What follows belongs to an exercise in optimizing a design on an open flow for small area, a short achievable clock period and few clock cycles; a production flow would make more cautious choices. At most, simulation tests tie the RTL to the original design; equivalence was not proved. The series may have gaps, and a smaller design here may also do less where the tests do not look. For runs 11 and 12, only the layout was checked, not whether the RTL still works.

Fig. 1: run 1, logic cells by family
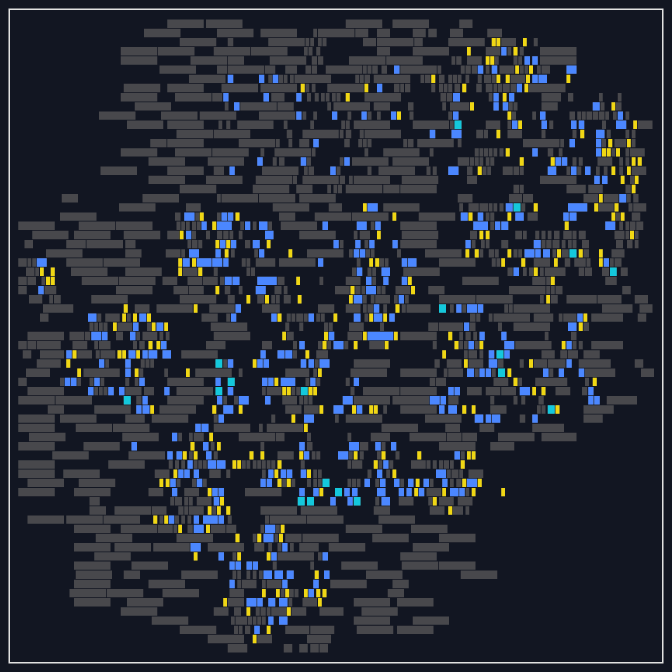
Fig. 2: run 1, M1 wires
Bar = 50 µm.
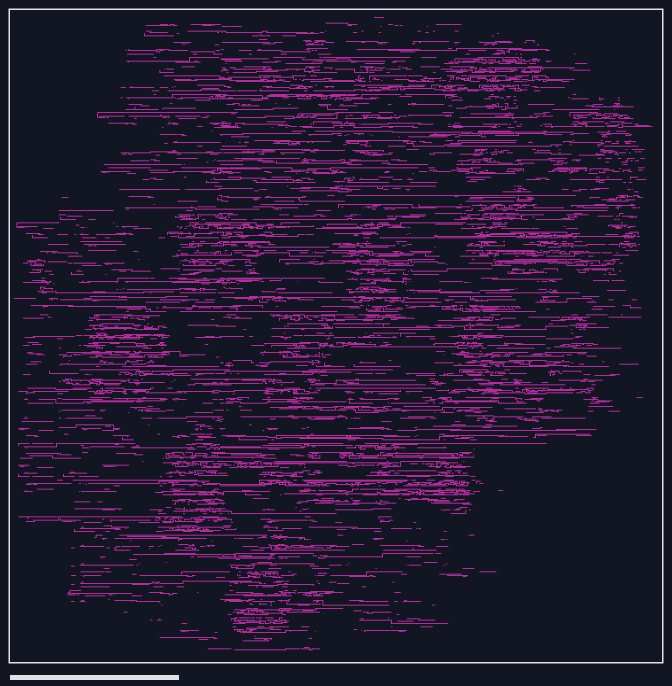
Fig. 3: run 1, the clock tree on the layout
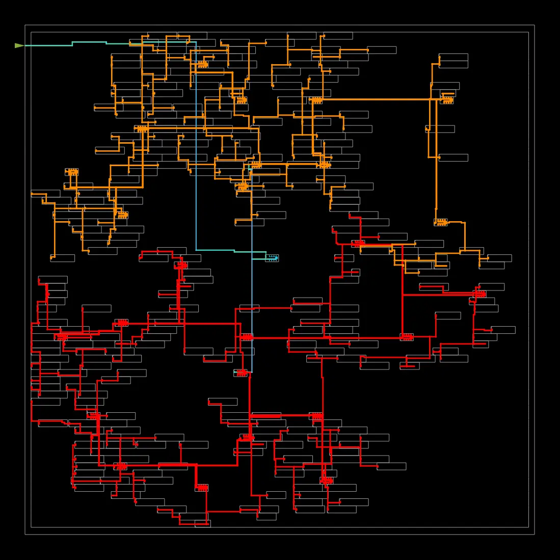
==> flow/design.v <==
module fp4_cmul_w(br, bi, widx, p_re, p_im);
  input [3:0] br;
  wire [3:0] br;
  input [3:0] bi;
  wire [3:0] bi;
  input [2:0] widx;
  wire [2:0] widx;
  output [3:0] p_re;
  wire [3:0] p_re;
  output [3:0] p_im;
  wire [3:0] p_im;
  wire _000_;
  wire _001_;
  wire _002_;
  wire _003_;
  wire _004_;
  wire _005_;
  wire _006_;
  wire _007_;
  wire _008_;
  wire _009_;
  wire _010_;
  wire _011_;
  wire _012_;
  wire _013_;
  wire _014_;
  wire _015_;
  wire _016_;
  wire _017_;
  wire _018_;
  wire _019_;
  wire _020_;
  wire _021_;
  wire _022_;
  wire _023_;
  wire _024_;
  wire _025_;
  wire _026_;
  wire _027_;
  wire _028_;
  wire _029_;
  wire _030_;
  wire _031_;
  wire _032_;
  wire _033_;
  wire _034_;
  wire _035_;
  wire _036_;
  wire _037_;
  wire _038_;
  wire _039_;
  wire _040_;
  wire _041_;
  wire _042_;
  wire _043_;
  wire _044_;
  wire _045_;
  wire _046_;
  wire _047_;
  wire _048_;
  wire _049_;
  wire _050_;
  wire _051_;
  wire _052_;
  wire _053_;
  wire _054_;
  wire _055_;
  wire _056_;
  wire _057_;
  wire _058_;
  wire _059_;
  wire _060_;
  wire _061_;
  wire _062_;
  wire _063_;
  wire _064_;
  wire _065_;
  wire _066_;
  wire _067_;
  wire _068_;
  wire _069_;
  wire _070_;
  wire _071_;
  wire _072_;
  wire _073_;
  wire _074_;
  wire _075_;
  wire _076_;
  wire _077_;
  wire _078_;
  wire _079_;
  wire _080_;
  wire _081_;
  wire _082_;
  wire _083_;
  wire _084_;
  wire _085_;
  wire _086_;
  wire _087_;
  wire _088_;
  wire _089_;
  wire _090_;
  wire _091_;
  wire _092_;
  wire _093_;
  wire _094_;
  wire _095_;
  wire _096_;
  wire _097_;
  wire _098_;
  wire _099_;
  wire _100_;
  wire _101_;
  wire _102_;
  wire _103_;
  wire _104_;
  wire _105_;
  wire _106_;
  wire _107_;
  wire _108_;
  wire _109_;
  wire _110_;
  wire _111_;
  wire _112_;
  wire _113_;
  wire _114_;
  wire _115_;
  wire _116_;
  wire _117_;
  wire _118_;
  wire _119_;
  wire _120_;
  wire _121_;
  wire _122_;
  wire _123_;
  wire _124_;
  wire _125_;
  wire _126_;
  wire _127_;
  wire _128_;
  wire _129_;
  wire _130_;
  wire _131_;
  wire _132_;
  wire _133_;
  wire _134_;
  wire _135_;
  wire _136_;
  wire _137_;
  wire _138_;
  wire _139_;
  wire _140_;
  wire _141_;
  wire _142_;
  wire _143_;
  wire _144_;
  wire _145_;
  wire _146_;
  wire _147_;
  wire _148_;
  wire _149_;
  wire _150_;
  wire _151_;
  wire _152_;
  wire _153_;
  wire _154_;
  wire _155_;
  wire _156_;
  wire _157_;
  wire _158_;
  wire _159_;
  wire _160_;
  wire _161_;
  wire _162_;
  wire _163_;
  wire _164_;
  wire _165_;
  wire _166_;
  wire _167_;
  wire _168_;
  wire _169_;
  wire _170_;
  wire _171_;
  wire _172_;
  wire _173_;
  wire _174_;
  wire _175_;
  wire _176_;
  wire _177_;
  wire _178_;
  wire _179_;
  wire _180_;
  wire _181_;
  wire _182_;
  wire _183_;
  wire _184_;
  wire _185_;
  wire _186_;
  wire _187_;
  wire _188_;
  wire _189_;
  wire _190_;
  wire _191_;
  wire _192_;
  wire _193_;
  wire _194_;
  wire _195_;
  wire _196_;
  wire _197_;
  wire _198_;
  wire _199_;
  wire _200_;
  wire _201_;
  wire _202_;
  wire _203_;
  wire _204_;
  wire _205_;
  wire _206_;
  wire _207_;
  wire _208_;
  wire _209_;
  wire _210_;
  wire _211_;
  wire _212_;
  wire _213_;
  wire _214_;
  wire _215_;
  wire _216_;
  wire _217_;
  wire _218_;
  wire _219_;
  wire _220_;
  wire _221_;
  wire _222_;
  wire _223_;
  wire _224_;
  wire _225_;
  wire _226_;
  wire _227_;
  wire _228_;
  wire _229_;
  wire _230_;
  wire _231_;
  wire _232_;
  wire _233_;
  wire _234_;
  wire _235_;
  wire _236_;
  wire _237_;
  wire _238_;
  wire _239_;
  wire _240_;
  wire _241_;
  wire _242_;
  wire _243_;
  wire _244_;
  wire _245_;
  wire _246_;
  wire _247_;
  wire _248_;
  wire _249_;
  wire _250_;
  wire _251_;
  wire _252_;
  wire _253_;
  wire _254_;
  wire _255_;
  wire _256_;
  wire _257_;
  wire _258_;
  wire _259_;
  wire _260_;
  wire _261_;
  wire _262_;
  wire _263_;
  wire _264_;
  wire _265_;
  wire _266_;
  wire _267_;
  wire _268_;
  wire _269_;
  wire _270_;
  wire _271_;
  wire _272_;
  wire _273_;
  wire _274_;
  wire _275_;
  wire _276_;
  wire _277_;
  wire _278_;
  wire _279_;
  wire _280_;
  wire _281_;
  wire _282_;
  wire _283_;
  wire _284_;
  wire _285_;
  wire _286_;
  wire _287_;
  wire _288_;
  wire _289_;
  wire _290_;
  wire _291_;
  wire _292_;
  wire _293_;
  wire _294_;
  wire _295_;
  wire _296_;
  wire _297_;
  wire _298_;
  wire _299_;
  wire [3:0] \a1.out ;
  wire [3:0] \a1.result ;
  wire [2:0] \a1.sig_l ;
  wire [2:0] \a1.sig_s ;
  wire [2:0] \a1.sig_s_unaligned ;
  wire \a1.sub ;
  wire [3:0] \m1.x ;
  wire [3:0] \m2.half ;
  wire [3:0] \m2.mhalf ;
  wire [3:0] \m2.x ;
  wire [3:0] \m3.half ;
  wire [3:0] \m3.x ;
  wire [3:0] \m4.half ;
  wire [3:0] \m4.x ;
  wire [3:0] \s1.out ;
  wire [3:0] \s1.result ;
  wire [2:0] \s1.sig_l ;
  wire [2:0] \s1.sig_s ;
  wire [2:0] \s1.sig_s_unaligned ;
  wire \s1.sub ;
  wire [2:0] \tw.idx ;
  assign _097_ = ~widx[2];
  assign _108_ = widx[1] & _097_;
  assign _119_ = _108_ & widx[0];
  assign _130_ = ~_119_;
  assign _141_ = ~widx[1];
  assign _152_ = _141_ & widx[2];
  assign _163_ = ~_152_;
  assign _174_ = _163_ & _130_;
  assign _183_ = ~widx[0];
  assign _194_ = _183_ & widx[1];
  assign _205_ = ~_194_;
  assign _216_ = _205_ & _174_;
  assign _226_ = _216_ & bi[1];
  assign _233_ = ~_226_;
  assign _234_ = _183_ & _141_;
  assign _235_ = ~_234_;
  assign _236_ = _235_ & bi[2];
  assign _237_ = ~_236_;
  assign _238_ = _237_ & _233_;
  assign _239_ = ~_238_;
  assign _240_ = _235_ & br[2];
  assign _241_ = ~_240_;
  assign _242_ = ~_174_;
  assign _243_ = _242_ & br[1];
  assign _244_ = ~_243_;
  assign _245_ = _244_ & _241_;
  assign _246_ = ~_245_;
  assign _247_ = _246_ & _239_;
  assign _248_ = ~_247_;
  assign _249_ = _235_ & br[1];
  assign _250_ = ~_249_;
  assign _251_ = _250_ & _174_;
  assign _252_ = ~_251_;
  assign _253_ = _252_ & br[2];
  assign _254_ = ~_253_;
  assign _255_ = ~_216_;
  assign _256_ = _235_ & bi[1];
  assign _257_ = ~_256_;
  assign _258_ = _257_ & _255_;
  assign _259_ = ~_258_;
  assign _260_ = _259_ & bi[2];
  assign _261_ = ~_260_;
  assign _262_ = _261_ & _254_;
  assign _263_ = _262_ & _248_;
  assign _264_ = ~_263_;
  assign _265_ = ~_262_;
  assign _266_ = _260_ & _253_;
  assign _267_ = ~_266_;
  assign _268_ = _267_ & _265_;
  assign _269_ = ~_268_;
  assign _270_ = _243_ & br[2];
  assign _271_ = ~_270_;
  assign _272_ = _216_ & bi[2];
  assign _273_ = _272_ & bi[1];
  assign _274_ = ~_273_;
  assign _275_ = _274_ & _271_;
  assign _276_ = _275_ & _269_;
  assign _277_ = ~_276_;
  assign _278_ = ~br[1];
  assign _279_ = _278_ & _183_;
  assign _280_ = ~_279_;
  assign _281_ = br[1] & widx[0];
  assign _282_ = ~_281_;
  assign _283_ = _282_ & bi[1];
  assign _284_ = _283_ & _280_;
  assign _285_ = ~_284_;
  assign _286_ = ~bi[1];
  assign _287_ = _281_ & _286_;
  assign _288_ = ~_287_;
  assign _289_ = _288_ & _285_;
  assign _290_ = _289_ & _247_;
  assign _291_ = ~_290_;
  assign _292_ = _242_ & br[0];
  assign _293_ = ~_292_;
  assign _294_ = _249_ & _245_;
  assign _295_ = ~_294_;
  assign _296_ = _295_ & _293_;
  assign _297_ = ~_296_;
  assign _298_ = _245_ & _238_;
  assign _299_ = _216_ & bi[0];
  assign _000_ = ~_299_;
  assign _001_ = _000_ & _257_;
  assign _002_ = ~_001_;
  assign _003_ = _002_ & _298_;
  assign _004_ = _003_ & _297_;
  assign _005_ = ~_004_;
  assign _006_ = _005_ & _291_;
  assign _007_ = ~_006_;
  assign _008_ = ~_272_;
  assign _009_ = _254_ & _239_;
  assign _010_ = ~_009_;
  assign _011_ = _010_ & _008_;
  assign _012_ = ~_011_;
  assign _013_ = _012_ & _000_;
  assign _014_ = ~_013_;
  assign _015_ = ~_003_;
  assign _016_ = _011_ & _015_;
  assign _017_ = _016_ & _296_;
  assign _018_ = ~_017_;
  assign _019_ = _018_ & _014_;
  assign _020_ = ~br[3];
  assign _021_ = _020_ & bi[3];
  assign _022_ = ~_021_;
  assign _023_ = ~bi[3];
  assign _024_ = br[3] & _023_;
  assign _025_ = ~_024_;
  assign _026_ = _025_ & _022_;
  assign _027_ = ~_026_;
  assign _028_ = _027_ & _019_;
  assign _029_ = ~_028_;
  assign _030_ = ~_019_;
  assign _031_ = _026_ & _030_;
  assign _032_ = ~_031_;
  assign _033_ = _032_ & _029_;
  assign _034_ = ~_033_;
  assign _035_ = _034_ & _007_;
  assign _036_ = ~_035_;
  assign _037_ = _036_ & _277_;
  assign _038_ = ~_037_;
  assign _039_ = _038_ & _247_;
  assign _040_ = ~_275_;
  assign _041_ = _026_ & _040_;
  assign _042_ = ~_041_;
  assign _043_ = _027_ & _275_;
  assign _044_ = ~_043_;
  assign _045_ = _044_ & _042_;
  assign _046_ = _045_ & _039_;
  assign _047_ = ~_046_;
  assign _048_ = _047_ & _264_;
  assign _049_ = ~_048_;
  assign _050_ = _030_ & _007_;
  assign _051_ = ~_050_;
  assign _052_ = _019_ & _006_;
  assign _053_ = ~_052_;
  assign _054_ = _053_ & _051_;
  assign _055_ = ~_054_;
  assign _056_ = _055_ & _298_;
  assign _057_ = ~_056_;
  assign _058_ = _057_ & _049_;
  assign p_im[2] = ~_058_;
  assign _059_ = _298_ & _262_;
  assign _060_ = _059_ & _036_;
  assign _061_ = ~_060_;
  assign _062_ = _061_ & _047_;
  assign _063_ = ~_062_;
  assign _064_ = _063_ & _054_;
  assign _065_ = ~_064_;
  assign _066_ = _262_ & _247_;
  assign _067_ = ~_066_;
  assign _068_ = _067_ & _065_;
  assign _069_ = _035_ & _040_;
  assign _070_ = ~_069_;
  assign _071_ = _037_ & _275_;
  assign _072_ = ~_071_;
  assign _073_ = _072_ & _070_;
  assign p_im[1] = _073_ & _068_;
  assign _074_ = ~_039_;
  assign _075_ = ~_059_;
  assign _076_ = _075_ & _055_;
  assign p_im[0] = _076_ & _074_;
  assign _077_ = _242_ & bi[1];
  assign _078_ = ~_077_;
  assign _079_ = _257_ & _174_;
  assign _080_ = _079_ & _236_;
  assign _081_ = ~_080_;
  assign _082_ = _081_ & _078_;
  assign _083_ = ~_082_;
  assign _084_ = _216_ & br[1];
  assign _085_ = ~_084_;
  assign _086_ = _085_ & _241_;
  assign _087_ = ~_086_;
  assign _088_ = ~_079_;
  assign _089_ = _088_ & bi[2];
  assign _090_ = ~_089_;
  assign _091_ = _090_ & _087_;
  assign _092_ = ~_091_;
  assign _093_ = _216_ & br[2];
  assign _094_ = ~_093_;
  assign _095_ = _094_ & _092_;
  assign _096_ = _095_ & _083_;
  assign _098_ = ~_096_;
  assign _099_ = ~_095_;
  assign _100_ = _250_ & _255_;
  assign _101_ = ~_100_;
  assign _102_ = _101_ & _085_;
  assign _103_ = ~_102_;
  assign _104_ = _103_ & _099_;
  assign _105_ = ~_104_;
  assign _106_ = _105_ & _098_;
  assign _107_ = _090_ & _082_;
  assign _109_ = _216_ & br[0];
  assign _110_ = ~_109_;
  assign _111_ = _086_ & _249_;
  assign _112_ = ~_111_;
  assign _113_ = _112_ & _110_;
  assign _114_ = ~_113_;
  assign _115_ = _087_ & _082_;
  assign _116_ = ~_289_;
  assign _117_ = _089_ & _116_;
  assign _118_ = _117_ & _115_;
  assign _120_ = ~_118_;
  assign _121_ = ~_115_;
  assign _122_ = _101_ & br[2];
  assign _123_ = ~_122_;
  assign _124_ = _123_ & _090_;
  assign _125_ = _124_ & _121_;
  assign _126_ = _125_ & _098_;
  assign _127_ = ~_126_;
  assign _128_ = _127_ & _120_;
  assign _129_ = ~_128_;
  assign _131_ = _129_ & _114_;
  assign _132_ = _242_ & bi[0];
  assign _133_ = ~_132_;
  assign _134_ = _107_ & _256_;
  assign _135_ = ~_134_;
  assign _136_ = _135_ & _133_;
  assign _137_ = ~_136_;
  assign _138_ = _137_ & _131_;
  assign _139_ = ~_138_;
  assign _140_ = _139_ & _107_;
  assign _142_ = ~_140_;
  assign _143_ = _142_ & _026_;
  assign _144_ = ~_143_;
  assign _145_ = ~_107_;
  assign _146_ = _087_ & _289_;
  assign _147_ = _146_ & _145_;
  assign _148_ = _113_ & _099_;
  assign _149_ = ~_148_;
  assign _150_ = ~_131_;
  assign _151_ = _150_ & _095_;
  assign _153_ = _151_ & _136_;
  assign _154_ = ~_153_;
  assign _155_ = _154_ & _149_;
  assign _156_ = _155_ & _147_;
  assign _157_ = ~_156_;
  assign _158_ = ~_147_;
  assign _159_ = ~_155_;
  assign _160_ = _159_ & _158_;
  assign _161_ = ~_160_;
  assign _162_ = _161_ & _157_;
  assign _164_ = _162_ & _139_;
  assign _165_ = ~_164_;
  assign _166_ = _165_ & _144_;
  assign _167_ = ~_166_;
  assign _168_ = _159_ & _026_;
  assign _169_ = ~_168_;
  assign _170_ = _169_ & _147_;
  assign _171_ = _170_ & _167_;
  assign _172_ = ~_171_;
  assign _173_ = _172_ & _128_;
  assign _175_ = ~_173_;
  assign _176_ = _175_ & _167_;
  assign _177_ = ~_176_;
  assign _178_ = _177_ & _106_;
  assign _179_ = ~_178_;
  assign _180_ = ~_106_;
  assign _181_ = _175_ & _180_;
  assign _182_ = ~_181_;
  assign p_re[1] = _182_ & _179_;
  assign p_re[0] = _173_ & _162_;
  assign _184_ = ~p_re[1];
  assign _185_ = ~_124_;
  assign _186_ = _144_ & _106_;
  assign _187_ = ~_186_;
  assign _188_ = _143_ & _180_;
  assign _189_ = ~_188_;
  assign _190_ = _189_ & _187_;
  assign _191_ = ~_190_;
  assign _192_ = _191_ & _175_;
  assign _193_ = ~_192_;
  assign _195_ = _193_ & _185_;
  assign _196_ = ~_195_;
  assign _197_ = _191_ & _124_;
  assign _198_ = _197_ & _176_;
  assign _199_ = ~_198_;
  assign _200_ = _199_ & _196_;
  assign _201_ = _200_ & _184_;
  assign _202_ = ~_201_;
  assign _203_ = ~_151_;
  assign _204_ = _203_ & _020_;
  assign _206_ = ~_204_;
  assign _207_ = _235_ & _023_;
  assign _208_ = ~_207_;
  assign _209_ = _234_ & bi[3];
  assign _210_ = ~_209_;
  assign _211_ = _210_ & _208_;
  assign _212_ = ~_211_;
  assign _213_ = _212_ & _151_;
  assign _214_ = ~_213_;
  assign _215_ = _214_ & _206_;
  assign p_re[3] = _215_ & _202_;
  assign _217_ = ~_068_;
  assign _218_ = _217_ & _058_;
  assign _219_ = ~_218_;
  assign _220_ = ~_016_;
  assign _221_ = _220_ & _023_;
  assign _222_ = ~_221_;
  assign _223_ = _235_ & br[3];
  assign _224_ = ~_223_;
  assign _225_ = _234_ & _020_;
  assign _227_ = ~_225_;
  assign _228_ = _227_ & _224_;
  assign _229_ = ~_228_;
  assign _230_ = _229_ & _016_;
  assign _231_ = ~_230_;
  assign _232_ = _231_ & _222_;
  assign p_im[3] = _232_ & _219_;
  assign p_re[2] = ~_200_;
  assign \s1.sub  = 1'h1;
  assign \s1.out  = p_re;
  assign \s1.sig_l [2] = 1'h0;
  assign \s1.sig_s_unaligned [2] = 1'h0;
  assign \s1.sig_s [2] = 1'h0;
  assign \s1.result  = p_re;
  assign \m4.x  = bi;
  assign \m4.half [2:0] = \m2.half [2:0];
  assign \m3.x  = br;
  assign \m3.half [3] = 1'hx;
  assign \a1.result  = p_im;
  assign \a1.sig_s [2] = 1'h0;
  assign \a1.sig_s_unaligned [2] = 1'h0;
  assign \m2.x  = bi;
  assign \m2.half [3] = 1'hx;
  assign \m2.mhalf [2:0] = \m2.half [2:0];
  assign \a1.sig_l [2] = 1'h0;
  assign \m1.x  = br;
  assign \tw.idx  = widx;
  assign \a1.out  = p_im;
  assign \a1.sub  = 1'h0;
endmodule
module fp4_cmul_w2(br, bi, w, p_re, p_im);
  input [3:0] br;
  wire [3:0] br;
  input [3:0] bi;
  wire [3:0] bi;
  input [1:0] w;
  wire [1:0] w;
  output [3:0] p_re;
  wire [3:0] p_re;
  output [3:0] p_im;
  wire [3:0] p_im;
  wire _000_;
  wire _001_;
  wire _002_;
  wire _003_;
  wire _004_;
  wire _005_;
  wire _006_;
  wire _007_;
  wire _008_;
  wire _009_;
  wire _010_;
  wire _011_;
  wire _012_;
  wire _013_;
  wire _014_;
  wire _015_;
  wire _016_;
  wire _017_;
  wire _018_;
  wire _019_;
  wire _020_;
  wire _021_;
  wire _022_;
  wire _023_;
  wire _024_;
  wire _025_;
  wire _026_;
  wire _027_;
  wire _028_;
  wire _029_;
  wire _030_;
  wire _031_;
  wire _032_;
  wire _033_;
  wire _034_;
  wire _035_;
  wire _036_;
  wire _037_;
  wire _038_;
  wire _039_;
  wire _040_;
  wire _041_;
  wire _042_;
  wire _043_;
  wire _044_;
  wire _045_;
  wire _046_;
  wire _047_;
  wire _048_;
  wire _049_;
  wire _050_;
  wire _051_;
  wire _052_;
  wire _053_;
  wire _054_;
  wire _055_;
  wire _056_;
  wire _057_;
  wire _058_;
  wire _059_;
  wire _060_;
  wire _061_;
  wire _062_;
  wire _063_;
  wire _064_;
  wire _065_;
  wire _066_;
  wire _067_;
  wire _068_;
  wire _069_;
  wire _070_;
  wire _071_;
  wire _072_;
  wire _073_;
  wire _074_;
  wire _075_;
  wire _076_;
  wire _077_;
  wire _078_;
  wire _079_;
  wire _080_;
  wire _081_;
  wire _082_;
  wire _083_;
  wire _084_;
  wire _085_;
  wire _086_;
  wire _087_;
  wire _088_;
  wire _089_;
  wire _090_;
  wire _091_;
  wire _092_;
  wire _093_;
  wire _094_;
  wire _095_;
  wire _096_;
  wire _097_;
  wire _098_;
  wire _099_;
  wire _100_;
  wire _101_;
  wire _102_;
  wire _103_;
  wire _104_;
  wire _105_;
  wire _106_;
  wire _107_;
  wire _108_;
  wire _109_;
  wire _110_;
  wire _111_;
  wire _112_;
  wire _113_;
  wire _114_;
  wire _115_;
  wire _116_;
  wire _117_;
  wire _118_;
  wire _119_;
  wire _120_;
  wire _121_;
  wire _122_;
  wire _123_;
  wire _124_;
  wire _125_;
  wire _126_;
  wire _127_;
  wire _128_;
  wire _129_;
  wire _130_;
  wire _131_;
  wire _132_;
  wire _133_;
  wire _134_;
  wire _135_;
  wire _136_;
  wire _137_;
  wire _138_;
  wire _139_;
  wire _140_;
  wire _141_;
  wire _142_;
  wire _143_;
  wire _144_;
  wire _145_;
  wire _146_;
  wire _147_;
  wire _148_;
  wire _149_;
  wire _150_;
  wire _151_;
  wire _152_;
  wire _153_;
  wire _154_;
  wire _155_;
  wire _156_;
  wire _157_;
  wire [3:0] \u.a1.out ;
  wire [3:0] \u.a1.result ;
  wire [2:0] \u.a1.sig_l ;
  wire [2:0] \u.a1.sig_s ;
  wire [2:0] \u.a1.sig_s_unaligned ;
  wire \u.a1.sub ;
  wire [3:0] \u.bi ;
  wire [3:0] \u.br ;
  wire [3:0] \u.m1.x ;
  wire [3:0] \u.m2.half ;
  wire [3:0] \u.m2.mhalf ;
  wire [3:0] \u.m2.x ;
  wire [3:0] \u.m3.half ;
  wire [3:0] \u.m3.x ;
  wire [3:0] \u.m4.half ;
  wire [3:0] \u.m4.x ;
  wire [3:0] \u.p_im ;
  wire [3:0] \u.p_re ;
  wire [3:0] \u.s1.out ;
  wire [3:0] \u.s1.result ;
  wire [2:0] \u.s1.sig_l ;
  wire [2:0] \u.s1.sig_s ;
  wire [2:0] \u.s1.sig_s_unaligned ;
  wire \u.s1.sub ;
  wire [2:0] \u.tw.idx ;
  wire [2:0] \u.widx ;
  assign _077_ = br[1] & br[2];
  assign _078_ = ~_077_;
  assign _079_ = bi[2] & bi[1];
  assign _080_ = ~_079_;
  assign _081_ = bi[2] & br[2];
  assign _082_ = ~_081_;
  assign _083_ = _082_ & _080_;
  assign _084_ = _083_ & _078_;
  assign _085_ = ~_084_;
  assign _086_ = _085_ & w[0];
  assign _087_ = ~_086_;
  assign _088_ = bi[1] & br[1];
  assign _089_ = ~_088_;
  assign _090_ = _089_ & w[0];
  assign _091_ = ~_090_;
  assign _092_ = _091_ & bi[2];
  assign _093_ = ~_092_;
  assign _094_ = ~br[3];
  assign _095_ = ~bi[3];
  assign _096_ = _095_ & _094_;
  assign _097_ = ~_096_;
  assign _098_ = bi[3] & br[3];
  assign _099_ = ~_098_;
  assign _100_ = _099_ & _097_;
  assign _101_ = ~bi[2];
  assign _102_ = _089_ & _101_;
  assign _103_ = ~_102_;
  assign _104_ = _103_ & _100_;
  assign _105_ = _104_ & _093_;
  assign _106_ = ~_105_;
  assign _107_ = ~br[2];
  assign _108_ = _101_ & _107_;
  assign _109_ = ~_108_;
  assign _110_ = _109_ & _082_;
  assign _111_ = ~_110_;
  assign _112_ = _111_ & w[0];
  assign _113_ = ~_112_;
  assign _114_ = ~bi[1];
  assign _115_ = ~w[0];
  assign _116_ = ~w[1];
  assign _117_ = _116_ & _115_;
  assign _118_ = _117_ & _114_;
  assign _119_ = ~_118_;
  assign _120_ = ~br[1];
  assign _121_ = w[1] & _115_;
  assign _122_ = _121_ & _120_;
  assign _123_ = ~_122_;
  assign _124_ = _123_ & _119_;
  assign _125_ = _124_ & _113_;
  assign _126_ = ~_125_;
  assign _127_ = _126_ & _106_;
  assign _128_ = _127_ & _086_;
  assign _129_ = ~_128_;
  assign _130_ = _114_ & _120_;
  assign _131_ = ~_130_;
  assign _132_ = _131_ & _089_;
  assign _133_ = _132_ & _112_;
  assign _134_ = ~_133_;
  assign _135_ = _117_ & br[0];
  assign _136_ = ~_135_;
  assign _137_ = _121_ & bi[0];
  assign _138_ = ~_137_;
  assign _139_ = _138_ & _136_;
  assign _140_ = _139_ & _134_;
  assign _141_ = _140_ & _129_;
  assign _142_ = ~_141_;
  assign _143_ = ~_100_;
  assign _144_ = _128_ & _143_;
  assign _145_ = ~_144_;
  assign _146_ = ~_127_;
  assign _147_ = _146_ & _087_;
  assign _148_ = ~_147_;
  assign _149_ = _148_ & _145_;
  assign _150_ = _131_ & _091_;
  assign _151_ = _150_ & _149_;
  assign _152_ = ~_151_;
  assign _153_ = ~_149_;
  assign _154_ = ~_132_;
  assign _155_ = _154_ & _115_;
  assign _156_ = ~_155_;
  assign _157_ = _156_ & _091_;
  assign _000_ = ~_157_;
  assign _001_ = _000_ & _153_;
  assign _002_ = ~_001_;
  assign _003_ = _002_ & _152_;
  assign _004_ = _003_ & _142_;
  assign _005_ = _004_ & _087_;
  assign _006_ = ~_005_;
  assign _007_ = _117_ & br[2];
  assign _008_ = ~_007_;
  assign _009_ = _121_ & bi[2];
  assign _010_ = ~_009_;
  assign _011_ = _010_ & _008_;
  assign _012_ = _100_ & _081_;
  assign _013_ = ~_012_;
  assign _014_ = _013_ & _086_;
  assign _015_ = ~_014_;
  assign _016_ = _015_ & _011_;
  assign _017_ = _016_ & _006_;
  assign p_re[2] = ~_017_;
  assign _018_ = _011_ & _004_;
  assign _019_ = ~_018_;
  assign _020_ = ~_003_;
  assign _021_ = _020_ & _087_;
  assign _022_ = ~_021_;
  assign _023_ = _022_ & _019_;
  assign p_re[1] = ~_023_;
  assign _024_ = ~_140_;
  assign p_re[0] = _019_ & _024_;
  assign _025_ = _117_ & bi[2];
  assign _026_ = ~_025_;
  assign _027_ = _121_ & br[2];
  assign _028_ = ~_027_;
  assign _029_ = _028_ & _026_;
  assign _030_ = _029_ & _127_;
  assign _031_ = _117_ & bi[0];
  assign _032_ = ~_031_;
  assign _033_ = _121_ & br[0];
  assign _034_ = ~_033_;
  assign _035_ = _034_ & _032_;
  assign _036_ = _035_ & _134_;
  assign _037_ = _036_ & _013_;
  assign _038_ = _037_ & _030_;
  assign _039_ = ~_038_;
  assign _040_ = _029_ & _153_;
  assign _041_ = ~_040_;
  assign p_im[2] = _041_ & _039_;
  assign _042_ = ~_030_;
  assign _043_ = _042_ & _149_;
  assign _044_ = ~_043_;
  assign p_im[1] = _044_ & _039_;
  assign _045_ = ~_036_;
  assign p_im[0] = _045_ & _042_;
  assign _046_ = _023_ & _017_;
  assign _047_ = ~_046_;
  assign _048_ = _080_ & br[2];
  assign _049_ = ~_048_;
  assign _050_ = _101_ & _114_;
  assign _051_ = ~_050_;
  assign _052_ = _051_ & w[0];
  assign _053_ = _052_ & _049_;
  assign _054_ = _053_ & _095_;
  assign _055_ = ~_054_;
  assign _056_ = _121_ & _095_;
  assign _057_ = ~_056_;
  assign _058_ = ~_053_;
  assign _059_ = ~_121_;
  assign _060_ = _059_ & br[3];
  assign _061_ = ~_060_;
  assign _062_ = _061_ & _058_;
  assign _063_ = _062_ & _057_;
  assign _064_ = ~_063_;
  assign _065_ = _064_ & _055_;
  assign p_re[3] = _065_ & _047_;
  assign _066_ = ~_117_;
  assign _067_ = _058_ & _066_;
  assign _068_ = ~_067_;
  assign _069_ = _068_ & bi[3];
  assign _070_ = ~_069_;
  assign _071_ = _094_ & _115_;
  assign _072_ = ~_071_;
  assign _073_ = _072_ & _062_;
  assign _074_ = ~_073_;
  assign _075_ = _074_ & _070_;
  assign _076_ = ~_075_;
  assign p_im[3] = _076_ & _039_;
  assign \u.s1.sig_l [2] = 1'h0;
  assign \u.s1.sig_s_unaligned [2] = 1'h0;
  assign \u.s1.sig_s [2] = 1'h0;
  assign \u.m2.x  = bi;
  assign \u.m2.half [3] = 1'hx;
  assign \u.m2.mhalf [2:0] = \u.m2.half [2:0];
  assign \u.s1.result  = p_re;
  assign \u.m3.half [3] = 1'hx;
  assign \u.m3.x  = br;
  assign \u.s1.out  = p_re;
  assign \u.m1.x  = br;
  assign \u.s1.sub  = 1'h1;
  assign \u.m4.half [2:0] = \u.m2.half [2:0];
  assign \u.m4.x  = bi;
  assign \u.tw.idx  = { w, 1'h0 };
  assign \u.p_im  = p_im;
  assign \u.p_re  = p_re;
  assign \u.widx  = { w, 1'h0 };
  assign \u.bi  = bi;
  assign \u.br  = br;
  assign \u.a1.result  = p_im;
  assign \u.a1.sig_s [2] = 1'h0;
  assign \u.a1.sig_s_unaligned [2] = 1'h0;
  assign \u.a1.sig_l [2] = 1'h0;
  assign \u.a1.out  = p_im;
  assign \u.a1.sub  = 1'h0;
endmodule
module fp4_addsub2(a, p, x, y);
  input [3:0] a;
  wire [3:0] a;
  input [3:0] p;
  wire [3:0] p;
  output [3:0] x;
  wire [3:0] x;
  output [3:0] y;
  wire [3:0] y;
  wire _000_;
  wire _001_;
  wire _002_;
  wire _003_;
  wire _004_;
  wire _005_;
  wire _006_;
  wire _007_;
  wire _008_;
  wire _009_;
  wire _010_;
  wire _011_;
  wire _012_;
  wire _013_;
  wire _014_;
  wire _015_;
  wire _016_;
  wire _017_;
  wire _018_;
  wire _019_;
  wire _020_;
  wire _021_;
  wire _022_;
  wire _023_;
  wire _024_;
  wire _025_;
  wire _026_;
  wire _027_;
  wire _028_;
  wire _029_;
  wire _030_;
  wire _031_;
  wire _032_;
  wire _033_;
  wire _034_;
  wire _035_;
  wire _036_;
  wire _037_;
  wire _038_;
  wire _039_;
  wire _040_;
  wire _041_;
  wire _042_;
  wire _043_;
  wire _044_;
  wire _045_;
  wire _046_;
  wire _047_;
  wire _048_;
  wire _049_;
  wire _050_;
  wire _051_;
  wire _052_;
  wire _053_;
  wire _054_;
  wire _055_;
  wire _056_;
  wire _057_;
  wire _058_;
  wire _059_;
  wire _060_;
  wire _061_;
  wire _062_;
  wire _063_;
  wire _064_;
  wire _065_;
  wire _066_;
  wire _067_;
  wire _068_;
  wire _069_;
  wire _070_;
  wire _071_;
  wire _072_;
  wire _073_;
  wire _074_;
  wire _075_;
  wire _076_;
  wire _077_;
  wire _078_;
  wire _079_;
  wire _080_;
  wire _081_;
  wire _082_;
  wire _083_;
  wire _084_;
  wire _085_;
  wire _086_;
  wire _087_;
  wire _088_;
  wire _089_;
  wire _090_;
  wire _091_;
  wire _092_;
  wire _093_;
  wire _094_;
  wire _095_;
  wire _096_;
  wire _097_;
  wire _098_;
  wire _099_;
  wire _100_;
  wire _101_;
  wire _102_;
  wire _103_;
  wire _104_;
  wire _105_;
  wire _106_;
  wire _107_;
  wire _108_;
  wire _109_;
  wire _110_;
  wire _111_;
  wire _112_;
  wire _113_;
  wire _114_;
  wire _115_;
  wire _116_;
  wire _117_;
  wire _118_;
  wire _119_;
  wire _120_;
  wire _121_;
  wire _122_;
  wire _123_;
  wire _124_;
  wire _125_;
  wire _126_;
  wire _127_;
  wire _128_;
  wire _129_;
  wire _130_;
  wire _131_;
  wire _132_;
  wire _133_;
  wire _134_;
  wire _135_;
  wire _136_;
  wire _137_;
  wire _138_;
  wire _139_;
  wire _140_;
  wire _141_;
  wire _142_;
  wire _143_;
  wire _144_;
  wire _145_;
  wire _146_;
  wire _147_;
  wire _148_;
  wire _149_;
  wire _150_;
  wire _151_;
  wire _152_;
  wire _153_;
  wire _154_;
  wire _155_;
  wire _156_;
  wire _157_;
  wire _158_;
  wire [2:0] \u_d.x ;
  wire [2:0] \u_d.y ;
  wire [2:0] \u_s.x ;
  wire [2:0] \u_s.y ;
  wire [2:0] xm;
  wire [2:0] ym;
  assign _066_ = ~p[2];
  assign _075_ = ~a[1];
  assign _079_ = _075_ & p[1];
  assign _080_ = ~_079_;
  assign _081_ = _080_ & _066_;
  assign _082_ = ~_081_;
  assign _083_ = ~a[2];
  assign _084_ = ~p[1];
  assign _085_ = a[1] & _084_;
  assign _086_ = ~_085_;
  assign _087_ = _086_ & _083_;
  assign _088_ = ~_087_;
  assign _089_ = _088_ & _082_;
  assign _090_ = ~_089_;
  assign _091_ = _088_ & a[0];
  assign _092_ = ~_091_;
  assign _093_ = _082_ & p[0];
  assign _094_ = ~_093_;
  assign _095_ = _094_ & _092_;
  assign _096_ = ~_095_;
  assign _097_ = _096_ & _090_;
  assign _098_ = ~_097_;
  assign _099_ = ~p[0];
  assign _100_ = a[2] & _066_;
  assign _101_ = ~_100_;
  assign _102_ = _083_ & _066_;
  assign _103_ = ~_102_;
  assign _104_ = a[2] & p[2];
  assign _105_ = ~_104_;
  assign _106_ = _105_ & _103_;
  assign _107_ = ~_106_;
  assign _108_ = _086_ & p[0];
  assign _109_ = ~_108_;
  assign _110_ = _109_ & _080_;
  assign _111_ = _110_ & _107_;
  assign _112_ = ~_111_;
  assign _113_ = _112_ & _101_;
  assign _114_ = _113_ & _099_;
  assign _115_ = ~_114_;
  assign _116_ = ~_113_;
  assign _117_ = ~a[0];
  assign _118_ = _086_ & p[2];
  assign _119_ = ~_118_;
  assign _120_ = _119_ & _117_;
  assign _121_ = _120_ & _116_;
  assign _122_ = ~_121_;
  assign _123_ = _122_ & _115_;
  assign _124_ = ~_123_;
  assign _125_ = _124_ & _089_;
  assign _126_ = ~_125_;
  assign _127_ = p[0] & a[0];
  assign _128_ = _075_ & _084_;
  assign _129_ = _128_ & a[2];
  assign _130_ = ~_129_;
  assign _131_ = a[1] & p[1];
  assign _132_ = _131_ & _083_;
  assign _133_ = ~_132_;
  assign _134_ = _133_ & _130_;
  assign _135_ = ~_134_;
  assign _136_ = _135_ & _127_;
  assign _137_ = ~_136_;
  assign _138_ = _137_ & _126_;
  assign _139_ = ~_138_;
  assign _140_ = ~a[3];
  assign _141_ = _140_ & p[3];
  assign _142_ = ~_141_;
  assign _143_ = ~p[3];
  assign _144_ = a[3] & _143_;
  assign _145_ = ~_144_;
  assign _146_ = _145_ & _142_;
  assign _147_ = ~_146_;
  assign _148_ = _147_ & _139_;
  assign _149_ = ~_148_;
  assign _150_ = _149_ & _098_;
  assign y[0] = ~_150_;
  assign _151_ = _125_ & _106_;
  assign _152_ = ~_151_;
  assign _153_ = _122_ & _107_;
  assign _154_ = ~_153_;
  assign _155_ = _154_ & _128_;
  assign _156_ = ~_155_;
  assign _157_ = _131_ & _107_;
  assign _158_ = ~_157_;
  assign _000_ = a[1] & a[0];
  assign _001_ = ~_000_;
  assign _002_ = p[0] & p[1];
  assign _003_ = ~_002_;
  assign _004_ = _003_ & _001_;
  assign _005_ = ~_004_;
  assign _006_ = _005_ & _104_;
  assign _007_ = ~_006_;
  assign _008_ = _007_ & _158_;
  assign _009_ = _008_ & _156_;
  assign _010_ = _009_ & _152_;
  assign _011_ = _010_ & _147_;
  assign _012_ = ~_011_;
  assign _013_ = ~_127_;
  assign _014_ = _099_ & _117_;
  assign _015_ = ~_014_;
  assign _016_ = _015_ & _013_;
  assign _017_ = _016_ & _128_;
  assign _018_ = ~_017_;
  assign _019_ = ~_128_;
  assign _020_ = _019_ & _090_;
  assign _021_ = ~_020_;
  assign _022_ = _021_ & _018_;
  assign _023_ = _022_ & _010_;
  assign _024_ = ~_023_;
  assign _025_ = ~_010_;
  assign _026_ = _086_ & _080_;
  assign _027_ = _026_ & _025_;
  assign _028_ = ~_027_;
  assign _029_ = _028_ & _024_;
  assign _030_ = _029_ & _146_;
  assign _031_ = ~_030_;
  assign _032_ = _031_ & _012_;
  assign y[1] = ~_032_;
  assign _033_ = _146_ & _139_;
  assign _034_ = ~_033_;
  assign _035_ = _034_ & _098_;
  assign x[0] = ~_035_;
  assign _036_ = _010_ & _146_;
  assign _037_ = ~_036_;
  assign _038_ = _029_ & _147_;
  assign _039_ = ~_038_;
  assign _040_ = _039_ & _037_;
  assign x[1] = ~_040_;
  assign _041_ = _018_ & _102_;
  assign _042_ = ~_041_;
  assign _043_ = _042_ & _008_;
  assign _044_ = ~_043_;
  assign _045_ = _044_ & _134_;
  assign _046_ = ~_045_;
  assign _047_ = _046_ & _147_;
  assign _048_ = ~_047_;
  assign _049_ = ~_016_;
  assign _050_ = _049_ & _157_;
  assign _051_ = ~_050_;
  assign _052_ = _128_ & _104_;
  assign _053_ = ~_052_;
  assign _054_ = _053_ & _042_;
  assign _055_ = _054_ & _051_;
  assign _056_ = _055_ & _152_;
  assign _057_ = _056_ & _146_;
  assign _058_ = ~_057_;
  assign _059_ = _058_ & _048_;
  assign y[2] = ~_059_;
  assign _060_ = _059_ & _032_;
  assign _061_ = ~_060_;
  assign _062_ = _113_ & p[3];
  assign _063_ = ~_062_;
  assign _064_ = _116_ & _140_;
  assign _065_ = ~_064_;
  assign _067_ = _065_ & _063_;
  assign y[3] = _067_ & _061_;
  assign _068_ = _046_ & _146_;
  assign _069_ = ~_068_;
  assign _070_ = _056_ & _147_;
  assign _071_ = ~_070_;
  assign _072_ = _071_ & _069_;
  assign x[2] = ~_072_;
  assign _073_ = _072_ & _040_;
  assign _074_ = ~_073_;
  assign _076_ = _113_ & _143_;
  assign _077_ = ~_076_;
  assign _078_ = _077_ & _065_;
  assign x[3] = _078_ & _074_;
  assign \u_s.y  = p[2:0];
  assign \u_s.x  = a[2:0];
  assign \u_d.y  = p[2:0];
  assign \u_d.x  = a[2:0];
  assign ym = y[2:0];
  assign xm = x[2:0];
endmodule
module fp4_butterfly(
    input [7:0] A,
    input [7:0] B,
    input [2:0] widx,
    output [7:0] X,
    output [7:0] Y
);
    wire [3:0] p_re, p_im;
    fp4_cmul_w cm (.br(B[7:4]), .bi(B[3:0]), .widx(widx), .p_re(p_re), .p_im(p_im));
    fp4_addsub2 xr (.a(A[7:4]), .p(p_re), .x(X[7:4]), .y(Y[7:4]));
    fp4_addsub2 xi (.a(A[3:0]), .p(p_im), .x(X[3:0]), .y(Y[3:0]));
endmodule
module fp4_butterfly_w2(
    input [7:0] A,
    input [7:0] B,
    input [1:0] w,
    output [7:0] X,
    output [7:0] Y
);
    wire [3:0] p_re, p_im;
    fp4_cmul_w2 cm (.br(B[7:4]), .bi(B[3:0]), .w(w), .p_re(p_re), .p_im(p_im));
    fp4_addsub2 xr (.a(A[7:4]), .p(p_re), .x(X[7:4]), .y(Y[7:4]));
    fp4_addsub2 xi (.a(A[3:0]), .p(p_im), .x(X[3:0]), .y(Y[3:0]));
endmodule
module fp4_z(
    input [3:0] x,
    output [3:0] y
);
    wire sub = (x[2:1] == 2'b00);
    assign y = {x[3] & (x[2:0] != 3'b000), x[2] | (sub & x[0]), x[1] | (sub & x[0]), x[0] & ~sub};
endmodule
module fp4_butterfly_w0(
    input [7:0] A,
    input [7:0] B,
    output [7:0] X,
    output [7:0] Y
);
    wire [3:0] p_re, p_im;
    fp4_z zr (.x(B[7:4]), .y(p_re));
    fp4_z zi (.x(B[3:0]), .y(p_im));
    fp4_addsub2 xr (.a(A[7:4]), .p(p_re), .x(X[7:4]), .y(Y[7:4]));
    fp4_addsub2 xi (.a(A[3:0]), .p(p_im), .x(X[3:0]), .y(Y[3:0]));
endmodule
module fp4_butterfly_w08(
    input [7:0] A,
    input [7:0] B,
    input w8,
    output [7:0] X,
    output [7:0] Y
);
    wire [3:0] zr, zi;
    fp4_z u_r (.x(B[7:4]), .y(zr));
    fp4_z u_i (.x(B[3:0]), .y(zi));
    wire [3:0] p_re = w8 ? {zi[3] ^ (zi != 4'h0), zi[2:0]} : zr;
    wire [3:0] p_im = w8 ? zr : zi;
    fp4_addsub2 xr (.a(A[7:4]), .p(p_re), .x(X[7:4]), .y(Y[7:4]));
    fp4_addsub2 xi (.a(A[3:0]), .p(p_im), .x(X[3:0]), .y(Y[3:0]));
endmodule
module sdf_stage #(
    parameter D = 8
)(
    input wire clk,
    input wire en,
    input wire phase,
    input wire [7:0] s_in,
    input wire [7:0] X,
    input wire [7:0] Y,
    output wire [7:0] A,
    output wire [7:0] s_out
);
    reg [8*D-1:0] dl;  
    assign A = dl[8*D-1 -: 8];
    generate
        if (D == 1) begin : g1
            always @(posedge clk)
                if (en) dl <= phase ? Y : s_in;
        end else begin : gn
            always @(posedge clk)
                if (en) dl <= {dl[8*(D-1)-1:0], phase ? Y : s_in};
        end
    endgenerate
    assign s_out = phase ? X : A;
endmodule
module fp4_fft #(
    parameter MAX_N = 32,
    parameter ADDR_WIDTH = $clog2(MAX_N)
)(
    input wire clk,
    input wire rst,
    input wire start,
    input wire [ADDR_WIDTH-1:0] N,  
    output reg done,
    output reg error,
    input wire [7:0] data_in,  
    input wire data_in_valid,  
    output reg [7:0] data_out,  
    output reg data_out_valid,  
    output reg fft_ready  
);
    reg n16, n8;
    always @(posedge clk) begin
        n16 <= (N == 5'd16);
        n8 <= (N == 5'd8);
    end
    wire [3:0] mask = n16 ? 4'hf : n8 ? 4'h7 : 4'h3;
    function [14:0] stage_ctl;
        input [3:0] x;
        input m16, m8;
        reg [3:0] l0, l1, l2, l3, l4, l5, cm, r;
        reg hi4;
        begin
            l0 = x - 4'd1;
            l1 = m16 ? x - 4'd10 : x - 4'd1;
            l2 = m16 ? x - 4'd15 : m8 ? x - 4'd6 : x - 4'd1;
            l3 = m16 ? x - 4'd2 : m8 ? x - 4'd9 : x - 4'd4;
            l4 = m16 ? x - 4'd3 : m8 ? x - 4'd10 : x - 4'd5;
            l5 = x - 4'd10;
            hi4 = m16 ? l4[3] : m8 ? l4[2] : l4[1];
            cm = x & (m16 ? 4'hf : m8 ? 4'h7 : 4'h3);
            r = m16 ? 4'd12 : m8 ? 4'd5 : 4'd2;
            stage_ctl[14] = l0[3];
            stage_ctl[13] = l1[2];
            stage_ctl[12] = l2[1];
            stage_ctl[11] = l3[0];
            stage_ctl[10] = m16 & l1[3];
            stage_ctl[9:8] = m16 ? {l2[2], l2[3]} : m8 ? {l2[2], 1'b0} : 2'b00;
            stage_ctl[7:5] = m16 ? {l3[1], l3[2], l3[3]} : m8 ? {l3[1], l3[2], 1'b0} : {l3[1], 2'b00};
            stage_ctl[4] = hi4 & ~l4[0];
            stage_ctl[3] = l5[2] & ~l5[1];
            stage_ctl[2] = (cm >= r);
            stage_ctl[1] = (cm == r - 4'd1);
            stage_ctl[0] = 1'b0;
        end
    endfunction
    reg in_frame;  
    reg [3:0] c;  
    reg [1:0] fv;  
    reg en;  
    reg [14:0] ctl;  
    wire start_now = data_in_valid & ~in_frame & fft_ready;
    wire adv = in_frame ? data_in_valid : 1'b1;
    wire [3:0] cur = start_now ? 4'd0 : c;
    wire last = in_frame & data_in_valid & ((c & mask) == mask);
    wire wrap = adv & ((cur & mask) == mask);
    wire in_frame_n = start_now | (in_frame & ~last);
    wire [3:0] c_n = adv ? cur + 4'd1 : c;
    wire last_slot = ((c & mask) == mask);
    wire wrap_next = (((c + 4'd1) & mask) == 4'd0);
    wire [14:0] ctl_inc = stage_ctl(c + 4'd1, n16, n8);
    wire [14:0] ctl_one = stage_ctl(4'd1, N == 5'd16, N == 5'd8);
    always @(posedge clk)
        ctl <= ~adv ? ctl : start_now ? ctl_one : ctl_inc;
    wire ph8 = ctl[14], ph4 = ctl[13], ph2 = ctl[12], ph1 = ctl[11];
    wire k4 = ctl[10];
    wire [1:0] k2 = ctl[9:8];
    wire [2:0] k1 = ctl[7:5];
    wire cond1 = ctl[4], cond2 = ctl[3];
    wire out_v = ctl[2] ? fv[0] : fv[1];
    always @(posedge clk or negedge rst) begin
        if (!rst) begin
            in_frame <= 1'b0;
            c <= 4'hf;  
            fv <= 2'b00;
            fft_ready <= 1'b0;
            done <= 1'b0;
            error <= 1'b0;
            data_out_valid <= 1'b0;
            en <= 1'b0;
        end else begin
            in_frame <= in_frame_n;
            c <= c_n;
            en <= adv;
            fft_ready <= in_frame ? (data_in_valid & last_slot) : (~(data_in_valid & fft_ready) & wrap_next);
            done <= last;
            error <= start & ((N == 5'd0) | ((N & (N - 5'd1)) != 5'd0));
            data_out_valid <= en & out_v;
            if (wrap)
                fv <= {fv[0], in_frame};
            else if (en & ctl[1])
                fv[1] <= 1'b0;  
        end
    end
    reg [7:0] in_reg, o8, o4, o2;
    wire [7:0] s8, s4, s2, s1;
    wire [7:0] a8, a4, a2, a1, x8, y8, x4, y4, x2, y2, x1, y1;
    wire [7:0] b4 = n16 ? o8 : in_reg;
    wire [7:0] b2 = n16 | n8 ? o4 : in_reg;
    fp4_butterfly_w0 bf8 (.A(a8), .B(in_reg), .X(x8), .Y(y8));
    fp4_butterfly_w08 bf4 (.A(a4), .B(b4), .w8(k4), .X(x4), .Y(y4));
    fp4_butterfly_w2 bf2 (.A(a2), .B(b2), .w(k2), .X(x2), .Y(y2));
    fp4_butterfly bf1 (.A(a1), .B(o2), .widx(k1), .X(x1), .Y(y1));
    sdf_stage #(.D(8)) st8 (.clk(clk), .en(en), .phase(ph8), .s_in(in_reg),
                            .X(x8), .Y(y8), .A(a8), .s_out(s8));
    sdf_stage #(.D(4)) st4 (.clk(clk), .en(en), .phase(ph4), .s_in(b4),
                            .X(x4), .Y(y4), .A(a4), .s_out(s4));
    sdf_stage #(.D(2)) st2 (.clk(clk), .en(en), .phase(ph2), .s_in(b2),
                            .X(x2), .Y(y2), .A(a2), .s_out(s2));
    sdf_stage #(.D(1)) st1 (.clk(clk), .en(en), .phase(ph1), .s_in(o2),
                            .X(x1), .Y(y1), .A(a1), .s_out(s1));
    reg [55:0] rv1;
    reg [15:0] rv2;
    wire [7:0] tap1 = n16 ? rv1[55:48] : n8 ? rv1[23:16] : rv1[7:0];
    wire [7:0] q1 = cond1 ? s1 : tap1;
    wire [7:0] q2 = cond2 ? q1 : rv2[15:8];
    wire [7:0] q = n16 ? q2 : q1;
    always @(posedge clk)
        in_reg <= data_in;
    always @(posedge clk) begin
        if (en) begin
            o8 <= s8;
            o4 <= s4;
            o2 <= s2;
            rv1 <= {rv1[47:0], cond1 ? tap1 : s1};
            rv2 <= {rv2[7:0], cond2 ? rv2[15:8] : q1};
            data_out <= q;
        end
    end
endmodule
==> flow/flow/run.sh <==
#!/bin/bash
set -e
echo "export BUFFER_PORTS_ARGS = -buffer_cell sky130_fd_sc_hd__buf_4" >> "$FLOW_CONFIG"
echo "export SETUP_SLACK_MARGIN = 15" >> "$FLOW_CONFIG"
bash standard.sh > standard_flow.log 2>&1
==> flow/standard.sh <==
#!/bin/bash
# synth_recipe.tcl (not shown) runs the flow's synth.tcl, then flattens the netlist and writes it again
# the make line also repeats each setting of config.mk as NAME=value (left out here)
make -C /OpenROAD-flow-scripts/flow DESIGN_CONFIG=/design/flow/config.mk WORK_HOME=/design/flow/orfs CLKGATE_MAP_FILE= SYNTH_SCRIPT=/design/flow/synth_recipe.tcl "${@:-finish}"
==> flow/config.mk <==
export PLATFORM = sky130hd
export DESIGN_NAME = fp4_fft
export DESIGN_NICKNAME = fp4_fft
export VERILOG_FILES = /design/flow/design.v
export SDC_FILE = /design/flow/constraint.sdc
export NUM_CORES = 4
export LEC_CHECK = 0
export ABC_AREA = 1
export CAP_MARGIN = 20
export CORE_MARGIN = 2
export CORE_UTILIZATION = 40
export CTS_BUF_LIST = sky130_fd_sc_hd__clkbuf_8
export CTS_CLUSTER_DIAMETER = 60
export CTS_CLUSTER_SIZE = 20
export SLEW_MARGIN = 20
export BUFFER_PORTS_ARGS = -buffer_cell sky130_fd_sc_hd__buf_4
export SETUP_SLACK_MARGIN = 15
==> flow/constraint.sdc <==
create_clock -name core_clock -period 20.0 [get_ports {clk}]
set_input_delay 4.0000 -clock core_clock [delete_from_list [all_inputs] [get_ports {clk}]]
set_output_delay 4.0000 -clock core_clock [all_outputs]
set_load 0.01 [all_outputs]
==> results.toml, run 1 <==
[drt]
drtIter0Drc = 743
routed_via_density = 5.142
route.detailed.drc = 0
dr.pass1.iters = 5
postRouteAntennaNets = 0
wl_per_cell_um = 15.18

[yosys]
synth-async-reset-ratio_pct = 4.615
syn_area_per_cell_um2 = 9.357
synth_compound_area_share_pct = 13.36
ys_seq_area_share_pct = 53.49
synthAdderAreaFrac_pct = 6.997
synth_top_family_by_area = "simple AND/OR/NAND/NOR gates"
synth_cells = 1529
synthesis.nets = 1626
synth-simple-area-share_pct = 17.78
yosysWarnings = 5
ys_types = 62
synthFlopType = "edfxtp_1"
synth_area_um2 = 14310
synthXorXnorAreaFrac_pct = 1.259
synth.area.mux_share_pct = 0.4285
synth_seq_cells = 260
synth_edf_count = 238

[worst_setup_path]
reg2reg_slack_ns = 15.38
path_cells = "buf_6"
cp.arrival_ns = 1.14
crit_slowest_cell = "edfxtp_1"
cpPeakStageDelay_ns = 0.41
end_kind = "output port"
critPathRequiredTime_ns = 16.00
crit_buf_inv = 1
critical-path-top-delay-family = "flip-flops"
path_max_fanout = 1
critical_path_class = "register to output port"
crit_path_start_kind = "register"

[finish]
layout_commonest_cell = "nand2_1"
area_growth_pct = 10.63
largest_register_ff_count = 64
num-nets-final = 1668
postLayoutCellArea_um2 = 15830
largest_register = "st8.dl"
n_fill_cell = 3414
layout_common_cells = "378 x nand2_1, 238 x edfxtp_1, 210 x inv_1"
drive_gt1_share_pct = 11.32
reg_top3 = "st8.dl (64), rv1 (56), st4.dl (32)"
n_antenna_cell = 0

[floorplanning]
dieArea_um2 = 37290
ios = 29
core_area_um2 = 35400
die_w_um = 193.1
die_y_um = 193.1
start_util_pct = 40.42
rows = 69

[sta]
finalCriticalPeriod_ns = 5.142
period_share_pct = 25.71
setup_viol = 0
max_slew_margin_pct = 44.09
fin_worst_skew_ns = 0.05078
hold_viol = 0
max_freq_ghz = 0.1945
tightest_slew_ns = 0.8387
slew_viol_final = 0
rsz0062_at_grt = "true"
final.setup.tns_ns = 0

[clock_network]
insertion_delay_ns = 0.63
hold_buffers = 0
cts_buffer_depth = 3
cts_tree = "built"
cts.reportedPaths.clkPinSlew_ns = 0.11

[run]
maxCapViolCount = 0

[grt]
antenna_found_initial = 0
grt_pass1_vias = 9936
grt_usage_pct = 16.92
overflow = 0
grt_max_degree = 67
grt_pass1_wl_um = 50670

[outcome]
outcome = "no timing/DRC/antenna violations"

[placement]
placed_area_um2 = 15080
io_buffers = 28
gp_congestion = 0.9193
dpl.hpwl_um = 22330

[hold_path]
hold_class = "register to register"
Testbench counts for the RTL of run 1, summed over its fixed seeds: cycles 5,352.
Back to the opening pictures, Fig. 1:
[cyan] and/or cells | cells: 18
[yellow] inv cells | cells: 229 | where: widely spread
[blue] aoi and oai cells | cells: 308

Back to the opening pictures, Fig. 2:
nets with wire on the layer: 1549
wire length on this layer: 15500 µm
share of all routed wire: 50%
longest straight run: 68.1 µm
M1 GR Usage: 25.26%
vias: 10550
Routed WL: 31140 µm

Back to the opening pictures, Fig. 3:
CTS sink cnt: 260
Root Buffer: clkbuf_8
CTS buffer count: 26
H-tree depth: 1
Seq cells: 260

[run 1: cell usage after synthesis, types with 5 or more instances]
cell,instances,area [µm²]
nand2_2,19,118.9
a21oi_1,44,220.2
o21ai_2,9,78.83
nand3_1,70,350.3
a21boi_0,5,37.54
nor3_1,7,35.03
inv_2,14,52.55
a22oi_1,14,105.1
clkinv_1,5,18.77
a31oi_1,9,56.30
nor2_1,82,307.8
edfxtp_1,238,7147
xor2_1,12,105.1
mux2i_1,5,50.05
ha_1,80,1001
dfrtp_1,8,200.2
or2_2,12,75.07
o21ai_0,149,745.7
o32ai_1,5,43.79
dfxtp_1,10,200.2
clkbuf_1,15,56.30
o22ai_1,15,93.84
nand2_1,380,1426
inv_1,210,788.3
nand4_1,8,50.05
o2111ai_1,9,78.83
o21ai_1,25,125.1
[run 1: through the flow]
stage | utilization, % | instances | hold WS (ns) | setup WS (ns)
after floorplan | - | 1529 | 0.4003 | 14.94
after global placement | 42.61 | 2002 | 0.4007 | 14.51
after detailed placement | 42.61 | 2002 | 0.4045 | 14.49
after CTS | 44.53 | 2050 | 0.4232 | 14.81
after global routing | 44.71 | 2051 | 0.4311 | 14.79
final | 44.71 | 2051 | 0.4207 | 14.86
[run 1: per-layer routing]
layer / track usage (%) / vias up / part of all wire (%)
li1: - / 5277 / -
met1: 25.26 / 4998 / 50
met2: 26.25 / 228 / 43
met3: 2.172 / 43 / 5.0
met4: 3.788 / 0 / 1.8
met5: 0 / - / 0
[run 1: worst paths after layout]
path	from	end	cells past startpoint
setup / recovery	data_out[1]	data_out[1]	1
setup reg to reg	n16	st2.dl[3]	23
max in group asynchronous	rst	c[0]	1
hold / removal	st2.dl[4]	st2.dl[12]	0
min in group asynchronous	rst	en	1
hold reg to reg	st2.dl[4]	st2.dl[12]	0
[run 1: cell families after synthesis]
logic type / after synthesis
flip-flops: 260
adder cells (fa/ha/maj): 80
AO/OA/AOI/OAI: 317
multiplexers: 6
buffers and inverters: 250
XOR/XNOR: 18
AND/OR/NAND/NOR: 598
[run 1: repair_timing]
item / 4_1_cts / 5_1_grt
resized for setup: 6 / 17
cloned: 0 / 1
setup endpoints to repair: 15 / 36
setup buffers: 1 / 0
pin swaps: 0 / 1
[run 1: final cells by class]
class                           instances  area (µm²)  share of cell area [%]
Clock inverter                         20       284.0                   1.795
Clock buffer                           27       371.6                   2.348
Timing Repair Buffer                   34       300.3                   1.897
Tap cell                              461       576.8                   3.645
Inverter                              229       859.6                   5.431
Sequential cell                       260        7659                   48.39
Multi-Input combinational cell       1020        5776                   36.49
==> run 1 -> run 2 <==
--- a/flow/config.mk
+++ b/flow/config.mk
@@ -10,7 +10,7 @@
 export CORE_MARGIN = 2
 export CORE_UTILIZATION = 40
-export CTS_BUF_LIST = sky130_fd_sc_hd__clkbuf_8
-export CTS_CLUSTER_DIAMETER = 60
-export CTS_CLUSTER_SIZE = 20
+export CTS_BUF_LIST = sky130_fd_sc_hd__clkbuf_16
+export CTS_CLUSTER_DIAMETER = 80
+export CTS_CLUSTER_SIZE = 25
 export SLEW_MARGIN = 20
 export BUFFER_PORTS_ARGS = -buffer_cell sky130_fd_sc_hd__buf_4
Fig. 4: run 2, M1 wires
Bar = 50 µm.
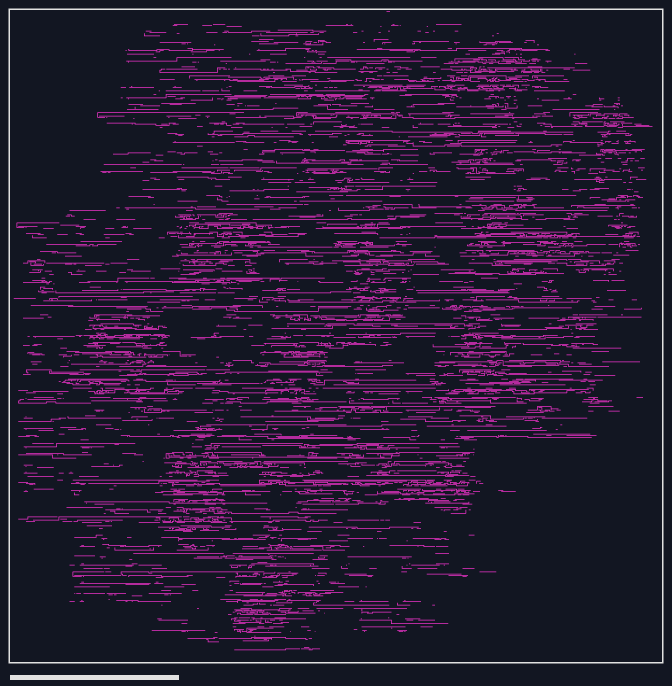
share of all routed wire: 50%
main direction: horizontal
nets with wire on the layer: 1552

Fig. 5: run 2, the clock tree on the layout
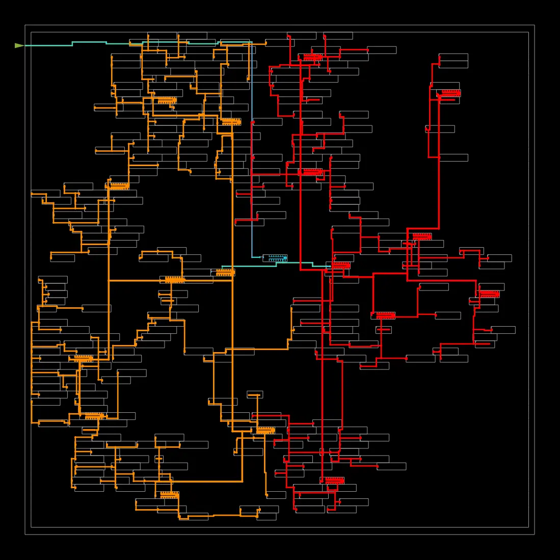
CTS buffer count: 18
Root Buffer: clkbuf_16

==> run 2 against run 1 <==
Compared with the run above: still clean; synthesized area stayed put; worst hold slack worse by 0.0054 ns; clock skew is 0.031 ns lower; clock-buffer cell count is 8 lower; setup slack better by 0.088 ns; fmax is 1.7% higher; cell count is 0.29% lower; non-clock buffer count is 8 higher; synthesized cell count stayed put; sequential cell count stayed put; final area is 0.31% higher; critical endpoint is now data_out[0]; highest routed layer unchanged.
==> results.toml, run 2 <==
[sta]
final.setup.tns_ns = 0
rsz0062_at_grt = "true"
tightest_slew_ns = 0.8182
fin_worst_skew_ns = 0.01974
setup_viol = 0
hold_viol = 0
max_freq_ghz = 0.1979
max_slew_margin_pct = 45.45
period_share_pct = 25.27
finalCriticalPeriod_ns = 5.054
slew_viol_final = 0
fin_ws_ns = 14.95

[drt]
postRouteAntennaNets = 0
drtIter0Drc = 906
wl_per_cell_um = 15.21
vias = 10470
dr.pass1.iters = 5
route.detailed.drc = 0
routed_via_density = 5.121
drt-total-wl_um = 31110

[worst_setup_path]
crit_path_start_kind = "register"
critPathRequiredTime_ns = 16.00
reg2reg_slack_ns = 15.44
critPathLaunch = "data_out[0]"
critical-path-top-delay-family = "flip-flops"
r2r_start = "n16"
crit_buf_inv = 1
reg2reg_to = "o4[3]"
critical_path_class = "register to output port"
cpPeakStageDelay_ns = 0.40
r2r_cells = 26
end_kind = "output port"
cp.arrival_ns = 1.05
path_cells = "buf_6"
crit_slowest_cell = "edfxtp_1"
path_max_fanout = 1
cp.depth = 1
crit_end = "data_out[0]"

[placement]
io_buffers = 28
gp_congestion = 0.9193
dp_cells = 2002
dpl.hpwl_um = 22330
pre_cts_ws_ns = 14.49

[clock_network]
htree_levels = 1
hold_buffers = 0
cts.sinks = 260
insertion_delay_ns = 0.53
cts.reportedPaths.clkPinSlew_ns = 0.09
cts_buffer_depth = 3
cts_tree = "built"

[floorplanning]
core_area_um2 = 35400
start_util_pct = 40.42
die_w_um = 193.1
die_y_um = 193.1
rows = 69
ios = 29
dieArea_um2 = 37290

[grt]
grt_pass1_wl_um = 50240
grt_usage_pct = 16.73
grt_pass1_vias = 9794
grt_max_degree = 67
antenna_found_initial = 0
overflow = 0

[finish]
n_fill_cell = 3392
n_antenna_cell = 0
num-nets-final = 1669
largest_register = "st8.dl"
area_growth_pct = 10.97
largest_register_ff_count = 64
drive_gt1_share_pct = 10.86
final_cell_count_no_fill = 2045
layout_commonest_cell = "nand2_1"
layout_common_cells = "378 x nand2_1, 238 x edfxtp_1, 212 x inv_1"
reg_top3 = "st8.dl (64), rv1 (56), st4.dl (32)"

[yosys]
synth_cells = 1529
synthTopCellsByArea = "edfxtp_1 50%, nand2_1 10%, ha_1 7.0%, inv_1 5.5%, o21ai_0 5.2%"
synth_edf_count = 238
synthTopCellsByCount = "380 x nand2_1, 238 x edfxtp_1, 210 x inv_1, 149 x o21ai_0, 82 x nor2_1"
ys_seq_area_share_pct = 53.49
synthFlopType = "edfxtp_1"
synth.most_common_cell = "nand2_1"
syn_area_per_cell_um2 = 9.357
synth_top_area_share_pct = 49.96
synth_area_um2 = 14310
synth_seq_cells = 260
yosysTopAreaCell = "edfxtp_1"
synth-async-reset-ratio_pct = 4.615
yosysWarnings = 5
synthesis.nets = 1626
ys_types = 62

[outcome]
outcome = "no timing/DRC/antenna violations"

[hold_path]
hold_start = "rv1[32]"
hold_class = "register to register"

[run]
maxCapViolCount = 0
Fig. 6: run 2, wire density map
Bar = 50 µm. 39 x 39 tiles, from black (low) to pale yellow (high), scaled to the fullest tile. Values are wire area over tile area, all layers added.
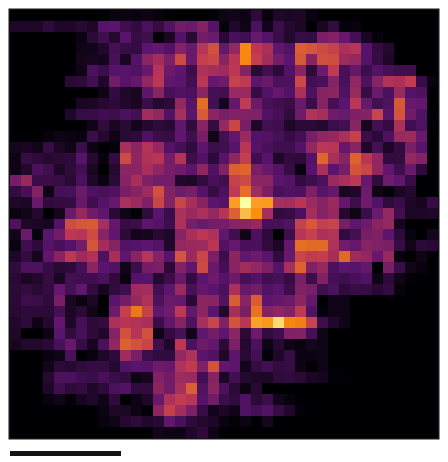
emptiest ninth of the die: lower right
fullest tile: 0.68
nearly empty tiles: 23%

-- run 2: cell counts after synthesis --
Identical to the previous run, type by type.
-- run 2: how the worst min path moves through the flow --
stage                       to  slack [ns]  depth (start not counted)
finish                 rv1[40]        0.42                          0
global route        st8.dl[24]        0.42                          0
global placement       rv1[49]        0.40                          0
detailed placement     rv1[40]        0.40                          0
floorplan              rv1[16]        0.40                          0
CTS                 st8.dl[24]        0.42                          0
-- run 2: timing repair --
action	4_1_cts	5_1_grt
pin swaps	0	2
hold endpoints to repair	0	0
gates resized for setup	7	18
buffers inserted	1	8
gates cloned	0	2
setup endpoints to repair	13	39
-- run 2: stage by stage --
stage          cell area (µm²)  util, %  hold WS (ns)
2_1_floorplan            14360        -        0.4003
3_3_place_gp             15080    42.61        0.4007
3_5_place_dp             15080    42.61        0.4045
4_1_cts                  15740    44.48        0.4189
5_1_grt                  15880    44.85        0.4223
6_report                 15880    44.85        0.4153
-- run 2: metal layers --
metal,vias to the layer above,share of wire (%),GRT usage [%]
li1,5270,-,-
met1,4963,50,25.25
met2,206,44,26.03
met3,34,4.7,1.719
met4,0,2.1,3.613
met5,-,0,0
-- run 2: cell families (layout without fill, tap and decap cells) --
kind of cell	Yosys count	after routing	synth area share, %
AO/OA/AOI/OAI	317	317	13.36
XOR/XNOR	18	18	1.259
adder cells (fa/ha/maj)	80	80	6.997
buffers and inverters	250	304	6.682
flip-flops	260	260	53.49
multiplexers	6	6	0.4286
AND/OR/NAND/NOR	598	599	17.78
-- run 2: area by class of cell --
cell class,count,area [µm²],area share (%)
clock inverter,13,156.4,0.9852
tap,461,576.8,3.633
timing repair buffer,42,360.3,2.270
sequential,260,7659,48.24
clock buffer,19,475.5,2.995
inverter,229,867.1,5.462
multi-input combinational,1020,5776,36.38
timing repair inverter,1,5.005,0.03153
==> run 2 -> run 3 <==
--- a/flow/design.v
+++ b/flow/design.v
@@ -1509,14 +1509,14 @@
         begin
             l0 = x - 4'd1;
-            l1 = m16 ? x - 4'd10 : x - 4'd1;
-            l2 = m16 ? x - 4'd15 : m8 ? x - 4'd6 : x - 4'd1;
-            l3 = m16 ? x - 4'd2 : m8 ? x - 4'd9 : x - 4'd4;
-            l4 = m16 ? x - 4'd3 : m8 ? x - 4'd10 : x - 4'd5;
+            l1 = x - 4'd10;
+            l2 = x - 4'd15;
+            l3 = x - 4'd2;
+            l4 = x - 4'd3;
             l5 = x - 4'd10;
             hi4 = m16 ? l4[3] : m8 ? l4[2] : l4[1];
             cm = x & (m16 ? 4'hf : m8 ? 4'h7 : 4'h3);
-            r = m16 ? 4'd12 : m8 ? 4'd5 : 4'd2;
-            stage_ctl[14] = l0[3];
-            stage_ctl[13] = l1[2];
+            r = m16 ? 4'd12 : m8 ? 4'd0 : 4'd2;
+            stage_ctl[14] = m16 & l0[3];
+            stage_ctl[13] = (m16 | m8) & l1[2];
             stage_ctl[12] = l2[1];
             stage_ctl[11] = l3[0];
@@ -1525,7 +1525,7 @@
             stage_ctl[7:5] = m16 ? {l3[1], l3[2], l3[3]} : m8 ? {l3[1], l3[2], 1'b0} : {l3[1], 2'b00};
             stage_ctl[4] = hi4 & ~l4[0];
-            stage_ctl[3] = l5[2] & ~l5[1];
+            stage_ctl[3] = m16 & l5[2] & ~l5[1];
             stage_ctl[2] = (cm >= r);
-            stage_ctl[1] = (cm == r - 4'd1);
+            stage_ctl[1] = (r != 4'd0) & (cm == r - 4'd1);
             stage_ctl[0] = 1'b0;
         end
@@ -1533,5 +1533,5 @@
     reg in_frame;  
     reg [3:0] c;  
-    reg [1:0] fv;  
+    reg [5:0] fv;  
     reg en;  
     reg [14:0] ctl;  
@@ -1554,10 +1554,11 @@
     wire [2:0] k1 = ctl[7:5];
     wire cond1 = ctl[4], cond2 = ctl[3];
-    wire out_v = ctl[2] ? fv[0] : fv[1];
+    wire out_v = n16 ? (ctl[2] ? fv[0] : fv[1]) : n8 ? fv[2] : (ctl[2] ? fv[4] : fv[5]);
+    wire [5:0] keep = n16 ? 6'b000011 : n8 ? 6'b000111 : 6'b111111;
     always @(posedge clk or negedge rst) begin
         if (!rst) begin
             in_frame <= 1'b0;
             c <= 4'hf;  
-            fv <= 2'b00;
+            fv <= 6'b000000;
             fft_ready <= 1'b0;
             done <= 1'b0;
@@ -1574,7 +1575,9 @@
             data_out_valid <= en & out_v;
             if (wrap)
-                fv <= {fv[0], in_frame};
-            else if (en & ctl[1])
-                fv[1] <= 1'b0;  
+                fv <= {fv[4:0], in_frame} & keep;
+            else if (en & ctl[1]) begin
+                if (n16) fv[1] <= 1'b0;
+                else fv[5] <= 1'b0;
+            end
         end
     end
@@ -1582,6 +1585,6 @@
     wire [7:0] s8, s4, s2, s1;
     wire [7:0] a8, a4, a2, a1, x8, y8, x4, y4, x2, y2, x1, y1;
-    wire [7:0] b4 = n16 ? o8 : in_reg;
-    wire [7:0] b2 = n16 | n8 ? o4 : in_reg;
+    wire [7:0] b4 = o8;
+    wire [7:0] b2 = o4;
     fp4_butterfly_w0 bf8 (.A(a8), .B(in_reg), .X(x8), .Y(y8));
     fp4_butterfly_w08 bf4 (.A(a4), .B(b4), .w8(k4), .X(x4), .Y(y4));
@@ -1601,5 +1604,4 @@
     wire [7:0] q1 = cond1 ? s1 : tap1;
     wire [7:0] q2 = cond2 ? q1 : rv2[15:8];
-    wire [7:0] q = n16 ? q2 : q1;
     always @(posedge clk)
         in_reg <= data_in;
@@ -1611,5 +1613,5 @@
             rv1 <= {rv1[47:0], cond1 ? tap1 : s1};
             rv2 <= {rv2[7:0], cond2 ? rv2[15:8] : q1};
-            data_out <= q;
+            data_out <= q2;
         end
     end
--- a/flow/config.mk
+++ b/flow/config.mk
@@ -12,5 +12,5 @@
 export CTS_BUF_LIST = sky130_fd_sc_hd__clkbuf_16
 export CTS_CLUSTER_DIAMETER = 80
-export CTS_CLUSTER_SIZE = 25
+export CTS_CLUSTER_SIZE = 30
 export SLEW_MARGIN = 20
 export BUFFER_PORTS_ARGS = -buffer_cell sky130_fd_sc_hd__buf_4
Fig. 7: run 3, zoomed window
Region (129, 33) to (159, 63) µm. Cells in gray, sequential cells in the stronger gray; small squares are vias.
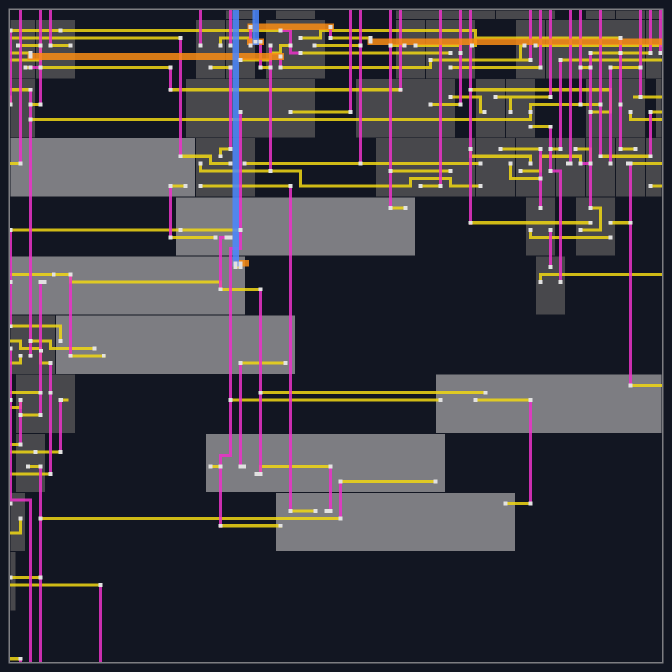
[yellow] M1
[magenta] M2
[orange] M3
[blue] M4
most frequent: inv_1 (7), edfxtp_1 (7), nand2_1 (6)
cells with their middle in the window: 36
sequential cells in the window: 7
netlist names of flops here include: st2.dl (6), o2 (1)

Fig. 8: run 3, logic cells by family
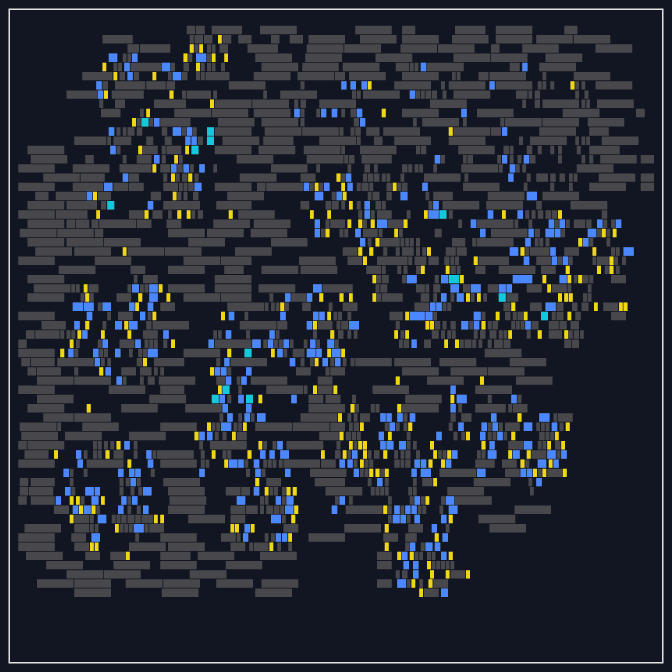
[cyan] and/or cells | cells: 13
[blue] aoi and oai cells | cells: 282
[yellow] inv cells | cells: 226

==> run 3 against run 2 <==
Compared with the run above: final area is 1.7% lower; via count is 4.0% lower; largest cell class unchanged; first-iteration DRC count fell by 25%; utilization is 0.12 points higher; still clean; routed wire length decreased by 10%.
==> results.toml, run 3 <==
[yosys]
syn_area_per_cell_um2 = 9.342
synth_area_um2 = 14170
synth_top_area_share_pct = 50.43
synthesis.nets = 1612
yosysTopAreaCell = "edfxtp_1"
synthTopCellsByCount = "390 x nand2_1, 238 x edfxtp_1, 215 x inv_1, 143 x o21ai_0, 91 x nor2_1"
synthFlopType = "edfxtp_1"
synth_edf_count = 238
yosysWarnings = 5
synth_seq_cells = 264
ys_seq_area_share_pct = 54.71
synth_cells = 1517
synthTopCellsByArea = "edfxtp_1 50%, nand2_1 10%, ha_1 6.9%, inv_1 5.7%, o21ai_0 5.1%"
synth.most_common_cell = "nand2_1"
synth-async-reset-ratio_pct = 6.061
ys_types = 56

[grt]
grt_pass1_vias = 9611
grt_usage_pct = 15.52
antenna_found_initial = 0
grt_max_degree = 77
overflow = 0
grt_pass1_wl_um = 47220

[hold_path]
worstHoldPathCells = 0
hold_class = "register to register"

[sta]
fin_ws_ns = 14.94
rsz0062_at_grt = "true"
max_slew_margin_pct = 31.86
hold_viol = 0
period_share_pct = 25.32
final.setup.tns_ns = 0
finalCriticalPeriod_ns = 5.065
tightest_slew_ns = 1.018
fin_worst_skew_ns = 0.03636
setup_viol = 0
max_freq_ghz = 0.1974
slew_viol_final = 0
worst_hold_slack_ns = 0.4207

[clock_network]
cts_buffer_depth = 3
htree_levels = 1
cts.sinks = 264
cts_tree = "built"
insertion_delay_ns = 0.52
cts_root_buffer = "clkbuf_16"
cts_inserted_buffers = 16
cts.reportedPaths.clkPinSlew_ns = 0.10

[finish]
n_antenna_cell = 0
num-nets-final = 1644
n_fill_cell = 3319
reg_top3 = "st8.dl (64), rv1 (56), st4.dl (32)"
largest_register_ff_count = 64
regArea_um2 = 7757
postLayoutCellArea_um2 = 15610
multi_input_area_um2 = 5530
largest_register = "st8.dl"
layout_commonest_cell = "nand2_1"
drive_gt1_share_pct = 8.339
area_growth_pct = 10.15
layout_common_cells = "388 x nand2_1, 238 x edfxtp_1, 215 x inv_1"

[floorplanning]
die_y_um = 192.2
start_util_pct = 40.82
ios = 29
dieArea_um2 = 36950
rows = 68
die_w_um = 192.2
core_area_um2 = 34710

[placement]
dpl.hpwl_um = 20140
io_buffers = 28
placed_area_um2 = 14950
pre_cts_ws_ns = 14.61
gp_congestion = 0.8263

[worst_setup_path]
r2r_cells = 37
critical-path-top-delay-family = "flip-flops"
path_cells = "buf_6"
crit_buf_inv = 1
critPathRequiredTime_ns = 16.00
crit_slowest_cell = "dfrtp_2"
path_max_fanout = 2
cp.depth = 1
critical_path_class = "register to output port"
cpPeakStageDelay_ns = 0.42
crit_path_start_kind = "register"
cp.arrival_ns = 1.07
end_kind = "output port"

[drt]
wl_per_cell_um = 13.88
dr.pass1.iters = 5
route.detailed.drc = 0
routed_via_density = 4.992
drt-total-wl_um = 27950
vias = 10050
drtIter0Drc = 682
postRouteAntennaNets = 0

[run]
maxCapViolCount = 0

[outcome]
outcome = "no timing/DRC/antenna violations"
Testbench counts for the RTL of run 3, summed over its fixed seeds: cycles 5,352.
Fig. 9: run 3, wire density map
Bar = 50 µm. 38 x 38 tiles, from black (low) to pale yellow (high), scaled to the fullest tile. Values are wire area over tile area, all layers added.
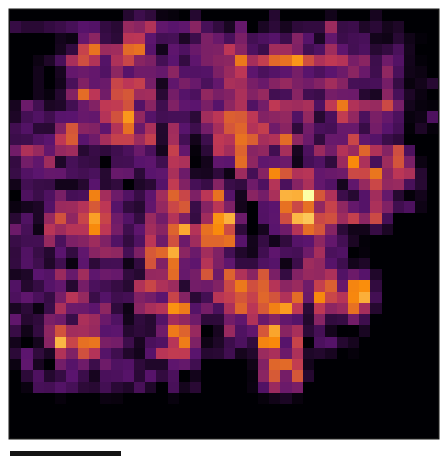
densest ninth of the die: center
emptiest ninth of the die: lower right
nearly empty tiles: 25%
mean over tiles: 0.12
tiles over half the peak: 11%
fullest tile: 0.52

[run 3: cell types whose count changed after synthesis, sizes merged, moves of 3 or more]
cell | before | now
o22ai | 16 | 19
nand2 | 401 | 405
nor2 | 87 | 95
a221oi | 4 | 1
o31ai | 3 | 6
or2 | 14 | 10
a21oi | 45 | 50
o21ai | 184 | 161
xnor2 | 3 | 6
dfrtp | 8 | 12
clkbuf | 15 | 18
a31oi | 9 | 3
[run 3: what timing repair did]
action | in CTS | in global routing
hold buffers | 0 | 0
resized for setup | 8 | 3
pin swaps | 0 | 1
buffers inserted | 1 | 2
setup endpoints to repair | 12 | 18
[run 3: final timing paths]
kind | end | slack, ns | from
worst min register to register | rv1[40] | 0.42 | rv1[32]
max in group asynchronous | c[3] | 16.41 | rst
min in group asynchronous | data_out_valid | 3.32 | rst
worst max register to register | rv2[5] | 15.58 | ctl[6]
worst min-delay path | rv1[40] | 0.42 | rv1[32]
worst max-delay path | fft_ready | 14.94 | fft_ready
[run 3: metrics by stage]
step / util, % / instances
floorplan: - / 1517
global placement: 43.07 / 1983
detailed placement: 43.07 / 1983
CTS: 44.89 / 2012
global route: 44.97 / 2014
finish: 44.97 / 2014
[run 3: final cells by class]
type	count	area share, %
Sequential cell	264	49.70
Clock inverter	12	1.258
Clock buffer	16	2.565
Timing Repair Buffer	36	1.972
Inverter	226	5.434
Tap cell	455	3.647
Multi-Input combinational cell	1005	35.43
[run 3: routing by layer]
metal  global-route usage (%)  vias to the layer above  share of wire (%)  wire length, µm
met5                        0                        -                  0                0
met2                    25.46                      152                 46            12720
met1                    22.07                     4681                 49            13720
met4                    3.376                        0                1.9              530
li1                         -                     5187                  -                -
met3                    1.900                       33                3.5              971
[run 3: cells by family after synthesis]
logic type / Yosys count / share of synthesized area [%]
XOR/XNOR: 20 / 1.342
multiplexers: 8 / 0.5739
AND/OR/NAND/NOR: 611 / 18.14
adder cells (fa/ha/maj): 78 / 6.887
AO/OA/AOI/OAI: 288 / 11.74
flip-flops: 264 / 54.71
buffers and inverters: 248 / 6.604
==> run 3 -> run 4 <==
--- a/flow/config.mk
+++ b/flow/config.mk
@@ -12,5 +12,5 @@
 export CTS_BUF_LIST = sky130_fd_sc_hd__clkbuf_16
 export CTS_CLUSTER_DIAMETER = 80
-export CTS_CLUSTER_SIZE = 30
+export CTS_CLUSTER_SIZE = 25
 export SLEW_MARGIN = 20
 export BUFFER_PORTS_ARGS = -buffer_cell sky130_fd_sc_hd__buf_4
Fig. 10: run 4, the clock tree on the layout
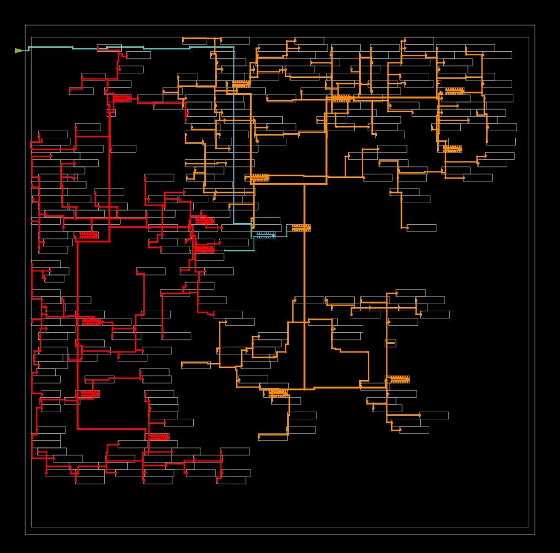
CTS buffer count: 16
Seq cells: 264

Fig. 11: run 4, wire density map
Bar = 50 µm. 38 x 38 tiles, from black (low) to pale yellow (high), scaled to the fullest tile. Values are wire area over tile area, all layers added.
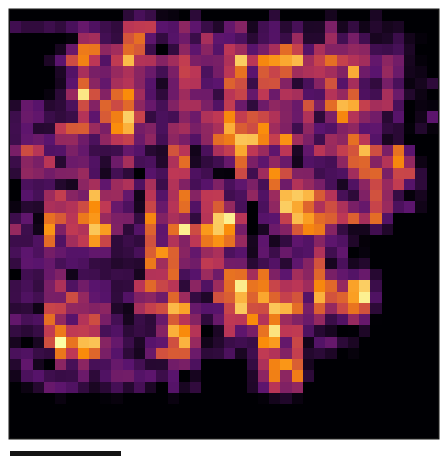
mean over tiles: 0.12
tiles over half the peak: 18%
emptiest ninth of the die: lower right
nearly empty tiles: 25%
vias: 10060
Routed WL: 27790 µm

==> run 4 against run 3 <==
Compared with the run above: still clean; non-clock buffer count is the same; setup slack better by 0.025 ns; synthesized cell count did not move; clock skew barely moved; register-to-register slack improved by 0.03 ns; via count grew 0.11%; largest cell class unchanged.
==> results.toml, run 4 <==
[outcome]
outcome = "no timing/DRC/antenna violations"

[placement]
gp_congestion = 0.8263
pre_cts_ws_ns = 14.61
dpl.hpwl_um = 20140
io_buffers = 28

[drt]
dr.pass1.iters = 5
routed_via_density = 4.997
postRouteAntennaNets = 0
route.detailed.drc = 0
drtIter0Drc = 756
wl_per_cell_um = 13.80

[floorplanning]
core_area_um2 = 34710
start_util_pct = 40.82
dieArea_um2 = 36950
die_w_um = 192.2

[clock_network]
cts_buffer_depth = 3
cts_root_buffer = "clkbuf_16"
cts_tree = "built"
cts.reportedPaths.clkPinSlew_ns = 0.10
htree_levels = 1
insertion_delay_ns = 0.51

[yosys]
synthFlopType = "edfxtp_1"
synth_cells = 1517
synth-async-reset-ratio_pct = 6.061
synth_edf_count = 238
synth_top_area_share_pct = 50.43
synth_seq_cells = 264
ys_types = 56
synth_compound_area_share_pct = 11.74
synth-simple-area-share_pct = 18.14
yosysWarnings = 5
synth.most_common_cell = "nand2_1"
synth_top_family_by_area = "simple AND/OR/NAND/NOR gates"
syn_area_per_cell_um2 = 9.342
synthXorXnorAreaFrac_pct = 1.342
synthAdderAreaFrac_pct = 6.887
ys_seq_area_share_pct = 54.71
synthTopCellsByArea = "edfxtp_1 50%, nand2_1 10%, ha_1 6.9%, inv_1 5.7%, o21ai_0 5.1%"

[sta]
slew_viol_final = 0
final.setup.tns_ns = 0
max_freq_ghz = 0.1984
period_share_pct = 25.20
hold_viol = 0
rsz0062_at_grt = "true"
setup_viol = 0

[finish]
postLayoutCoreUtil_pct = 44.76
num-nets-final = 1644
n_antenna_cell = 0
drive_gt1_share_pct = 8.210
reg_top3 = "st8.dl (64), rv1 (56), st4.dl (32)"
area_growth_pct = 9.633
largest_register_ff_count = 64

[worst_setup_path]
cp.arrival_ns = 1.04
path_cells = "buf_6"
crit_buf_inv = 1
path_max_fanout = 1
cpPeakStageDelay_ns = 0.39
end_kind = "output port"
critical_path_class = "register to output port"
crit_path_start_kind = "register"

[grt]
grt_max_degree = 77
overflow = 0
grt_pass1_wl_um = 47000
grt_usage_pct = 15.38

[run]
maxCapViolCount = 0

[hold_path]
hold_class = "register to register"
Fig. 12: run 4, logic cells by family
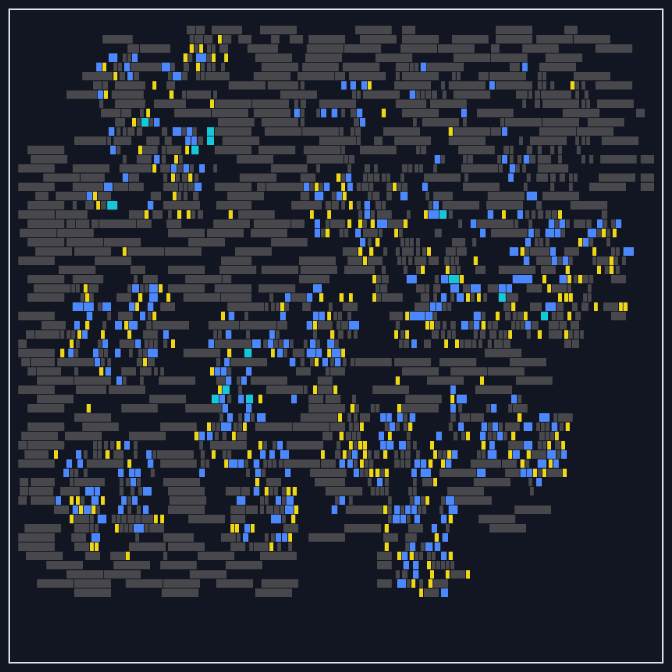
[blue] aoi and oai cells | cells: 282
[yellow] inv cells | cells: 226
[cyan] and/or cells | cells: 13
commonest non-fill, non-tap cell in the layout: nand2_1
Cell Count, Final, Fillers Out: 2014
multi-input gate share of total cell area: 35.64%

==> run 4: metal layers <==
layer,global-route usage [%],vias to the layer above,share of wire [%]
met4,2.760,0,1.5
met1,22.25,4695,50
met5,0,-,0
li1,-,5192,-
met3,1.571,28,2.8
met2,25.30,149,46
==> run 4: final timing paths <==
path,from,end,slack (ns),cells past startpoint
min,st4.dl[20],st4.dl[28],0.41,0
min in group asynchronous,rst,en,3.35,1
max reg2reg,ctl[6],rv2[5],15.61,37
max,data_out[2],data_out[2],14.96,1
max in group asynchronous,rst,c[3],16.38,1
min reg2reg,st4.dl[20],st4.dl[28],0.41,0
==> run 4: kinds of logic (layout without fill, tap and decap cells) <==
group,after synthesis,count (layout)
DFF,264,264
xor gates and xnor gates,20,20
adders and majority gates,78,78
muxes,8,8
buffers and inverters,248,290
and+or+nand+nor,611,611
AOI/OAI and AO/OA,288,288
==> run 4: stage by stage <==
step / cell area, µm² / cells / hold WS (ns)
2_1_floorplan: 14220 / 1517 / 0.4003
3_3_place_gp: 14950 / 1983 / 0.4008
3_5_place_dp: 14950 / 1983 / 0.4045
4_1_cts: 15500 / 2012 / 0.4099
5_1_grt: 15540 / 2014 / 0.4123
6_report: 15540 / 2014 / 0.4084
==> run 4: final cells by class <==
type,instances,area (µm²),share of cell area (%)
tap,455,569.3,3.664
clock inverter,11,90.09,0.5798
sequential,264,7757,49.93
timing repair buffer,36,307.8,1.981
clock buffer,17,425.4,2.738
inverter,226,848.3,5.460
multi-input combinational,1005,5538,35.64
==> run 4: timing repair <==
item / 4_1_cts / 5_1_grt
pin swaps: 0 / 2
endpoints found under the setup margin: 12 / 16
gates resized for setup: 7 / 6
buffers inserted: 1 / 2
hold buffers: 0 / 0
==> run 4 -> run 5 <==
--- a/flow/design.v
+++ b/flow/design.v
@@ -1509,12 +1509,12 @@
         begin
             l0 = x - 4'd1;
-            l1 = x - 4'd10;
-            l2 = x - 4'd15;
-            l3 = x - 4'd2;
-            l4 = x - 4'd3;
-            l5 = x - 4'd10;
+            l1 = x - 4'd9;
+            l2 = x - 4'd14;
+            l3 = x - 4'd1;
+            l4 = x - 4'd2;
+            l5 = x - 4'd9;
             hi4 = m16 ? l4[3] : m8 ? l4[2] : l4[1];
             cm = x & (m16 ? 4'hf : m8 ? 4'h7 : 4'h3);
-            r = m16 ? 4'd12 : m8 ? 4'd0 : 4'd2;
+            r = m16 ? 4'd11 : m8 ? 4'd7 : 4'd1;
             stage_ctl[14] = m16 & l0[3];
             stage_ctl[13] = (m16 | m8) & l1[2];
@@ -1527,5 +1527,5 @@
             stage_ctl[3] = m16 & l5[2] & ~l5[1];
             stage_ctl[2] = (cm >= r);
-            stage_ctl[1] = (r != 4'd0) & (cm == r - 4'd1);
+            stage_ctl[1] = (cm == r - 4'd1);
             stage_ctl[0] = 1'b0;
         end
@@ -1554,5 +1554,5 @@
     wire [2:0] k1 = ctl[7:5];
     wire cond1 = ctl[4], cond2 = ctl[3];
-    wire out_v = n16 ? (ctl[2] ? fv[0] : fv[1]) : n8 ? fv[2] : (ctl[2] ? fv[4] : fv[5]);
+    wire out_v = n16 ? (ctl[2] ? fv[0] : fv[1]) : n8 ? (ctl[2] ? fv[1] : fv[2]) : (ctl[2] ? fv[4] : fv[5]);
     wire [5:0] keep = n16 ? 6'b000011 : n8 ? 6'b000111 : 6'b111111;
     always @(posedge clk or negedge rst) begin
@@ -1578,12 +1578,13 @@
             else if (en & ctl[1]) begin
                 if (n16) fv[1] <= 1'b0;
+                else if (n8) fv[2] <= 1'b0;
                 else fv[5] <= 1'b0;
             end
         end
     end
-    reg [7:0] in_reg, o8, o4, o2;
+    reg [7:0] in_reg, o4, o2;
     wire [7:0] s8, s4, s2, s1;
     wire [7:0] a8, a4, a2, a1, x8, y8, x4, y4, x2, y2, x1, y1;
-    wire [7:0] b4 = o8;
+    wire [7:0] b4 = s8;
     wire [7:0] b2 = o4;
     fp4_butterfly_w0 bf8 (.A(a8), .B(in_reg), .X(x8), .Y(y8));
@@ -1608,5 +1609,4 @@
     always @(posedge clk) begin
         if (en) begin
-            o8 <= s8;
             o4 <= s4;
             o2 <= s2;
==> flow/flow/run.sh (replaced) <==
#!/bin/bash


set -e
echo "export BUFFER_PORTS_ARGS = -buffer_cell sky130_fd_sc_hd__buf_4" >> "$FLOW_CONFIG"
bash standard.sh > standard_flow.log 2>&1
--- a/flow/config.mk
+++ b/flow/config.mk
@@ -15,3 +15,2 @@
 export SLEW_MARGIN = 20
 export BUFFER_PORTS_ARGS = -buffer_cell sky130_fd_sc_hd__buf_4
-export SETUP_SLACK_MARGIN = 15
Fig. 13: run 5, M1 wires
Bar = 50 µm.
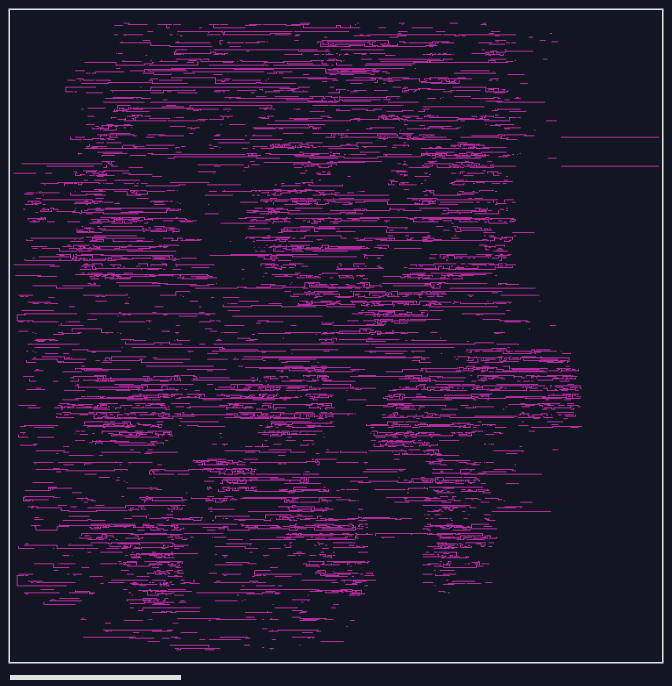
wire length on this layer: 14200 µm
main direction: horizontal
M1 GR Usage: 23.42%
Routed WL: 28250 µm
vias: 10140

Fig. 14: run 5, the clock tree on the layout
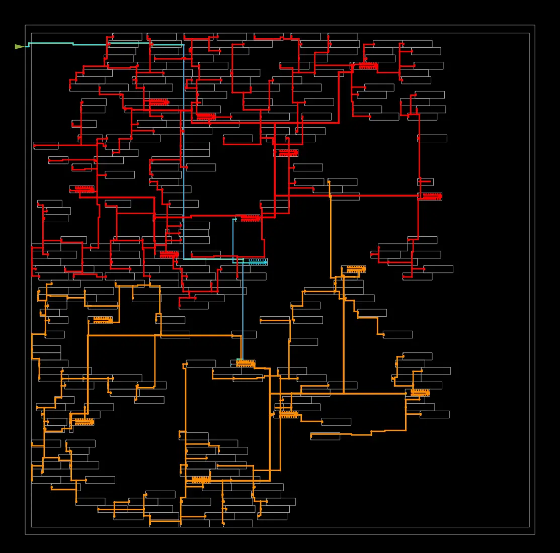
Seq cells: 255
CTS sink cnt: 255

==> run 5 against run 4 <==
Compared with the run above: still clean on timing, DRC and antenna; first-iteration DRC count down 3.4%; fmax fell by 2.5%; clock-buffer cell count did not move; synthesized cell count is 0.73% lower.
==> results.toml, run 5 <==
[worst_setup_path]
critPathLaunch = "data_in_valid"
path_max_fanout = 8
crit_path_start_kind = "primary input"
critical_path_class = "primary input to register"
r2r_start = "ctl[14]"
cp.arrival_ns = 5.56
end_kind = "register"

[finish]
reg_top3 = "st8.dl (64), rv1 (56), st4.dl (32)"
n_antenna_cell = 0
layout_commonest_cell = "nand2_1"
multi_input_area_um2 = 5562
final_cell_count_no_fill = 2000
regArea_um2 = 7486
largest_register_ff_count = 64
area_growth_pct = 9.137
drive_gt1_share_pct = 7.508
postLayoutCoreUtil_pct = 44.15
num-nets-final = 1627

[yosys]
synth.area.mux_share_pct = 0.4308
synth-async-reset-ratio_pct = 6.275
ys_seq_area_share_pct = 53.68
synth_seq_cells = 255
synth.most_common_cell = "nand2_1"
synthTopCellsByArea = "edfxtp_1 49%, nand2_1 11%, ha_1 6.7%, inv_1 5.6%, o21ai_0 3.9%"
ys_types = 60
synth_compound_area_share_pct = 11.72
syn_area_per_cell_um2 = 9.256
synthAdderAreaFrac_pct = 6.732
synth-simple-area-share_pct = 19.53
yosysWarnings = 5
synthesis.nets = 1598
synthFlopType = "edfxtp_1"
synth_cells = 1506
synth_top_area_share_pct = 49.33

[drt]
dr.pass1.iters = 6
routed_via_density = 5.070
postRouteAntennaNets = 0
route.detailed.drc = 0
drtIter0Drc = 730

[placement]
io_buffers = 28
dp_cells = 1972
gp_congestion = 0.8709
dpl.hpwl_um = 20140

[sta]
max_slew_margin_pct = 28.55
final.setup.tns_ns = 0
slew_viol_final = 0
period_share_pct = 25.83
setup_viol = 0
max_freq_ghz = 0.1936
hold_viol = 0
rsz0062_at_grt = "false"

[hold_path]
hold_start = "rv1[45]"
hold_class = "register to register"

[clock_network]
cts_buffer_depth = 3
cts_inserted_buffers = 16
postCtsSetupBuffers = 0
htree_levels = 1
cts_root_buffer = "clkbuf_16"
cts_tree = "built"
cts.reportedPaths.clkPinSlew_ns = 0.10
insertion_delay_ns = 0.51
hold_buffers = 0
cts_resized = 0

[floorplanning]
dieArea_um2 = 36360
start_util_pct = 40.45
core_area_um2 = 34460
die_y_um = 190.7
die_w_um = 190.7

[grt]
grt_max_degree = 92
overflow = 0

[outcome]
outcome = "no timing/DRC/antenna violations"

[run]
maxCapViolCount = 0
Testbench counts for the RTL of run 5, summed over its fixed seeds: cycles 5,344.
Fig. 15: run 5, wire density map
Bar = 50 µm. 38 x 38 tiles, from black (low) to pale yellow (high), scaled to the fullest tile. Values are wire area over tile area, all layers added.
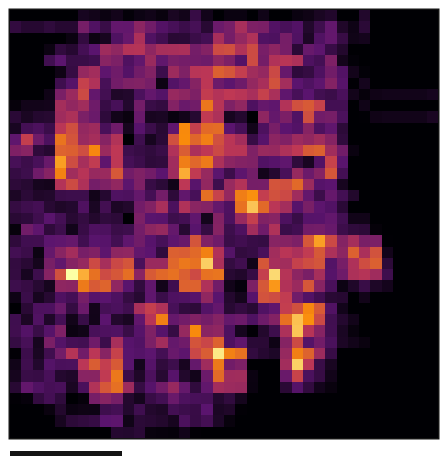
fullest tile: 0.57
emptiest ninth of the die: lower right
mean over tiles: 0.12
post-detailed-route wirelength per cell: 14.12 µm
Overall Global Routing Usage: 15.85%

## run 5: cell types whose count changed in the layout (fill, tap and decap cells not counted), moves of 8 or more
| cell | change |
|---|---|
| a21oi_1 | -8 |
| a31oi_1 | +8 |
| buf_6 | -9 |
| edfxtp_1 | -9 |
| nand2_1 | +33 |
| nand3_1 | +19 |
| o21ai_0 | -30 |
## run 5: final timing paths
| kind | slack [ns] | cells past startpoint | end |
|---|---|---|---|
| max in group asynchronous | 16.40 | 1 | c[2] |
| hold reg to reg | 0.41 | 0 | rv1[53] |
| min in group asynchronous | 3.34 | 1 | fft_ready |
| setup reg to reg | 14.84 | 35 | data_out[5] |
| hold / removal | 0.41 | 0 | rv1[53] |
| setup / recovery | 14.83 | 11 | fv[5] |
## run 5: per-stage QoR
step	hold slack, ns	area [µm²]	worst slack [ns]
final	0.4142	15210	14.83
after global routing	0.4308	15210	14.12
after CTS	0.4191	15210	14.85
after detailed placement	0.4045	14660	14.30
after global placement	0.4005	14660	14.36
after floorplan	0.4003	13940	14.35
## run 5: kinds of logic (layout without fill, tap and decap cells)
logic type,count (synthesis),count (layout)
fa+ha+maj,75,75
compound gates,266,266
xor+xnor,21,21
flops,255,255
mux,6,6
buf+inv,237,276
simple gates,646,646
## run 5: routing by layer
metal	up-vias	GRT usage [%]	part of all wire [%]	wire length [µm]
met5	-	0	0	0
met4	0	3.757	1.8	510
met3	35	1.730	4.6	1309
met2	221	24.97	43	12250
met1	4749	23.42	50	14180
li1	5135	-	-	-
## run 5: cell type report
| type | count | area share, % |
|---|---|---|
| Inverter | 217 | 5.354 |
| Clock inverter | 11 | 0.7895 |
| Tap cell | 455 | 3.742 |
| Timing Repair Buffer | 31 | 1.554 |
| Sequential cell | 255 | 49.21 |
| Clock buffer | 17 | 2.796 |
| Multi-Input combinational cell | 1014 | 36.56 |
## run 5: worst max-delay path: stages
cell and delay [ns]:
buf_4 0.12, nand2_1 0.07, nor2_1 0.11, inv_1 0.23
nand2_1 0.16, nand2_1 0.09, nand3_1 0.07, nor2_1 0.34
inv_1 0.16, o211ai_1 0.11, o21ai_0 0.11
==> run 5 -> run 6 <==
==> flow/flow/run.sh (replaced) <==
#!/bin/bash
set -e
echo "export BUFFER_PORTS_ARGS = -buffer_cell sky130_fd_sc_hd__buf_4" >> "$FLOW_CONFIG"
echo "export SETUP_SLACK_MARGIN = 15" >> "$FLOW_CONFIG"
bash standard.sh > standard_flow.log 2>&1
--- a/flow/config.mk
+++ b/flow/config.mk
@@ -15,2 +15,3 @@
 export SLEW_MARGIN = 20
 export BUFFER_PORTS_ARGS = -buffer_cell sky130_fd_sc_hd__buf_4
+export SETUP_SLACK_MARGIN = 15
Fig. 16: run 6, M1 wires
Bar = 50 µm.
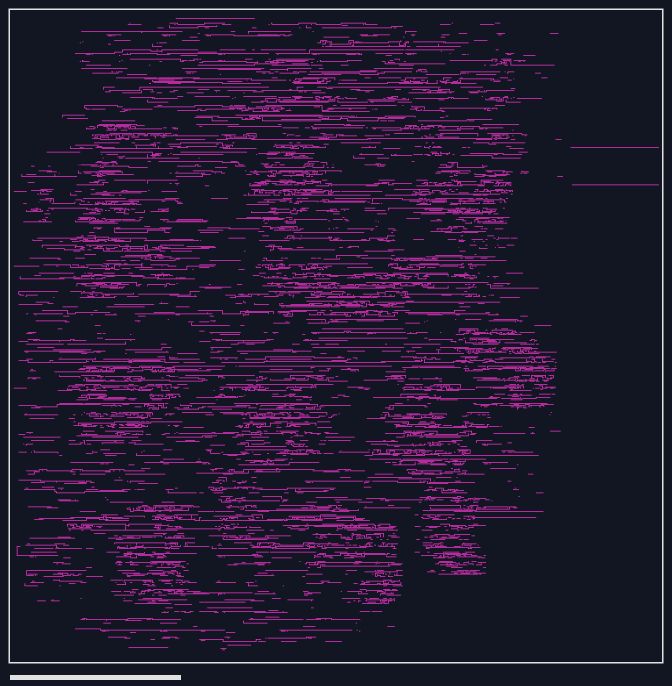
nets with wire on the layer: 1538
wire length on this layer: 14300 µm
share of all routed wire: 50%
main direction: horizontal
longest straight run: 44.6 µm

Fig. 17: run 6, wire density map
Bar = 50 µm. 38 x 38 tiles, from black (low) to pale yellow (high), scaled to the fullest tile. Values are wire area over tile area, all layers added.
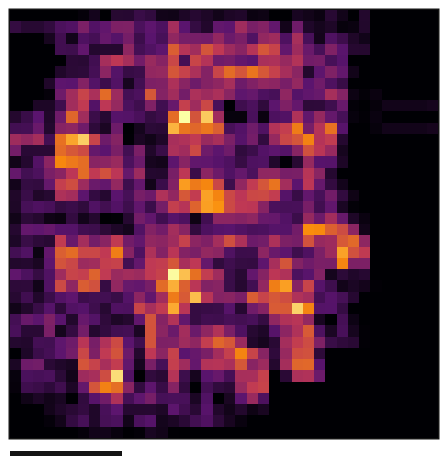
densest ninth of the die: center
fullest tile: 0.55
emptiest ninth of the die: lower right
vias: 10220
post-detailed-route wirelength per cell: 14.11 µm
Overall Global Routing Usage: 15.86%

==> run 6 against run 5 <==
Compared with the run above: synthesized area stayed put; cell count is 0.60% higher; worst hold slack worse by 0.0024 ns; clock skew is 0.0035 ns higher; sequential cell count stayed put; register-to-register slack better by 0.61 ns; final area is 1.4% higher; setup slack better by 0.12 ns; sequential share of layout area is 0.66 points lower; global-route usage hardly changed; fmax is 2.4% higher; still clean on timing, DRC and antenna; first-iteration DRC count is 2.2% lower.
==> results.toml, run 6 <==
[outcome]
outcome = "no timing/DRC/antenna violations"

[finish]
drive_gt1_share_pct = 9.377
num-nets-final = 1639
largest_register_ff_count = 64
n_antenna_cell = 0
reg_top3 = "st8.dl (64), rv1 (56), st4.dl (32)"
n_fill_cell = 3273
largest_register = "st8.dl"
area_growth_pct = 10.67
layout_commonest_cell = "nand2_1"
layout_common_cells = "420 x nand2_1, 229 x edfxtp_1, 207 x inv_1"

[worst_setup_path]
path_max_fanout = 2
critical-path-top-delay-family = "flip-flops"
end_kind = "output port"
critPathRequiredTime_ns = 16.00
crit_buf_inv = 1
critical_path_class = "register to output port"
cpPeakStageDelay_ns = 0.42
crit_slowest_cell = "dfrtp_2"
path_cells = "buf_6"
crit_path_start_kind = "register"
cp.arrival_ns = 1.05

[sta]
final.setup.tns_ns = 0
max_slew_margin_pct = 24.32
finalCriticalPeriod_ns = 5.046
period_share_pct = 25.23
fin_ws_ns = 14.95
rsz0062_at_grt = "true"
hold_viol = 0
fin_worst_skew_ns = 0.02008
tightest_slew_ns = 1.131
slew_viol_final = 0
setup_viol = 0
max_freq_ghz = 0.1982

[yosys]
synth_cells = 1506
ys_seq_area_share_pct = 53.68
synth.most_common_cell = "nand2_1"
synth_edf_count = 229
yosysWarnings = 5
synth_top_area_share_pct = 49.33
syn_area_per_cell_um2 = 9.256
synthTopCellsByArea = "edfxtp_1 49%, nand2_1 11%, ha_1 6.7%, inv_1 5.6%, o21ai_0 3.9%"
synth_area_um2 = 13940
yosysTopAreaCell = "edfxtp_1"
ys_types = 60
synthTopCellsByCount = "421 x nand2_1, 229 x edfxtp_1, 209 x inv_1, 110 x o21ai_0, 87 x nand3_1"
synthFlopType = "edfxtp_1"
synthesis.nets = 1598
synth-async-reset-ratio_pct = 6.275
synth_seq_cells = 255

[drt]
route.detailed.drc = 0
drtIter0Drc = 714
postRouteAntennaNets = 0
drt-total-wl_um = 28380
dr.pass1.iters = 5
routed_via_density = 5.081

[placement]
gp_congestion = 0.8864
io_buffers = 28
pre_cts_ws_ns = 14.72
dpl.hpwl_um = 20100

[grt]
grt_pass1_vias = 9645
overflow = 0
grt_pass1_wl_um = 47680
grt_max_degree = 90
antenna_found_initial = 0

[clock_network]
cts.reportedPaths.clkPinSlew_ns = 0.09
insertion_delay_ns = 0.51
htree_levels = 1
cts_tree = "built"
cts_root_buffer = "clkbuf_16"
cts_buffer_depth = 3
cts_inserted_buffers = 17
cts.sinks = 255

[run]
maxCapViolCount = 0

[floorplanning]
die_w_um = 190.7
rows = 68
die_y_um = 190.7
start_util_pct = 40.45
core_area_um2 = 34460
dieArea_um2 = 36360
ios = 29

[hold_path]
hold_class = "register to register"
Fig. 18: run 6, logic cells by family
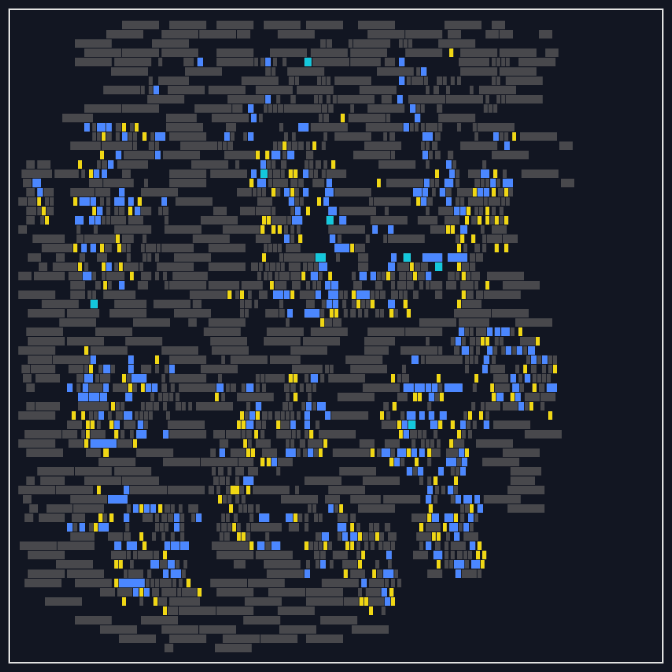
[yellow] inv cells | cells: 218
[cyan] and/or cells | cells: 8
[blue] aoi and oai cells | cells: 255

[run 6: cell counts after synthesis]
No cell type changed its count.
[run 6: layer usage]
| layer | routed length (µm) | part of all wire [%] | GRT usage (%) | vias to the layer above |
|---|---|---|---|---|
| met3 | 1200 | 4.2 | 1.951 | 36 |
| met2 | 12450 | 44 | 24.94 | 193 |
| met4 | 428 | 1.5 | 3.548 | 0 |
| met1 | 14300 | 50 | 23.42 | 4831 |
| li1 | - | - | - | 5162 |
| met5 | 0 | 0 | 0 | - |
[run 6: kinds of logic after synthesis]
kind of cell | after synthesis | synth area share (%)
AND/OR/NAND/NOR | 646 | 19.53
XOR/XNOR | 21 | 1.481
adder cells (fa/ha/maj) | 75 | 6.732
flip-flops | 255 | 53.68
multiplexers | 6 | 0.4309
AO/OA/AOI/OAI | 266 | 11.72
buffers and inverters | 237 | 6.427
[run 6: area by class of cell]
class                      instances  area [µm²]  share of cell area (%)
sequential                       255        7490                   48.55
inverter                         217       818.3                   5.304
timing repair buffer              41       356.6                   2.311
clock inverter                    12       117.6                  0.7624
multi-input combinational       1014        5645                   36.59
tap                              455       569.3                   3.690
timing repair inverter             1       5.005                 0.03244
clock buffer                      17       425.4                   2.758
[run 6: worst paths after layout]
kind,startpoint,endpoint,slack [ns],cells after the start
setup / recovery,fft_ready,fft_ready,14.95,1
hold / removal,st4.dl[2],st4.dl[10],0.41,0
setup reg to reg,in_reg[5],st4.dl[3],15.45,30
hold reg to reg,st4.dl[2],st4.dl[10],0.41,0
max in group asynchronous,rst,c[2],16.40,1
min in group asynchronous,rst,error,3.34,1
[run 6: what timing repair did]
action | CTS | global route
setup buffers | 2 | 8
hold buffers | 0 | 0
gates resized for setup | 12 | 15
pin swaps | 0 | 1
endpoints found under the hold margin | 0 | 0
setup endpoints to repair | 24 | 39
cloned | 1 | 0
[run 6: through the flow]
step	cell area [µm²]	utilization (%)	instances	hold WS [ns]
5_1_grt	15430	44.77	2012	0.4218
2_1_floorplan	13980	-	1506	0.4003
4_1_cts	15310	44.43	2004	0.4093
3_5_place_dp	14710	42.68	1972	0.4045
3_3_place_gp	14710	42.68	1972	0.4008
6_report	15430	44.77	2012	0.4118
==> run 6 -> run 7 <==
--- a/flow/design.v
+++ b/flow/design.v
@@ -1605,6 +1605,8 @@
     wire [7:0] q1 = cond1 ? s1 : tap1;
     wire [7:0] q2 = cond2 ? q1 : rv2[15:8];
-    always @(posedge clk)
+    always @(posedge clk) begin
         in_reg <= data_in;
+        data_out <= q2;
+    end
     always @(posedge clk) begin
         if (en) begin
@@ -1613,5 +1615,4 @@
             rv1 <= {rv1[47:0], cond1 ? tap1 : s1};
             rv2 <= {rv2[7:0], cond2 ? rv2[15:8] : q1};
-            data_out <= q2;
         end
     end
Fig. 19: run 7, the clock tree on the layout
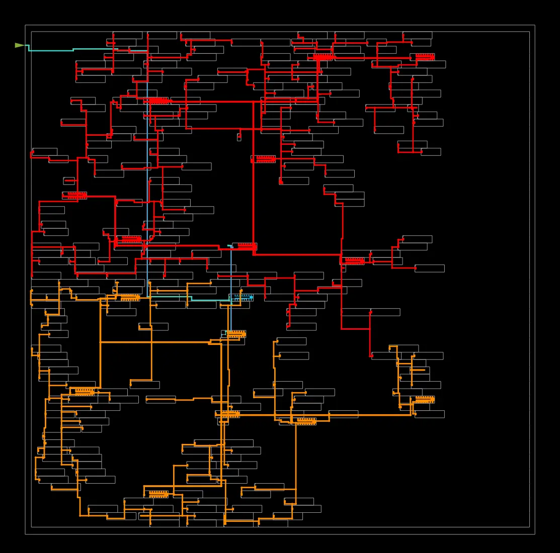

Fig. 20: run 7, zoomed window
Region (128, 33) to (158, 63) µm. Cells in gray, sequential cells in the stronger gray; small squares are vias.
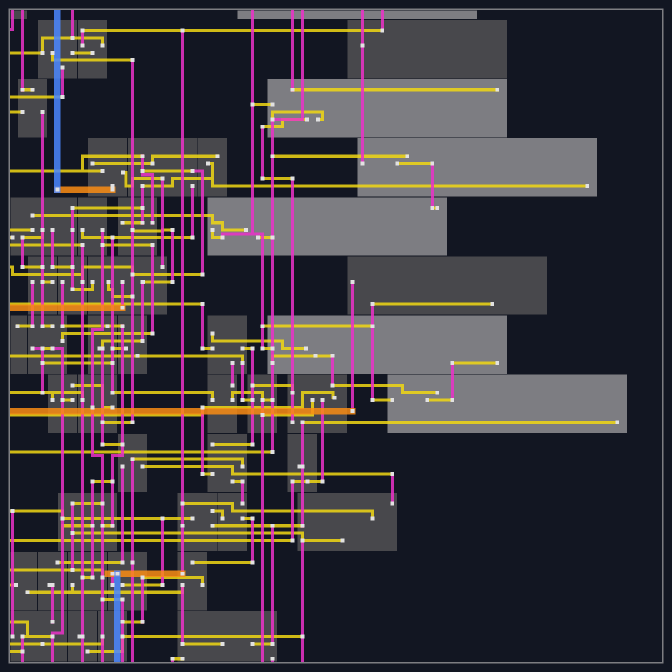
[orange] M3
[magenta] M2
[blue] M4
[yellow] M1
netlist names of flops here include: st2.dl (4), o2 (1)
most frequent: nand2_1 (9), inv_1 (8), o21ai_0 (8)
sequential cells in the window: 5
cells with their middle in the window: 45

==> run 7 against run 6 <==
Compared with the run above: fmax about the same; synthesized area is 0.57% lower; setup slack better by 0.0028 ns; clock skew grew 0.0089 ns; first-iteration DRC count grew 16%; non-clock buffer count is 3 lower; utilization down 0.31 points; die area decreased by 0.57%; critical endpoint unchanged.
==> results.toml, run 7 <==
[grt]
grt_max_degree = 82
antenna_found_initial = 0
grt_usage_pct = 15.87
grt_pass1_vias = 9733
overflow = 0
grt_pass1_wl_um = 47640

[clock_network]
htree_levels = 1
cts.reportedPaths.clkPinSlew_ns = 0.09
cts_root_buffer = "clkbuf_16"
cts_inserted_buffers = 16
cts.sinks = 255
cts_buffer_depth = 3
cts_tree = "built"
insertion_delay_ns = 0.52

[worst_setup_path]
critical-path-top-delay-family = "flip-flops"
reg2reg_to = "st4.dl[3]"
crit_end = "fft_ready"
critical_path_class = "register to output port"
reg2reg_slack_ns = 15.40
critPathRequiredTime_ns = 16.00
path_max_fanout = 2
r2r_cells = 30
path_cells = "buf_6"
cp.arrival_ns = 1.04
crit_buf_inv = 1
critPathLaunch = "fft_ready"
r2r_start = "in_reg[5]"
crit_slowest_cell = "dfrtp_2"
cpPeakStageDelay_ns = 0.42
crit_path_start_kind = "register"
end_kind = "output port"
cp.depth = 1

[floorplanning]
die_w_um = 190.1
core_area_um2 = 34370
rows = 68
dieArea_um2 = 36150
ios = 29
die_y_um = 190.1
start_util_pct = 40.32

[yosys]
synthTopCellsByCount = "421 x nand2_1, 221 x edfxtp_1, 209 x inv_1, 110 x o21ai_0, 87 x nand3_1"
yosysWarnings = 5
synth.most_common_cell = "nand2_1"
synth-async-reset-ratio_pct = 6.275
synthesis.nets = 1598
ys_seq_area_share_pct = 53.41
synth_area_um2 = 13860
yosysTopAreaCell = "edfxtp_1"
synth_top_area_share_pct = 47.88
synthTopCellsByArea = "edfxtp_1 48%, nand2_1 11%, ha_1 6.8%, inv_1 5.7%, o21ai_0 4.0%"
synth_edf_count = 221
syn_area_per_cell_um2 = 9.203
synthFlopType = "edfxtp_1"
ys_types = 60
synth_seq_cells = 255
synth_cells = 1506

[drt]
postRouteAntennaNets = 0
dr.pass1.iters = 5
wl_per_cell_um = 14.14
drt-total-wl_um = 28400
vias = 10170
route.detailed.drc = 0
drtIter0Drc = 825
routed_via_density = 5.065

[sta]
worst_hold_slack_ns = 0.4144
tightest_slew_ns = 1.031
fin_worst_skew_ns = 0.02897
max_slew_margin_pct = 31.28
finalCriticalPeriod_ns = 5.044
max_freq_ghz = 0.1983
setup_viol = 0
hold_viol = 0
period_share_pct = 25.22
slew_viol_final = 0
final.setup.tns_ns = 0
rsz0062_at_grt = "true"

[finish]
n_fill_cell = 3319
layout_commonest_cell = "nand2_1"
num-nets-final = 1635
largest_register_ff_count = 64
area_growth_pct = 10.27
postLayoutCoreUtil_pct = 44.46
reg_top3 = "st8.dl (64), rv1 (56), st4.dl (32)"
layout_common_cells = "420 x nand2_1, 221 x edfxtp_1, 208 x inv_1"
regArea_um2 = 7410
drive_gt1_share_pct = 9.208
multi_input_area_um2 = 5629
n_antenna_cell = 0
largest_register = "st8.dl"

[placement]
gp_congestion = 0.8770
io_buffers = 28
dpl.hpwl_um = 20290

[outcome]
outcome = "no timing/DRC/antenna violations"

[run]
maxCapViolCount = 0

[hold_path]
hold_class = "register to register"
Testbench counts for the RTL of run 7, summed over its fixed seeds: cycles 5,344.
Fig. 21: run 7, logic cells by family
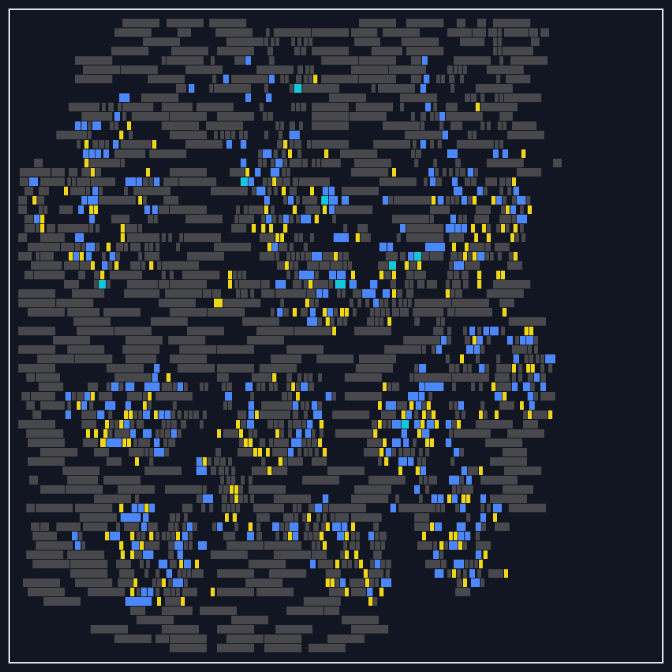
[blue] aoi and oai cells | cells: 255
[yellow] inv cells | cells: 218
[cyan] and/or cells | cells: 8

[run 7: cell types whose count changed after synthesis, sizes merged]
cell / delta
dfxtp: +8
edfxtp: -8
[run 7: logic make-up (layout without fill, tap and decap cells)]
family / Yosys count / in the layout / synth area share (%)
multiplexers: 6 / 6 / 0.4333
buffers and inverters: 237 / 284 / 6.464
flip-flops: 255 / 255 / 53.41
AND/OR/NAND/NOR: 646 / 646 / 19.64
AO/OA/AOI/OAI: 266 / 266 / 11.79
XOR/XNOR: 21 / 21 / 1.490
adder cells (fa/ha/maj): 75 / 75 / 6.771
[run 7: worst min path at each step]
| stage | from | to | slack, ns | cells past startpoint |
|---|---|---|---|---|
| 4_1_cts | st4.dl[2] | st4.dl[10] | 0.42 | 0 |
| 2_1_floorplan | rv1[8] | rv1[16] | 0.40 | 0 |
| 5_1_grt | st4.dl[2] | st4.dl[10] | 0.43 | 0 |
| 3_3_place_gp | rv1[42] | rv1[50] | 0.40 | 0 |
| 3_5_place_dp | rv1[35] | rv1[43] | 0.40 | 0 |
| 6_report | st4.dl[22] | st4.dl[30] | 0.41 | 0 |
[run 7: layout make-up]
| cell class | count | share of cell area, % |
|---|---|---|
| repair inverters | 1 | 0.03275 |
| flip-flops and latches | 255 | 48.48 |
| inverters | 217 | 5.354 |
| multi-input cells | 1014 | 36.83 |
| repair buffers | 38 | 1.989 |
| well taps | 455 | 3.725 |
| clock buffers | 17 | 2.783 |
| clock inverters | 11 | 0.8023 |
[run 7: per-stage QoR]
stage / instance area (µm²) / std cells / setup slack (ns)
6_report: 15280 / 2008 / 14.96
5_1_grt: 15280 / 2008 / 14.92
4_1_cts: 15220 / 2004 / 14.93
3_5_place_dp: 14630 / 1973 / 14.69
3_3_place_gp: 14630 / 1973 / 14.74
2_1_floorplan: 13900 / 1506 / 14.99
[run 7: per-layer routing]
layer | share of wire (%) | GRT usage (%) | wire length [µm] | up-vias
met3 | 4.2 | 1.771 | 1201 | 30
met5 | 0 | 0 | 0 | -
li1 | - | - | - | 5145
met4 | 1.5 | 3.399 | 424 | 0
met1 | 50 | 23.43 | 14310 | 4790
met2 | 44 | 25.20 | 12460 | 206
[run 7: what timing repair did]
item	4_1_cts	5_1_grt
setup endpoints to repair	8	27
pin swaps	0	1
gates cloned	1	0
resized for setup	5	12
hold buffers	0	0
setup buffers	2	4
==> run 7 -> run 8 <==
--- a/flow/design.v
+++ b/flow/design.v
@@ -1605,8 +1605,6 @@
     wire [7:0] q1 = cond1 ? s1 : tap1;
     wire [7:0] q2 = cond2 ? q1 : rv2[15:8];
-    always @(posedge clk) begin
+    always @(posedge clk)
         in_reg <= data_in;
-        data_out <= q2;
-    end
     always @(posedge clk) begin
         if (en) begin
@@ -1615,4 +1613,5 @@
             rv1 <= {rv1[47:0], cond1 ? tap1 : s1};
             rv2 <= {rv2[7:0], cond2 ? rv2[15:8] : q1};
+            data_out <= q2;
         end
     end
==> flow/flow/run.sh (replaced) <==
#!/bin/bash
set -e
rm -rf scripts_mod
cp -r "$FLOW_HOME/scripts" scripts_mod
printf 'strash\ndch -f\nmap -a\nstrash\ndch -f\nmap -a\ntopo\nstime -c\n' > scripts_mod/abc_area.script
echo "export BUFFER_PORTS_ARGS = -buffer_cell sky130_fd_sc_hd__buf_4" >> "$FLOW_CONFIG"
echo "export SETUP_SLACK_MARGIN = 15" >> "$FLOW_CONFIG"
export SCRIPTS_DIR="$PWD/scripts_mod"
bash standard.sh > standard_flow.log 2>&1
Fig. 22: run 8, M1 wires
Bar = 50 µm.
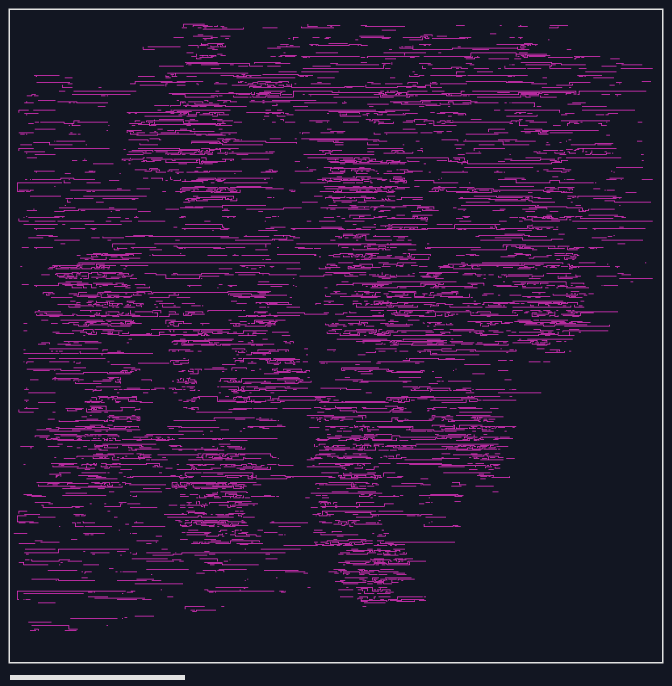
share of all routed wire: 44%
wire length on this layer: 13600 µm
main direction: horizontal

Fig. 23: run 8, zoomed window
Region (124, 31) to (154, 61) µm. Cells in gray, sequential cells in the stronger gray; small squares are vias.
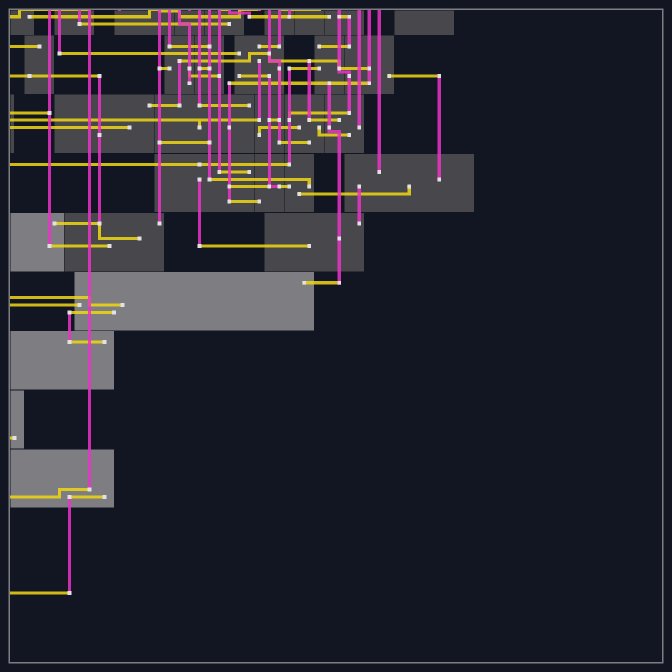
[magenta] M2
[yellow] M1
netlist names of flops here include: st2.dl (1)
most frequent: ha_1 (5), clkinv_1 (3), nor2_1 (3)
sequential cells in the window: 1
cells with their middle in the window: 18

==> run 8 against run 7 <==
Compared with the run above: still clean on timing, DRC and antenna; global-route usage grew 1.3 points; first-iteration DRC count shrank 22%; sequential share of layout area shrank 3.7 points; non-clock buffer count grew 121; synthesized cell count shrank 10%; routed wire length grew 9.0%; via count grew 1.7%; largest cell class unchanged.
==> results.toml, run 8 <==
[sta]
finalCriticalPeriod_ns = 5.410
slew_viol_final = 0
max_slew_margin_pct = 33.32
max_freq_ghz = 0.1849
rsz0062_at_grt = "true"
setup_viol = 0
fin_worst_skew_ns = 0.02078
final.setup.tns_ns = 0
period_share_pct = 27.05
hold_viol = 0
tightest_slew_ns = 1.000
fin_ws_ns = 14.59

[placement]
gp_congestion = 0.8547
io_buffers = 28
dpl.hpwl_um = 19340
pre_cts_ws_ns = 13.84

[finish]
largest_register_ff_count = 64
num-nets-final = 1624
n_fill_cell = 2920
n_antenna_cell = 0
regArea_um2 = 7508
drive_gt1_share_pct = 27.71
multi_input_area_um2 = 6105
layout_common_cells = "257 x nand2_1, 229 x edfxtp_1, 139 x buf_4"
largest_register = "st8.dl"
area_growth_pct = 26.76
postLayoutCoreUtil_pct = 51.50
reg_top3 = "st8.dl (64), rv1 (56), st4.dl (32)"
layout_commonest_cell = "nand2_1"

[worst_setup_path]
end_kind = "register"
r2r_start = "ctl[6]"
reg2reg_to = "rv2[7]"
crit_path_start_kind = "register"
r2r_cells = 36
crit_slowest_cell = "edfxtp_1"
critPathRequiredTime_ns = 20.25
crit_end = "rv2[7]"
cpPeakStageDelay_ns = 0.50
critical_path_class = "register to register"
cp.arrival_ns = 5.66
reg2reg_slack_ns = 14.59
path_max_fanout = 8
critPathLaunch = "ctl[6]"
timing.critical_path.mode_cell = "nand2_2"

[yosys]
ys_types = 41
yosysWarnings = 5
synth_area_um2 = 13220
synth_cells = 1355
synth.most_common_cell = "nand2_1"
yosysTopAreaCell = "edfxtp_1"
synthFlopType = "edfxtp_1"
synth_top_area_share_pct = 52.02
synth_seq_cells = 255
syn_area_per_cell_um2 = 9.756
synth-async-reset-ratio_pct = 6.275
synth_edf_count = 229
synthTopCellsByCount = "287 x nand2_1, 229 x edfxtp_1, 182 x clkinv_1, 182 x o21ai_0, 104 x nor2_1"
synthesis.nets = 1447
ys_seq_area_share_pct = 56.60
synthTopCellsByArea = "edfxtp_1 52%, nand2_1 8.1%, ha_1 7.1%, o21ai_0 6.9%, clkinv_1 5.2%"

[run]
maxCapViolCount = 0

[floorplanning]
dieArea_um2 = 34520
die_w_um = 185.8
die_y_um = 185.8
start_util_pct = 40.63
rows = 66
ios = 29
core_area_um2 = 32540

[outcome]
outcome = "no timing/DRC/antenna violations"

[drt]
drtIter0Drc = 645
dr.pass1.iters = 5
route.detailed.drc = 0
routed_via_density = 5.215
postRouteAntennaNets = 0

[clock_network]
insertion_delay_ns = 0.52
cts_buffer_depth = 3
cts_inserted_buffers = 16
cts_root_buffer = "clkbuf_16"
cts.sinks = 255
cts_tree = "built"
cts.reportedPaths.clkPinSlew_ns = 0.10
htree_levels = 1

[grt]
antenna_found_initial = 0
grt_pass1_wl_um = 48310
grt_max_degree = 90
grt_pass1_vias = 9836
overflow = 0

[hold_path]
hold_class = "register to register"
Testbench counts for the RTL of run 8, summed over its fixed seeds: cycles 5,344.
Fig. 24: run 8, wire density map
Bar = 50 µm. 37 x 37 tiles, from black (low) to pale yellow (high), scaled to the fullest tile. Values are wire area over tile area, all layers added.
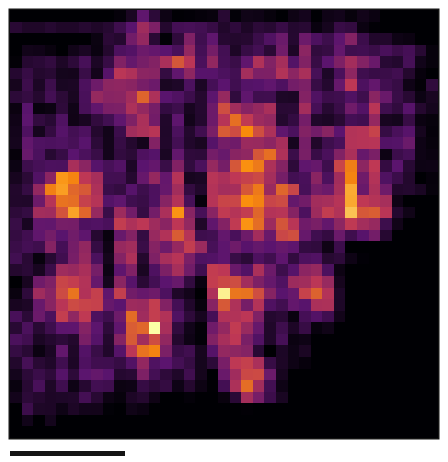
tiles over half the peak: 7.7%
densest ninth of the die: center
fullest tile: 0.70
emptiest ninth of the die: lower right
nearly empty tiles: 23%
Overall Global Routing Usage: 17.18%
Routed WL: 30970 µm
vias: 10340
post-detailed-route wirelength per cell: 15.62 µm

-- run 8: how the worst min path moves through the flow --
stage / startpoint / end / slack, ns / cells past startpoint
after floorplan: rv1[8] / rv1[16] / 0.40 / 0
after global placement: st2.dl[6] / st2.dl[14] / 0.40 / 0
after detailed placement: st2.dl[2] / st2.dl[10] / 0.40 / 0
after CTS: st8.dl[16] / st8.dl[24] / 0.42 / 0
after global routing: st8.dl[16] / st8.dl[24] / 0.42 / 0
final: st2.dl[1] / st2.dl[9] / 0.42 / 0
-- run 8: layout make-up --
cell class,count,share of cell area [%]
clock buffers,17,2.539
multi-input cells,917,36.43
well taps,442,3.300
inverters,182,4.465
repair buffers,159,7.721
clock inverters,10,0.7019
flip-flops and latches,255,44.81
repair inverters,1,0.02987
-- run 8: through the flow --
step | cell area [µm²] | std cells | hold WS (ns)
after detailed placement | 14220 | 1826 | 0.4045
final | 16760 | 1983 | 0.4195
after global placement | 14220 | 1826 | 0.4005
after floorplan | 13440 | 1355 | 0.4003
after CTS | 15800 | 1929 | 0.4186
after global routing | 16760 | 1983 | 0.4238
-- run 8: what timing repair did --
item / CTS / global route
gates resized for setup: 140 / 168
endpoints found under the setup margin: 61 / 69
pin swaps: 57 / 82
hold buffers: 0 / 0
buffers inserted: 74 / 53
gates cloned: 2 / 0
-- run 8: kinds of logic after synthesis --
group | after synthesis | synth area share (%)
fa+ha+maj | 75 | 7.099
buf+inv | 184 | 5.225
simple gates | 457 | 13.79
flops | 255 | 56.60
xor+xnor | 19 | 1.259
compound gates | 365 | 16.02
-- run 8: worst max-delay path, delay by kind of cell (launching register included) --
kind	cells	cell delay, ns
AO/OA/AOI/OAI	17	2.76
XOR/XNOR	1	0.19
adder cells (fa/ha/maj)	1	0.29
buffers and inverters	6	0.47
flip-flops	1	0.50
AND/OR/NAND/NOR	11	0.95
-- run 8: per-layer routing --
metal | vias up | global-route usage [%] | wire, µm
met5 | - | 0 | 0
met4 | 0 | 5.827 | 901
met3 | 65 | 2.289 | 1161
met2 | 241 | 29.22 | 15300
met1 | 4899 | 22.59 | 13600
li1 | 5137 | - | -
==> run 8 -> run 9 <==
==> flow/flow/run.sh (replaced) <==
#!/bin/bash
set -e
rm -rf scripts_mod
cp -r "$FLOW_HOME/scripts" scripts_mod
printf 'strash\ndch -f\nmap -a\nstrash\ndch -f\nmap -a\ntopo\nstime -c\nbuffer -c\nupsize -c\ndnsize -c\n' > scripts_mod/abc_area.script
echo "export BUFFER_PORTS_ARGS = -buffer_cell sky130_fd_sc_hd__buf_4" >> "$FLOW_CONFIG"
echo "export SETUP_SLACK_MARGIN = 15" >> "$FLOW_CONFIG"
export SCRIPTS_DIR="$PWD/scripts_mod"
bash standard.sh > standard_flow.log 2>&1
Fig. 25: run 9, M1 wires
Bar = 50 µm.
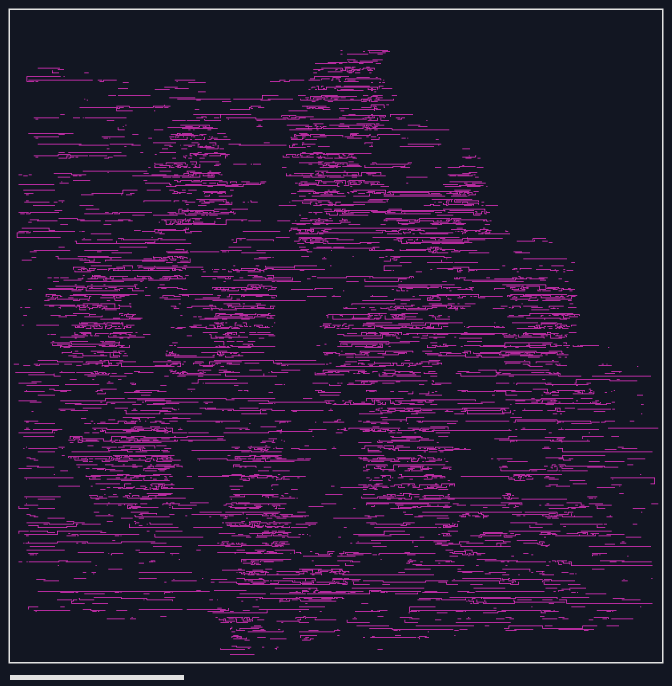
wire length on this layer: 13200 µm
main direction: horizontal
share of all routed wire: 46%
longest straight run: 49.2 µm
nets with wire on the layer: 1468
Routed WL: 29030 µm
M1 GR Usage: 21.35%
vias: 10040

Fig. 26: run 9, wire density map
Bar = 50 µm. 37 x 37 tiles, from black (low) to pale yellow (high), scaled to the fullest tile. Values are wire area over tile area, all layers added.
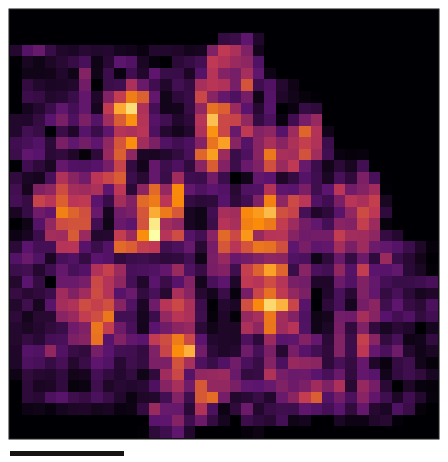
fullest tile: 0.62
mean over tiles: 0.13
densest ninth of the die: center
nearly empty tiles: 24%
emptiest ninth of the die: upper right
post-detailed-route wirelength per cell: 15.00 µm
Overall Global Routing Usage: 15.71%

==> run 9 against run 8 <==
Compared with the run above: still clean; worst hold slack gained 0.0036 ns; critical path depth shrank 1; non-clock buffer count shrank 51; final area shrank 4.0%; synthesized cell count grew 1.5%; cell count shrank 2.4%; routed wire length shrank 6.3%; fmax grew 7.1%; global-route usage shrank 1.5 points; largest cell class unchanged.
==> results.toml, run 9 <==
[worst_setup_path]
cpPeakStageDelay_ns = 0.52
cp.arrival_ns = 5.30
path_max_fanout = 5
r2r_cells = 35
crit_path_start_kind = "register"
crit_slowest_cell = "edfxtp_1"
critPathRequiredTime_ns = 20.25
critical_path_class = "register to register"
end_kind = "register"

[grt]
overflow = 0
grt_pass1_wl_um = 46110
grt_pass1_vias = 9259
antenna_found_initial = 0
grt_max_degree = 91

[sta]
max_slew_margin_pct = 33.97
setup_viol = 0
finalCriticalPeriod_ns = 5.052
tightest_slew_ns = 0.9905
fin_worst_skew_ns = 0.02621
period_share_pct = 25.26
hold_viol = 0
final.setup.tns_ns = 0
slew_viol_final = 0
rsz0062_at_grt = "true"
max_freq_ghz = 0.1980

[yosys]
synth_area_um2 = 13430
synthTopCellsByCount = "283 x nand2_1, 229 x edfxtp_1, 172 x inv_1, 161 x o21ai_0, 97 x nor2_1"
synth.most_common_cell = "nand2_1"
synthFlopType = "edfxtp_1"
synth_top_area_share_pct = 51.20
synth_edf_count = 229
synth_cells = 1375
syn_area_per_cell_um2 = 9.768
yosysWarnings = 5
synth-async-reset-ratio_pct = 6.275
synth_seq_cells = 255
synthesis.nets = 1467
synthTopCellsByArea = "edfxtp_1 51%, nand2_1 7.9%, ha_1 7.0%, o21ai_0 6.0%, inv_1 4.8%"
ys_types = 60
ys_seq_area_share_pct = 55.71
yosysTopAreaCell = "edfxtp_1"

[hold_path]
worstHoldPathCells = 0
hold_class = "register to register"

[floorplanning]
rows = 67
core_area_um2 = 33280
start_util_pct = 40.35
die_w_um = 187.2
ios = 29
die_y_um = 187.2
dieArea_um2 = 35060

[clock_network]
insertion_delay_ns = 0.51
cts.reportedPaths.clkPinSlew_ns = 0.10
cts_buffer_depth = 3
hold_buffers = 0
cts_tree = "built"
cts.sinks = 255
cts_root_buffer = "clkbuf_16"
htree_levels = 1

[finish]
multi_input_area_um2 = 5992
reg_top3 = "st8.dl (64), rv1 (56), st4.dl (32)"
largest_register = "st8.dl"
num-nets-final = 1571
n_fill_cell = 3009
layout_commonest_cell = "nand2_1"
area_growth_pct = 19.77
drive_gt1_share_pct = 22.66
layout_common_cells = "266 x nand2_1, 229 x edfxtp_1, 150 x inv_1"
largest_register_ff_count = 64
n_antenna_cell = 0
regArea_um2 = 7507

[drt]
dr.pass1.iters = 6
drtIter0Drc = 810
route.detailed.drc = 0
postRouteAntennaNets = 0
routed_via_density = 5.186

[placement]
gp_congestion = 0.9041
dpl.hpwl_um = 19330
io_buffers = 28

[run]
maxCapViolCount = 0

[outcome]
outcome = "no timing/DRC/antenna violations"
Fig. 27: run 9, the clock tree on the layout
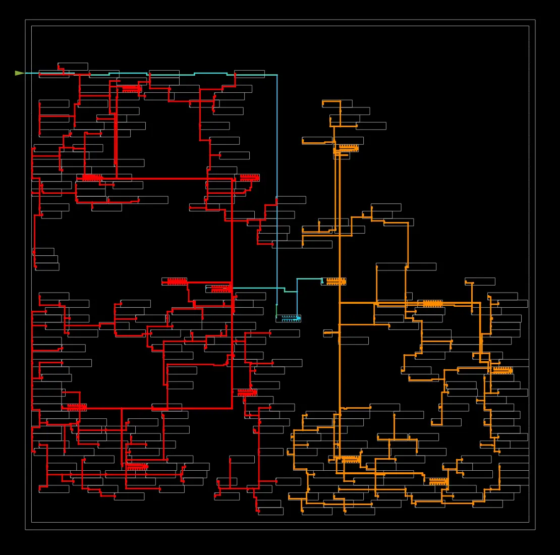
CTS buffer count: 15

[run 9: cell count changes after synthesis, moves of 5 or more]
cell | previous run | this run
o21ai_2 | 0 | 6
inv_2 | 0 | 9
o21ai_0 | 182 | 161
clkinv_1 | 182 | 1
clkbuf_1 | 0 | 20
a21oi_1 | 71 | 66
inv_1 | 0 | 172
nor2_2 | 0 | 6
nor2_1 | 104 | 97
o21ai_1 | 0 | 15
[run 9: cell families after synthesis]
kind of cell	after synthesis	synth area share [%]
flops	255	55.71
buf+inv	204	5.701
simple gates	457	13.85
xor+xnor	19	1.295
fa+ha+maj	75	6.987
compound gates	365	16.45
[run 9: per-stage QoR]
stage / cells / utilization (%) / hold slack, ns / instance area (µm²) / setup WS, ns
2_1_floorplan: 1375 / - / 0.4003 / 13470 / 14.83
3_3_place_gp: 1834 / 42.65 / 0.4010 / 14190 / 14.27
3_5_place_dp: 1834 / 42.65 / 0.4045 / 14190 / 14.21
4_1_cts: 1888 / 45.68 / 0.4242 / 15200 / 14.93
5_1_grt: 1935 / 48.33 / 0.4276 / 16090 / 14.54
6_report: 1935 / 48.33 / 0.4231 / 16090 / 14.95
[run 9: worst max-delay path: cells and delay by family, from the launching register on]
family                   cells  cell delay, ns
adder cells (fa/ha/maj)      1            0.28
AO/OA/AOI/OAI               16            2.36
XOR/XNOR                     1            0.16
AND/OR/NAND/NOR             13            1.22
flip-flops                   1            0.52
buffers and inverters        4            0.26
[run 9: area by class of cell]
type                       instances  area share, %
sequential                       255          46.67
tap                              448          3.485
clock inverter                    10         0.6145
inverter                         182          4.278
clock buffer                      15          2.334
timing repair buffer             108          5.367
multi-input combinational        917          37.25
[run 9: path summary, 6_finish.rpt]
| path | slack, ns | end | from |
|---|---|---|---|
| max | 14.95 | data_out[7] | ctl[14] |
| min | 0.42 | st2.dl[14] | st2.dl[6] |
| max reg2reg | 14.95 | data_out[7] | ctl[14] |
| min reg2reg | 0.42 | st2.dl[14] | st2.dl[6] |
| max in group asynchronous | 16.40 | c[3] | rst |
| min in group asynchronous | 3.34 | done | rst |
[run 9: routing by layer]
layer	vias to the layer above	global-route usage, %	part of all wire (%)
met5	-	0	0
met4	0	3.816	2.2
met3	42	1.895	3.6
met2	218	26.87	49
met1	4791	21.35	46
li1	4984	-	-
[run 9: timing repair]
item,4_1_cts,5_1_grt
resized for setup,81,150
endpoints found under the setup margin,64,64
pin swaps,29,66
setup buffers,29,46
gates cloned,0,1
==> run 9 -> run 10 <==
--- a/flow/design.v
+++ b/flow/design.v
@@ -1561,8 +1561,4 @@
             c <= 4'hf;  
             fv <= 6'b000000;
-            fft_ready <= 1'b0;
-            done <= 1'b0;
-            error <= 1'b0;
-            data_out_valid <= 1'b0;
             en <= 1'b0;
         end else begin
@@ -1570,8 +1566,4 @@
             c <= c_n;
             en <= adv;
-            fft_ready <= in_frame ? (data_in_valid & last_slot) : (~(data_in_valid & fft_ready) & wrap_next);
-            done <= last;
-            error <= start & ((N == 5'd0) | ((N & (N - 5'd1)) != 5'd0));
-            data_out_valid <= en & out_v;
             if (wrap)
                 fv <= {fv[4:0], in_frame} & keep;
@@ -1605,6 +1597,14 @@
     wire [7:0] q1 = cond1 ? s1 : tap1;
     wire [7:0] q2 = cond2 ? q1 : rv2[15:8];
-    always @(posedge clk)
+    always @(posedge clk) begin
         in_reg <= data_in;
+        data_out <= q2;
+    end
+    always @(posedge clk) begin
+        fft_ready <= in_frame ? (data_in_valid & last_slot) : (~(data_in_valid & fft_ready) & wrap_next);
+        done <= last;
+        error <= start & ((N == 5'd0) | ((N & (N - 5'd1)) != 5'd0));
+        data_out_valid <= en & out_v;
+    end
     always @(posedge clk) begin
         if (en) begin
@@ -1613,5 +1613,4 @@
             rv1 <= {rv1[47:0], cond1 ? tap1 : s1};
             rv2 <= {rv2[7:0], cond2 ? rv2[15:8] : q1};
-            data_out <= q2;
         end
     end
==> flow/flow/run.sh (replaced) <==
#!/bin/bash
set -e
echo "export BUFFER_PORTS_ARGS = -buffer_cell sky130_fd_sc_hd__buf_4" >> "$FLOW_CONFIG"
echo "export SETUP_SLACK_MARGIN = 15" >> "$FLOW_CONFIG"
bash standard.sh > standard_flow.log 2>&1
Fig. 28: run 10, M1 wires
Bar = 50 µm.
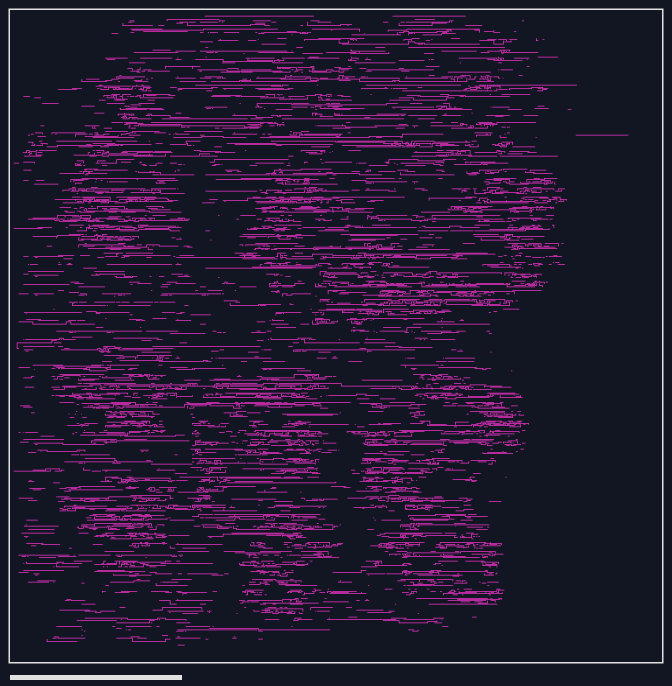
main direction: horizontal
share of all routed wire: 50%

Fig. 29: run 10, the clock tree on the layout
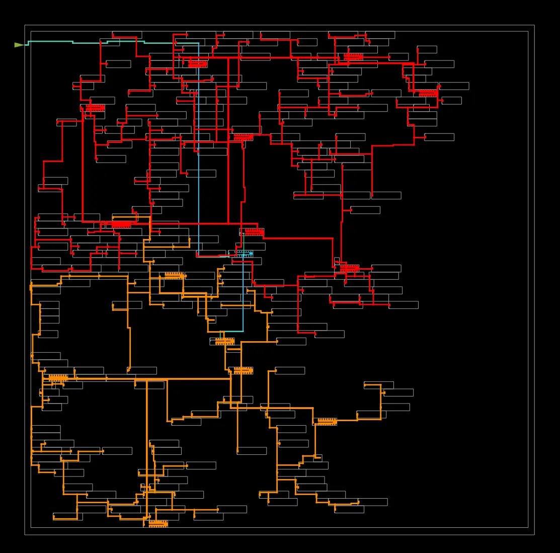

==> run 10 against run 9 <==
Compared with the run above: critical path depth decreased by 34; clock skew rose by 0.0029 ns; register-to-register slack gained 0.62 ns; setup slack improved by 0.080 ns; clock-buffer cell count did not move; synthesized cell count increased by 9.5%; global-route usage is 0.083 points higher; still clean.
==> results.toml, run 10 <==
[floorplanning]
ios = 29
dieArea_um2 = 36100
core_area_um2 = 34290
die_y_um = 190.0
start_util_pct = 40.36
rows = 68
die_w_um = 190.0

[worst_setup_path]
crit_slowest_cell = "dfxtp_4"
critical_path_class = "register to output port"
critical-path-top-delay-family = "flip-flops"
cp.arrival_ns = 0.97
critPathRequiredTime_ns = 16.00
crit_path_start_kind = "register"
path_cells = "buf_6"
cpPeakStageDelay_ns = 0.35
path_max_fanout = 2
end_kind = "output port"
crit_buf_inv = 1

[drt]
drtIter0Drc = 645
vias = 10010
wl_per_cell_um = 14.14
routed_via_density = 4.981
route.detailed.drc = 0
drt-total-wl_um = 28430
postRouteAntennaNets = 0
dr.pass1.iters = 5

[yosys]
syn_area_per_cell_um2 = 9.190
synth_cells = 1506
synthesis.nets = 1598
synth_edf_count = 221
synthTopCellsByCount = "421 x nand2_1, 221 x edfxtp_1, 209 x inv_1, 110 x o21ai_0, 87 x nand3_1"
synth_top_area_share_pct = 47.95
ys_types = 60
synth_area_um2 = 13840
yosysTopAreaCell = "edfxtp_1"
synth-async-reset-ratio_pct = 4.706
ys_seq_area_share_pct = 53.34
synth.most_common_cell = "nand2_1"
synthFlopType = "edfxtp_1"
synthTopCellsByArea = "edfxtp_1 48%, nand2_1 11%, ha_1 6.8%, inv_1 5.7%, o21ai_0 4.0%"
synth_seq_cells = 255
yosysWarnings = 5

[sta]
fin_ws_ns = 15.03
slew_viol_final = 0
finalCriticalPeriod_ns = 4.972
setup_viol = 0
max_slew_margin_pct = 26.47
max_freq_ghz = 0.2011
period_share_pct = 24.86
hold_viol = 0
final.setup.tns_ns = 0
fin_worst_skew_ns = 0.02909
rsz0062_at_grt = "true"
tightest_slew_ns = 1.099

[finish]
layout_common_cells = "420 x nand2_1, 221 x edfxtp_1, 208 x inv_1"
drive_gt1_share_pct = 9.196
num-nets-final = 1638
area_growth_pct = 9.882
largest_register_ff_count = 64
reg_top3 = "st8.dl (64), rv1 (56), st4.dl (32)"
postLayoutCoreUtil_pct = 44.35
largest_register = "st8.dl"
layout_commonest_cell = "nand2_1"
n_antenna_cell = 0

[clock_network]
cts_tree = "built"
htree_levels = 1
cts.sinks = 255
cts_inserted_buffers = 15
cts_root_buffer = "clkbuf_16"
cts_buffer_depth = 3
insertion_delay_ns = 0.51
cts.reportedPaths.clkPinSlew_ns = 0.10

[hold_path]
hold_class = "register to register"

[grt]
grt_pass1_vias = 9518
antenna_found_initial = 0
grt_max_degree = 83
grt_usage_pct = 15.80
overflow = 0
grt_pass1_wl_um = 47140

[outcome]
outcome = "no timing/DRC/antenna violations"

[placement]
pre_cts_ws_ns = 14.71
gp_congestion = 0.8543
io_buffers = 28
dpl.hpwl_um = 20320

[run]
maxCapViolCount = 0
Testbench counts for the RTL of run 10, summed over its fixed seeds: cycles 5,344.
Fig. 30: run 10, zoomed window
Region (128, 33) to (158, 63) µm. Cells in gray, sequential cells in the stronger gray; small squares are vias.
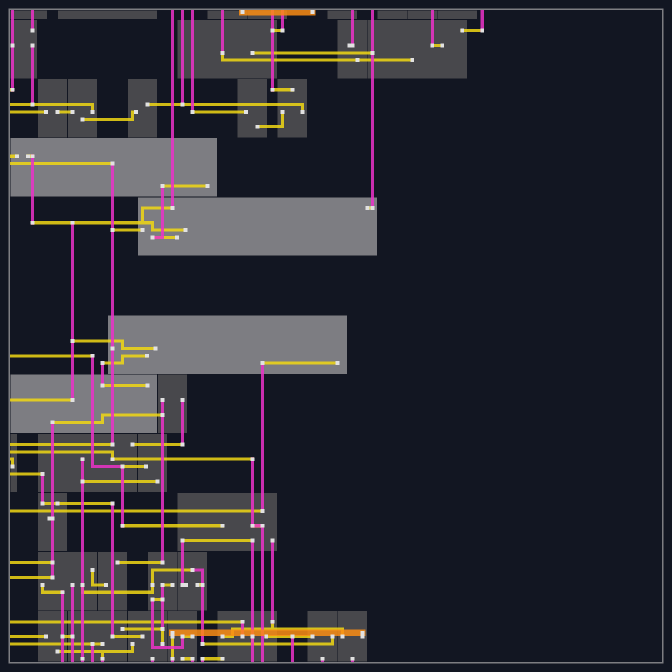
[magenta] M2
[yellow] M1
[orange] M3
most frequent: inv_1 (9), nand2_1 (7)
netlist names of flops here include: st2.dl (4)
sequential cells in the window: 4
cells with their middle in the window: 29

## run 10: area by class of cell
| type | count | area [µm²] |
|---|---|---|
| fillers | 3281 | 19080 |
| flip-flops and latches | 255 | 7393 |
| multi-input cells | 1014 | 5633 |
| inverters | 217 | 818.3 |
| well taps | 455 | 569.3 |
| clock buffers | 15 | 375.4 |
| repair buffers | 42 | 330.3 |
| clock inverters | 11 | 82.58 |
| repair inverters | 1 | 5.005 |
## run 10: worst paths after layout
kind                                 start  depth (start not counted)         end  slack [ns]
worst max-delay path             fft_ready                          1   fft_ready       15.03
worst min-delay path            st8.dl[43]                          0  st8.dl[51]        0.41
worst max register to register   in_reg[5]                         30   st4.dl[3]       15.57
worst min register to register  st8.dl[43]                          0  st8.dl[51]        0.41
max in group asynchronous              rst                          1        c[1]       16.42
min in group asynchronous              rst                          1       fv[4]        3.32
## run 10: repair_timing
action	4_1_cts	5_1_grt
cloned	0	1
hold buffers	0	0
pin swaps	0	2
setup buffers	2	9
endpoints found under the setup margin	25	41
hold endpoints to repair	0	0
gates resized for setup	6	12
## run 10: metrics by stage
stage / instances / area, µm² / hold slack (ns)
after CTS: 2000 / 15090 / 0.4134
after global placement: 1972 / 14610 / 0.4001
final: 2010 / 15210 / 0.4117
after detailed placement: 1972 / 14610 / 0.4045
after global routing: 2010 / 15210 / 0.4203
after floorplan: 1506 / 13880 / 0.4003
## run 10: cells by family (layout without fill, tap and decap cells)
family                   count (synthesis)  in the layout  synth area share [%]
multiplexers                             6              6                0.4340
AND/OR/NAND/NOR                        646            646                 19.67
AO/OA/AOI/OAI                          266            266                 11.81
buffers and inverters                  237            286                 6.473
XOR/XNOR                                21             21                 1.492
adder cells (fa/ha/maj)                 75             75                 6.781
flip-flops                             255            255                 53.34
## run 10: worst reg2reg max path, delay by kind of cell (launching register included)
kind	cells	cell delay [ns]
buf+inv	3	0.21
flops	1	0.34
simple gates	20	2.22
compound gates	5	0.84
fa+ha+maj	2	0.59
## run 10: routing by layer
layer	vias up	share of wire (%)	global-route usage, %
met5	-	0	0
met2	167	44	25.32
li1	5164	-	-
met4	0	2.1	4.234
met1	4644	50	22.70
met3	36	3.6	1.863
==> run 10 -> run 11 <==
--- a/flow/design.v
+++ b/flow/design.v
@@ -1536,5 +1536,6 @@
     reg en;  
     reg [14:0] ctl;  
-    wire start_now = data_in_valid & ~in_frame & fft_ready;
+    reg rdy;  
+    wire start_now = data_in_valid & ~in_frame & rdy;
     wire adv = in_frame ? data_in_valid : 1'b1;
     wire [3:0] cur = start_now ? 4'd0 : c;
@@ -1545,4 +1546,5 @@
     wire last_slot = ((c & mask) == mask);
     wire wrap_next = (((c + 4'd1) & mask) == 4'd0);
+    wire rdy_n = in_frame ? (data_in_valid & last_slot) : (~(data_in_valid & rdy) & wrap_next);
     wire [14:0] ctl_inc = stage_ctl(c + 4'd1, n16, n8);
     wire [14:0] ctl_one = stage_ctl(4'd1, N == 5'd16, N == 5'd8);
@@ -1561,4 +1563,6 @@
             c <= 4'hf;  
             fv <= 6'b000000;
+            fft_ready <= 1'b0;
+            rdy <= 1'b0;
             en <= 1'b0;
         end else begin
@@ -1566,4 +1570,6 @@
             c <= c_n;
             en <= adv;
+            fft_ready <= rdy_n;  
+            rdy <= rdy_n;
             if (wrap)
                 fv <= {fv[4:0], in_frame} & keep;
@@ -1602,5 +1608,4 @@
     end
     always @(posedge clk) begin
-        fft_ready <= in_frame ? (data_in_valid & last_slot) : (~(data_in_valid & fft_ready) & wrap_next);
         done <= last;
         error <= start & ((N == 5'd0) | ((N & (N - 5'd1)) != 5'd0));
Fig. 31: run 11, zoomed window
Region (127, 32) to (157, 62) µm. Cells in gray, sequential cells in the stronger gray; small squares are vias.
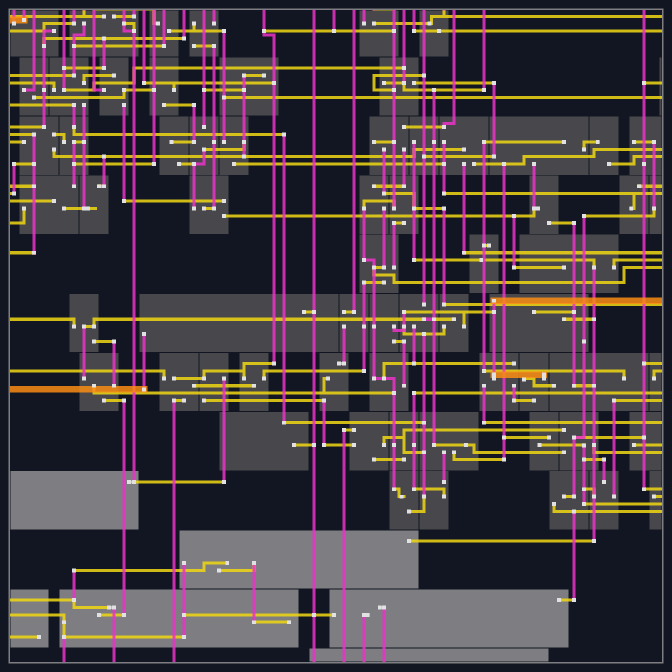
[yellow] M1
[orange] M3
[magenta] M2
cells with their middle in the window: 64
most frequent: nand2_1 (16), o21ai_0 (12), inv_1 (11)
netlist names of flops here include: st2.dl (3), o4 (1)
sequential cells in the window: 4

Fig. 32: run 11, M1 wires
Bar = 50 µm.
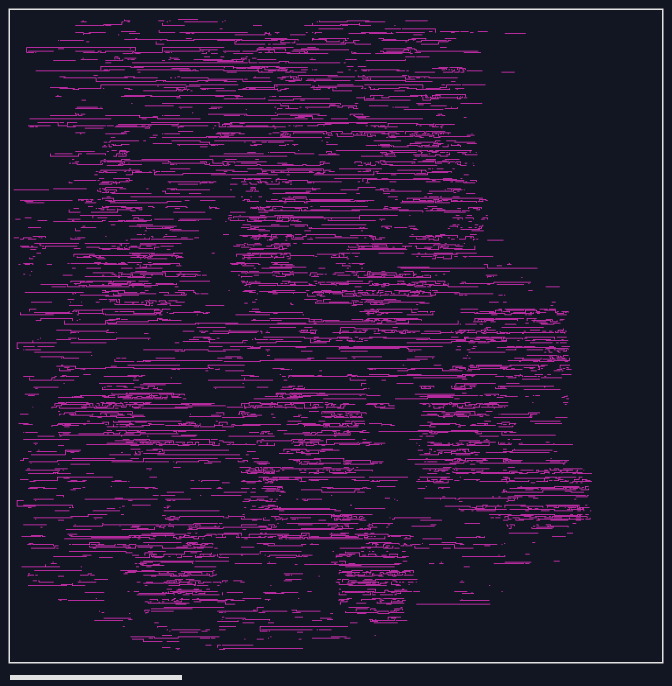
share of all routed wire: 51%
nets with wire on the layer: 1526
longest straight run: 67.8 µm
wire length on this layer: 14700 µm
main direction: horizontal
Routed WL: 28560 µm
M1 GR Usage: 24.41%

==> run 11 against run 10 <==
Compared with the run above: final area up 0.24%; cell count is 0.35% lower; first-iteration DRC count up 24%; die area about the same; synthesized cell count shrank 0.33%; non-clock buffer count shrank 2; critical endpoint unchanged.
==> results.toml, run 11 <==
[outcome]
outcome = "no timing/DRC/antenna violations"

[sta]
slew_viol_final = 0
max_freq_ghz = 0.1976
max_slew_margin_pct = 26.82
final.setup.tns_ns = 0
fin_worst_skew_ns = 0.01904
worst_hold_slack_ns = 0.4154
setup_viol = 0
period_share_pct = 25.30
finalCriticalPeriod_ns = 5.060
fin_ws_ns = 14.94
tightest_slew_ns = 1.094
hold_viol = 0
rsz0062_at_grt = "true"

[placement]
pre_cts_ws_ns = 14.63
dpl.hpwl_um = 20240
gp_congestion = 0.8707
io_buffers = 28

[drt]
route.detailed.drc = 0
dr.pass1.iters = 5
routed_via_density = 5.057
postRouteAntennaNets = 0
wl_per_cell_um = 14.26
drtIter0Drc = 803
vias = 10130

[yosys]
synthTopCellsByCount = "415 x nand2_1, 221 x edfxtp_1, 207 x inv_1, 110 x o21ai_0, 86 x nand3_1"
synth-async-reset-ratio_pct = 5.098
synth_top_area_share_pct = 47.97
synth_area_um2 = 13830
yosysTopAreaCell = "edfxtp_1"
synthesis.nets = 1593
syn_area_per_cell_um2 = 9.217
synth.most_common_cell = "nand2_1"
ys_types = 59
synth_edf_count = 221
ys_seq_area_share_pct = 53.40
synthTopCellsByArea = "edfxtp_1 48%, nand2_1 11%, ha_1 6.8%, inv_1 5.6%, o21ai_0 4.0%"
yosysWarnings = 5
synth_seq_cells = 255
synth_cells = 1501
synthFlopType = "edfxtp_1"

[worst_setup_path]
crit_path_start_kind = "register"
critical_path_class = "register to output port"
crit_buf_inv = 1
crit_slowest_cell = "dfrtp_2"
path_cells = "buf_6"
critical-path-top-delay-family = "flip-flops"
end_kind = "output port"
path_max_fanout = 2
critPathRequiredTime_ns = 16.00
cpPeakStageDelay_ns = 0.43
cp.arrival_ns = 1.06

[finish]
num-nets-final = 1630
largest_register_ff_count = 64
area_growth_pct = 10.18
postLayoutCoreUtil_pct = 44.46
reg_top3 = "st8.dl (64), rv1 (56), st4.dl (32)"
n_antenna_cell = 0
drive_gt1_share_pct = 9.367
largest_register = "st8.dl"
layout_commonest_cell = "nand2_1"
layout_common_cells = "413 x nand2_1, 221 x edfxtp_1, 208 x inv_1"

[clock_network]
hold_buffers = 0
insertion_delay_ns = 0.51
cts.sinks = 255
cts.reportedPaths.clkPinSlew_ns = 0.10
cts_root_buffer = "clkbuf_16"
cts_tree = "built"
htree_levels = 1
cts_buffer_depth = 3

[floorplanning]
die_y_um = 190.0
ios = 29
core_area_um2 = 34290
dieArea_um2 = 36090
die_w_um = 190.0
rows = 68
start_util_pct = 40.35

[hold_path]
hold_class = "register to register"

[grt]
grt_pass1_vias = 9683
antenna_found_initial = 0
grt_usage_pct = 16.12
overflow = 0
grt_max_degree = 80
grt_pass1_wl_um = 48220

[run]
maxCapViolCount = 0

[power]
Fig. 33: run 11, the clock tree on the layout
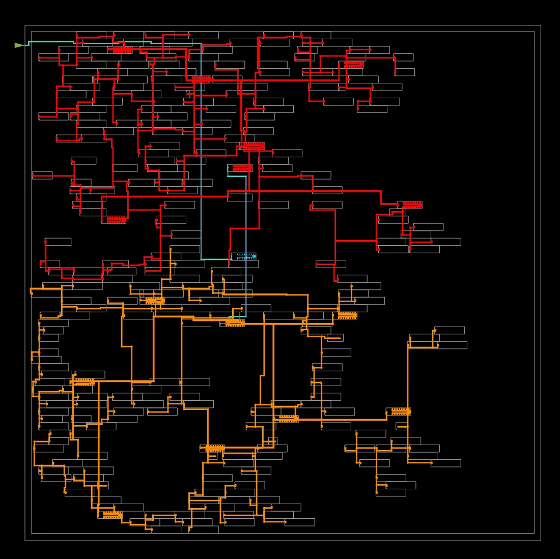
CTS buffer count: 16

[run 11: stage by stage]
stage                     cell area [µm²]  cells
after global routing                15240   2003
after CTS                           15140   1996
after global placement              14590   1965
after floorplan                     13880   1501
final                               15240   2003
after detailed placement            14590   1965
[run 11: cells by family (layout without fill, tap and decap cells)]
kind of cell	count (synthesis)	after routing	synth area share [%]
buffers and inverters	238	285	6.521
xor gates and xnor gates	22	22	1.556
DFF	255	255	53.40
adders and majority gates	75	75	6.783
and+or+nand+nor	638	638	19.43
AOI/OAI and AO/OA	267	267	11.88
muxes	6	6	0.4341
[run 11: worst paths after layout]
path,slack (ns),cells past startpoint,from,to
worst max-delay path,14.94,1,fft_ready,fft_ready
max in group asynchronous,16.44,1,rst,c[2]
min in group asynchronous,3.32,1,rst,fft_ready
worst min register to register,0.42,0,st8.dl[7],st8.dl[15]
worst max register to register,15.54,28,in_reg[5],st4.dl[3]
worst min-delay path,0.42,0,st8.dl[7],st8.dl[15]
[run 11: timing repair]
item                       4_1_cts  5_1_grt
setup buffers                    2        7
resized for setup                2       14
gates cloned                     1        0
setup endpoints to repair       10       30
pin swaps                        0        1
[run 11: cell type report]
class	instances	area, µm²
inverters	216	814.5
repair buffers	40	304.0
clock inverters	11	95.09
clock buffers	17	425.4
repair inverters	1	5.005
multi-input cells	1008	5637
flip-flops and latches	255	7393
well taps	455	569.3
fillers	3270	19040
[run 11: per-layer routing]
layer | vias up | global-route usage, % | share of wire [%] | routed length [µm]
met5 | - | 0 | 0 | 0
met1 | 4764 | 24.41 | 51 | 14690
li1 | 5142 | - | - | -
met3 | 29 | 1.752 | 3.8 | 1083
met4 | 0 | 3.309 | 1.4 | 391
met2 | 195 | 24.99 | 43 | 12400
==> run 11 -> run 12 <==
--- a/flow/design.v
+++ b/flow/design.v
@@ -1511,10 +1511,10 @@
             l1 = x - 4'd9;
             l2 = x - 4'd14;
-            l3 = x - 4'd1;
-            l4 = x - 4'd2;
-            l5 = x - 4'd9;
+            l3 = x - 4'd0;
+            l4 = x - 4'd1;
+            l5 = x - 4'd8;
             hi4 = m16 ? l4[3] : m8 ? l4[2] : l4[1];
             cm = x & (m16 ? 4'hf : m8 ? 4'h7 : 4'h3);
-            r = m16 ? 4'd11 : m8 ? 4'd7 : 4'd1;
+            r = m16 ? 4'd10 : m8 ? 4'd6 : 4'd0;
             stage_ctl[14] = m16 & l0[3];
             stage_ctl[13] = (m16 | m8) & l1[2];
@@ -1527,5 +1527,5 @@
             stage_ctl[3] = m16 & l5[2] & ~l5[1];
             stage_ctl[2] = (cm >= r);
-            stage_ctl[1] = (cm == r - 4'd1);
+            stage_ctl[1] = (cm == ((r - 4'd1) & (m16 ? 4'hf : m8 ? 4'h7 : 4'h3)));
             stage_ctl[0] = 1'b0;
         end
@@ -1533,9 +1533,8 @@
     reg in_frame;  
     reg [3:0] c;  
-    reg [5:0] fv;  
+    reg [4:0] fv;  
     reg en;  
     reg [14:0] ctl;  
-    reg rdy;  
-    wire start_now = data_in_valid & ~in_frame & rdy;
+    wire start_now = data_in_valid & ~in_frame & fft_ready;
     wire adv = in_frame ? data_in_valid : 1'b1;
     wire [3:0] cur = start_now ? 4'd0 : c;
@@ -1546,5 +1545,4 @@
     wire last_slot = ((c & mask) == mask);
     wire wrap_next = (((c + 4'd1) & mask) == 4'd0);
-    wire rdy_n = in_frame ? (data_in_valid & last_slot) : (~(data_in_valid & rdy) & wrap_next);
     wire [14:0] ctl_inc = stage_ctl(c + 4'd1, n16, n8);
     wire [14:0] ctl_one = stage_ctl(4'd1, N == 5'd16, N == 5'd8);
@@ -1556,13 +1554,15 @@
     wire [2:0] k1 = ctl[7:5];
     wire cond1 = ctl[4], cond2 = ctl[3];
-    wire out_v = n16 ? (ctl[2] ? fv[0] : fv[1]) : n8 ? (ctl[2] ? fv[1] : fv[2]) : (ctl[2] ? fv[4] : fv[5]);
-    wire [5:0] keep = n16 ? 6'b000011 : n8 ? 6'b000111 : 6'b111111;
+    wire out_v = n16 ? (ctl[2] ? fv[0] : fv[1]) : n8 ? (ctl[2] ? fv[1] : fv[2]) : fv[4];
+    wire [4:0] keep = n16 ? 5'b00011 : n8 ? 5'b00111 : 5'b11111;
     always @(posedge clk or negedge rst) begin
         if (!rst) begin
             in_frame <= 1'b0;
             c <= 4'hf;  
-            fv <= 6'b000000;
+            fv <= 5'b00000;
             fft_ready <= 1'b0;
-            rdy <= 1'b0;
+            done <= 1'b0;
+            error <= 1'b0;
+            data_out_valid <= 1'b0;
             en <= 1'b0;
         end else begin
@@ -1570,16 +1570,17 @@
             c <= c_n;
             en <= adv;
-            fft_ready <= rdy_n;  
-            rdy <= rdy_n;
+            fft_ready <= in_frame ? (data_in_valid & last_slot) : (~(data_in_valid & fft_ready) & wrap_next);
+            done <= last;
+            error <= start & ((N == 5'd0) | ((N & (N - 5'd1)) != 5'd0));
+            data_out_valid <= en & out_v;
             if (wrap)
-                fv <= {fv[4:0], in_frame} & keep;
+                fv <= {fv[3:0], in_frame} & keep;
             else if (en & ctl[1]) begin
                 if (n16) fv[1] <= 1'b0;
                 else if (n8) fv[2] <= 1'b0;
-                else fv[5] <= 1'b0;
             end
         end
     end
-    reg [7:0] in_reg, o4, o2;
+    reg [7:0] in_reg, o4;
     wire [7:0] s8, s4, s2, s1;
     wire [7:0] a8, a4, a2, a1, x8, y8, x4, y4, x2, y2, x1, y1;
@@ -1589,5 +1590,5 @@
     fp4_butterfly_w08 bf4 (.A(a4), .B(b4), .w8(k4), .X(x4), .Y(y4));
     fp4_butterfly_w2 bf2 (.A(a2), .B(b2), .w(k2), .X(x2), .Y(y2));
-    fp4_butterfly bf1 (.A(a1), .B(o2), .widx(k1), .X(x1), .Y(y1));
+    fp4_butterfly bf1 (.A(a1), .B(s2), .widx(k1), .X(x1), .Y(y1));
     sdf_stage #(.D(8)) st8 (.clk(clk), .en(en), .phase(ph8), .s_in(in_reg),
                             .X(x8), .Y(y8), .A(a8), .s_out(s8));
@@ -1596,5 +1597,5 @@
     sdf_stage #(.D(2)) st2 (.clk(clk), .en(en), .phase(ph2), .s_in(b2),
                             .X(x2), .Y(y2), .A(a2), .s_out(s2));
-    sdf_stage #(.D(1)) st1 (.clk(clk), .en(en), .phase(ph1), .s_in(o2),
+    sdf_stage #(.D(1)) st1 (.clk(clk), .en(en), .phase(ph1), .s_in(s2),
                             .X(x1), .Y(y1), .A(a1), .s_out(s1));
     reg [55:0] rv1;
@@ -1603,19 +1604,12 @@
     wire [7:0] q1 = cond1 ? s1 : tap1;
     wire [7:0] q2 = cond2 ? q1 : rv2[15:8];
-    always @(posedge clk) begin
+    always @(posedge clk)
         in_reg <= data_in;
-        data_out <= q2;
-    end
-    always @(posedge clk) begin
-        done <= last;
-        error <= start & ((N == 5'd0) | ((N & (N - 5'd1)) != 5'd0));
-        data_out_valid <= en & out_v;
-    end
     always @(posedge clk) begin
         if (en) begin
             o4 <= s4;
-            o2 <= s2;
             rv1 <= {rv1[47:0], cond1 ? tap1 : s1};
             rv2 <= {rv2[7:0], cond2 ? rv2[15:8] : q1};
+            data_out <= q2;
         end
     end
Fig. 34: run 12, M1 wires
Bar = 50 µm.
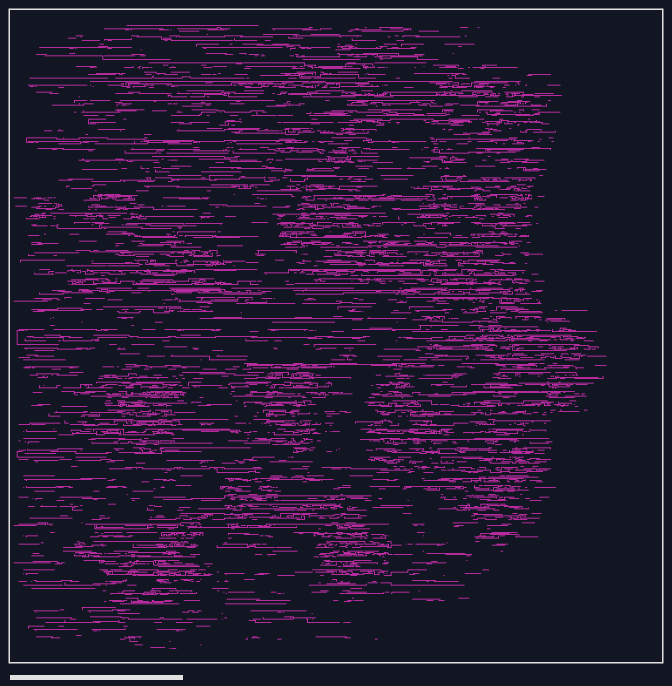
main direction: horizontal
longest straight run: 63.5 µm
M1 GR Usage: 24.54%
Routed WL: 32580 µm
vias: 10930

Fig. 35: run 12, wire density map
Bar = 50 µm. 38 x 38 tiles, from black (low) to pale yellow (high), scaled to the fullest tile. Values are wire area over tile area, all layers added.
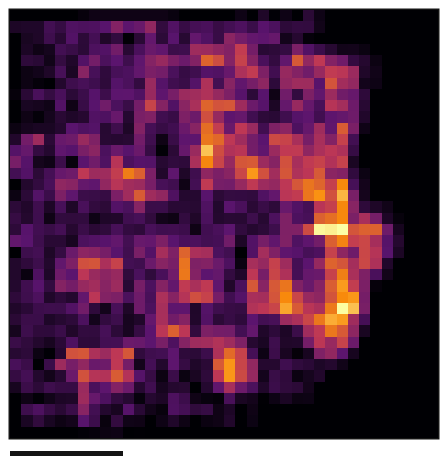
nearly empty tiles: 23%
fullest tile: 0.70
emptiest ninth of the die: lower right
tiles over half the peak: 9.1%
post-detailed-route wirelength per cell: 15.25 µm
Overall Global Routing Usage: 17.14%

==> run 12 against run 11 <==
Compared with the run above: critical path depth is 50 higher; still clean; die area is 1.2% lower; setup slack worse by 1.2 ns; clock-buffer cell count is 2 lower; critical endpoint is now rv2[6].
==> results.toml, run 12 <==
[floorplanning]
ios = 29
die_y_um = 188.9
start_util_pct = 40.67
rows = 67
dieArea_um2 = 35670
core_area_um2 = 33620
die_w_um = 188.9

[clock_network]
cts_buffer_depth = 3
htree_levels = 1
cts_tree = "built"
cts_root_buffer = "clkbuf_16"
cts.reportedPaths.clkPinSlew_ns = 0.10
insertion_delay_ns = 0.49
hold_buffers = 0

[finish]
layout_commonest_cell = "nand2_1"
largest_register = "st8.dl"
largest_register_ff_count = 64
reg_top3 = "st8.dl (64), rv1 (56), st4.dl (32)"
multi_input_area_um2 = 6670
area_growth_pct = 27.04
regArea_um2 = 7259
postLayoutCellArea_um2 = 17370
num-nets-final = 1774
layout_common_cells = "323 x nand2_1, 222 x edfxtp_1, 186 x inv_1"
n_antenna_cell = 0
n_fill_cell = 2951
drive_gt1_share_pct = 30.51

[hold_path]
hold_start = "st8.dl[32]"
worstHoldPathCells = 0
min_to = "st8.dl[40]"
hold_class = "register to register"

[yosys]
synth-async-reset-ratio_pct = 6.073
yosysTopAreaCell = "edfxtp_1"
synthTopCellsByCount = "381 x nand2_1, 222 x edfxtp_1, 211 x inv_1, 146 x o21ai_0, 82 x nor2_1"
synth_edf_count = 222
synthTopCellsByArea = "edfxtp_1 49%, nand2_1 10%, ha_1 7.0%, inv_1 5.8%, o21ai_0 5.3%"
synthFlopType = "edfxtp_1"
syn_area_per_cell_um2 = 9.156
synth_area_um2 = 13670
ys_types = 59
synthesis.nets = 1586
ys_seq_area_share_pct = 53.01
synth_seq_cells = 247
yosysWarnings = 5
synth.most_common_cell = "nand2_1"
synth_top_area_share_pct = 48.76
synth_cells = 1493

[sta]
fin_worst_skew_ns = 0.01898
max_freq_ghz = 0.1609
fin_ws_ns = 13.79
setup_viol = 0
finalCriticalPeriod_ns = 6.214
final.setup.tns_ns = 0
max_slew_margin_pct = 34.11
hold_viol = 0
tightest_slew_ns = 0.9780
rsz0062_at_grt = "true"
period_share_pct = 31.07
slew_viol_final = 0

[worst_setup_path]
r2r_cells = 51
cpPeakStageDelay_ns = 0.45
critical-path-top-delay-family = "simple AND/OR/NAND/NOR gates"
path_max_fanout = 5
crit_slowest_cell = "edfxtp_1"
r2r_start = "o4[5]"
cp.arrival_ns = 6.43
critical_path_class = "register to register"
reg2reg_slack_ns = 13.79
reg2reg_to = "rv2[6]"
critPathRequiredTime_ns = 20.22
end_kind = "register"
critPathLaunch = "o4[5]"
crit_path_start_kind = "register"
crit_buf_inv = 4

[placement]
pre_cts_ws_ns = 13.59
gp_congestion = 0.9106
placed_area_um2 = 14660
io_buffers = 28
dpl.hpwl_um = 20270

[drt]
postRouteAntennaNets = 0
drtIter0Drc = 838
dr.pass1.iters = 5
routed_via_density = 5.117
route.detailed.drc = 0

[grt]
grt_max_degree = 90
grt_pass1_wl_um = 50820
antenna_found_initial = 0
grt_pass1_vias = 10320
overflow = 0

[outcome]
outcome = "no timing/DRC/antenna violations"

[run]
maxCapViolCount = 0
Fig. 36: run 12, the clock tree on the layout
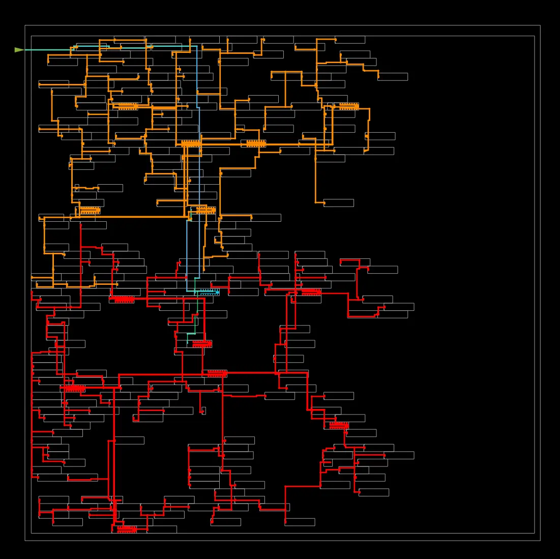
CTS sink cnt: 247
Seq cells: 247
CTS buffer count: 14

run 12: cell count changes after synthesis, sizes merged, moves of 6 or more:
cell / delta
a221oi: -8
inv: +10
o21ai: +37
dfxtp: -11
or2: +6
o22ai: -8
nand3: -9
a21oi: +6
nand2: -24
a31oi: -8
run 12: final cells by class:
cell class,instances,area share (%)
clock buffers,15,2.161
flip-flops and latches,247,41.80
clock inverters,8,0.2810
inverters,227,4.957
well taps,448,3.228
repair buffers,192,9.164
multi-input cells,999,38.41
run 12: worst reg2reg max path: cells and delay by family (launching register included):
kind                       cells  cell delay (ns)
adders and majority gates      3             0.68
buffers and inverters          4             0.34
AOI/OAI and AO/OA              5             0.61
DFF                            1             0.45
and+or+nand+nor               39             3.85
run 12: repair_timing:
action	CTS	global route
resized for setup	133	172
setup endpoints to repair	60	65
buffers inserted	123	38
pin swaps	85	87
run 12: how the worst max path moves through the flow:
stage / end / slack, ns / cells past startpoint
4_1_cts: st2.dl[7] / 14.04 / 47
5_1_grt: rv2[6] / 13.38 / 48
3_5_place_dp: data_out[6] / 13.59 / 57
2_1_floorplan: data_out[7] / 14.56 / 52
6_report: rv2[6] / 13.79 / 51
3_3_place_gp: data_out[6] / 13.74 / 53
run 12: logic make-up after synthesis:
family	Yosys count	share of synthesized area (%)
compound gates	295	12.59
fa+ha+maj	76	6.956
simple gates	609	19.15
flops	247	53.01
mux	4	0.2929
buf+inv	247	6.874
xor+xnor	15	1.126
run 12: through the flow:
step / instances / hold WS (ns) / util, %
2_1_floorplan: 1493 / 0.4003 / -
3_3_place_gp: 1952 / 0.4002 / 43.60
3_5_place_dp: 1952 / 0.4045 / 43.60
4_1_cts: 2098 / 0.4080 / 49.05
5_1_grt: 2136 / 0.4133 / 51.66
6_report: 2136 / 0.4112 / 51.66
run 12: routing by layer:
metal  global-route usage [%]  vias to the layer above  routed length, µm  part of all wire, %
met5                        0                        -                  0                    0
met2                    27.96                      253              15250                   47
met1                    24.54                     5176              15460                   47
met3                    1.483                       78               1050                  3.2
met4                    4.778                        0                823                  2.5
li1                         -                     5423                  -                    -
## Run 13: large edit since run 12, in outline
flow/design.v: 1616 -> 1591 lines; modules unchanged: 7
  fp4_cmul_w2: edited, 388 -> 374 lines
  fp4_addsub2: edited, 348 -> 336 lines
  fp4_fft: edited, 135 -> 136 lines
==> module fp4_addsub2 as of run 13 <==
module fp4_addsub2(a, p, x, y);
  input [3:0] a;
  wire [3:0] a;
  input [3:0] p;
  wire [3:0] p;
  output [3:0] x;
  wire [3:0] x;
  output [3:0] y;
  wire [3:0] y;
  wire _000_;
  wire _001_;
  wire _002_;
  wire _003_;
  wire _004_;
  wire _005_;
  wire _006_;
  wire _007_;
  wire _008_;
  wire _009_;
  wire _010_;
  wire _011_;
  wire _012_;
  wire _013_;
  wire _014_;
  wire _015_;
  wire _016_;
  wire _017_;
  wire _018_;
  wire _019_;
  wire _020_;
  wire _021_;
  wire _022_;
  wire _023_;
  wire _024_;
  wire _025_;
  wire _026_;
  wire _027_;
  wire _028_;
  wire _029_;
  wire _030_;
  wire _031_;
  wire _032_;
  wire _033_;
  wire _034_;
  wire _035_;
  wire _036_;
  wire _037_;
  wire _038_;
  wire _039_;
  wire _040_;
  wire _041_;
  wire _042_;
  wire _043_;
  wire _044_;
  wire _045_;
  wire _046_;
  wire _047_;
  wire _048_;
  wire _049_;
  wire _050_;
  wire _051_;
  wire _052_;
  wire _053_;
  wire _054_;
  wire _055_;
  wire _056_;
  wire _057_;
  wire _058_;
  wire _059_;
  wire _060_;
  wire _061_;
  wire _062_;
  wire _063_;
  wire _064_;
  wire _065_;
  wire _066_;
  wire _067_;
  wire _068_;
  wire _069_;
  wire _070_;
  wire _071_;
  wire _072_;
  wire _073_;
  wire _074_;
  wire _075_;
  wire _076_;
  wire _077_;
  wire _078_;
  wire _079_;
  wire _080_;
  wire _081_;
  wire _082_;
  wire _083_;
  wire _084_;
  wire _085_;
  wire _086_;
  wire _087_;
  wire _088_;
  wire _089_;
  wire _090_;
  wire _091_;
  wire _092_;
  wire _093_;
  wire _094_;
  wire _095_;
  wire _096_;
  wire _097_;
  wire _098_;
  wire _099_;
  wire _100_;
  wire _101_;
  wire _102_;
  wire _103_;
  wire _104_;
  wire _105_;
  wire _106_;
  wire _107_;
  wire _108_;
  wire _109_;
  wire _110_;
  wire _111_;
  wire _112_;
  wire _113_;
  wire _114_;
  wire _115_;
  wire _116_;
  wire _117_;
  wire _118_;
  wire _119_;
  wire _120_;
  wire _121_;
  wire _122_;
  wire _123_;
  wire _124_;
  wire _125_;
  wire _126_;
  wire _127_;
  wire _128_;
  wire _129_;
  wire _130_;
  wire _131_;
  wire _132_;
  wire _133_;
  wire _134_;
  wire _135_;
  wire _136_;
  wire _137_;
  wire _138_;
  wire _139_;
  wire _140_;
  wire _141_;
  wire _142_;
  wire _143_;
  wire _144_;
  wire _145_;
  wire _146_;
  wire _147_;
  wire _148_;
  wire _149_;
  wire _150_;
  wire _151_;
  wire _152_;
  wire [2:0] \u_d.x ;
  wire [2:0] \u_d.y ;
  wire [2:0] \u_s.x ;
  wire [2:0] \u_s.y ;
  wire [2:0] xm;
  wire [2:0] ym;
  assign _064_ = ~a[0];
  assign _072_ = a[1] & p[1];
  assign _073_ = ~_072_;
  assign _074_ = ~p[1];
  assign _075_ = ~a[1];
  assign _076_ = _075_ & _074_;
  assign _077_ = ~_076_;
  assign _078_ = _077_ & _073_;
  assign _079_ = ~_078_;
  assign _080_ = _079_ & a[2];
  assign _081_ = ~_080_;
  assign _082_ = ~p[2];
  assign _083_ = a[1] & _082_;
  assign _084_ = ~_083_;
  assign _085_ = _084_ & _081_;
  assign _086_ = ~_085_;
  assign _087_ = _086_ & _064_;
  assign _088_ = ~_087_;
  assign _089_ = ~p[0];
  assign _090_ = _089_ & _074_;
  assign _091_ = ~_090_;
  assign _092_ = _074_ & _082_;
  assign _093_ = ~_092_;
  assign _094_ = _093_ & _091_;
  assign _095_ = ~_094_;
  assign _096_ = a[2] & _082_;
  assign _097_ = ~_096_;
  assign _098_ = _097_ & _075_;
  assign _099_ = _098_ & _095_;
  assign _100_ = ~_099_;
  assign _101_ = p[0] & p[1];
  assign _102_ = ~_101_;
  assign _103_ = a[1] & a[0];
  assign _104_ = ~_103_;
  assign _105_ = _104_ & _102_;
  assign _106_ = ~_105_;
  assign _107_ = a[2] & p[2];
  assign _108_ = _107_ & _106_;
  assign _109_ = ~_108_;
  assign _110_ = ~a[2];
  assign _111_ = _110_ & p[1];
  assign _112_ = _111_ & _089_;
  assign _113_ = ~_112_;
  assign _114_ = _113_ & _109_;
  assign _115_ = _114_ & _100_;
  assign _116_ = _115_ & _088_;
  assign _117_ = _091_ & _110_;
  assign _118_ = ~_117_;
  assign _119_ = a[0] & _082_;
  assign _120_ = ~_119_;
  assign _121_ = ~_107_;
  assign _122_ = _121_ & _084_;
  assign _123_ = _122_ & _120_;
  assign _124_ = _123_ & _118_;
  assign _125_ = ~_124_;
  assign _126_ = _110_ & _082_;
  assign _127_ = ~_126_;
  assign _128_ = _127_ & _121_;
  assign _129_ = _127_ & _072_;
  assign _130_ = ~_129_;
  assign _131_ = _110_ & _075_;
  assign _132_ = ~_131_;
  assign _133_ = _132_ & _093_;
  assign _134_ = _133_ & _130_;
  assign _135_ = _134_ & _128_;
  assign _136_ = _135_ & _125_;
  assign _137_ = ~_136_;
  assign _138_ = _137_ & _116_;
  assign _139_ = ~p[3];
  assign _140_ = ~a[3];
  assign _141_ = _140_ & _139_;
  assign _142_ = ~_141_;
  assign _143_ = a[3] & p[3];
  assign _144_ = ~_143_;
  assign _145_ = _144_ & _142_;
  assign _146_ = ~_145_;
  assign _147_ = _146_ & _134_;
  assign _148_ = ~_147_;
  assign y[0] = _148_ & _138_;
  assign _149_ = ~_128_;
  assign _150_ = _149_ & _073_;
  assign _151_ = ~_150_;
  assign _152_ = _128_ & _077_;
  assign _000_ = ~_152_;
  assign _001_ = _000_ & _151_;
  assign _002_ = ~_001_;
  assign _003_ = _125_ & _109_;
  assign _004_ = _003_ & _002_;
  assign _005_ = _004_ & _145_;
  assign _006_ = ~_005_;
  assign _007_ = _116_ & _107_;
  assign _008_ = ~_007_;
  assign _009_ = p[0] & a[0];
  assign _010_ = ~_009_;
  assign _011_ = _089_ & _064_;
  assign _012_ = ~_011_;
  assign _013_ = _012_ & _010_;
  assign _014_ = ~_013_;
  assign _015_ = _149_ & _079_;
  assign _016_ = _015_ & _014_;
  assign _017_ = ~_016_;
  assign _018_ = _017_ & _002_;
  assign _019_ = _018_ & _137_;
  assign _020_ = _019_ & _008_;
  assign _021_ = _020_ & _146_;
  assign _022_ = ~_021_;
  assign _023_ = _022_ & _006_;
  assign y[1] = ~_023_;
  assign _024_ = _145_ & _134_;
  assign _025_ = ~_024_;
  assign x[0] = _025_ & _138_;
  assign _026_ = ~_004_;
  assign _027_ = _026_ & _146_;
  assign _028_ = ~_027_;
  assign _029_ = ~_020_;
  assign _030_ = _029_ & _145_;
  assign _031_ = ~_030_;
  assign x[1] = _031_ & _028_;
  assign _032_ = _127_ & _125_;
  assign _033_ = ~_032_;
  assign _034_ = _033_ & _077_;
  assign _035_ = ~_034_;
  assign _036_ = _107_ & _076_;
  assign _037_ = ~_036_;
  assign _038_ = _037_ & _017_;
  assign _039_ = _038_ & _035_;
  assign _040_ = ~_039_;
  assign _041_ = _040_ & _025_;
  assign _042_ = ~_041_;
  assign _043_ = _145_ & _108_;
  assign _044_ = ~_043_;
  assign y[2] = _044_ & _042_;
  assign _045_ = ~y[2];
  assign _046_ = _045_ & _023_;
  assign _047_ = ~_046_;
  assign _048_ = _091_ & _075_;
  assign _049_ = ~_048_;
  assign _050_ = _149_ & _102_;
  assign _051_ = _050_ & _049_;
  assign _052_ = ~_051_;
  assign _053_ = _052_ & _097_;
  assign _054_ = ~_053_;
  assign _055_ = _054_ & _140_;
  assign _056_ = ~_055_;
  assign _057_ = _053_ & p[3];
  assign _058_ = ~_057_;
  assign _059_ = _058_ & _056_;
  assign y[3] = _059_ & _047_;
  assign _060_ = _040_ & _148_;
  assign _061_ = ~_060_;
  assign _062_ = _146_ & _108_;
  assign _063_ = ~_062_;
  assign x[2] = _063_ & _061_;
  assign _065_ = ~x[1];
  assign _066_ = ~x[2];
  assign _067_ = _066_ & _065_;
  assign _068_ = ~_067_;
  assign _069_ = _053_ & _139_;
  assign _070_ = ~_069_;
  assign _071_ = _070_ & _056_;
  assign x[3] = _071_ & _068_;
  assign \u_s.y  = p[2:0];
  assign \u_s.x  = a[2:0];
  assign \u_d.y  = p[2:0];
  assign \u_d.x  = a[2:0];
  assign ym = y[2:0];
  assign xm = x[2:0];
endmodule
==> module fp4_fft as of run 13 <==
module fp4_fft #(
    parameter MAX_N = 32,
    parameter ADDR_WIDTH = $clog2(MAX_N)
)(
    input wire clk,
    input wire rst,
    input wire start,
    input wire [ADDR_WIDTH-1:0] N,  
    output reg done,
    output reg error,
    input wire [7:0] data_in,  
    input wire data_in_valid,  
    output reg [7:0] data_out,  
    output reg data_out_valid,  
    output reg fft_ready  
);
    reg n16, n8;
    always @(posedge clk) begin
        n16 <= (N == 5'd16);
        n8 <= (N == 5'd8);
    end
    wire [3:0] mask = n16 ? 4'hf : n8 ? 4'h7 : 4'h3;
    function [14:0] stage_ctl;
        input [3:0] x;
        input m16, m8;
        reg [3:0] l0, l1, l2, l3, l4, l5, cm, r;
        reg hi4;
        begin
            l0 = x - 4'd1;
            l1 = x - 4'd9;
            l2 = x - 4'd14;
            l3 = x - 4'd1;
            l4 = x - 4'd2;
            l5 = x - 4'd9;
            hi4 = m16 ? l4[3] : m8 ? l4[2] : l4[1];
            cm = x & (m16 ? 4'hf : m8 ? 4'h7 : 4'h3);
            r = m16 ? 4'd11 : m8 ? 4'd7 : 4'd1;
            stage_ctl[14] = m16 & l0[3];
            stage_ctl[13] = (m16 | m8) & l1[2];
            stage_ctl[12] = l2[1];
            stage_ctl[11] = l3[0];
            stage_ctl[10] = m16 & l1[3];
            stage_ctl[9:8] = m16 ? {l2[2], l2[3]} : m8 ? {l2[2], 1'b0} : 2'b00;
            stage_ctl[7:5] = m16 ? {l3[1], l3[2], l3[3]} : m8 ? {l3[1], l3[2], 1'b0} : {l3[1], 2'b00};
            stage_ctl[4] = hi4 & ~l4[0];
            stage_ctl[3] = m16 & l5[2] & ~l5[1];
            stage_ctl[2] = (cm >= r);
            stage_ctl[1] = (cm == r - 4'd1);
            stage_ctl[0] = 1'b0;
        end
    endfunction
    reg in_frame;  
    reg [3:0] c;  
    reg [5:0] fv;  
    reg en;  
    reg [14:0] ctl;  
    wire start_now = data_in_valid & ~in_frame & fft_ready;
    wire adv = in_frame ? data_in_valid : 1'b1;
    wire [3:0] cur = start_now ? 4'd0 : c;
    wire last = in_frame & data_in_valid & ((c & mask) == mask);
    wire wrap = adv & ((cur & mask) == mask);
    wire in_frame_n = start_now | (in_frame & ~last);
    wire [3:0] c_n = adv ? cur + 4'd1 : c;
    wire last_slot = ((c & mask) == mask);
    wire wrap_next = (((c + 4'd1) & mask) == 4'd0);
    wire [14:0] ctl_inc = stage_ctl(c + 4'd1, n16, n8);
    wire [14:0] ctl_one = stage_ctl(4'd1, N == 5'd16, N == 5'd8);
    always @(posedge clk)
        ctl <= ~adv ? ctl : start_now ? ctl_one : ctl_inc;
    wire ph8 = ctl[14], ph4 = ctl[13], ph2 = ctl[12], ph1 = ctl[11];
    wire k4 = ctl[10];
    wire [1:0] k2 = ctl[9:8];
    wire [2:0] k1 = ctl[7:5];
    wire cond1 = ctl[4], cond2 = ctl[3];
    wire out_v = n16 ? (ctl[2] ? fv[0] : fv[1]) : n8 ? (ctl[2] ? fv[1] : fv[2]) : (ctl[2] ? fv[4] : fv[5]);
    wire [5:0] keep = n16 ? 6'b000011 : n8 ? 6'b000111 : 6'b111111;
    always @(posedge clk or negedge rst) begin
        if (!rst) begin
            in_frame <= 1'b0;
            c <= 4'hf;  
            fv <= 6'b000000;
            en <= 1'b0;
        end else begin
            in_frame <= in_frame_n;
            c <= c_n;
            en <= adv;
            if (wrap)
                fv <= {fv[4:0], in_frame} & keep;
            else if (en & ctl[1]) begin
                if (n16) fv[1] <= 1'b0;
                else if (n8) fv[2] <= 1'b0;
                else fv[5] <= 1'b0;
            end
        end
    end
    reg [7:0] in_reg, o4, o2;
    wire [7:0] s8, s4, s2, s1;
    wire [7:0] a8, a4, a2, a1, x8, y8, x4, y4, x2, y2, x1, y1;
    wire [7:0] b4 = s8;
    wire [7:0] b2 = o4;
    fp4_butterfly_w0 bf8 (.A(a8), .B(in_reg), .X(x8), .Y(y8));
    fp4_butterfly_w08 bf4 (.A(a4), .B(b4), .w8(k4), .X(x4), .Y(y4));
    fp4_butterfly_w2 bf2 (.A(a2), .B(b2), .w(k2), .X(x2), .Y(y2));
    fp4_butterfly bf1 (.A(a1), .B(o2), .widx(k1), .X(x1), .Y(y1));
    sdf_stage #(.D(8)) st8 (.clk(clk), .en(en), .phase(ph8), .s_in(in_reg),
                            .X(x8), .Y(y8), .A(a8), .s_out(s8));
    sdf_stage #(.D(4)) st4 (.clk(clk), .en(en), .phase(ph4), .s_in(b4),
                            .X(x4), .Y(y4), .A(a4), .s_out(s4));
    sdf_stage #(.D(2)) st2 (.clk(clk), .en(en), .phase(ph2), .s_in(b2),
                            .X(x2), .Y(y2), .A(a2), .s_out(s2));
    sdf_stage #(.D(1)) st1 (.clk(clk), .en(en), .phase(ph1), .s_in(o2),
                            .X(x1), .Y(y1), .A(a1), .s_out(s1));
    reg [55:0] rv1;
    reg [15:0] rv2;
    wire [7:0] tap1 = n16 ? rv1[55:48] : n8 ? rv1[23:16] : rv1[7:0];
    wire [7:0] q1 = cond1 ? s1 : tap1;
    wire [7:0] q2 = cond2 ? q1 : rv2[15:8];
    always @(posedge clk) begin
        in_reg <= data_in;
        data_out <= q2;
    end
    always @(posedge clk) begin
        fft_ready <= in_frame ? (data_in_valid & last_slot) : (~(data_in_valid & fft_ready) & wrap_next);
        done <= last;
        error <= start & ((N == 5'd0) | ((N & (N - 5'd1)) != 5'd0));
        data_out_valid <= en & out_v;
    end
    always @(posedge clk) begin
        if (en) begin
            o4 <= s4;
            o2 <= s2;
            rv1 <= {rv1[47:0], cond1 ? tap1 : s1};
            rv2 <= {rv2[7:0], cond2 ? rv2[15:8] : q1};
        end
    end
endmodule
==> flow/flow/run.sh (replaced) <==
#!/bin/bash
set -e
echo "export BUFFER_PORTS_ARGS = -buffer_cell sky130_fd_sc_hd__buf_4" >> "$FLOW_CONFIG"
echo "export SETUP_SLACK_MARGIN = 15.2" >> "$FLOW_CONFIG"
bash standard.sh > standard_flow.log 2>&1
--- a/flow/config.mk
+++ b/flow/config.mk
@@ -15,3 +15,3 @@
 export SLEW_MARGIN = 20
 export BUFFER_PORTS_ARGS = -buffer_cell sky130_fd_sc_hd__buf_4
-export SETUP_SLACK_MARGIN = 15
+export SETUP_SLACK_MARGIN = 15.2
Fig. 37: run 13, logic cells by family
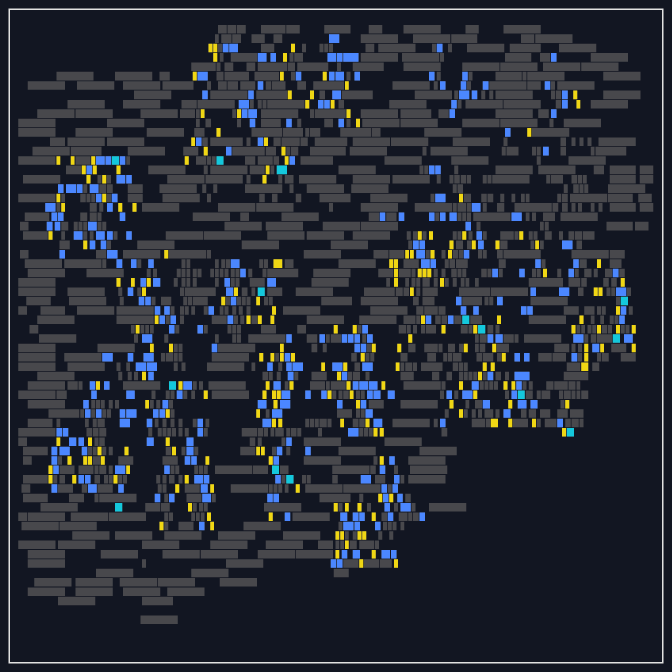
[blue] aoi and oai cells | cells: 278
[yellow] inv cells | cells: 204
[cyan] and/or cells | cells: 14
multi-input gate share of total cell area: 36.60%
Cell Count, Final, Fillers Out: 1972

Fig. 38: run 13, the clock tree on the layout
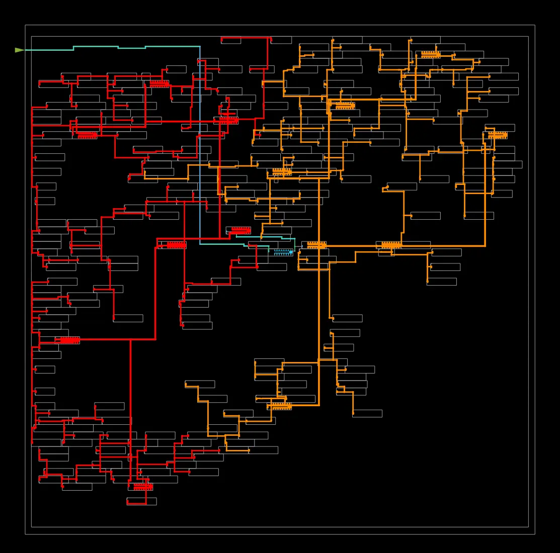
Seq cells: 255
CTS sink cnt: 255
CTS buffer count: 15

==> run 13 against run 12 <==
Compared with the run above: still clean on timing, DRC and antenna; routed wire length shrank 15%; first-iteration DRC count fell by 25%; global-route usage is 1.7 points lower; clock-buffer cell count unchanged; critical endpoint is now fft_ready; largest cell class unchanged.
==> results.toml, run 13 <==
[worst_setup_path]
critical_path_class = "register to output port"
r2r_cells = 24
critical-path-top-delay-family = "flip-flops"
crit_buf_inv = 1
path_max_fanout = 2
crit_end = "fft_ready"
reg2reg_slack_ns = 15.72
r2r_start = "ctl[5]"
critPathRequiredTime_ns = 16.00
cpPeakStageDelay_ns = 0.35
crit_path_start_kind = "register"
critPathLaunch = "fft_ready"
cp.arrival_ns = 0.95
cp.depth = 1

[yosys]
synth_top_family_by_area = "simple AND/OR/NAND/NOR gates"
synth_compound_area_share_pct = 12.64
ys_types = 67
synth_cells = 1482
ys_seq_area_share_pct = 53.82
synth-simple-area-share_pct = 20.98
synthTopCellsByArea = "edfxtp_1 48%, nand2_1 10%, inv_1 5.0%, ha_1 4.7%, o21ai_0 3.9%"
synth.most_common_cell = "nand2_1"
synth-async-reset-ratio_pct = 4.706
synthXorXnorAreaFrac_pct = 1.222
synth.area.mux_share_pct = 0.1459
synthTopCellsByCount = "366 x nand2_1, 221 x edfxtp_1, 184 x inv_1, 106 x nor2_1, 106 x o21ai_0"
synthFlopType = "edfxtp_1"
syn_area_per_cell_um2 = 9.256
synth_area_um2 = 13720
synth_top_area_share_pct = 48.38
yosysTopAreaCell = "edfxtp_1"
synthAdderAreaFrac_pct = 4.652
synth_seq_cells = 255

[grt]
grt_max_degree = 74
grt_usage_pct = 15.41
overflow = 0
grt-busiest-layer = "met2"
grt_pass1_wl_um = 45570
gr-usage-met3_pct = 1.779
grt_pass1_vias = 9304
met2_usage_pct = 25.80
use_met1_pct = 21.20

[sta]
fin_worst_skew_ns = 0.01700
hold_viol = 0
tightest_slew_ns = 0.9046
max_slew_margin_pct = 39.47
finalCriticalPeriod_ns = 4.947
period_share_pct = 24.74
max_freq_ghz = 0.2021
worst_hold_slack_ns = 0.4110
rsz0062_at_grt = "true"
final.setup.tns_ns = 0
setup_viol = 0
fin_ws_ns = 15.05
slew_viol_final = 0

[floorplanning]
die_w_um = 189.2
start_util_pct = 40.80
ios = 29
dieArea_um2 = 35790
die_y_um = 189.2
rows = 67
core_area_um2 = 33620

[finish]
layout_common_cells = "364 x nand2_1, 221 x edfxtp_1, 186 x inv_1"
n_antenna_cell = 0
layout_commonest_cell = "nand2_1"
largest_register_ff_count = 64
num-nets-final = 1585
reg_top3 = "st8.dl (64), rv1 (56), st4.dl (32)"
area_growth_pct = 9.368
postLayoutCoreUtil_pct = 44.63
drive_gt1_share_pct = 12.01

[clock_network]
insertion_delay_ns = 0.49
cts_root_buffer = "clkbuf_16"
htree_levels = 1
cts_tree = "built"
hold_buffers = 0
cts.reportedPaths.clkPinSlew_ns = 0.10

[drt]
wl_per_cell_um = 13.98
routed_via_density = 5.014
drtIter0Drc = 625
postRouteAntennaNets = 0
route.detailed.drc = 0

[hold_path]
hold_class = "register to register"

[run]
maxCapViolCount = 0

[placement]
gp_congestion = 0.8672
dpl.hpwl_um = 19630
pre_cts_ws_ns = 14.58
io_buffers = 28

[outcome]
outcome = "no timing/DRC/antenna violations"
Testbench counts for the RTL of run 13, summed over its fixed seeds: cycles 5,344.
Fig. 39: run 13, M1 wires
Bar = 50 µm.
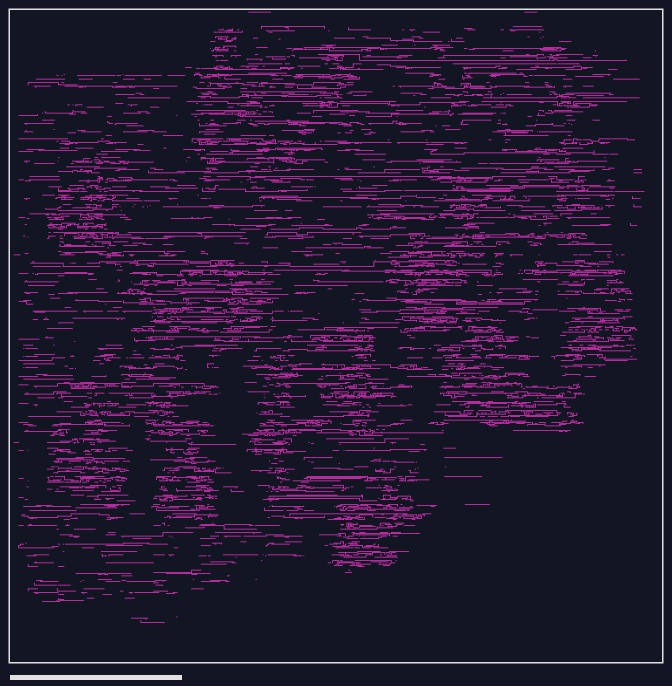
share of all routed wire: 48%
wire length on this layer: 13300 µm
vias: 9888
Routed WL: 27560 µm

[run 13: changes by cell type after synthesis, moves of 11 or more]
cell / previous run / this run
nand3_1: 75 / 64
nand2_1: 381 / 366
nand2_2: 21 / 32
inv_1: 211 / 184
a21oi_1: 46 / 62
nor2_1: 82 / 106
dfxtp_1: 10 / 22
a22oi_1: 16 / 4
ha_1: 76 / 51
o21ai_0: 146 / 106
[run 13: cells by family (layout without fill, tap and decap cells)]
logic type / Yosys count / count (layout)
buffers and inverters: 224 / 266
AND/OR/NAND/NOR: 642 / 642
multiplexers: 2 / 2
XOR/XNOR: 17 / 17
flip-flops: 255 / 255
adder cells (fa/ha/maj): 51 / 51
AO/OA/AOI/OAI: 291 / 291
[run 13: layout make-up]
| type | instances | area [µm²] |
|---|---|---|
| clock buffer | 15 | 375.4 |
| clock inverter | 9 | 70.07 |
| fill | 3179 | 18610 |
| inverter | 204 | 774.5 |
| multi-input combinational | 1003 | 5490 |
| sequential | 255 | 7401 |
| tap | 448 | 560.5 |
| timing repair buffer | 38 | 330.3 |
[run 13: per-stage QoR]
step           std cells  area (µm²)
3_3_place_gp        1942       14440
4_1_cts             1969       14960
6_report            1972       15000
2_1_floorplan       1482       13770
3_5_place_dp        1942       14440
5_1_grt             1972       15000
[run 13: how the worst min path moves through the flow]
stage | end | depth (start not counted)
CTS | st4.dl[19] | 0
global route | st4.dl[23] | 0
global placement | st4.dl[20] | 0
detailed placement | rv1[40] | 0
floorplan | rv1[16] | 0
finish | st4.dl[14] | 0
[run 13: timing repair]
action / 4_1_cts / 5_1_grt
gates cloned: 0 / 0
gates resized for setup: 20 / 7
pin swaps: 1 / 2
endpoints found under the setup margin: 15 / 20
setup buffers: 3 / 3
[run 13: layer usage]
metal / share of wire (%) / up-vias / wire length (µm)
met5: 0 / - / 0
met1: 48 / 4604 / 13260
li1: - / 5106 / -
met2: 46 / 139 / 12800
met3: 3.0 / 39 / 825
met4: 2.5 / 0 / 682
==> run 13 -> run 14 <==
==> flow/flow/run.sh (replaced) <==
#!/bin/bash
set -e
echo "export BUFFER_PORTS_ARGS = -buffer_cell sky130_fd_sc_hd__buf_4" >> "$FLOW_CONFIG"
echo "export SETUP_SLACK_MARGIN = 15" >> "$FLOW_CONFIG"
bash standard.sh > standard_flow.log 2>&1
--- a/flow/config.mk
+++ b/flow/config.mk
@@ -6,5 +6,4 @@
 export NUM_CORES = 4
 export LEC_CHECK = 0
-export ABC_AREA = 1
 export CAP_MARGIN = 20
 export CORE_MARGIN = 2
@@ -15,3 +14,3 @@
 export SLEW_MARGIN = 20
 export BUFFER_PORTS_ARGS = -buffer_cell sky130_fd_sc_hd__buf_4
-export SETUP_SLACK_MARGIN = 15.2
+export SETUP_SLACK_MARGIN = 15
Fig. 40: run 14, M1 wires
Bar = 50 µm.
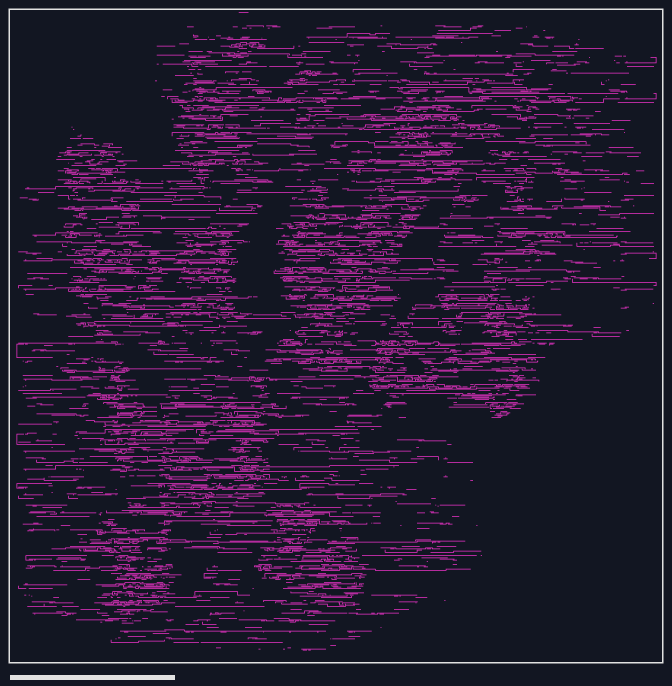
nets with wire on the layer: 1413
longest straight run: 42.8 µm
wire length on this layer: 15900 µm
main direction: horizontal
share of all routed wire: 49%

Fig. 41: run 14, wire density map
Bar = 50 µm. 39 x 39 tiles, from black (low) to pale yellow (high), scaled to the fullest tile. Values are wire area over tile area, all layers added.
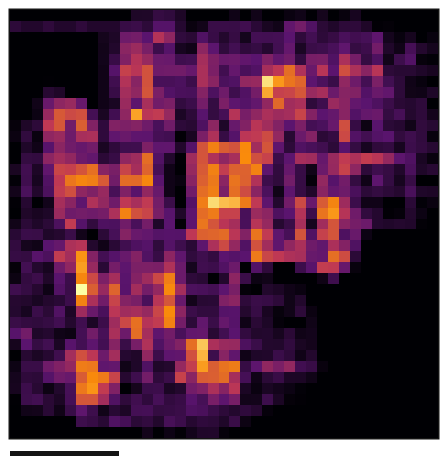
nearly empty tiles: 24%
densest ninth of the die: center
mean over tiles: 0.13
fullest tile: 0.63

==> run 14 against run 13 <==
Compared with the run above: final area increased by 10%; sequential share of layout area down 4.6 points; synthesized cell count down 5.1%; via count rose by 12%; routed wire length rose by 18%; fmax fell by 0.66%; critical path type unchanged; clock-buffer cell count grew 3; die area grew 8.5%; setup slack got worse by 0.033 ns; sequential cell count stayed put.
==> results.toml, run 14 <==
[sta]
finalCriticalPeriod_ns = 4.980
fin_worst_skew_ns = 0.04284
worst_hold_slack_ns = 0.4119
slew_viol_final = 0
period_share_pct = 24.90
max_freq_ghz = 0.2008
setup_viol = 0
final.setup.tns_ns = 0
hold_viol = 0
tightest_slew_ns = 1.059
rsz0062_at_grt = "true"
max_slew_margin_pct = 29.29

[clock_network]
cts_inserted_buffers = 18
insertion_delay_ns = 0.54
hold_buffers = 0
cts_buffer_depth = 3
htree_levels = 1
cts.reportedPaths.clkPinSlew_ns = 0.09
cts.sinks = 255
cts_tree = "built"
cts_root_buffer = "clkbuf_16"

[yosys]
synthesis.nets = 1475
yosysTopAreaCell = "edfxtp_1"
synth.most_common_cell = "edfxtp_1"
synthTopCellsByArea = "edfxtp_1 45%, ha_1 4.3%, dfxtp_1 3.0%, mux2i_1 2.9%, nor2_1 2.7%"
synthFlopType = "edfxtp_1"
synth_seq_cells = 255
synth_edf_count = 221
syn_area_per_cell_um2 = 10.60
yosysWarnings = 5
synth_cells = 1407
synthTopCellsByCount = "221 x edfxtp_1, 108 x nor2_1, 101 x nand2_1, 80 x inv_1, 70 x a21oi_1"
synth_top_area_share_pct = 44.52
synth_area_um2 = 14910
ys_types = 101
synth-async-reset-ratio_pct = 4.706
ys_seq_area_share_pct = 49.52

[worst_setup_path]
reg2reg_to = "rv2[4]"
critPathRequiredTime_ns = 16.00
r2r_cells = 16
critical-path-top-delay-family = "flip-flops"
cp.depth = 1
cpPeakStageDelay_ns = 0.33
crit_buf_inv = 1
end_kind = "output port"
path_cells = "buf_6"
critical_path_class = "register to output port"
crit_slowest_cell = "dfxtp_2"
cp.arrival_ns = 0.98
path_max_fanout = 1
critPathLaunch = "data_out[3]"
crit_path_start_kind = "register"
r2r_start = "o2[5]"
crit_end = "data_out[3]"
reg2reg_slack_ns = 15.28

[finish]
final_cell_count_no_fill = 1917
area_growth_pct = 11.09
n_fill_cell = 3380
drive_gt1_share_pct = 13.73
largest_register = "st8.dl"
regArea_um2 = 7403
reg_top3 = "st8.dl (64), rv1 (56), st4.dl (32)"
layout_commonest_cell = "edfxtp_1"
layout_common_cells = "221 x edfxtp_1, 107 x nor2_1, 100 x nand2_1"
n_antenna_cell = 0
largest_register_ff_count = 64
num-nets-final = 1505
multi_input_area_um2 = 7103

[grt]
grt_pass1_vias = 10300
antenna_found_initial = 0
overflow = 0
grt_pass1_wl_um = 52760
grt_usage_pct = 16.40
grt_max_degree = 86

[floorplanning]
dieArea_um2 = 38830
rows = 70
die_y_um = 197.1
die_w_um = 197.1
start_util_pct = 40.62
ios = 29
core_area_um2 = 36700

[outcome]
outcome = "no timing/DRC/antenna violations"

[drt]
dr.pass1.iters = 5
vias = 11090
wl_per_cell_um = 16.94
drt-total-wl_um = 32470
route.detailed.drc = 0
routed_via_density = 5.785
drtIter0Drc = 859
postRouteAntennaNets = 0

[run]
maxCapViolCount = 0

[placement]
io_buffers = 28
gp_congestion = 0.8588
dpl.hpwl_um = 22230
dp_cells = 1856

[hold_path]
worstHoldPathCells = 0
hold_class = "register to register"
Fig. 42: run 14, logic cells by family
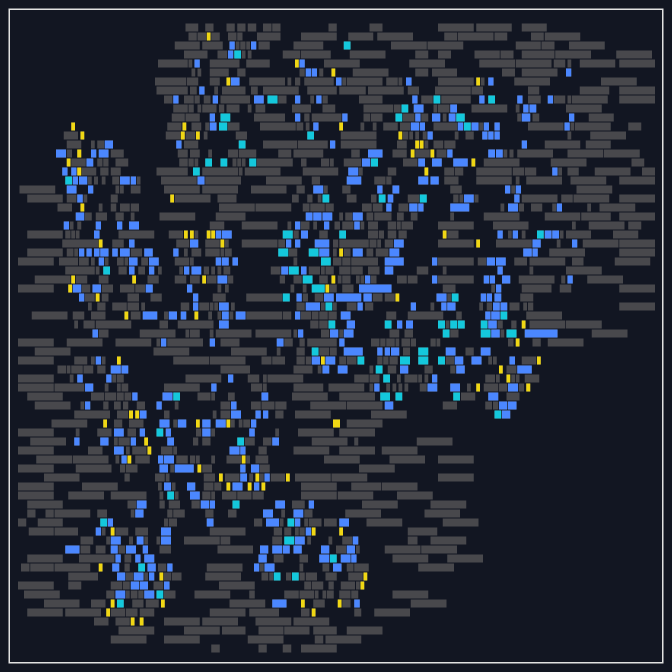
[cyan] and/or cells | cells: 71
[yellow] inv cells | cells: 83
[blue] aoi and oai cells | cells: 337

## run 14: cell types whose count changed after synthesis, sizes merged, moves of 37 or more
| cell | change |
|---|---|
| inv | -117 |
| mux2i | +42 |
| nand3 | -37 |
| o21ai | -51 |
| nand2 | -304 |
## run 14: layer usage
metal / up-vias / share of wire [%] / global-route usage [%]
met3: 42 / 4.2 / 2.066
met1: 5347 / 49 / 23.79
met2: 243 / 45 / 26.07
met5: - / 0 / 0
met4: 0 / 1.7 / 4.121
li1: 5457 / - / -
## run 14: how the worst min path moves through the flow
stage	startpoint	endpoint
floorplan	rv1[8]	rv1[16]
global placement	st4.dl[0]	st4.dl[8]
detailed placement	st4.dl[12]	st4.dl[20]
CTS	rv1[12]	rv1[20]
global route	rv1[44]	rv1[52]
finish	rv1[44]	rv1[52]
## run 14: kinds of logic after synthesis
group	after synthesis	share of synthesized area [%]
AOI/OAI and AO/OA	435	20.99
and+or+nand+nor	422	14.25
DFF	255	49.52
buffers and inverters	136	3.693
muxes	67	4.817
adders and majority gates	56	4.616
xor gates and xnor gates	36	2.115
## run 14: layout make-up
class                           instances  area share [%]
Sequential cell                       255           44.70
Multi-Input combinational cell       1017           42.89
Tap cell                              468           3.536
Timing Repair Buffer                   62           3.211
Clock buffer                           18           2.720
Inverter                               83           1.896
Clock inverter                         14           1.043
## run 14: timing repair
action                                  CTS  global route
setup buffers                             2            25
gates cloned                              0             1
resized for setup                        21            27
pin swaps                                 0             4
endpoints found under the setup margin   18            39
## run 14: metrics by stage
step	setup WS [ns]	util [%]	cell area [µm²]
2_1_floorplan	14.68	-	14970
3_3_place_gp	14.15	42.38	15550
3_5_place_dp	14.13	42.38	15550
4_1_cts	15.00	44.28	16250
5_1_grt	14.99	45.13	16560
6_report	15.02	45.13	16560
==> run 14 -> run 15 <==
--- a/flow/config.mk
+++ b/flow/config.mk
@@ -6,4 +6,5 @@
 export NUM_CORES = 4
 export LEC_CHECK = 0
+export ABC_AREA = 1
 export CAP_MARGIN = 20
 export CORE_MARGIN = 2
Fig. 43: run 15, wire density map
Bar = 50 µm. 38 x 38 tiles, from black (low) to pale yellow (high), scaled to the fullest tile. Values are wire area over tile area, all layers added.
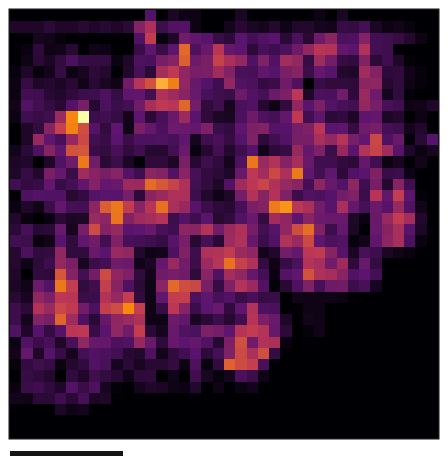
tiles over half the peak: 5.1%
fullest tile: 0.68
nearly empty tiles: 26%
emptiest ninth of the die: lower right
post-detailed-route wirelength per cell: 14.12 µm
Routed WL: 27800 µm
vias: 10030
Overall Global Routing Usage: 15.65%

Fig. 44: run 15, the clock tree on the layout
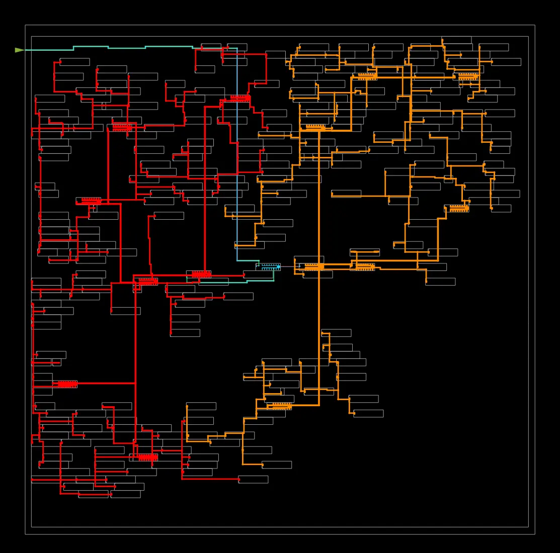

==> run 15 against run 14 <==
Compared with the run above: sequential cell count did not move; highest routed layer unchanged; critical path type unchanged; worst hold slack improved by 0.0068 ns; via count fell by 9.6%; die area fell by 7.8%; register-to-register slack improved by 0.37 ns.
==> results.toml, run 15 <==
[placement]
placed_area_um2 = 14450
dpl.hpwl_um = 19730

[yosys]
synth.most_common_cell = "nand2_1"
synth_top_area_share_pct = 48.38
ys_seq_area_share_pct = 53.82
synthFlopType = "edfxtp_1"
synthesis.nets = 1550
synth_edf_count = 221
yosysTopAreaCell = "edfxtp_1"
synthTopCellsByArea = "edfxtp_1 48%, nand2_1 10%, inv_1 5.0%, ha_1 4.7%, o21ai_0 3.9%"
synth-async-reset-ratio_pct = 4.706
ys_types = 67
synth_seq_cells = 255
yosysWarnings = 5
synth_cells = 1482
syn_area_per_cell_um2 = 9.256
synth_area_um2 = 13720

[clock_network]
insertion_delay_ns = 0.49
htree_levels = 1
cts.reportedPaths.clkPinSlew_ns = 0.10
cts.sinks = 255
hold_buffers = 0
cts_tree = "built"

[finish]
largest_register = "st8.dl"
regArea_um2 = 7390
multi_input_area_um2 = 5480
area_growth_pct = 8.729
n_antenna_cell = 0
n_fill_cell = 3197
drive_gt1_share_pct = 10.91
reg_top3 = "st8.dl (64), rv1 (56), st4.dl (32)"
postLayoutCellArea_um2 = 14910
layout_common_cells = "364 x nand2_1, 221 x edfxtp_1, 188 x inv_1"
num-nets-final = 1581
layout_commonest_cell = "nand2_1"

[drt]
route.detailed.drc = 0
postRouteAntennaNets = 0
drtIter0Drc = 574
routed_via_density = 5.092

[grt]
grt_pass1_vias = 9565
grt_max_degree = 80
antenna_found_initial = 0
overflow = 0
grt_pass1_wl_um = 46820

[worst_setup_path]
critPathRequiredTime_ns = 16.00
path_cells = "buf_6"
critical_path_class = "register to output port"
crit_slowest_cell = "dfxtp_4"
crit_buf_inv = 1
cpPeakStageDelay_ns = 0.36
critical-path-top-delay-family = "flip-flops"
crit_path_start_kind = "register"
end_kind = "output port"
cp.arrival_ns = 0.97

[run]
maxCapViolCount = 0

[sta]
final.setup.tns_ns = 0
setup_viol = 0
rsz0062_at_grt = "false"
fin_worst_skew_ns = 0.02392
period_share_pct = 24.84
max_slew_margin_pct = 34.75
slew_viol_final = 0
finalCriticalPeriod_ns = 4.969
max_freq_ghz = 0.2013
hold_viol = 0

[floorplanning]
dieArea_um2 = 35790
rows = 67
core_area_um2 = 33620
ios = 29
die_y_um = 189.2
die_w_um = 189.2
start_util_pct = 40.80

[hold_path]
hold_class = "register to register"

[outcome]
outcome = "no timing/DRC/antenna violations"
Fig. 45: run 15, M1 wires
Bar = 50 µm.
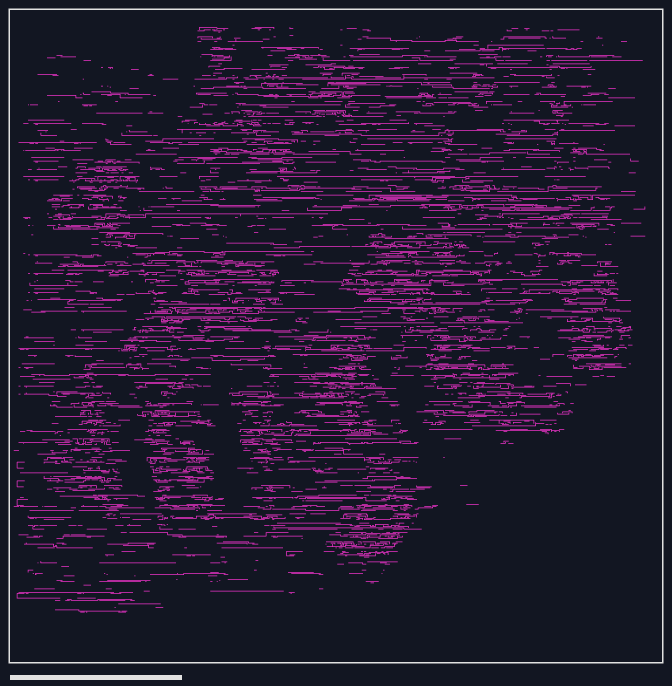
nets with wire on the layer: 1481
main direction: horizontal
wire length on this layer: 13100 µm
longest straight run: 52.9 µm

==> run 15: cell families after synthesis <==
family / share of synthesized area (%)
muxes: 0.1460
and+or+nand+nor: 20.98
buffers and inverters: 6.540
DFF: 53.82
adders and majority gates: 4.652
xor gates and xnor gates: 1.222
AOI/OAI and AO/OA: 12.64
==> run 15: per-stage QoR <==
step,instances,hold slack [ns],utilization [%],setup slack [ns]
2_1_floorplan,1482,0.4003,-,14.96
3_3_place_gp,1943,0.4011,42.97,14.66
3_5_place_dp,1943,0.4045,42.97,14.63
4_1_cts,1969,0.4122,44.37,15.02
5_1_grt,1969,0.4148,44.37,15.00
6_report,1969,0.4188,44.37,15.03
==> run 15: area by class of cell <==
type                       instances  area share [%]
sequential                       255           49.55
tap                              448           3.758
inverter                         204           5.168
clock buffer                      15           2.517
multi-input combinational       1003           36.75
clock inverter                    10          0.5285
timing repair buffer              34           1.737
==> run 15: final timing paths <==
check                           start          to  slack, ns  cells past startpoint
min in group asynchronous         rst          en       3.33                      1
setup / recovery            fft_ready   fft_ready      15.03                      1
setup reg to reg               ctl[5]      rv1[7]      15.65                     29
max in group asynchronous         rst        c[2]      16.43                      1
hold reg to reg            st8.dl[32]  st8.dl[40]       0.42                      0
hold / removal             st8.dl[32]  st8.dl[40]       0.42                      0
==> run 15: timing repair <==
action	4_1_cts	5_1_grt
buffers inserted	1	0
resized for setup	3	0
endpoints found under the setup margin	1	0
==> run 15: layer usage <==
layer | up-vias | share of wire (%) | GRT usage, %
li1 | 5100 | - | -
met5 | - | 0 | 0
met1 | 4690 | 47 | 21.45
met3 | 34 | 3.5 | 1.798
met2 | 202 | 47 | 26.56
met4 | 0 | 1.9 | 3.786
==> run 15 -> run 16 <==
--- a/flow/config.mk
+++ b/flow/config.mk
@@ -9,5 +9,5 @@
 export CAP_MARGIN = 20
 export CORE_MARGIN = 2
-export CORE_UTILIZATION = 40
+export CORE_UTILIZATION = 60
 export CTS_BUF_LIST = sky130_fd_sc_hd__clkbuf_16
 export CTS_CLUSTER_DIAMETER = 80
Fig. 46: run 16, zoomed window
Region (101, 24) to (131, 54) µm. Cells in gray, sequential cells in the stronger gray; small squares are vias.
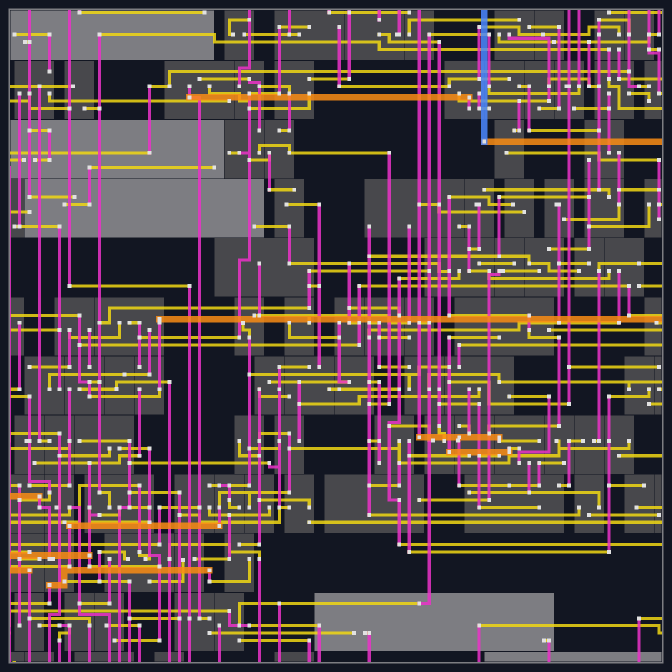
[magenta] M2
[blue] M4
[yellow] M1
[orange] M3
sequential cells in the window: 4
netlist names of flops here include: st2.dl (4)
most frequent: inv_1 (22), nand2_1 (15), o21ai_0 (11)
cells with their middle in the window: 90

Fig. 47: run 16, M1 wires
Bar = 50 µm.
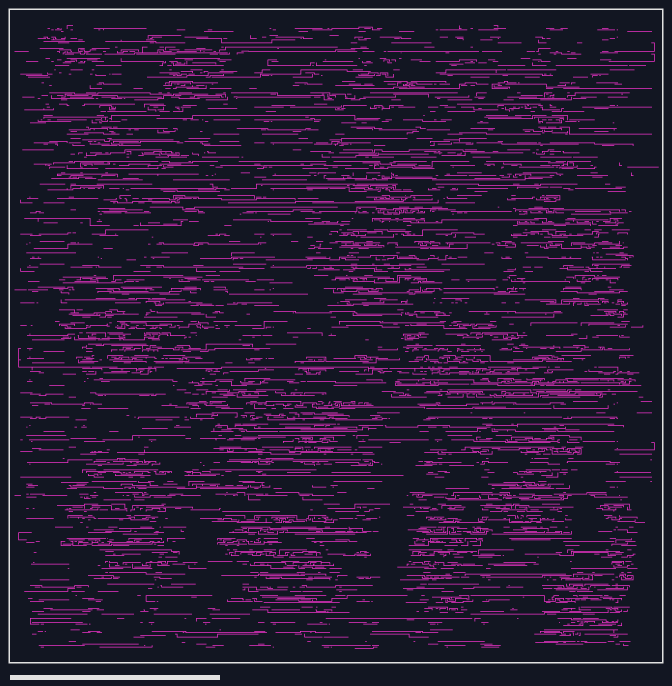
main direction: horizontal
nets with wire on the layer: 1487
wire length on this layer: 13400 µm
share of all routed wire: 49%
longest straight run: 39.1 µm

==> run 16 against run 15 <==
Compared with the run above: setup slack worse by 0.0095 ns; critical path depth unchanged; die area down 33%; fmax down 0.19%; clock-buffer cell count up 2; first-iteration DRC count up 42%; clock skew down 0.00066 ns; sequential cell count unchanged; worst hold slack worse by 0.0080 ns; global-route usage up 7.1 points; non-clock buffer count unchanged.
==> results.toml, run 16 <==
[clock_network]
cts_root_buffer = "clkbuf_16"
insertion_delay_ns = 0.50
cts_inserted_buffers = 16
cts.reportedPaths.clkPinSlew_ns = 0.10
cts_tree = "built"
cts_buffer_depth = 3
cts.sinks = 255
htree_levels = 1

[drt]
routed_via_density = 5.498
wl_per_cell_um = 14.95
postRouteAntennaNets = 0
dr.pass1.iters = 5
vias = 9945
route.detailed.drc = 0
drtIter0Drc = 815
drt-total-wl_um = 27040

[sta]
max_freq_ghz = 0.2009
tightest_slew_ns = 1.037
max_slew_margin_pct = 30.89
hold_viol = 0
final.setup.tns_ns = 0
setup_viol = 0
fin_worst_skew_ns = 0.02326
finalCriticalPeriod_ns = 4.978
slew_viol_final = 0
rsz0062_at_grt = "true"
period_share_pct = 24.89

[floorplanning]
rows = 55
dieArea_um2 = 24090
ios = 29
die_w_um = 155.2
core_area_um2 = 22570
start_util_pct = 60.77
die_y_um = 155.2

[grt]
antenna_found_initial = 0
grt_max_degree = 87
overflow = 0
grt_pass1_wl_um = 44590
grt_pass1_vias = 9215
grt_usage_pct = 22.73

[run]
maxCapViolCount = 0

[worst_setup_path]
crit_path_start_kind = "register"
critPathRequiredTime_ns = 16.00
end_kind = "output port"
path_cells = "buf_6"
critical-path-top-delay-family = "flip-flops"
path_max_fanout = 2
crit_buf_inv = 1
cp.arrival_ns = 0.98
cpPeakStageDelay_ns = 0.36
critical_path_class = "register to output port"
crit_slowest_cell = "dfxtp_4"

[finish]
area_growth_pct = 7.781
largest_register_ff_count = 64
layout_commonest_cell = "nand2_1"
num-nets-final = 1582
largest_register = "st8.dl"
reg_top3 = "st8.dl (64), rv1 (56), st4.dl (32)"
drive_gt1_share_pct = 11.15
n_antenna_cell = 0
layout_common_cells = "364 x nand2_1, 221 x edfxtp_1, 188 x inv_1"

[yosys]
synth.most_common_cell = "nand2_1"
synth_edf_count = 221
synth-async-reset-ratio_pct = 4.706
ys_types = 67
synth_cells = 1482
synthTopCellsByArea = "edfxtp_1 48%, nand2_1 10%, inv_1 5.0%, ha_1 4.7%, o21ai_0 3.9%"
synthFlopType = "edfxtp_1"
syn_area_per_cell_um2 = 9.256
yosysTopAreaCell = "edfxtp_1"
ys_seq_area_share_pct = 53.82
synth_top_area_share_pct = 48.38
synthesis.nets = 1550
yosysWarnings = 5
synth_seq_cells = 255
synth_area_um2 = 13720
synthTopCellsByCount = "366 x nand2_1, 221 x edfxtp_1, 184 x inv_1, 106 x nor2_1, 106 x o21ai_0"

[hold_path]
hold_class = "register to register"

[outcome]
outcome = "no timing/DRC/antenna violations"

[placement]
dp_cells = 1780
io_buffers = 28
dpl.hpwl_um = 19420
gp_congestion = 0.9424
Fig. 48: run 16, logic cells by family
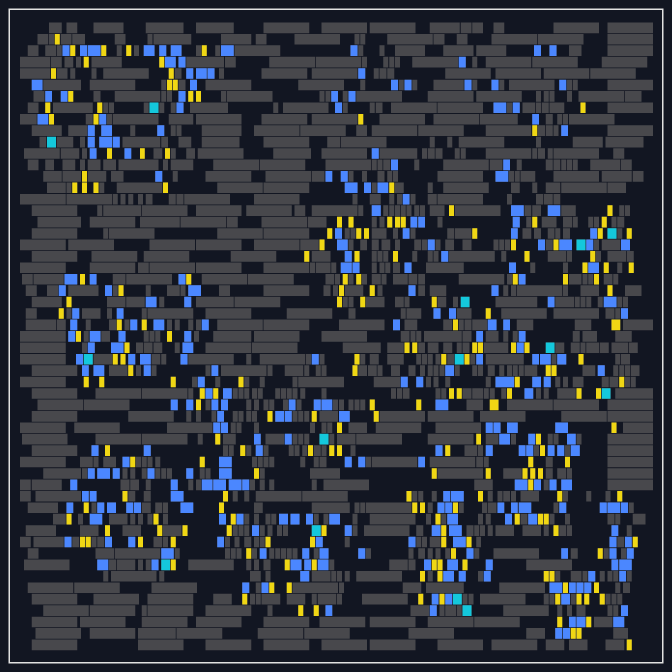
[cyan] and/or cells | cells: 14 | where: widely spread
[blue] aoi and oai cells | cells: 278 | where: widely spread
[yellow] inv cells | cells: 204 | where: widely spread
multi-input gate share of total cell area: 37.07%
Cell Count, Final, Fillers Out: 1809

## run 16: cell counts after synthesis
Identical to the previous run, type by type.
## run 16: cell type report
cell class                 count  area (µm²)
fill                        1843        7787
tap                          285       356.6
inverter                     204       770.7
clock inverter                11       102.6
sequential                   255        7390
clock buffer                  17       425.4
timing repair buffer          34       259.0
multi-input combinational   1003        5480
## run 16: worst paths after layout
path / from / to / depth (start not counted) / slack, ns
setup / recovery: fft_ready / fft_ready / 1 / 15.02
setup reg to reg: ctl[5] / rv2[1] / 24 / 15.62
min in group asynchronous: rst / fv[1] / 1 / 3.32
hold reg to reg: st4.dl[7] / st4.dl[15] / 0 / 0.41
max in group asynchronous: rst / c[1] / 1 / 16.43
hold / removal: st4.dl[7] / st4.dl[15] / 0 / 0.41
## run 16: cells by family (layout without fill, tap and decap cells)
kind of cell	Yosys count	after routing	synth area share, %
AOI/OAI and AO/OA	291	291	12.64
xor gates and xnor gates	17	17	1.222
adders and majority gates	51	51	4.652
buffers and inverters	224	266	6.540
DFF	255	255	53.82
muxes	2	2	0.1460
and+or+nand+nor	642	642	20.98
## run 16: per-stage QoR
step | hold WS, ns | area (µm²) | utilization [%] | setup WS [ns]
5_1_grt | 0.4201 | 14780 | 65.50 | 15.00
2_1_floorplan | 0.4003 | 13760 | - | 14.96
3_5_place_dp | 0.4045 | 14240 | 63.09 | 14.65
6_report | 0.4108 | 14780 | 65.50 | 15.02
4_1_cts | 0.4201 | 14780 | 65.50 | 15.01
3_3_place_gp | 0.4003 | 14240 | 63.09 | 14.70
## run 16: what timing repair did
item,in CTS,in global routing
gates resized for setup,3,0
hold buffers,0,0
gates cloned,0,0
setup endpoints to repair,1,1
setup buffers,1,0
## run 16: metal layers
layer | vias to the layer above | track usage (%) | part of all wire (%)
li1 | 5098 | - | -
met5 | - | 0 | 0
met2 | 229 | 35.51 | 44
met4 | 0 | 5.723 | 2.0
met3 | 35 | 3.259 | 4.8
met1 | 4583 | 33.88 | 49
==> run 16 -> run 17 <==
--- a/flow/config.mk
+++ b/flow/config.mk
@@ -9,6 +9,6 @@
 export CAP_MARGIN = 20
 export CORE_MARGIN = 2
-export CORE_UTILIZATION = 60
-export CTS_BUF_LIST = sky130_fd_sc_hd__clkbuf_16
+export CORE_UTILIZATION = 40
+export CTS_BUF_LIST = sky130_fd_sc_hd__clkbuf_8 sky130_fd_sc_hd__clkbuf_16
 export CTS_CLUSTER_DIAMETER = 80
 export CTS_CLUSTER_SIZE = 25
Fig. 49: run 17, signal wires by layer
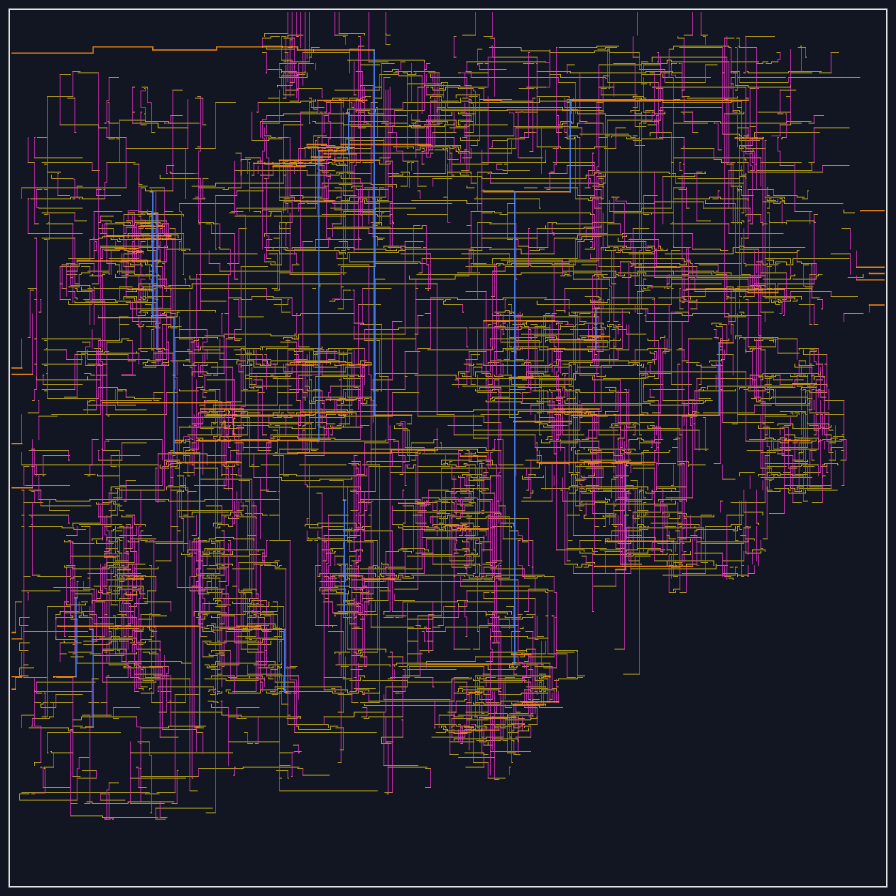
[orange] M3 | wire length: 994 µm
[blue] M4 | wire length: 540 µm
[magenta] M2 | wire length: 13100 µm
[yellow] M1 | wire length: 13200 µm
Routed WL: 27810 µm
vias: 10020
post-detailed-route wirelength per cell: 14.12 µm
Overall Global Routing Usage: 15.63%

Fig. 50: run 17, wire density map
Bar = 50 µm. 38 x 38 tiles, from black (low) to pale yellow (high), scaled to the fullest tile. Values are wire area over tile area, all layers added.
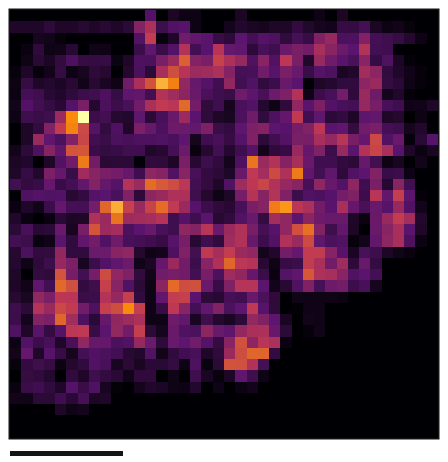
emptiest ninth of the die: lower right
densest ninth of the die: center
mean over tiles: 0.12
fullest tile: 0.68
nearly empty tiles: 26%
tiles over half the peak: 5.5%

==> run 17 against run 16 <==
Compared with the run above: still clean; synthesized cell count unchanged; first-iteration DRC count shrank 29%; final area increased by 0.95%; register-to-register slack improved by 0.04 ns; sequential share of layout area down 0.47 points; clock skew barely moved; synthesized area did not move; via count up 0.72%; clock-buffer cell count down 1; die area increased by 49%.
==> results.toml, run 17 <==
[worst_setup_path]
crit_buf_inv = 1
cp.arrival_ns = 0.97
cpPeakStageDelay_ns = 0.36
crit_slowest_cell = "dfxtp_4"
path_max_fanout = 2
critical-path-top-delay-family = "flip-flops"
crit_path_start_kind = "register"
reg2reg_slack_ns = 15.66
path_cells = "buf_6"
end_kind = "output port"
critical_path_class = "register to output port"
critPathRequiredTime_ns = 16.00

[yosys]
ys_types = 67
synthFlopType = "edfxtp_1"
synthTopCellsByCount = "366 x nand2_1, 221 x edfxtp_1, 184 x inv_1, 106 x nor2_1, 106 x o21ai_0"
syn_area_per_cell_um2 = 9.256
synthesis.nets = 1550
synth-async-reset-ratio_pct = 4.706
synth.most_common_cell = "nand2_1"
synth_top_area_share_pct = 48.38
ys_seq_area_share_pct = 53.82
synth_edf_count = 221
yosysTopAreaCell = "edfxtp_1"
synth_seq_cells = 255
yosysWarnings = 5
synth_area_um2 = 13720
synthTopCellsByArea = "edfxtp_1 48%, nand2_1 10%, inv_1 5.0%, ha_1 4.7%, o21ai_0 3.9%"
synth_cells = 1482

[grt]
grt_pass1_vias = 9555
grt_pass1_wl_um = 46760
overflow = 0
antenna_found_initial = 0
grt_max_degree = 80

[floorplanning]
die_w_um = 189.2
start_util_pct = 40.80
rows = 67
die_y_um = 189.2
core_area_um2 = 33620
dieArea_um2 = 35790
ios = 29

[sta]
slew_viol_final = 0
max_slew_margin_pct = 35.35
hold_viol = 0
setup_viol = 0
finalCriticalPeriod_ns = 4.970
fin_ws_ns = 15.03
period_share_pct = 24.85
max_freq_ghz = 0.2012
tightest_slew_ns = 0.9697
final.setup.tns_ns = 0
fin_worst_skew_ns = 0.02327
rsz0062_at_grt = "false"

[run]
maxCapViolCount = 0

[finish]
final_cell_count_no_fill = 1969
reg_top3 = "st8.dl (64), rv1 (56), st4.dl (32)"
n_antenna_cell = 0
largest_register_ff_count = 64
n_fill_cell = 3194
num-nets-final = 1581
largest_register = "st8.dl"
layout_common_cells = "364 x nand2_1, 221 x edfxtp_1, 188 x inv_1"
drive_gt1_share_pct = 10.98
area_growth_pct = 8.802
layout_commonest_cell = "nand2_1"

[clock_network]
insertion_delay_ns = 0.49
hold_buffers = 0
cts.reportedPaths.clkPinSlew_ns = 0.10
cts.sinks = 255
cts_inserted_buffers = 15
cts_root_buffer = "clkbuf_16"
cts_buffer_depth = 3
cts_tree = "built"
htree_levels = 1

[outcome]
outcome = "no timing/DRC/antenna violations"

[hold_path]
hold_class = "register to register"

[drt]
dr.pass1.iters = 5
route.detailed.drc = 0
routed_via_density = 5.087
drtIter0Drc = 577
postRouteAntennaNets = 0

[placement]
dp_cells = 1943
gp_congestion = 0.8772
pre_cts_ws_ns = 14.63
dpl.hpwl_um = 19730
io_buffers = 28
Fig. 51: run 17, the clock tree on the layout
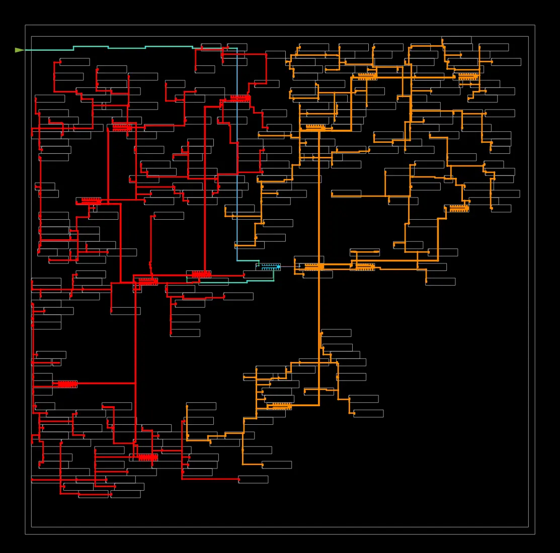

-- run 17: cell types whose count changed in the layout (fill, tap and decap cells not counted), sizes merged --
| cell | previous run | this run |
|---|---|---|
| inv | 210 | 207 |
| clkinvlp | 1 | 0 |
| clkinv | 4 | 6 |
| clkbuf | 17 | 16 |
-- run 17: final cells by class --
cell class | instances | area, µm² | area share [%]
clock buffer | 16 | 389.1 | 2.607
clock inverter | 9 | 75.07 | 0.5030
inverter | 204 | 770.7 | 5.164
multi-input combinational | 1003 | 5480 | 36.72
sequential | 255 | 7390 | 49.51
tap | 448 | 560.5 | 3.756
timing repair buffer | 34 | 259.0 | 1.735
-- run 17: metrics by stage --
stage / utilization, % / hold WS [ns] / cell area, µm²
floorplan: - / 0.4003 / 13760
global placement: 42.97 / 0.4011 / 14450
detailed placement: 42.97 / 0.4045 / 14450
CTS: 44.40 / 0.4122 / 14920
global route: 44.40 / 0.4148 / 14920
finish: 44.40 / 0.4188 / 14920
-- run 17: repair_timing --
item / in CTS / in global routing
endpoints found under the hold margin: 0 / 0
setup buffers: 1 / 0
resized for setup: 3 / 0
endpoints found under the setup margin: 1 / 0
-- run 17: path summary, 6_finish.rpt --
check                              to  startpoint  depth (start not counted)
max                         fft_ready   fft_ready                          1
min                        st8.dl[40]  st8.dl[32]                          0
max reg2reg                    rv1[7]      ctl[5]                         29
min reg2reg                st8.dl[40]  st8.dl[32]                          0
max in group asynchronous        c[2]         rst                          1
min in group asynchronous          en         rst                          1
-- run 17: kinds of logic (layout without fill, tap and decap cells) --
kind of cell / after synthesis / count (layout) / synth area share, %
buffers and inverters: 224 / 263 / 6.540
AOI/OAI and AO/OA: 291 / 291 / 12.64
and+or+nand+nor: 642 / 642 / 20.98
DFF: 255 / 255 / 53.82
adders and majority gates: 51 / 51 / 4.652
xor gates and xnor gates: 17 / 17 / 1.222
muxes: 2 / 2 / 0.1460
-- run 17: layer usage --
layer / track usage, % / vias to the layer above / share of wire [%]
li1: - / 5100 / -
met1: 21.40 / 4677 / 47
met2: 26.53 / 206 / 47
met3: 1.798 / 34 / 3.6
met4: 3.786 / 0 / 1.9
met5: 0 / - / 0
==> run 17 -> run 18 <==
--- a/flow/config.mk
+++ b/flow/config.mk
@@ -10,7 +10,7 @@
 export CORE_MARGIN = 2
 export CORE_UTILIZATION = 40
-export CTS_BUF_LIST = sky130_fd_sc_hd__clkbuf_8 sky130_fd_sc_hd__clkbuf_16
-export CTS_CLUSTER_DIAMETER = 80
-export CTS_CLUSTER_SIZE = 25
+export CTS_BUF_LIST = sky130_fd_sc_hd__clkbuf_16
+export CTS_CLUSTER_DIAMETER = 60
+export CTS_CLUSTER_SIZE = 30
 export SLEW_MARGIN = 20
 export BUFFER_PORTS_ARGS = -buffer_cell sky130_fd_sc_hd__buf_4
Fig. 52: run 18, wire density map
Bar = 50 µm. 38 x 38 tiles, from black (low) to pale yellow (high), scaled to the fullest tile. Values are wire area over tile area, all layers added.
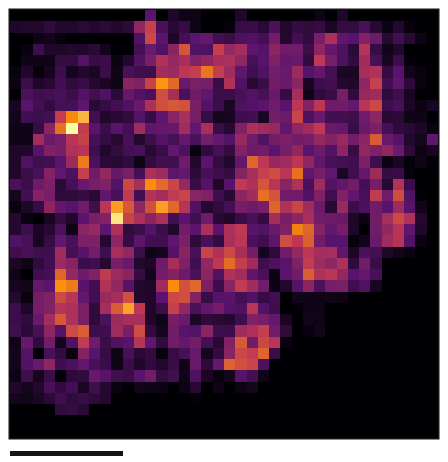
tiles over half the peak: 6.8%
fullest tile: 0.63
emptiest ninth of the die: lower right
mean over tiles: 0.12
Overall Global Routing Usage: 15.83%
post-detailed-route wirelength per cell: 14.11 µm
Routed WL: 28020 µm

Fig. 53: run 18, logic cells by family
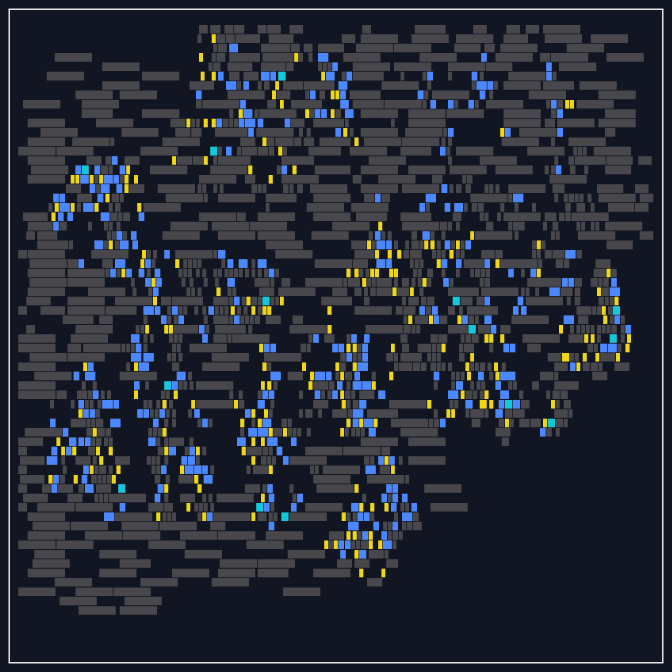
[cyan] and/or cells | cells: 14
[blue] aoi and oai cells | cells: 278
[yellow] inv cells | cells: 204
multi-input gate share of total cell area: 35.76%
Cell Count, Final, Fillers Out: 1986

==> run 18 against run 17 <==
Compared with the run above: sequential share of layout area fell by 1.2 points; critical path depth did not move; routed wire length rose by 0.75%; clock skew fell by 0.0076 ns; synthesized area did not move; synthesized cell count did not move; critical path type unchanged; largest cell class unchanged.
==> results.toml, run 18 <==
[grt]
grt_pass1_wl_um = 47190
grt_max_degree = 80
grt_pass1_vias = 9625
overflow = 0
antenna_found_initial = 0

[sta]
slew_viol_final = 0
max_slew_margin_pct = 34.54
finalCriticalPeriod_ns = 4.998
final.setup.tns_ns = 0
tightest_slew_ns = 0.9819
fin_worst_skew_ns = 0.01568
period_share_pct = 24.99
hold_viol = 0
setup_viol = 0
rsz0062_at_grt = "true"
max_freq_ghz = 0.2001

[finish]
largest_register = "st8.dl"
reg_top3 = "st8.dl (64), rv1 (56), st4.dl (32)"
layout_common_cells = "364 x nand2_1, 221 x edfxtp_1, 185 x inv_1"
num-nets-final = 1589
n_antenna_cell = 0
largest_register_ff_count = 64
multi_input_area_um2 = 5480
n_fill_cell = 3149
drive_gt1_share_pct = 12.61
regArea_um2 = 7400
area_growth_pct = 11.72
layout_commonest_cell = "nand2_1"

[worst_setup_path]
path_cells = "buf_6"
critical_path_class = "register to output port"
crit_path_start_kind = "register"
cp.arrival_ns = 1.00
critical-path-top-delay-family = "flip-flops"
cpPeakStageDelay_ns = 0.35
crit_buf_inv = 1
crit_slowest_cell = "dfxtp_4"
end_kind = "output port"
critPathRequiredTime_ns = 16.00
path_max_fanout = 2

[yosys]
synthesis.nets = 1550
synth_seq_cells = 255
synthTopCellsByCount = "366 x nand2_1, 221 x edfxtp_1, 184 x inv_1, 106 x nor2_1, 106 x o21ai_0"
yosysWarnings = 5
yosysTopAreaCell = "edfxtp_1"
synth_area_um2 = 13720
synthFlopType = "edfxtp_1"
ys_types = 67
synth_cells = 1482
syn_area_per_cell_um2 = 9.256
synth-async-reset-ratio_pct = 4.706
synth.most_common_cell = "nand2_1"
synthTopCellsByArea = "edfxtp_1 48%, nand2_1 10%, inv_1 5.0%, ha_1 4.7%, o21ai_0 3.9%"
synth_edf_count = 221
ys_seq_area_share_pct = 53.82
synth_top_area_share_pct = 48.38

[floorplanning]
die_w_um = 189.2
die_y_um = 189.2
rows = 67
start_util_pct = 40.80
ios = 29
dieArea_um2 = 35790
core_area_um2 = 33620

[clock_network]
cts_buffer_depth = 3
cts.sinks = 255
htree_levels = 1
insertion_delay_ns = 0.54
cts.reportedPaths.clkPinSlew_ns = 0.08
cts_root_buffer = "clkbuf_16"
cts_tree = "built"
cts_inserted_buffers = 23

[outcome]
outcome = "no timing/DRC/antenna violations"

[drt]
drtIter0Drc = 602
routed_via_density = 5.073
postRouteAntennaNets = 0
dr.pass1.iters = 5
route.detailed.drc = 0

[hold_path]
hold_class = "register to register"

[placement]
dpl.hpwl_um = 19730
io_buffers = 28
gp_congestion = 0.8772
dp_cells = 1943

[run]
maxCapViolCount = 0
Fig. 54: run 18, M1 wires
Bar = 50 µm.
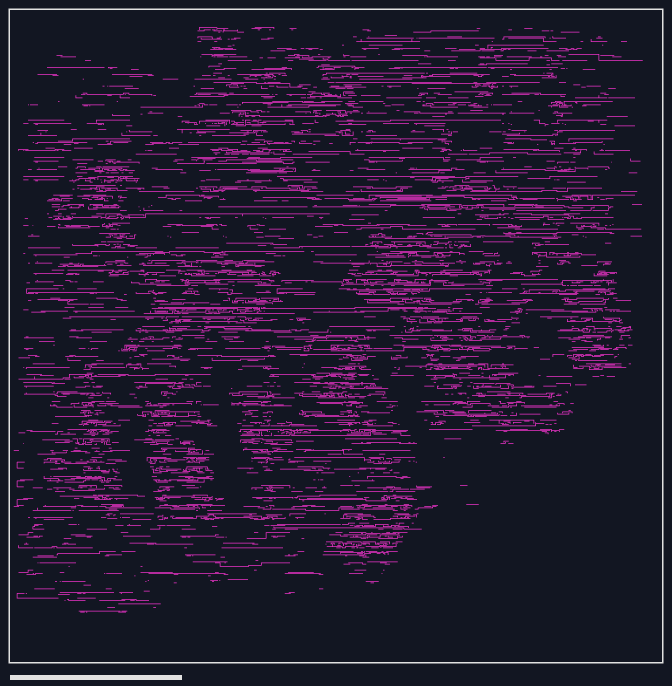
wire length on this layer: 13200 µm
main direction: horizontal
M1 GR Usage: 21.56%
vias: 10080

==> run 18: kinds of logic after synthesis <==
logic type	after synthesis	synth area share, %
and+or+nand+nor	642	20.98
DFF	255	53.82
muxes	2	0.1460
buffers and inverters	224	6.540
adders and majority gates	51	4.652
xor gates and xnor gates	17	1.222
AOI/OAI and AO/OA	291	12.64
==> run 18: area by class of cell <==
cell class,count,area share [%]
clock buffers,23,3.756
clock inverters,19,1.576
inverters,204,5.029
multi-input cells,1003,35.76
flip-flops and latches,255,48.29
well taps,448,3.658
repair buffers,34,1.935
==> run 18: through the flow <==
| stage | utilization, % | hold slack, ns | worst slack, ns | cell area [µm²] |
|---|---|---|---|---|
| after floorplan | - | 0.4003 | 14.96 | 13760 |
| after global placement | 42.97 | 0.4011 | 14.66 | 14450 |
| after detailed placement | 42.97 | 0.4045 | 14.63 | 14450 |
| after CTS | 45.50 | 0.4073 | 14.98 | 15290 |
| after global routing | 45.59 | 0.4152 | 14.97 | 15320 |
| final | 45.59 | 0.4064 | 15.00 | 15320 |
==> run 18: final timing paths <==
path | startpoint | end | slack (ns) | cells after the start
max | fft_ready | fft_ready | 15.00 | 1
min | st8.dl[47] | st8.dl[55] | 0.41 | 0
max reg2reg | ctl[5] | rv2[7] | 15.65 | 29
min reg2reg | st8.dl[47] | st8.dl[55] | 0.41 | 0
max in group asynchronous | rst | c[3] | 16.48 | 1
min in group asynchronous | rst | fv[5] | 3.29 | 1
==> run 18: layer usage <==
metal  up-vias  track usage, %  wire (µm)  part of all wire, %
li1       5133               -          -                    -
met1      4708           21.56      13240                   47
met2       196           26.68      13310                   47
met3        38           2.280        963                  3.4
met4         0           3.756        505                  1.8
met5         -               0          0                    0
==> run 18: timing repair <==
item	CTS	global route
buffers inserted	1	0
setup endpoints to repair	5	11
resized for setup	9	12
hold buffers	0	0

==> screenshots <==
Signal wires by layer.
panel A
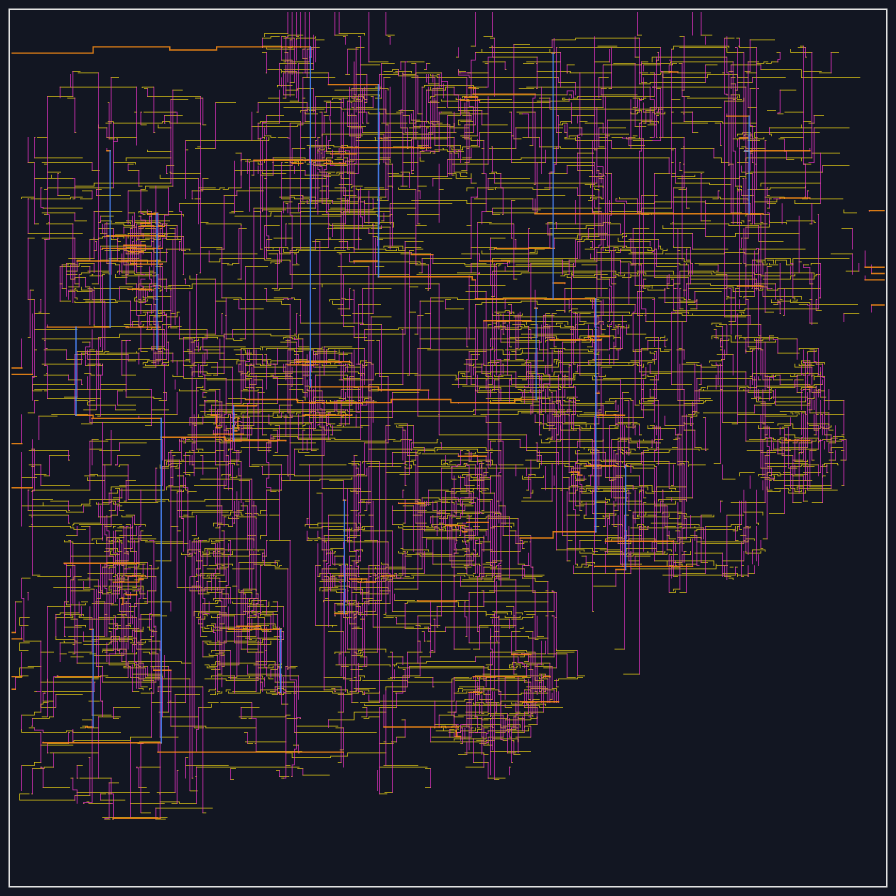
panel B
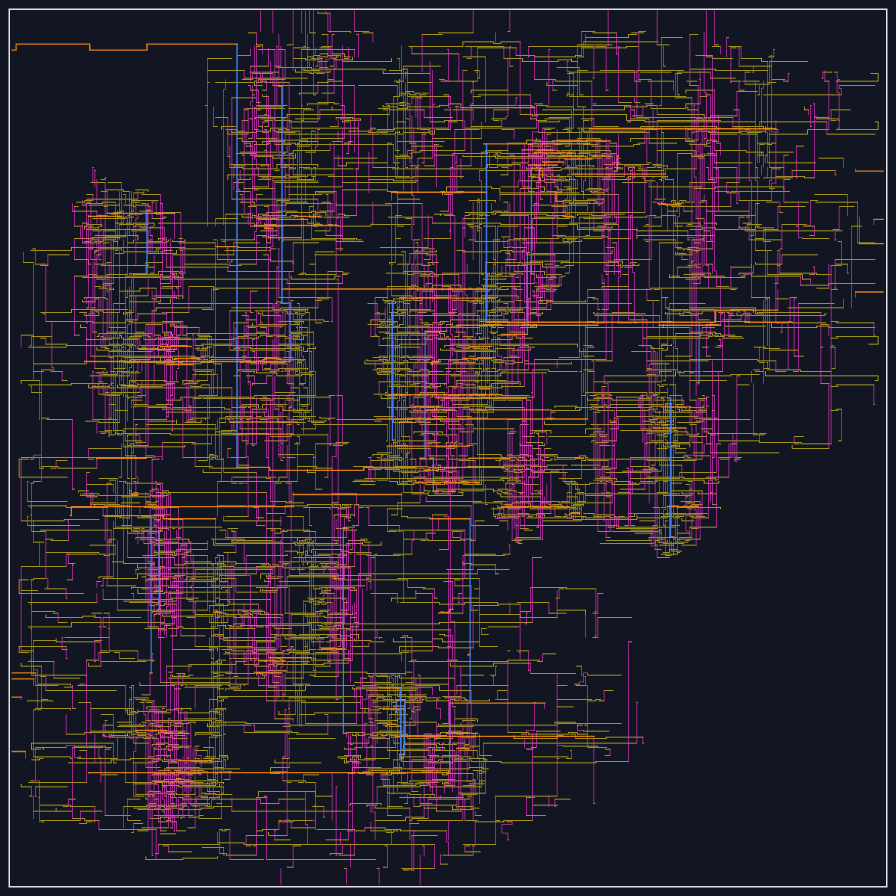
The one with the most wire is panel B.
- panel B = run 14
- panel A = run 18

Key to panel B:
[magenta] M2 | wire length: 14700 µm
[orange] M3 | wire length: 1350 µm
[blue] M4 | wire length: 555 µm
[yellow] M1 | wire length: 15900 µm

## port drivers added, routing unchanged
No port has a modelled driver above. Below, the same layouts with a new extraction and two added sets of constraints. Step 1: set_driving_cell puts a clkbuf_16 on clk and a buf_2 on each other input, an assumption about the parent block. Step 2 moves the port delays by t, midway between the first and last clock arrival at a register: inputs arrive t later, outputs are due t later. That takes back most of the time a late clock gives input paths. a / b / c = ideal / step 1 / step 2; a / b = the first two.
| run | t, ns | setup slack, ns | latest minus earliest clock arrival (ns) | slew at the worst register clock pin (ns) | cell pins on the clock port's net |
|---|---|---|---|---|---|
| run 1 | 0.653 | 14.858 / 14.810 / 14.489 | 0.054 / 0.053 | 0.11 / 0.11 | 1 |
| run 2 | 0.568 | 14.946 / 14.894 / 14.565 | 0.024 / 0.023 | 0.10 / 0.10 | 1 |
| run 3 | 0.554 | 14.935 / 14.887 / 14.625 | 0.038 / 0.037 | 0.11 / 0.11 | 1 |
| run 4 | 0.539 | 14.961 / 14.914 / 14.633 | 0.037 / 0.038 | 0.10 / 0.10 | 1 |
| run 5 | 0.550 | 14.834 / 14.839 / 14.310 | 0.017 / 0.017 | 0.10 / 0.10 | 1 |
| run 6 | 0.552 | 14.954 / 14.901 / 14.719 | 0.021 / 0.021 | 0.10 / 0.10 | 1 |
| run 7 | 0.553 | 14.957 / 14.905 / 14.686 | 0.030 / 0.030 | 0.10 / 0.10 | 1 |
| run 8 | 0.558 | 14.590 / 14.590 / 14.553 | 0.021 / 0.021 | 0.10 / 0.10 | 1 |
| run 9 | 0.546 | 14.948 / 14.904 / 14.552 | 0.027 / 0.027 | 0.10 / 0.10 | 1 |
| run 10 | 0.543 | 15.028 / 14.982 / 14.724 | 0.038 / 0.038 | 0.11 / 0.11 | 1 |
| run 11 | 0.550 | 14.940 / 14.891 / 14.692 | 0.020 / 0.020 | 0.10 / 0.10 | 1 |
| run 12 | 0.529 | 13.786 / 13.786 / 13.786 | 0.021 / 0.020 | 0.10 / 0.10 | 1 |
| run 13 | 0.536 | 15.053 / 15.003 / 14.752 | 0.017 / 0.018 | 0.10 / 0.10 | 1 |
| run 14 | 0.569 | 15.020 / 14.968 / 14.537 | 0.044 / 0.044 | 0.09 / 0.09 | 1 |
| run 15 | 0.534 | 15.031 / 14.981 / 14.630 | 0.025 / 0.025 | 0.10 / 0.10 | 1 |
| run 16 | 0.542 | 15.022 / 14.973 / 14.672 | 0.025 / 0.024 | 0.10 / 0.10 | 1 |
| run 17 | 0.534 | 15.031 / 14.981 / 14.631 | 0.024 / 0.025 | 0.10 / 0.10 | 1 |
| run 18 | 0.581 | 15.003 / 14.953 / 14.618 | 0.016 / 0.016 | 0.08 / 0.08 | 1 |
After both steps setup and hold are still met in every run listed. For run 5, which loses most, drivers alone change the setup slack by +0.005 ns; drivers and shift together by -0.524 ns.
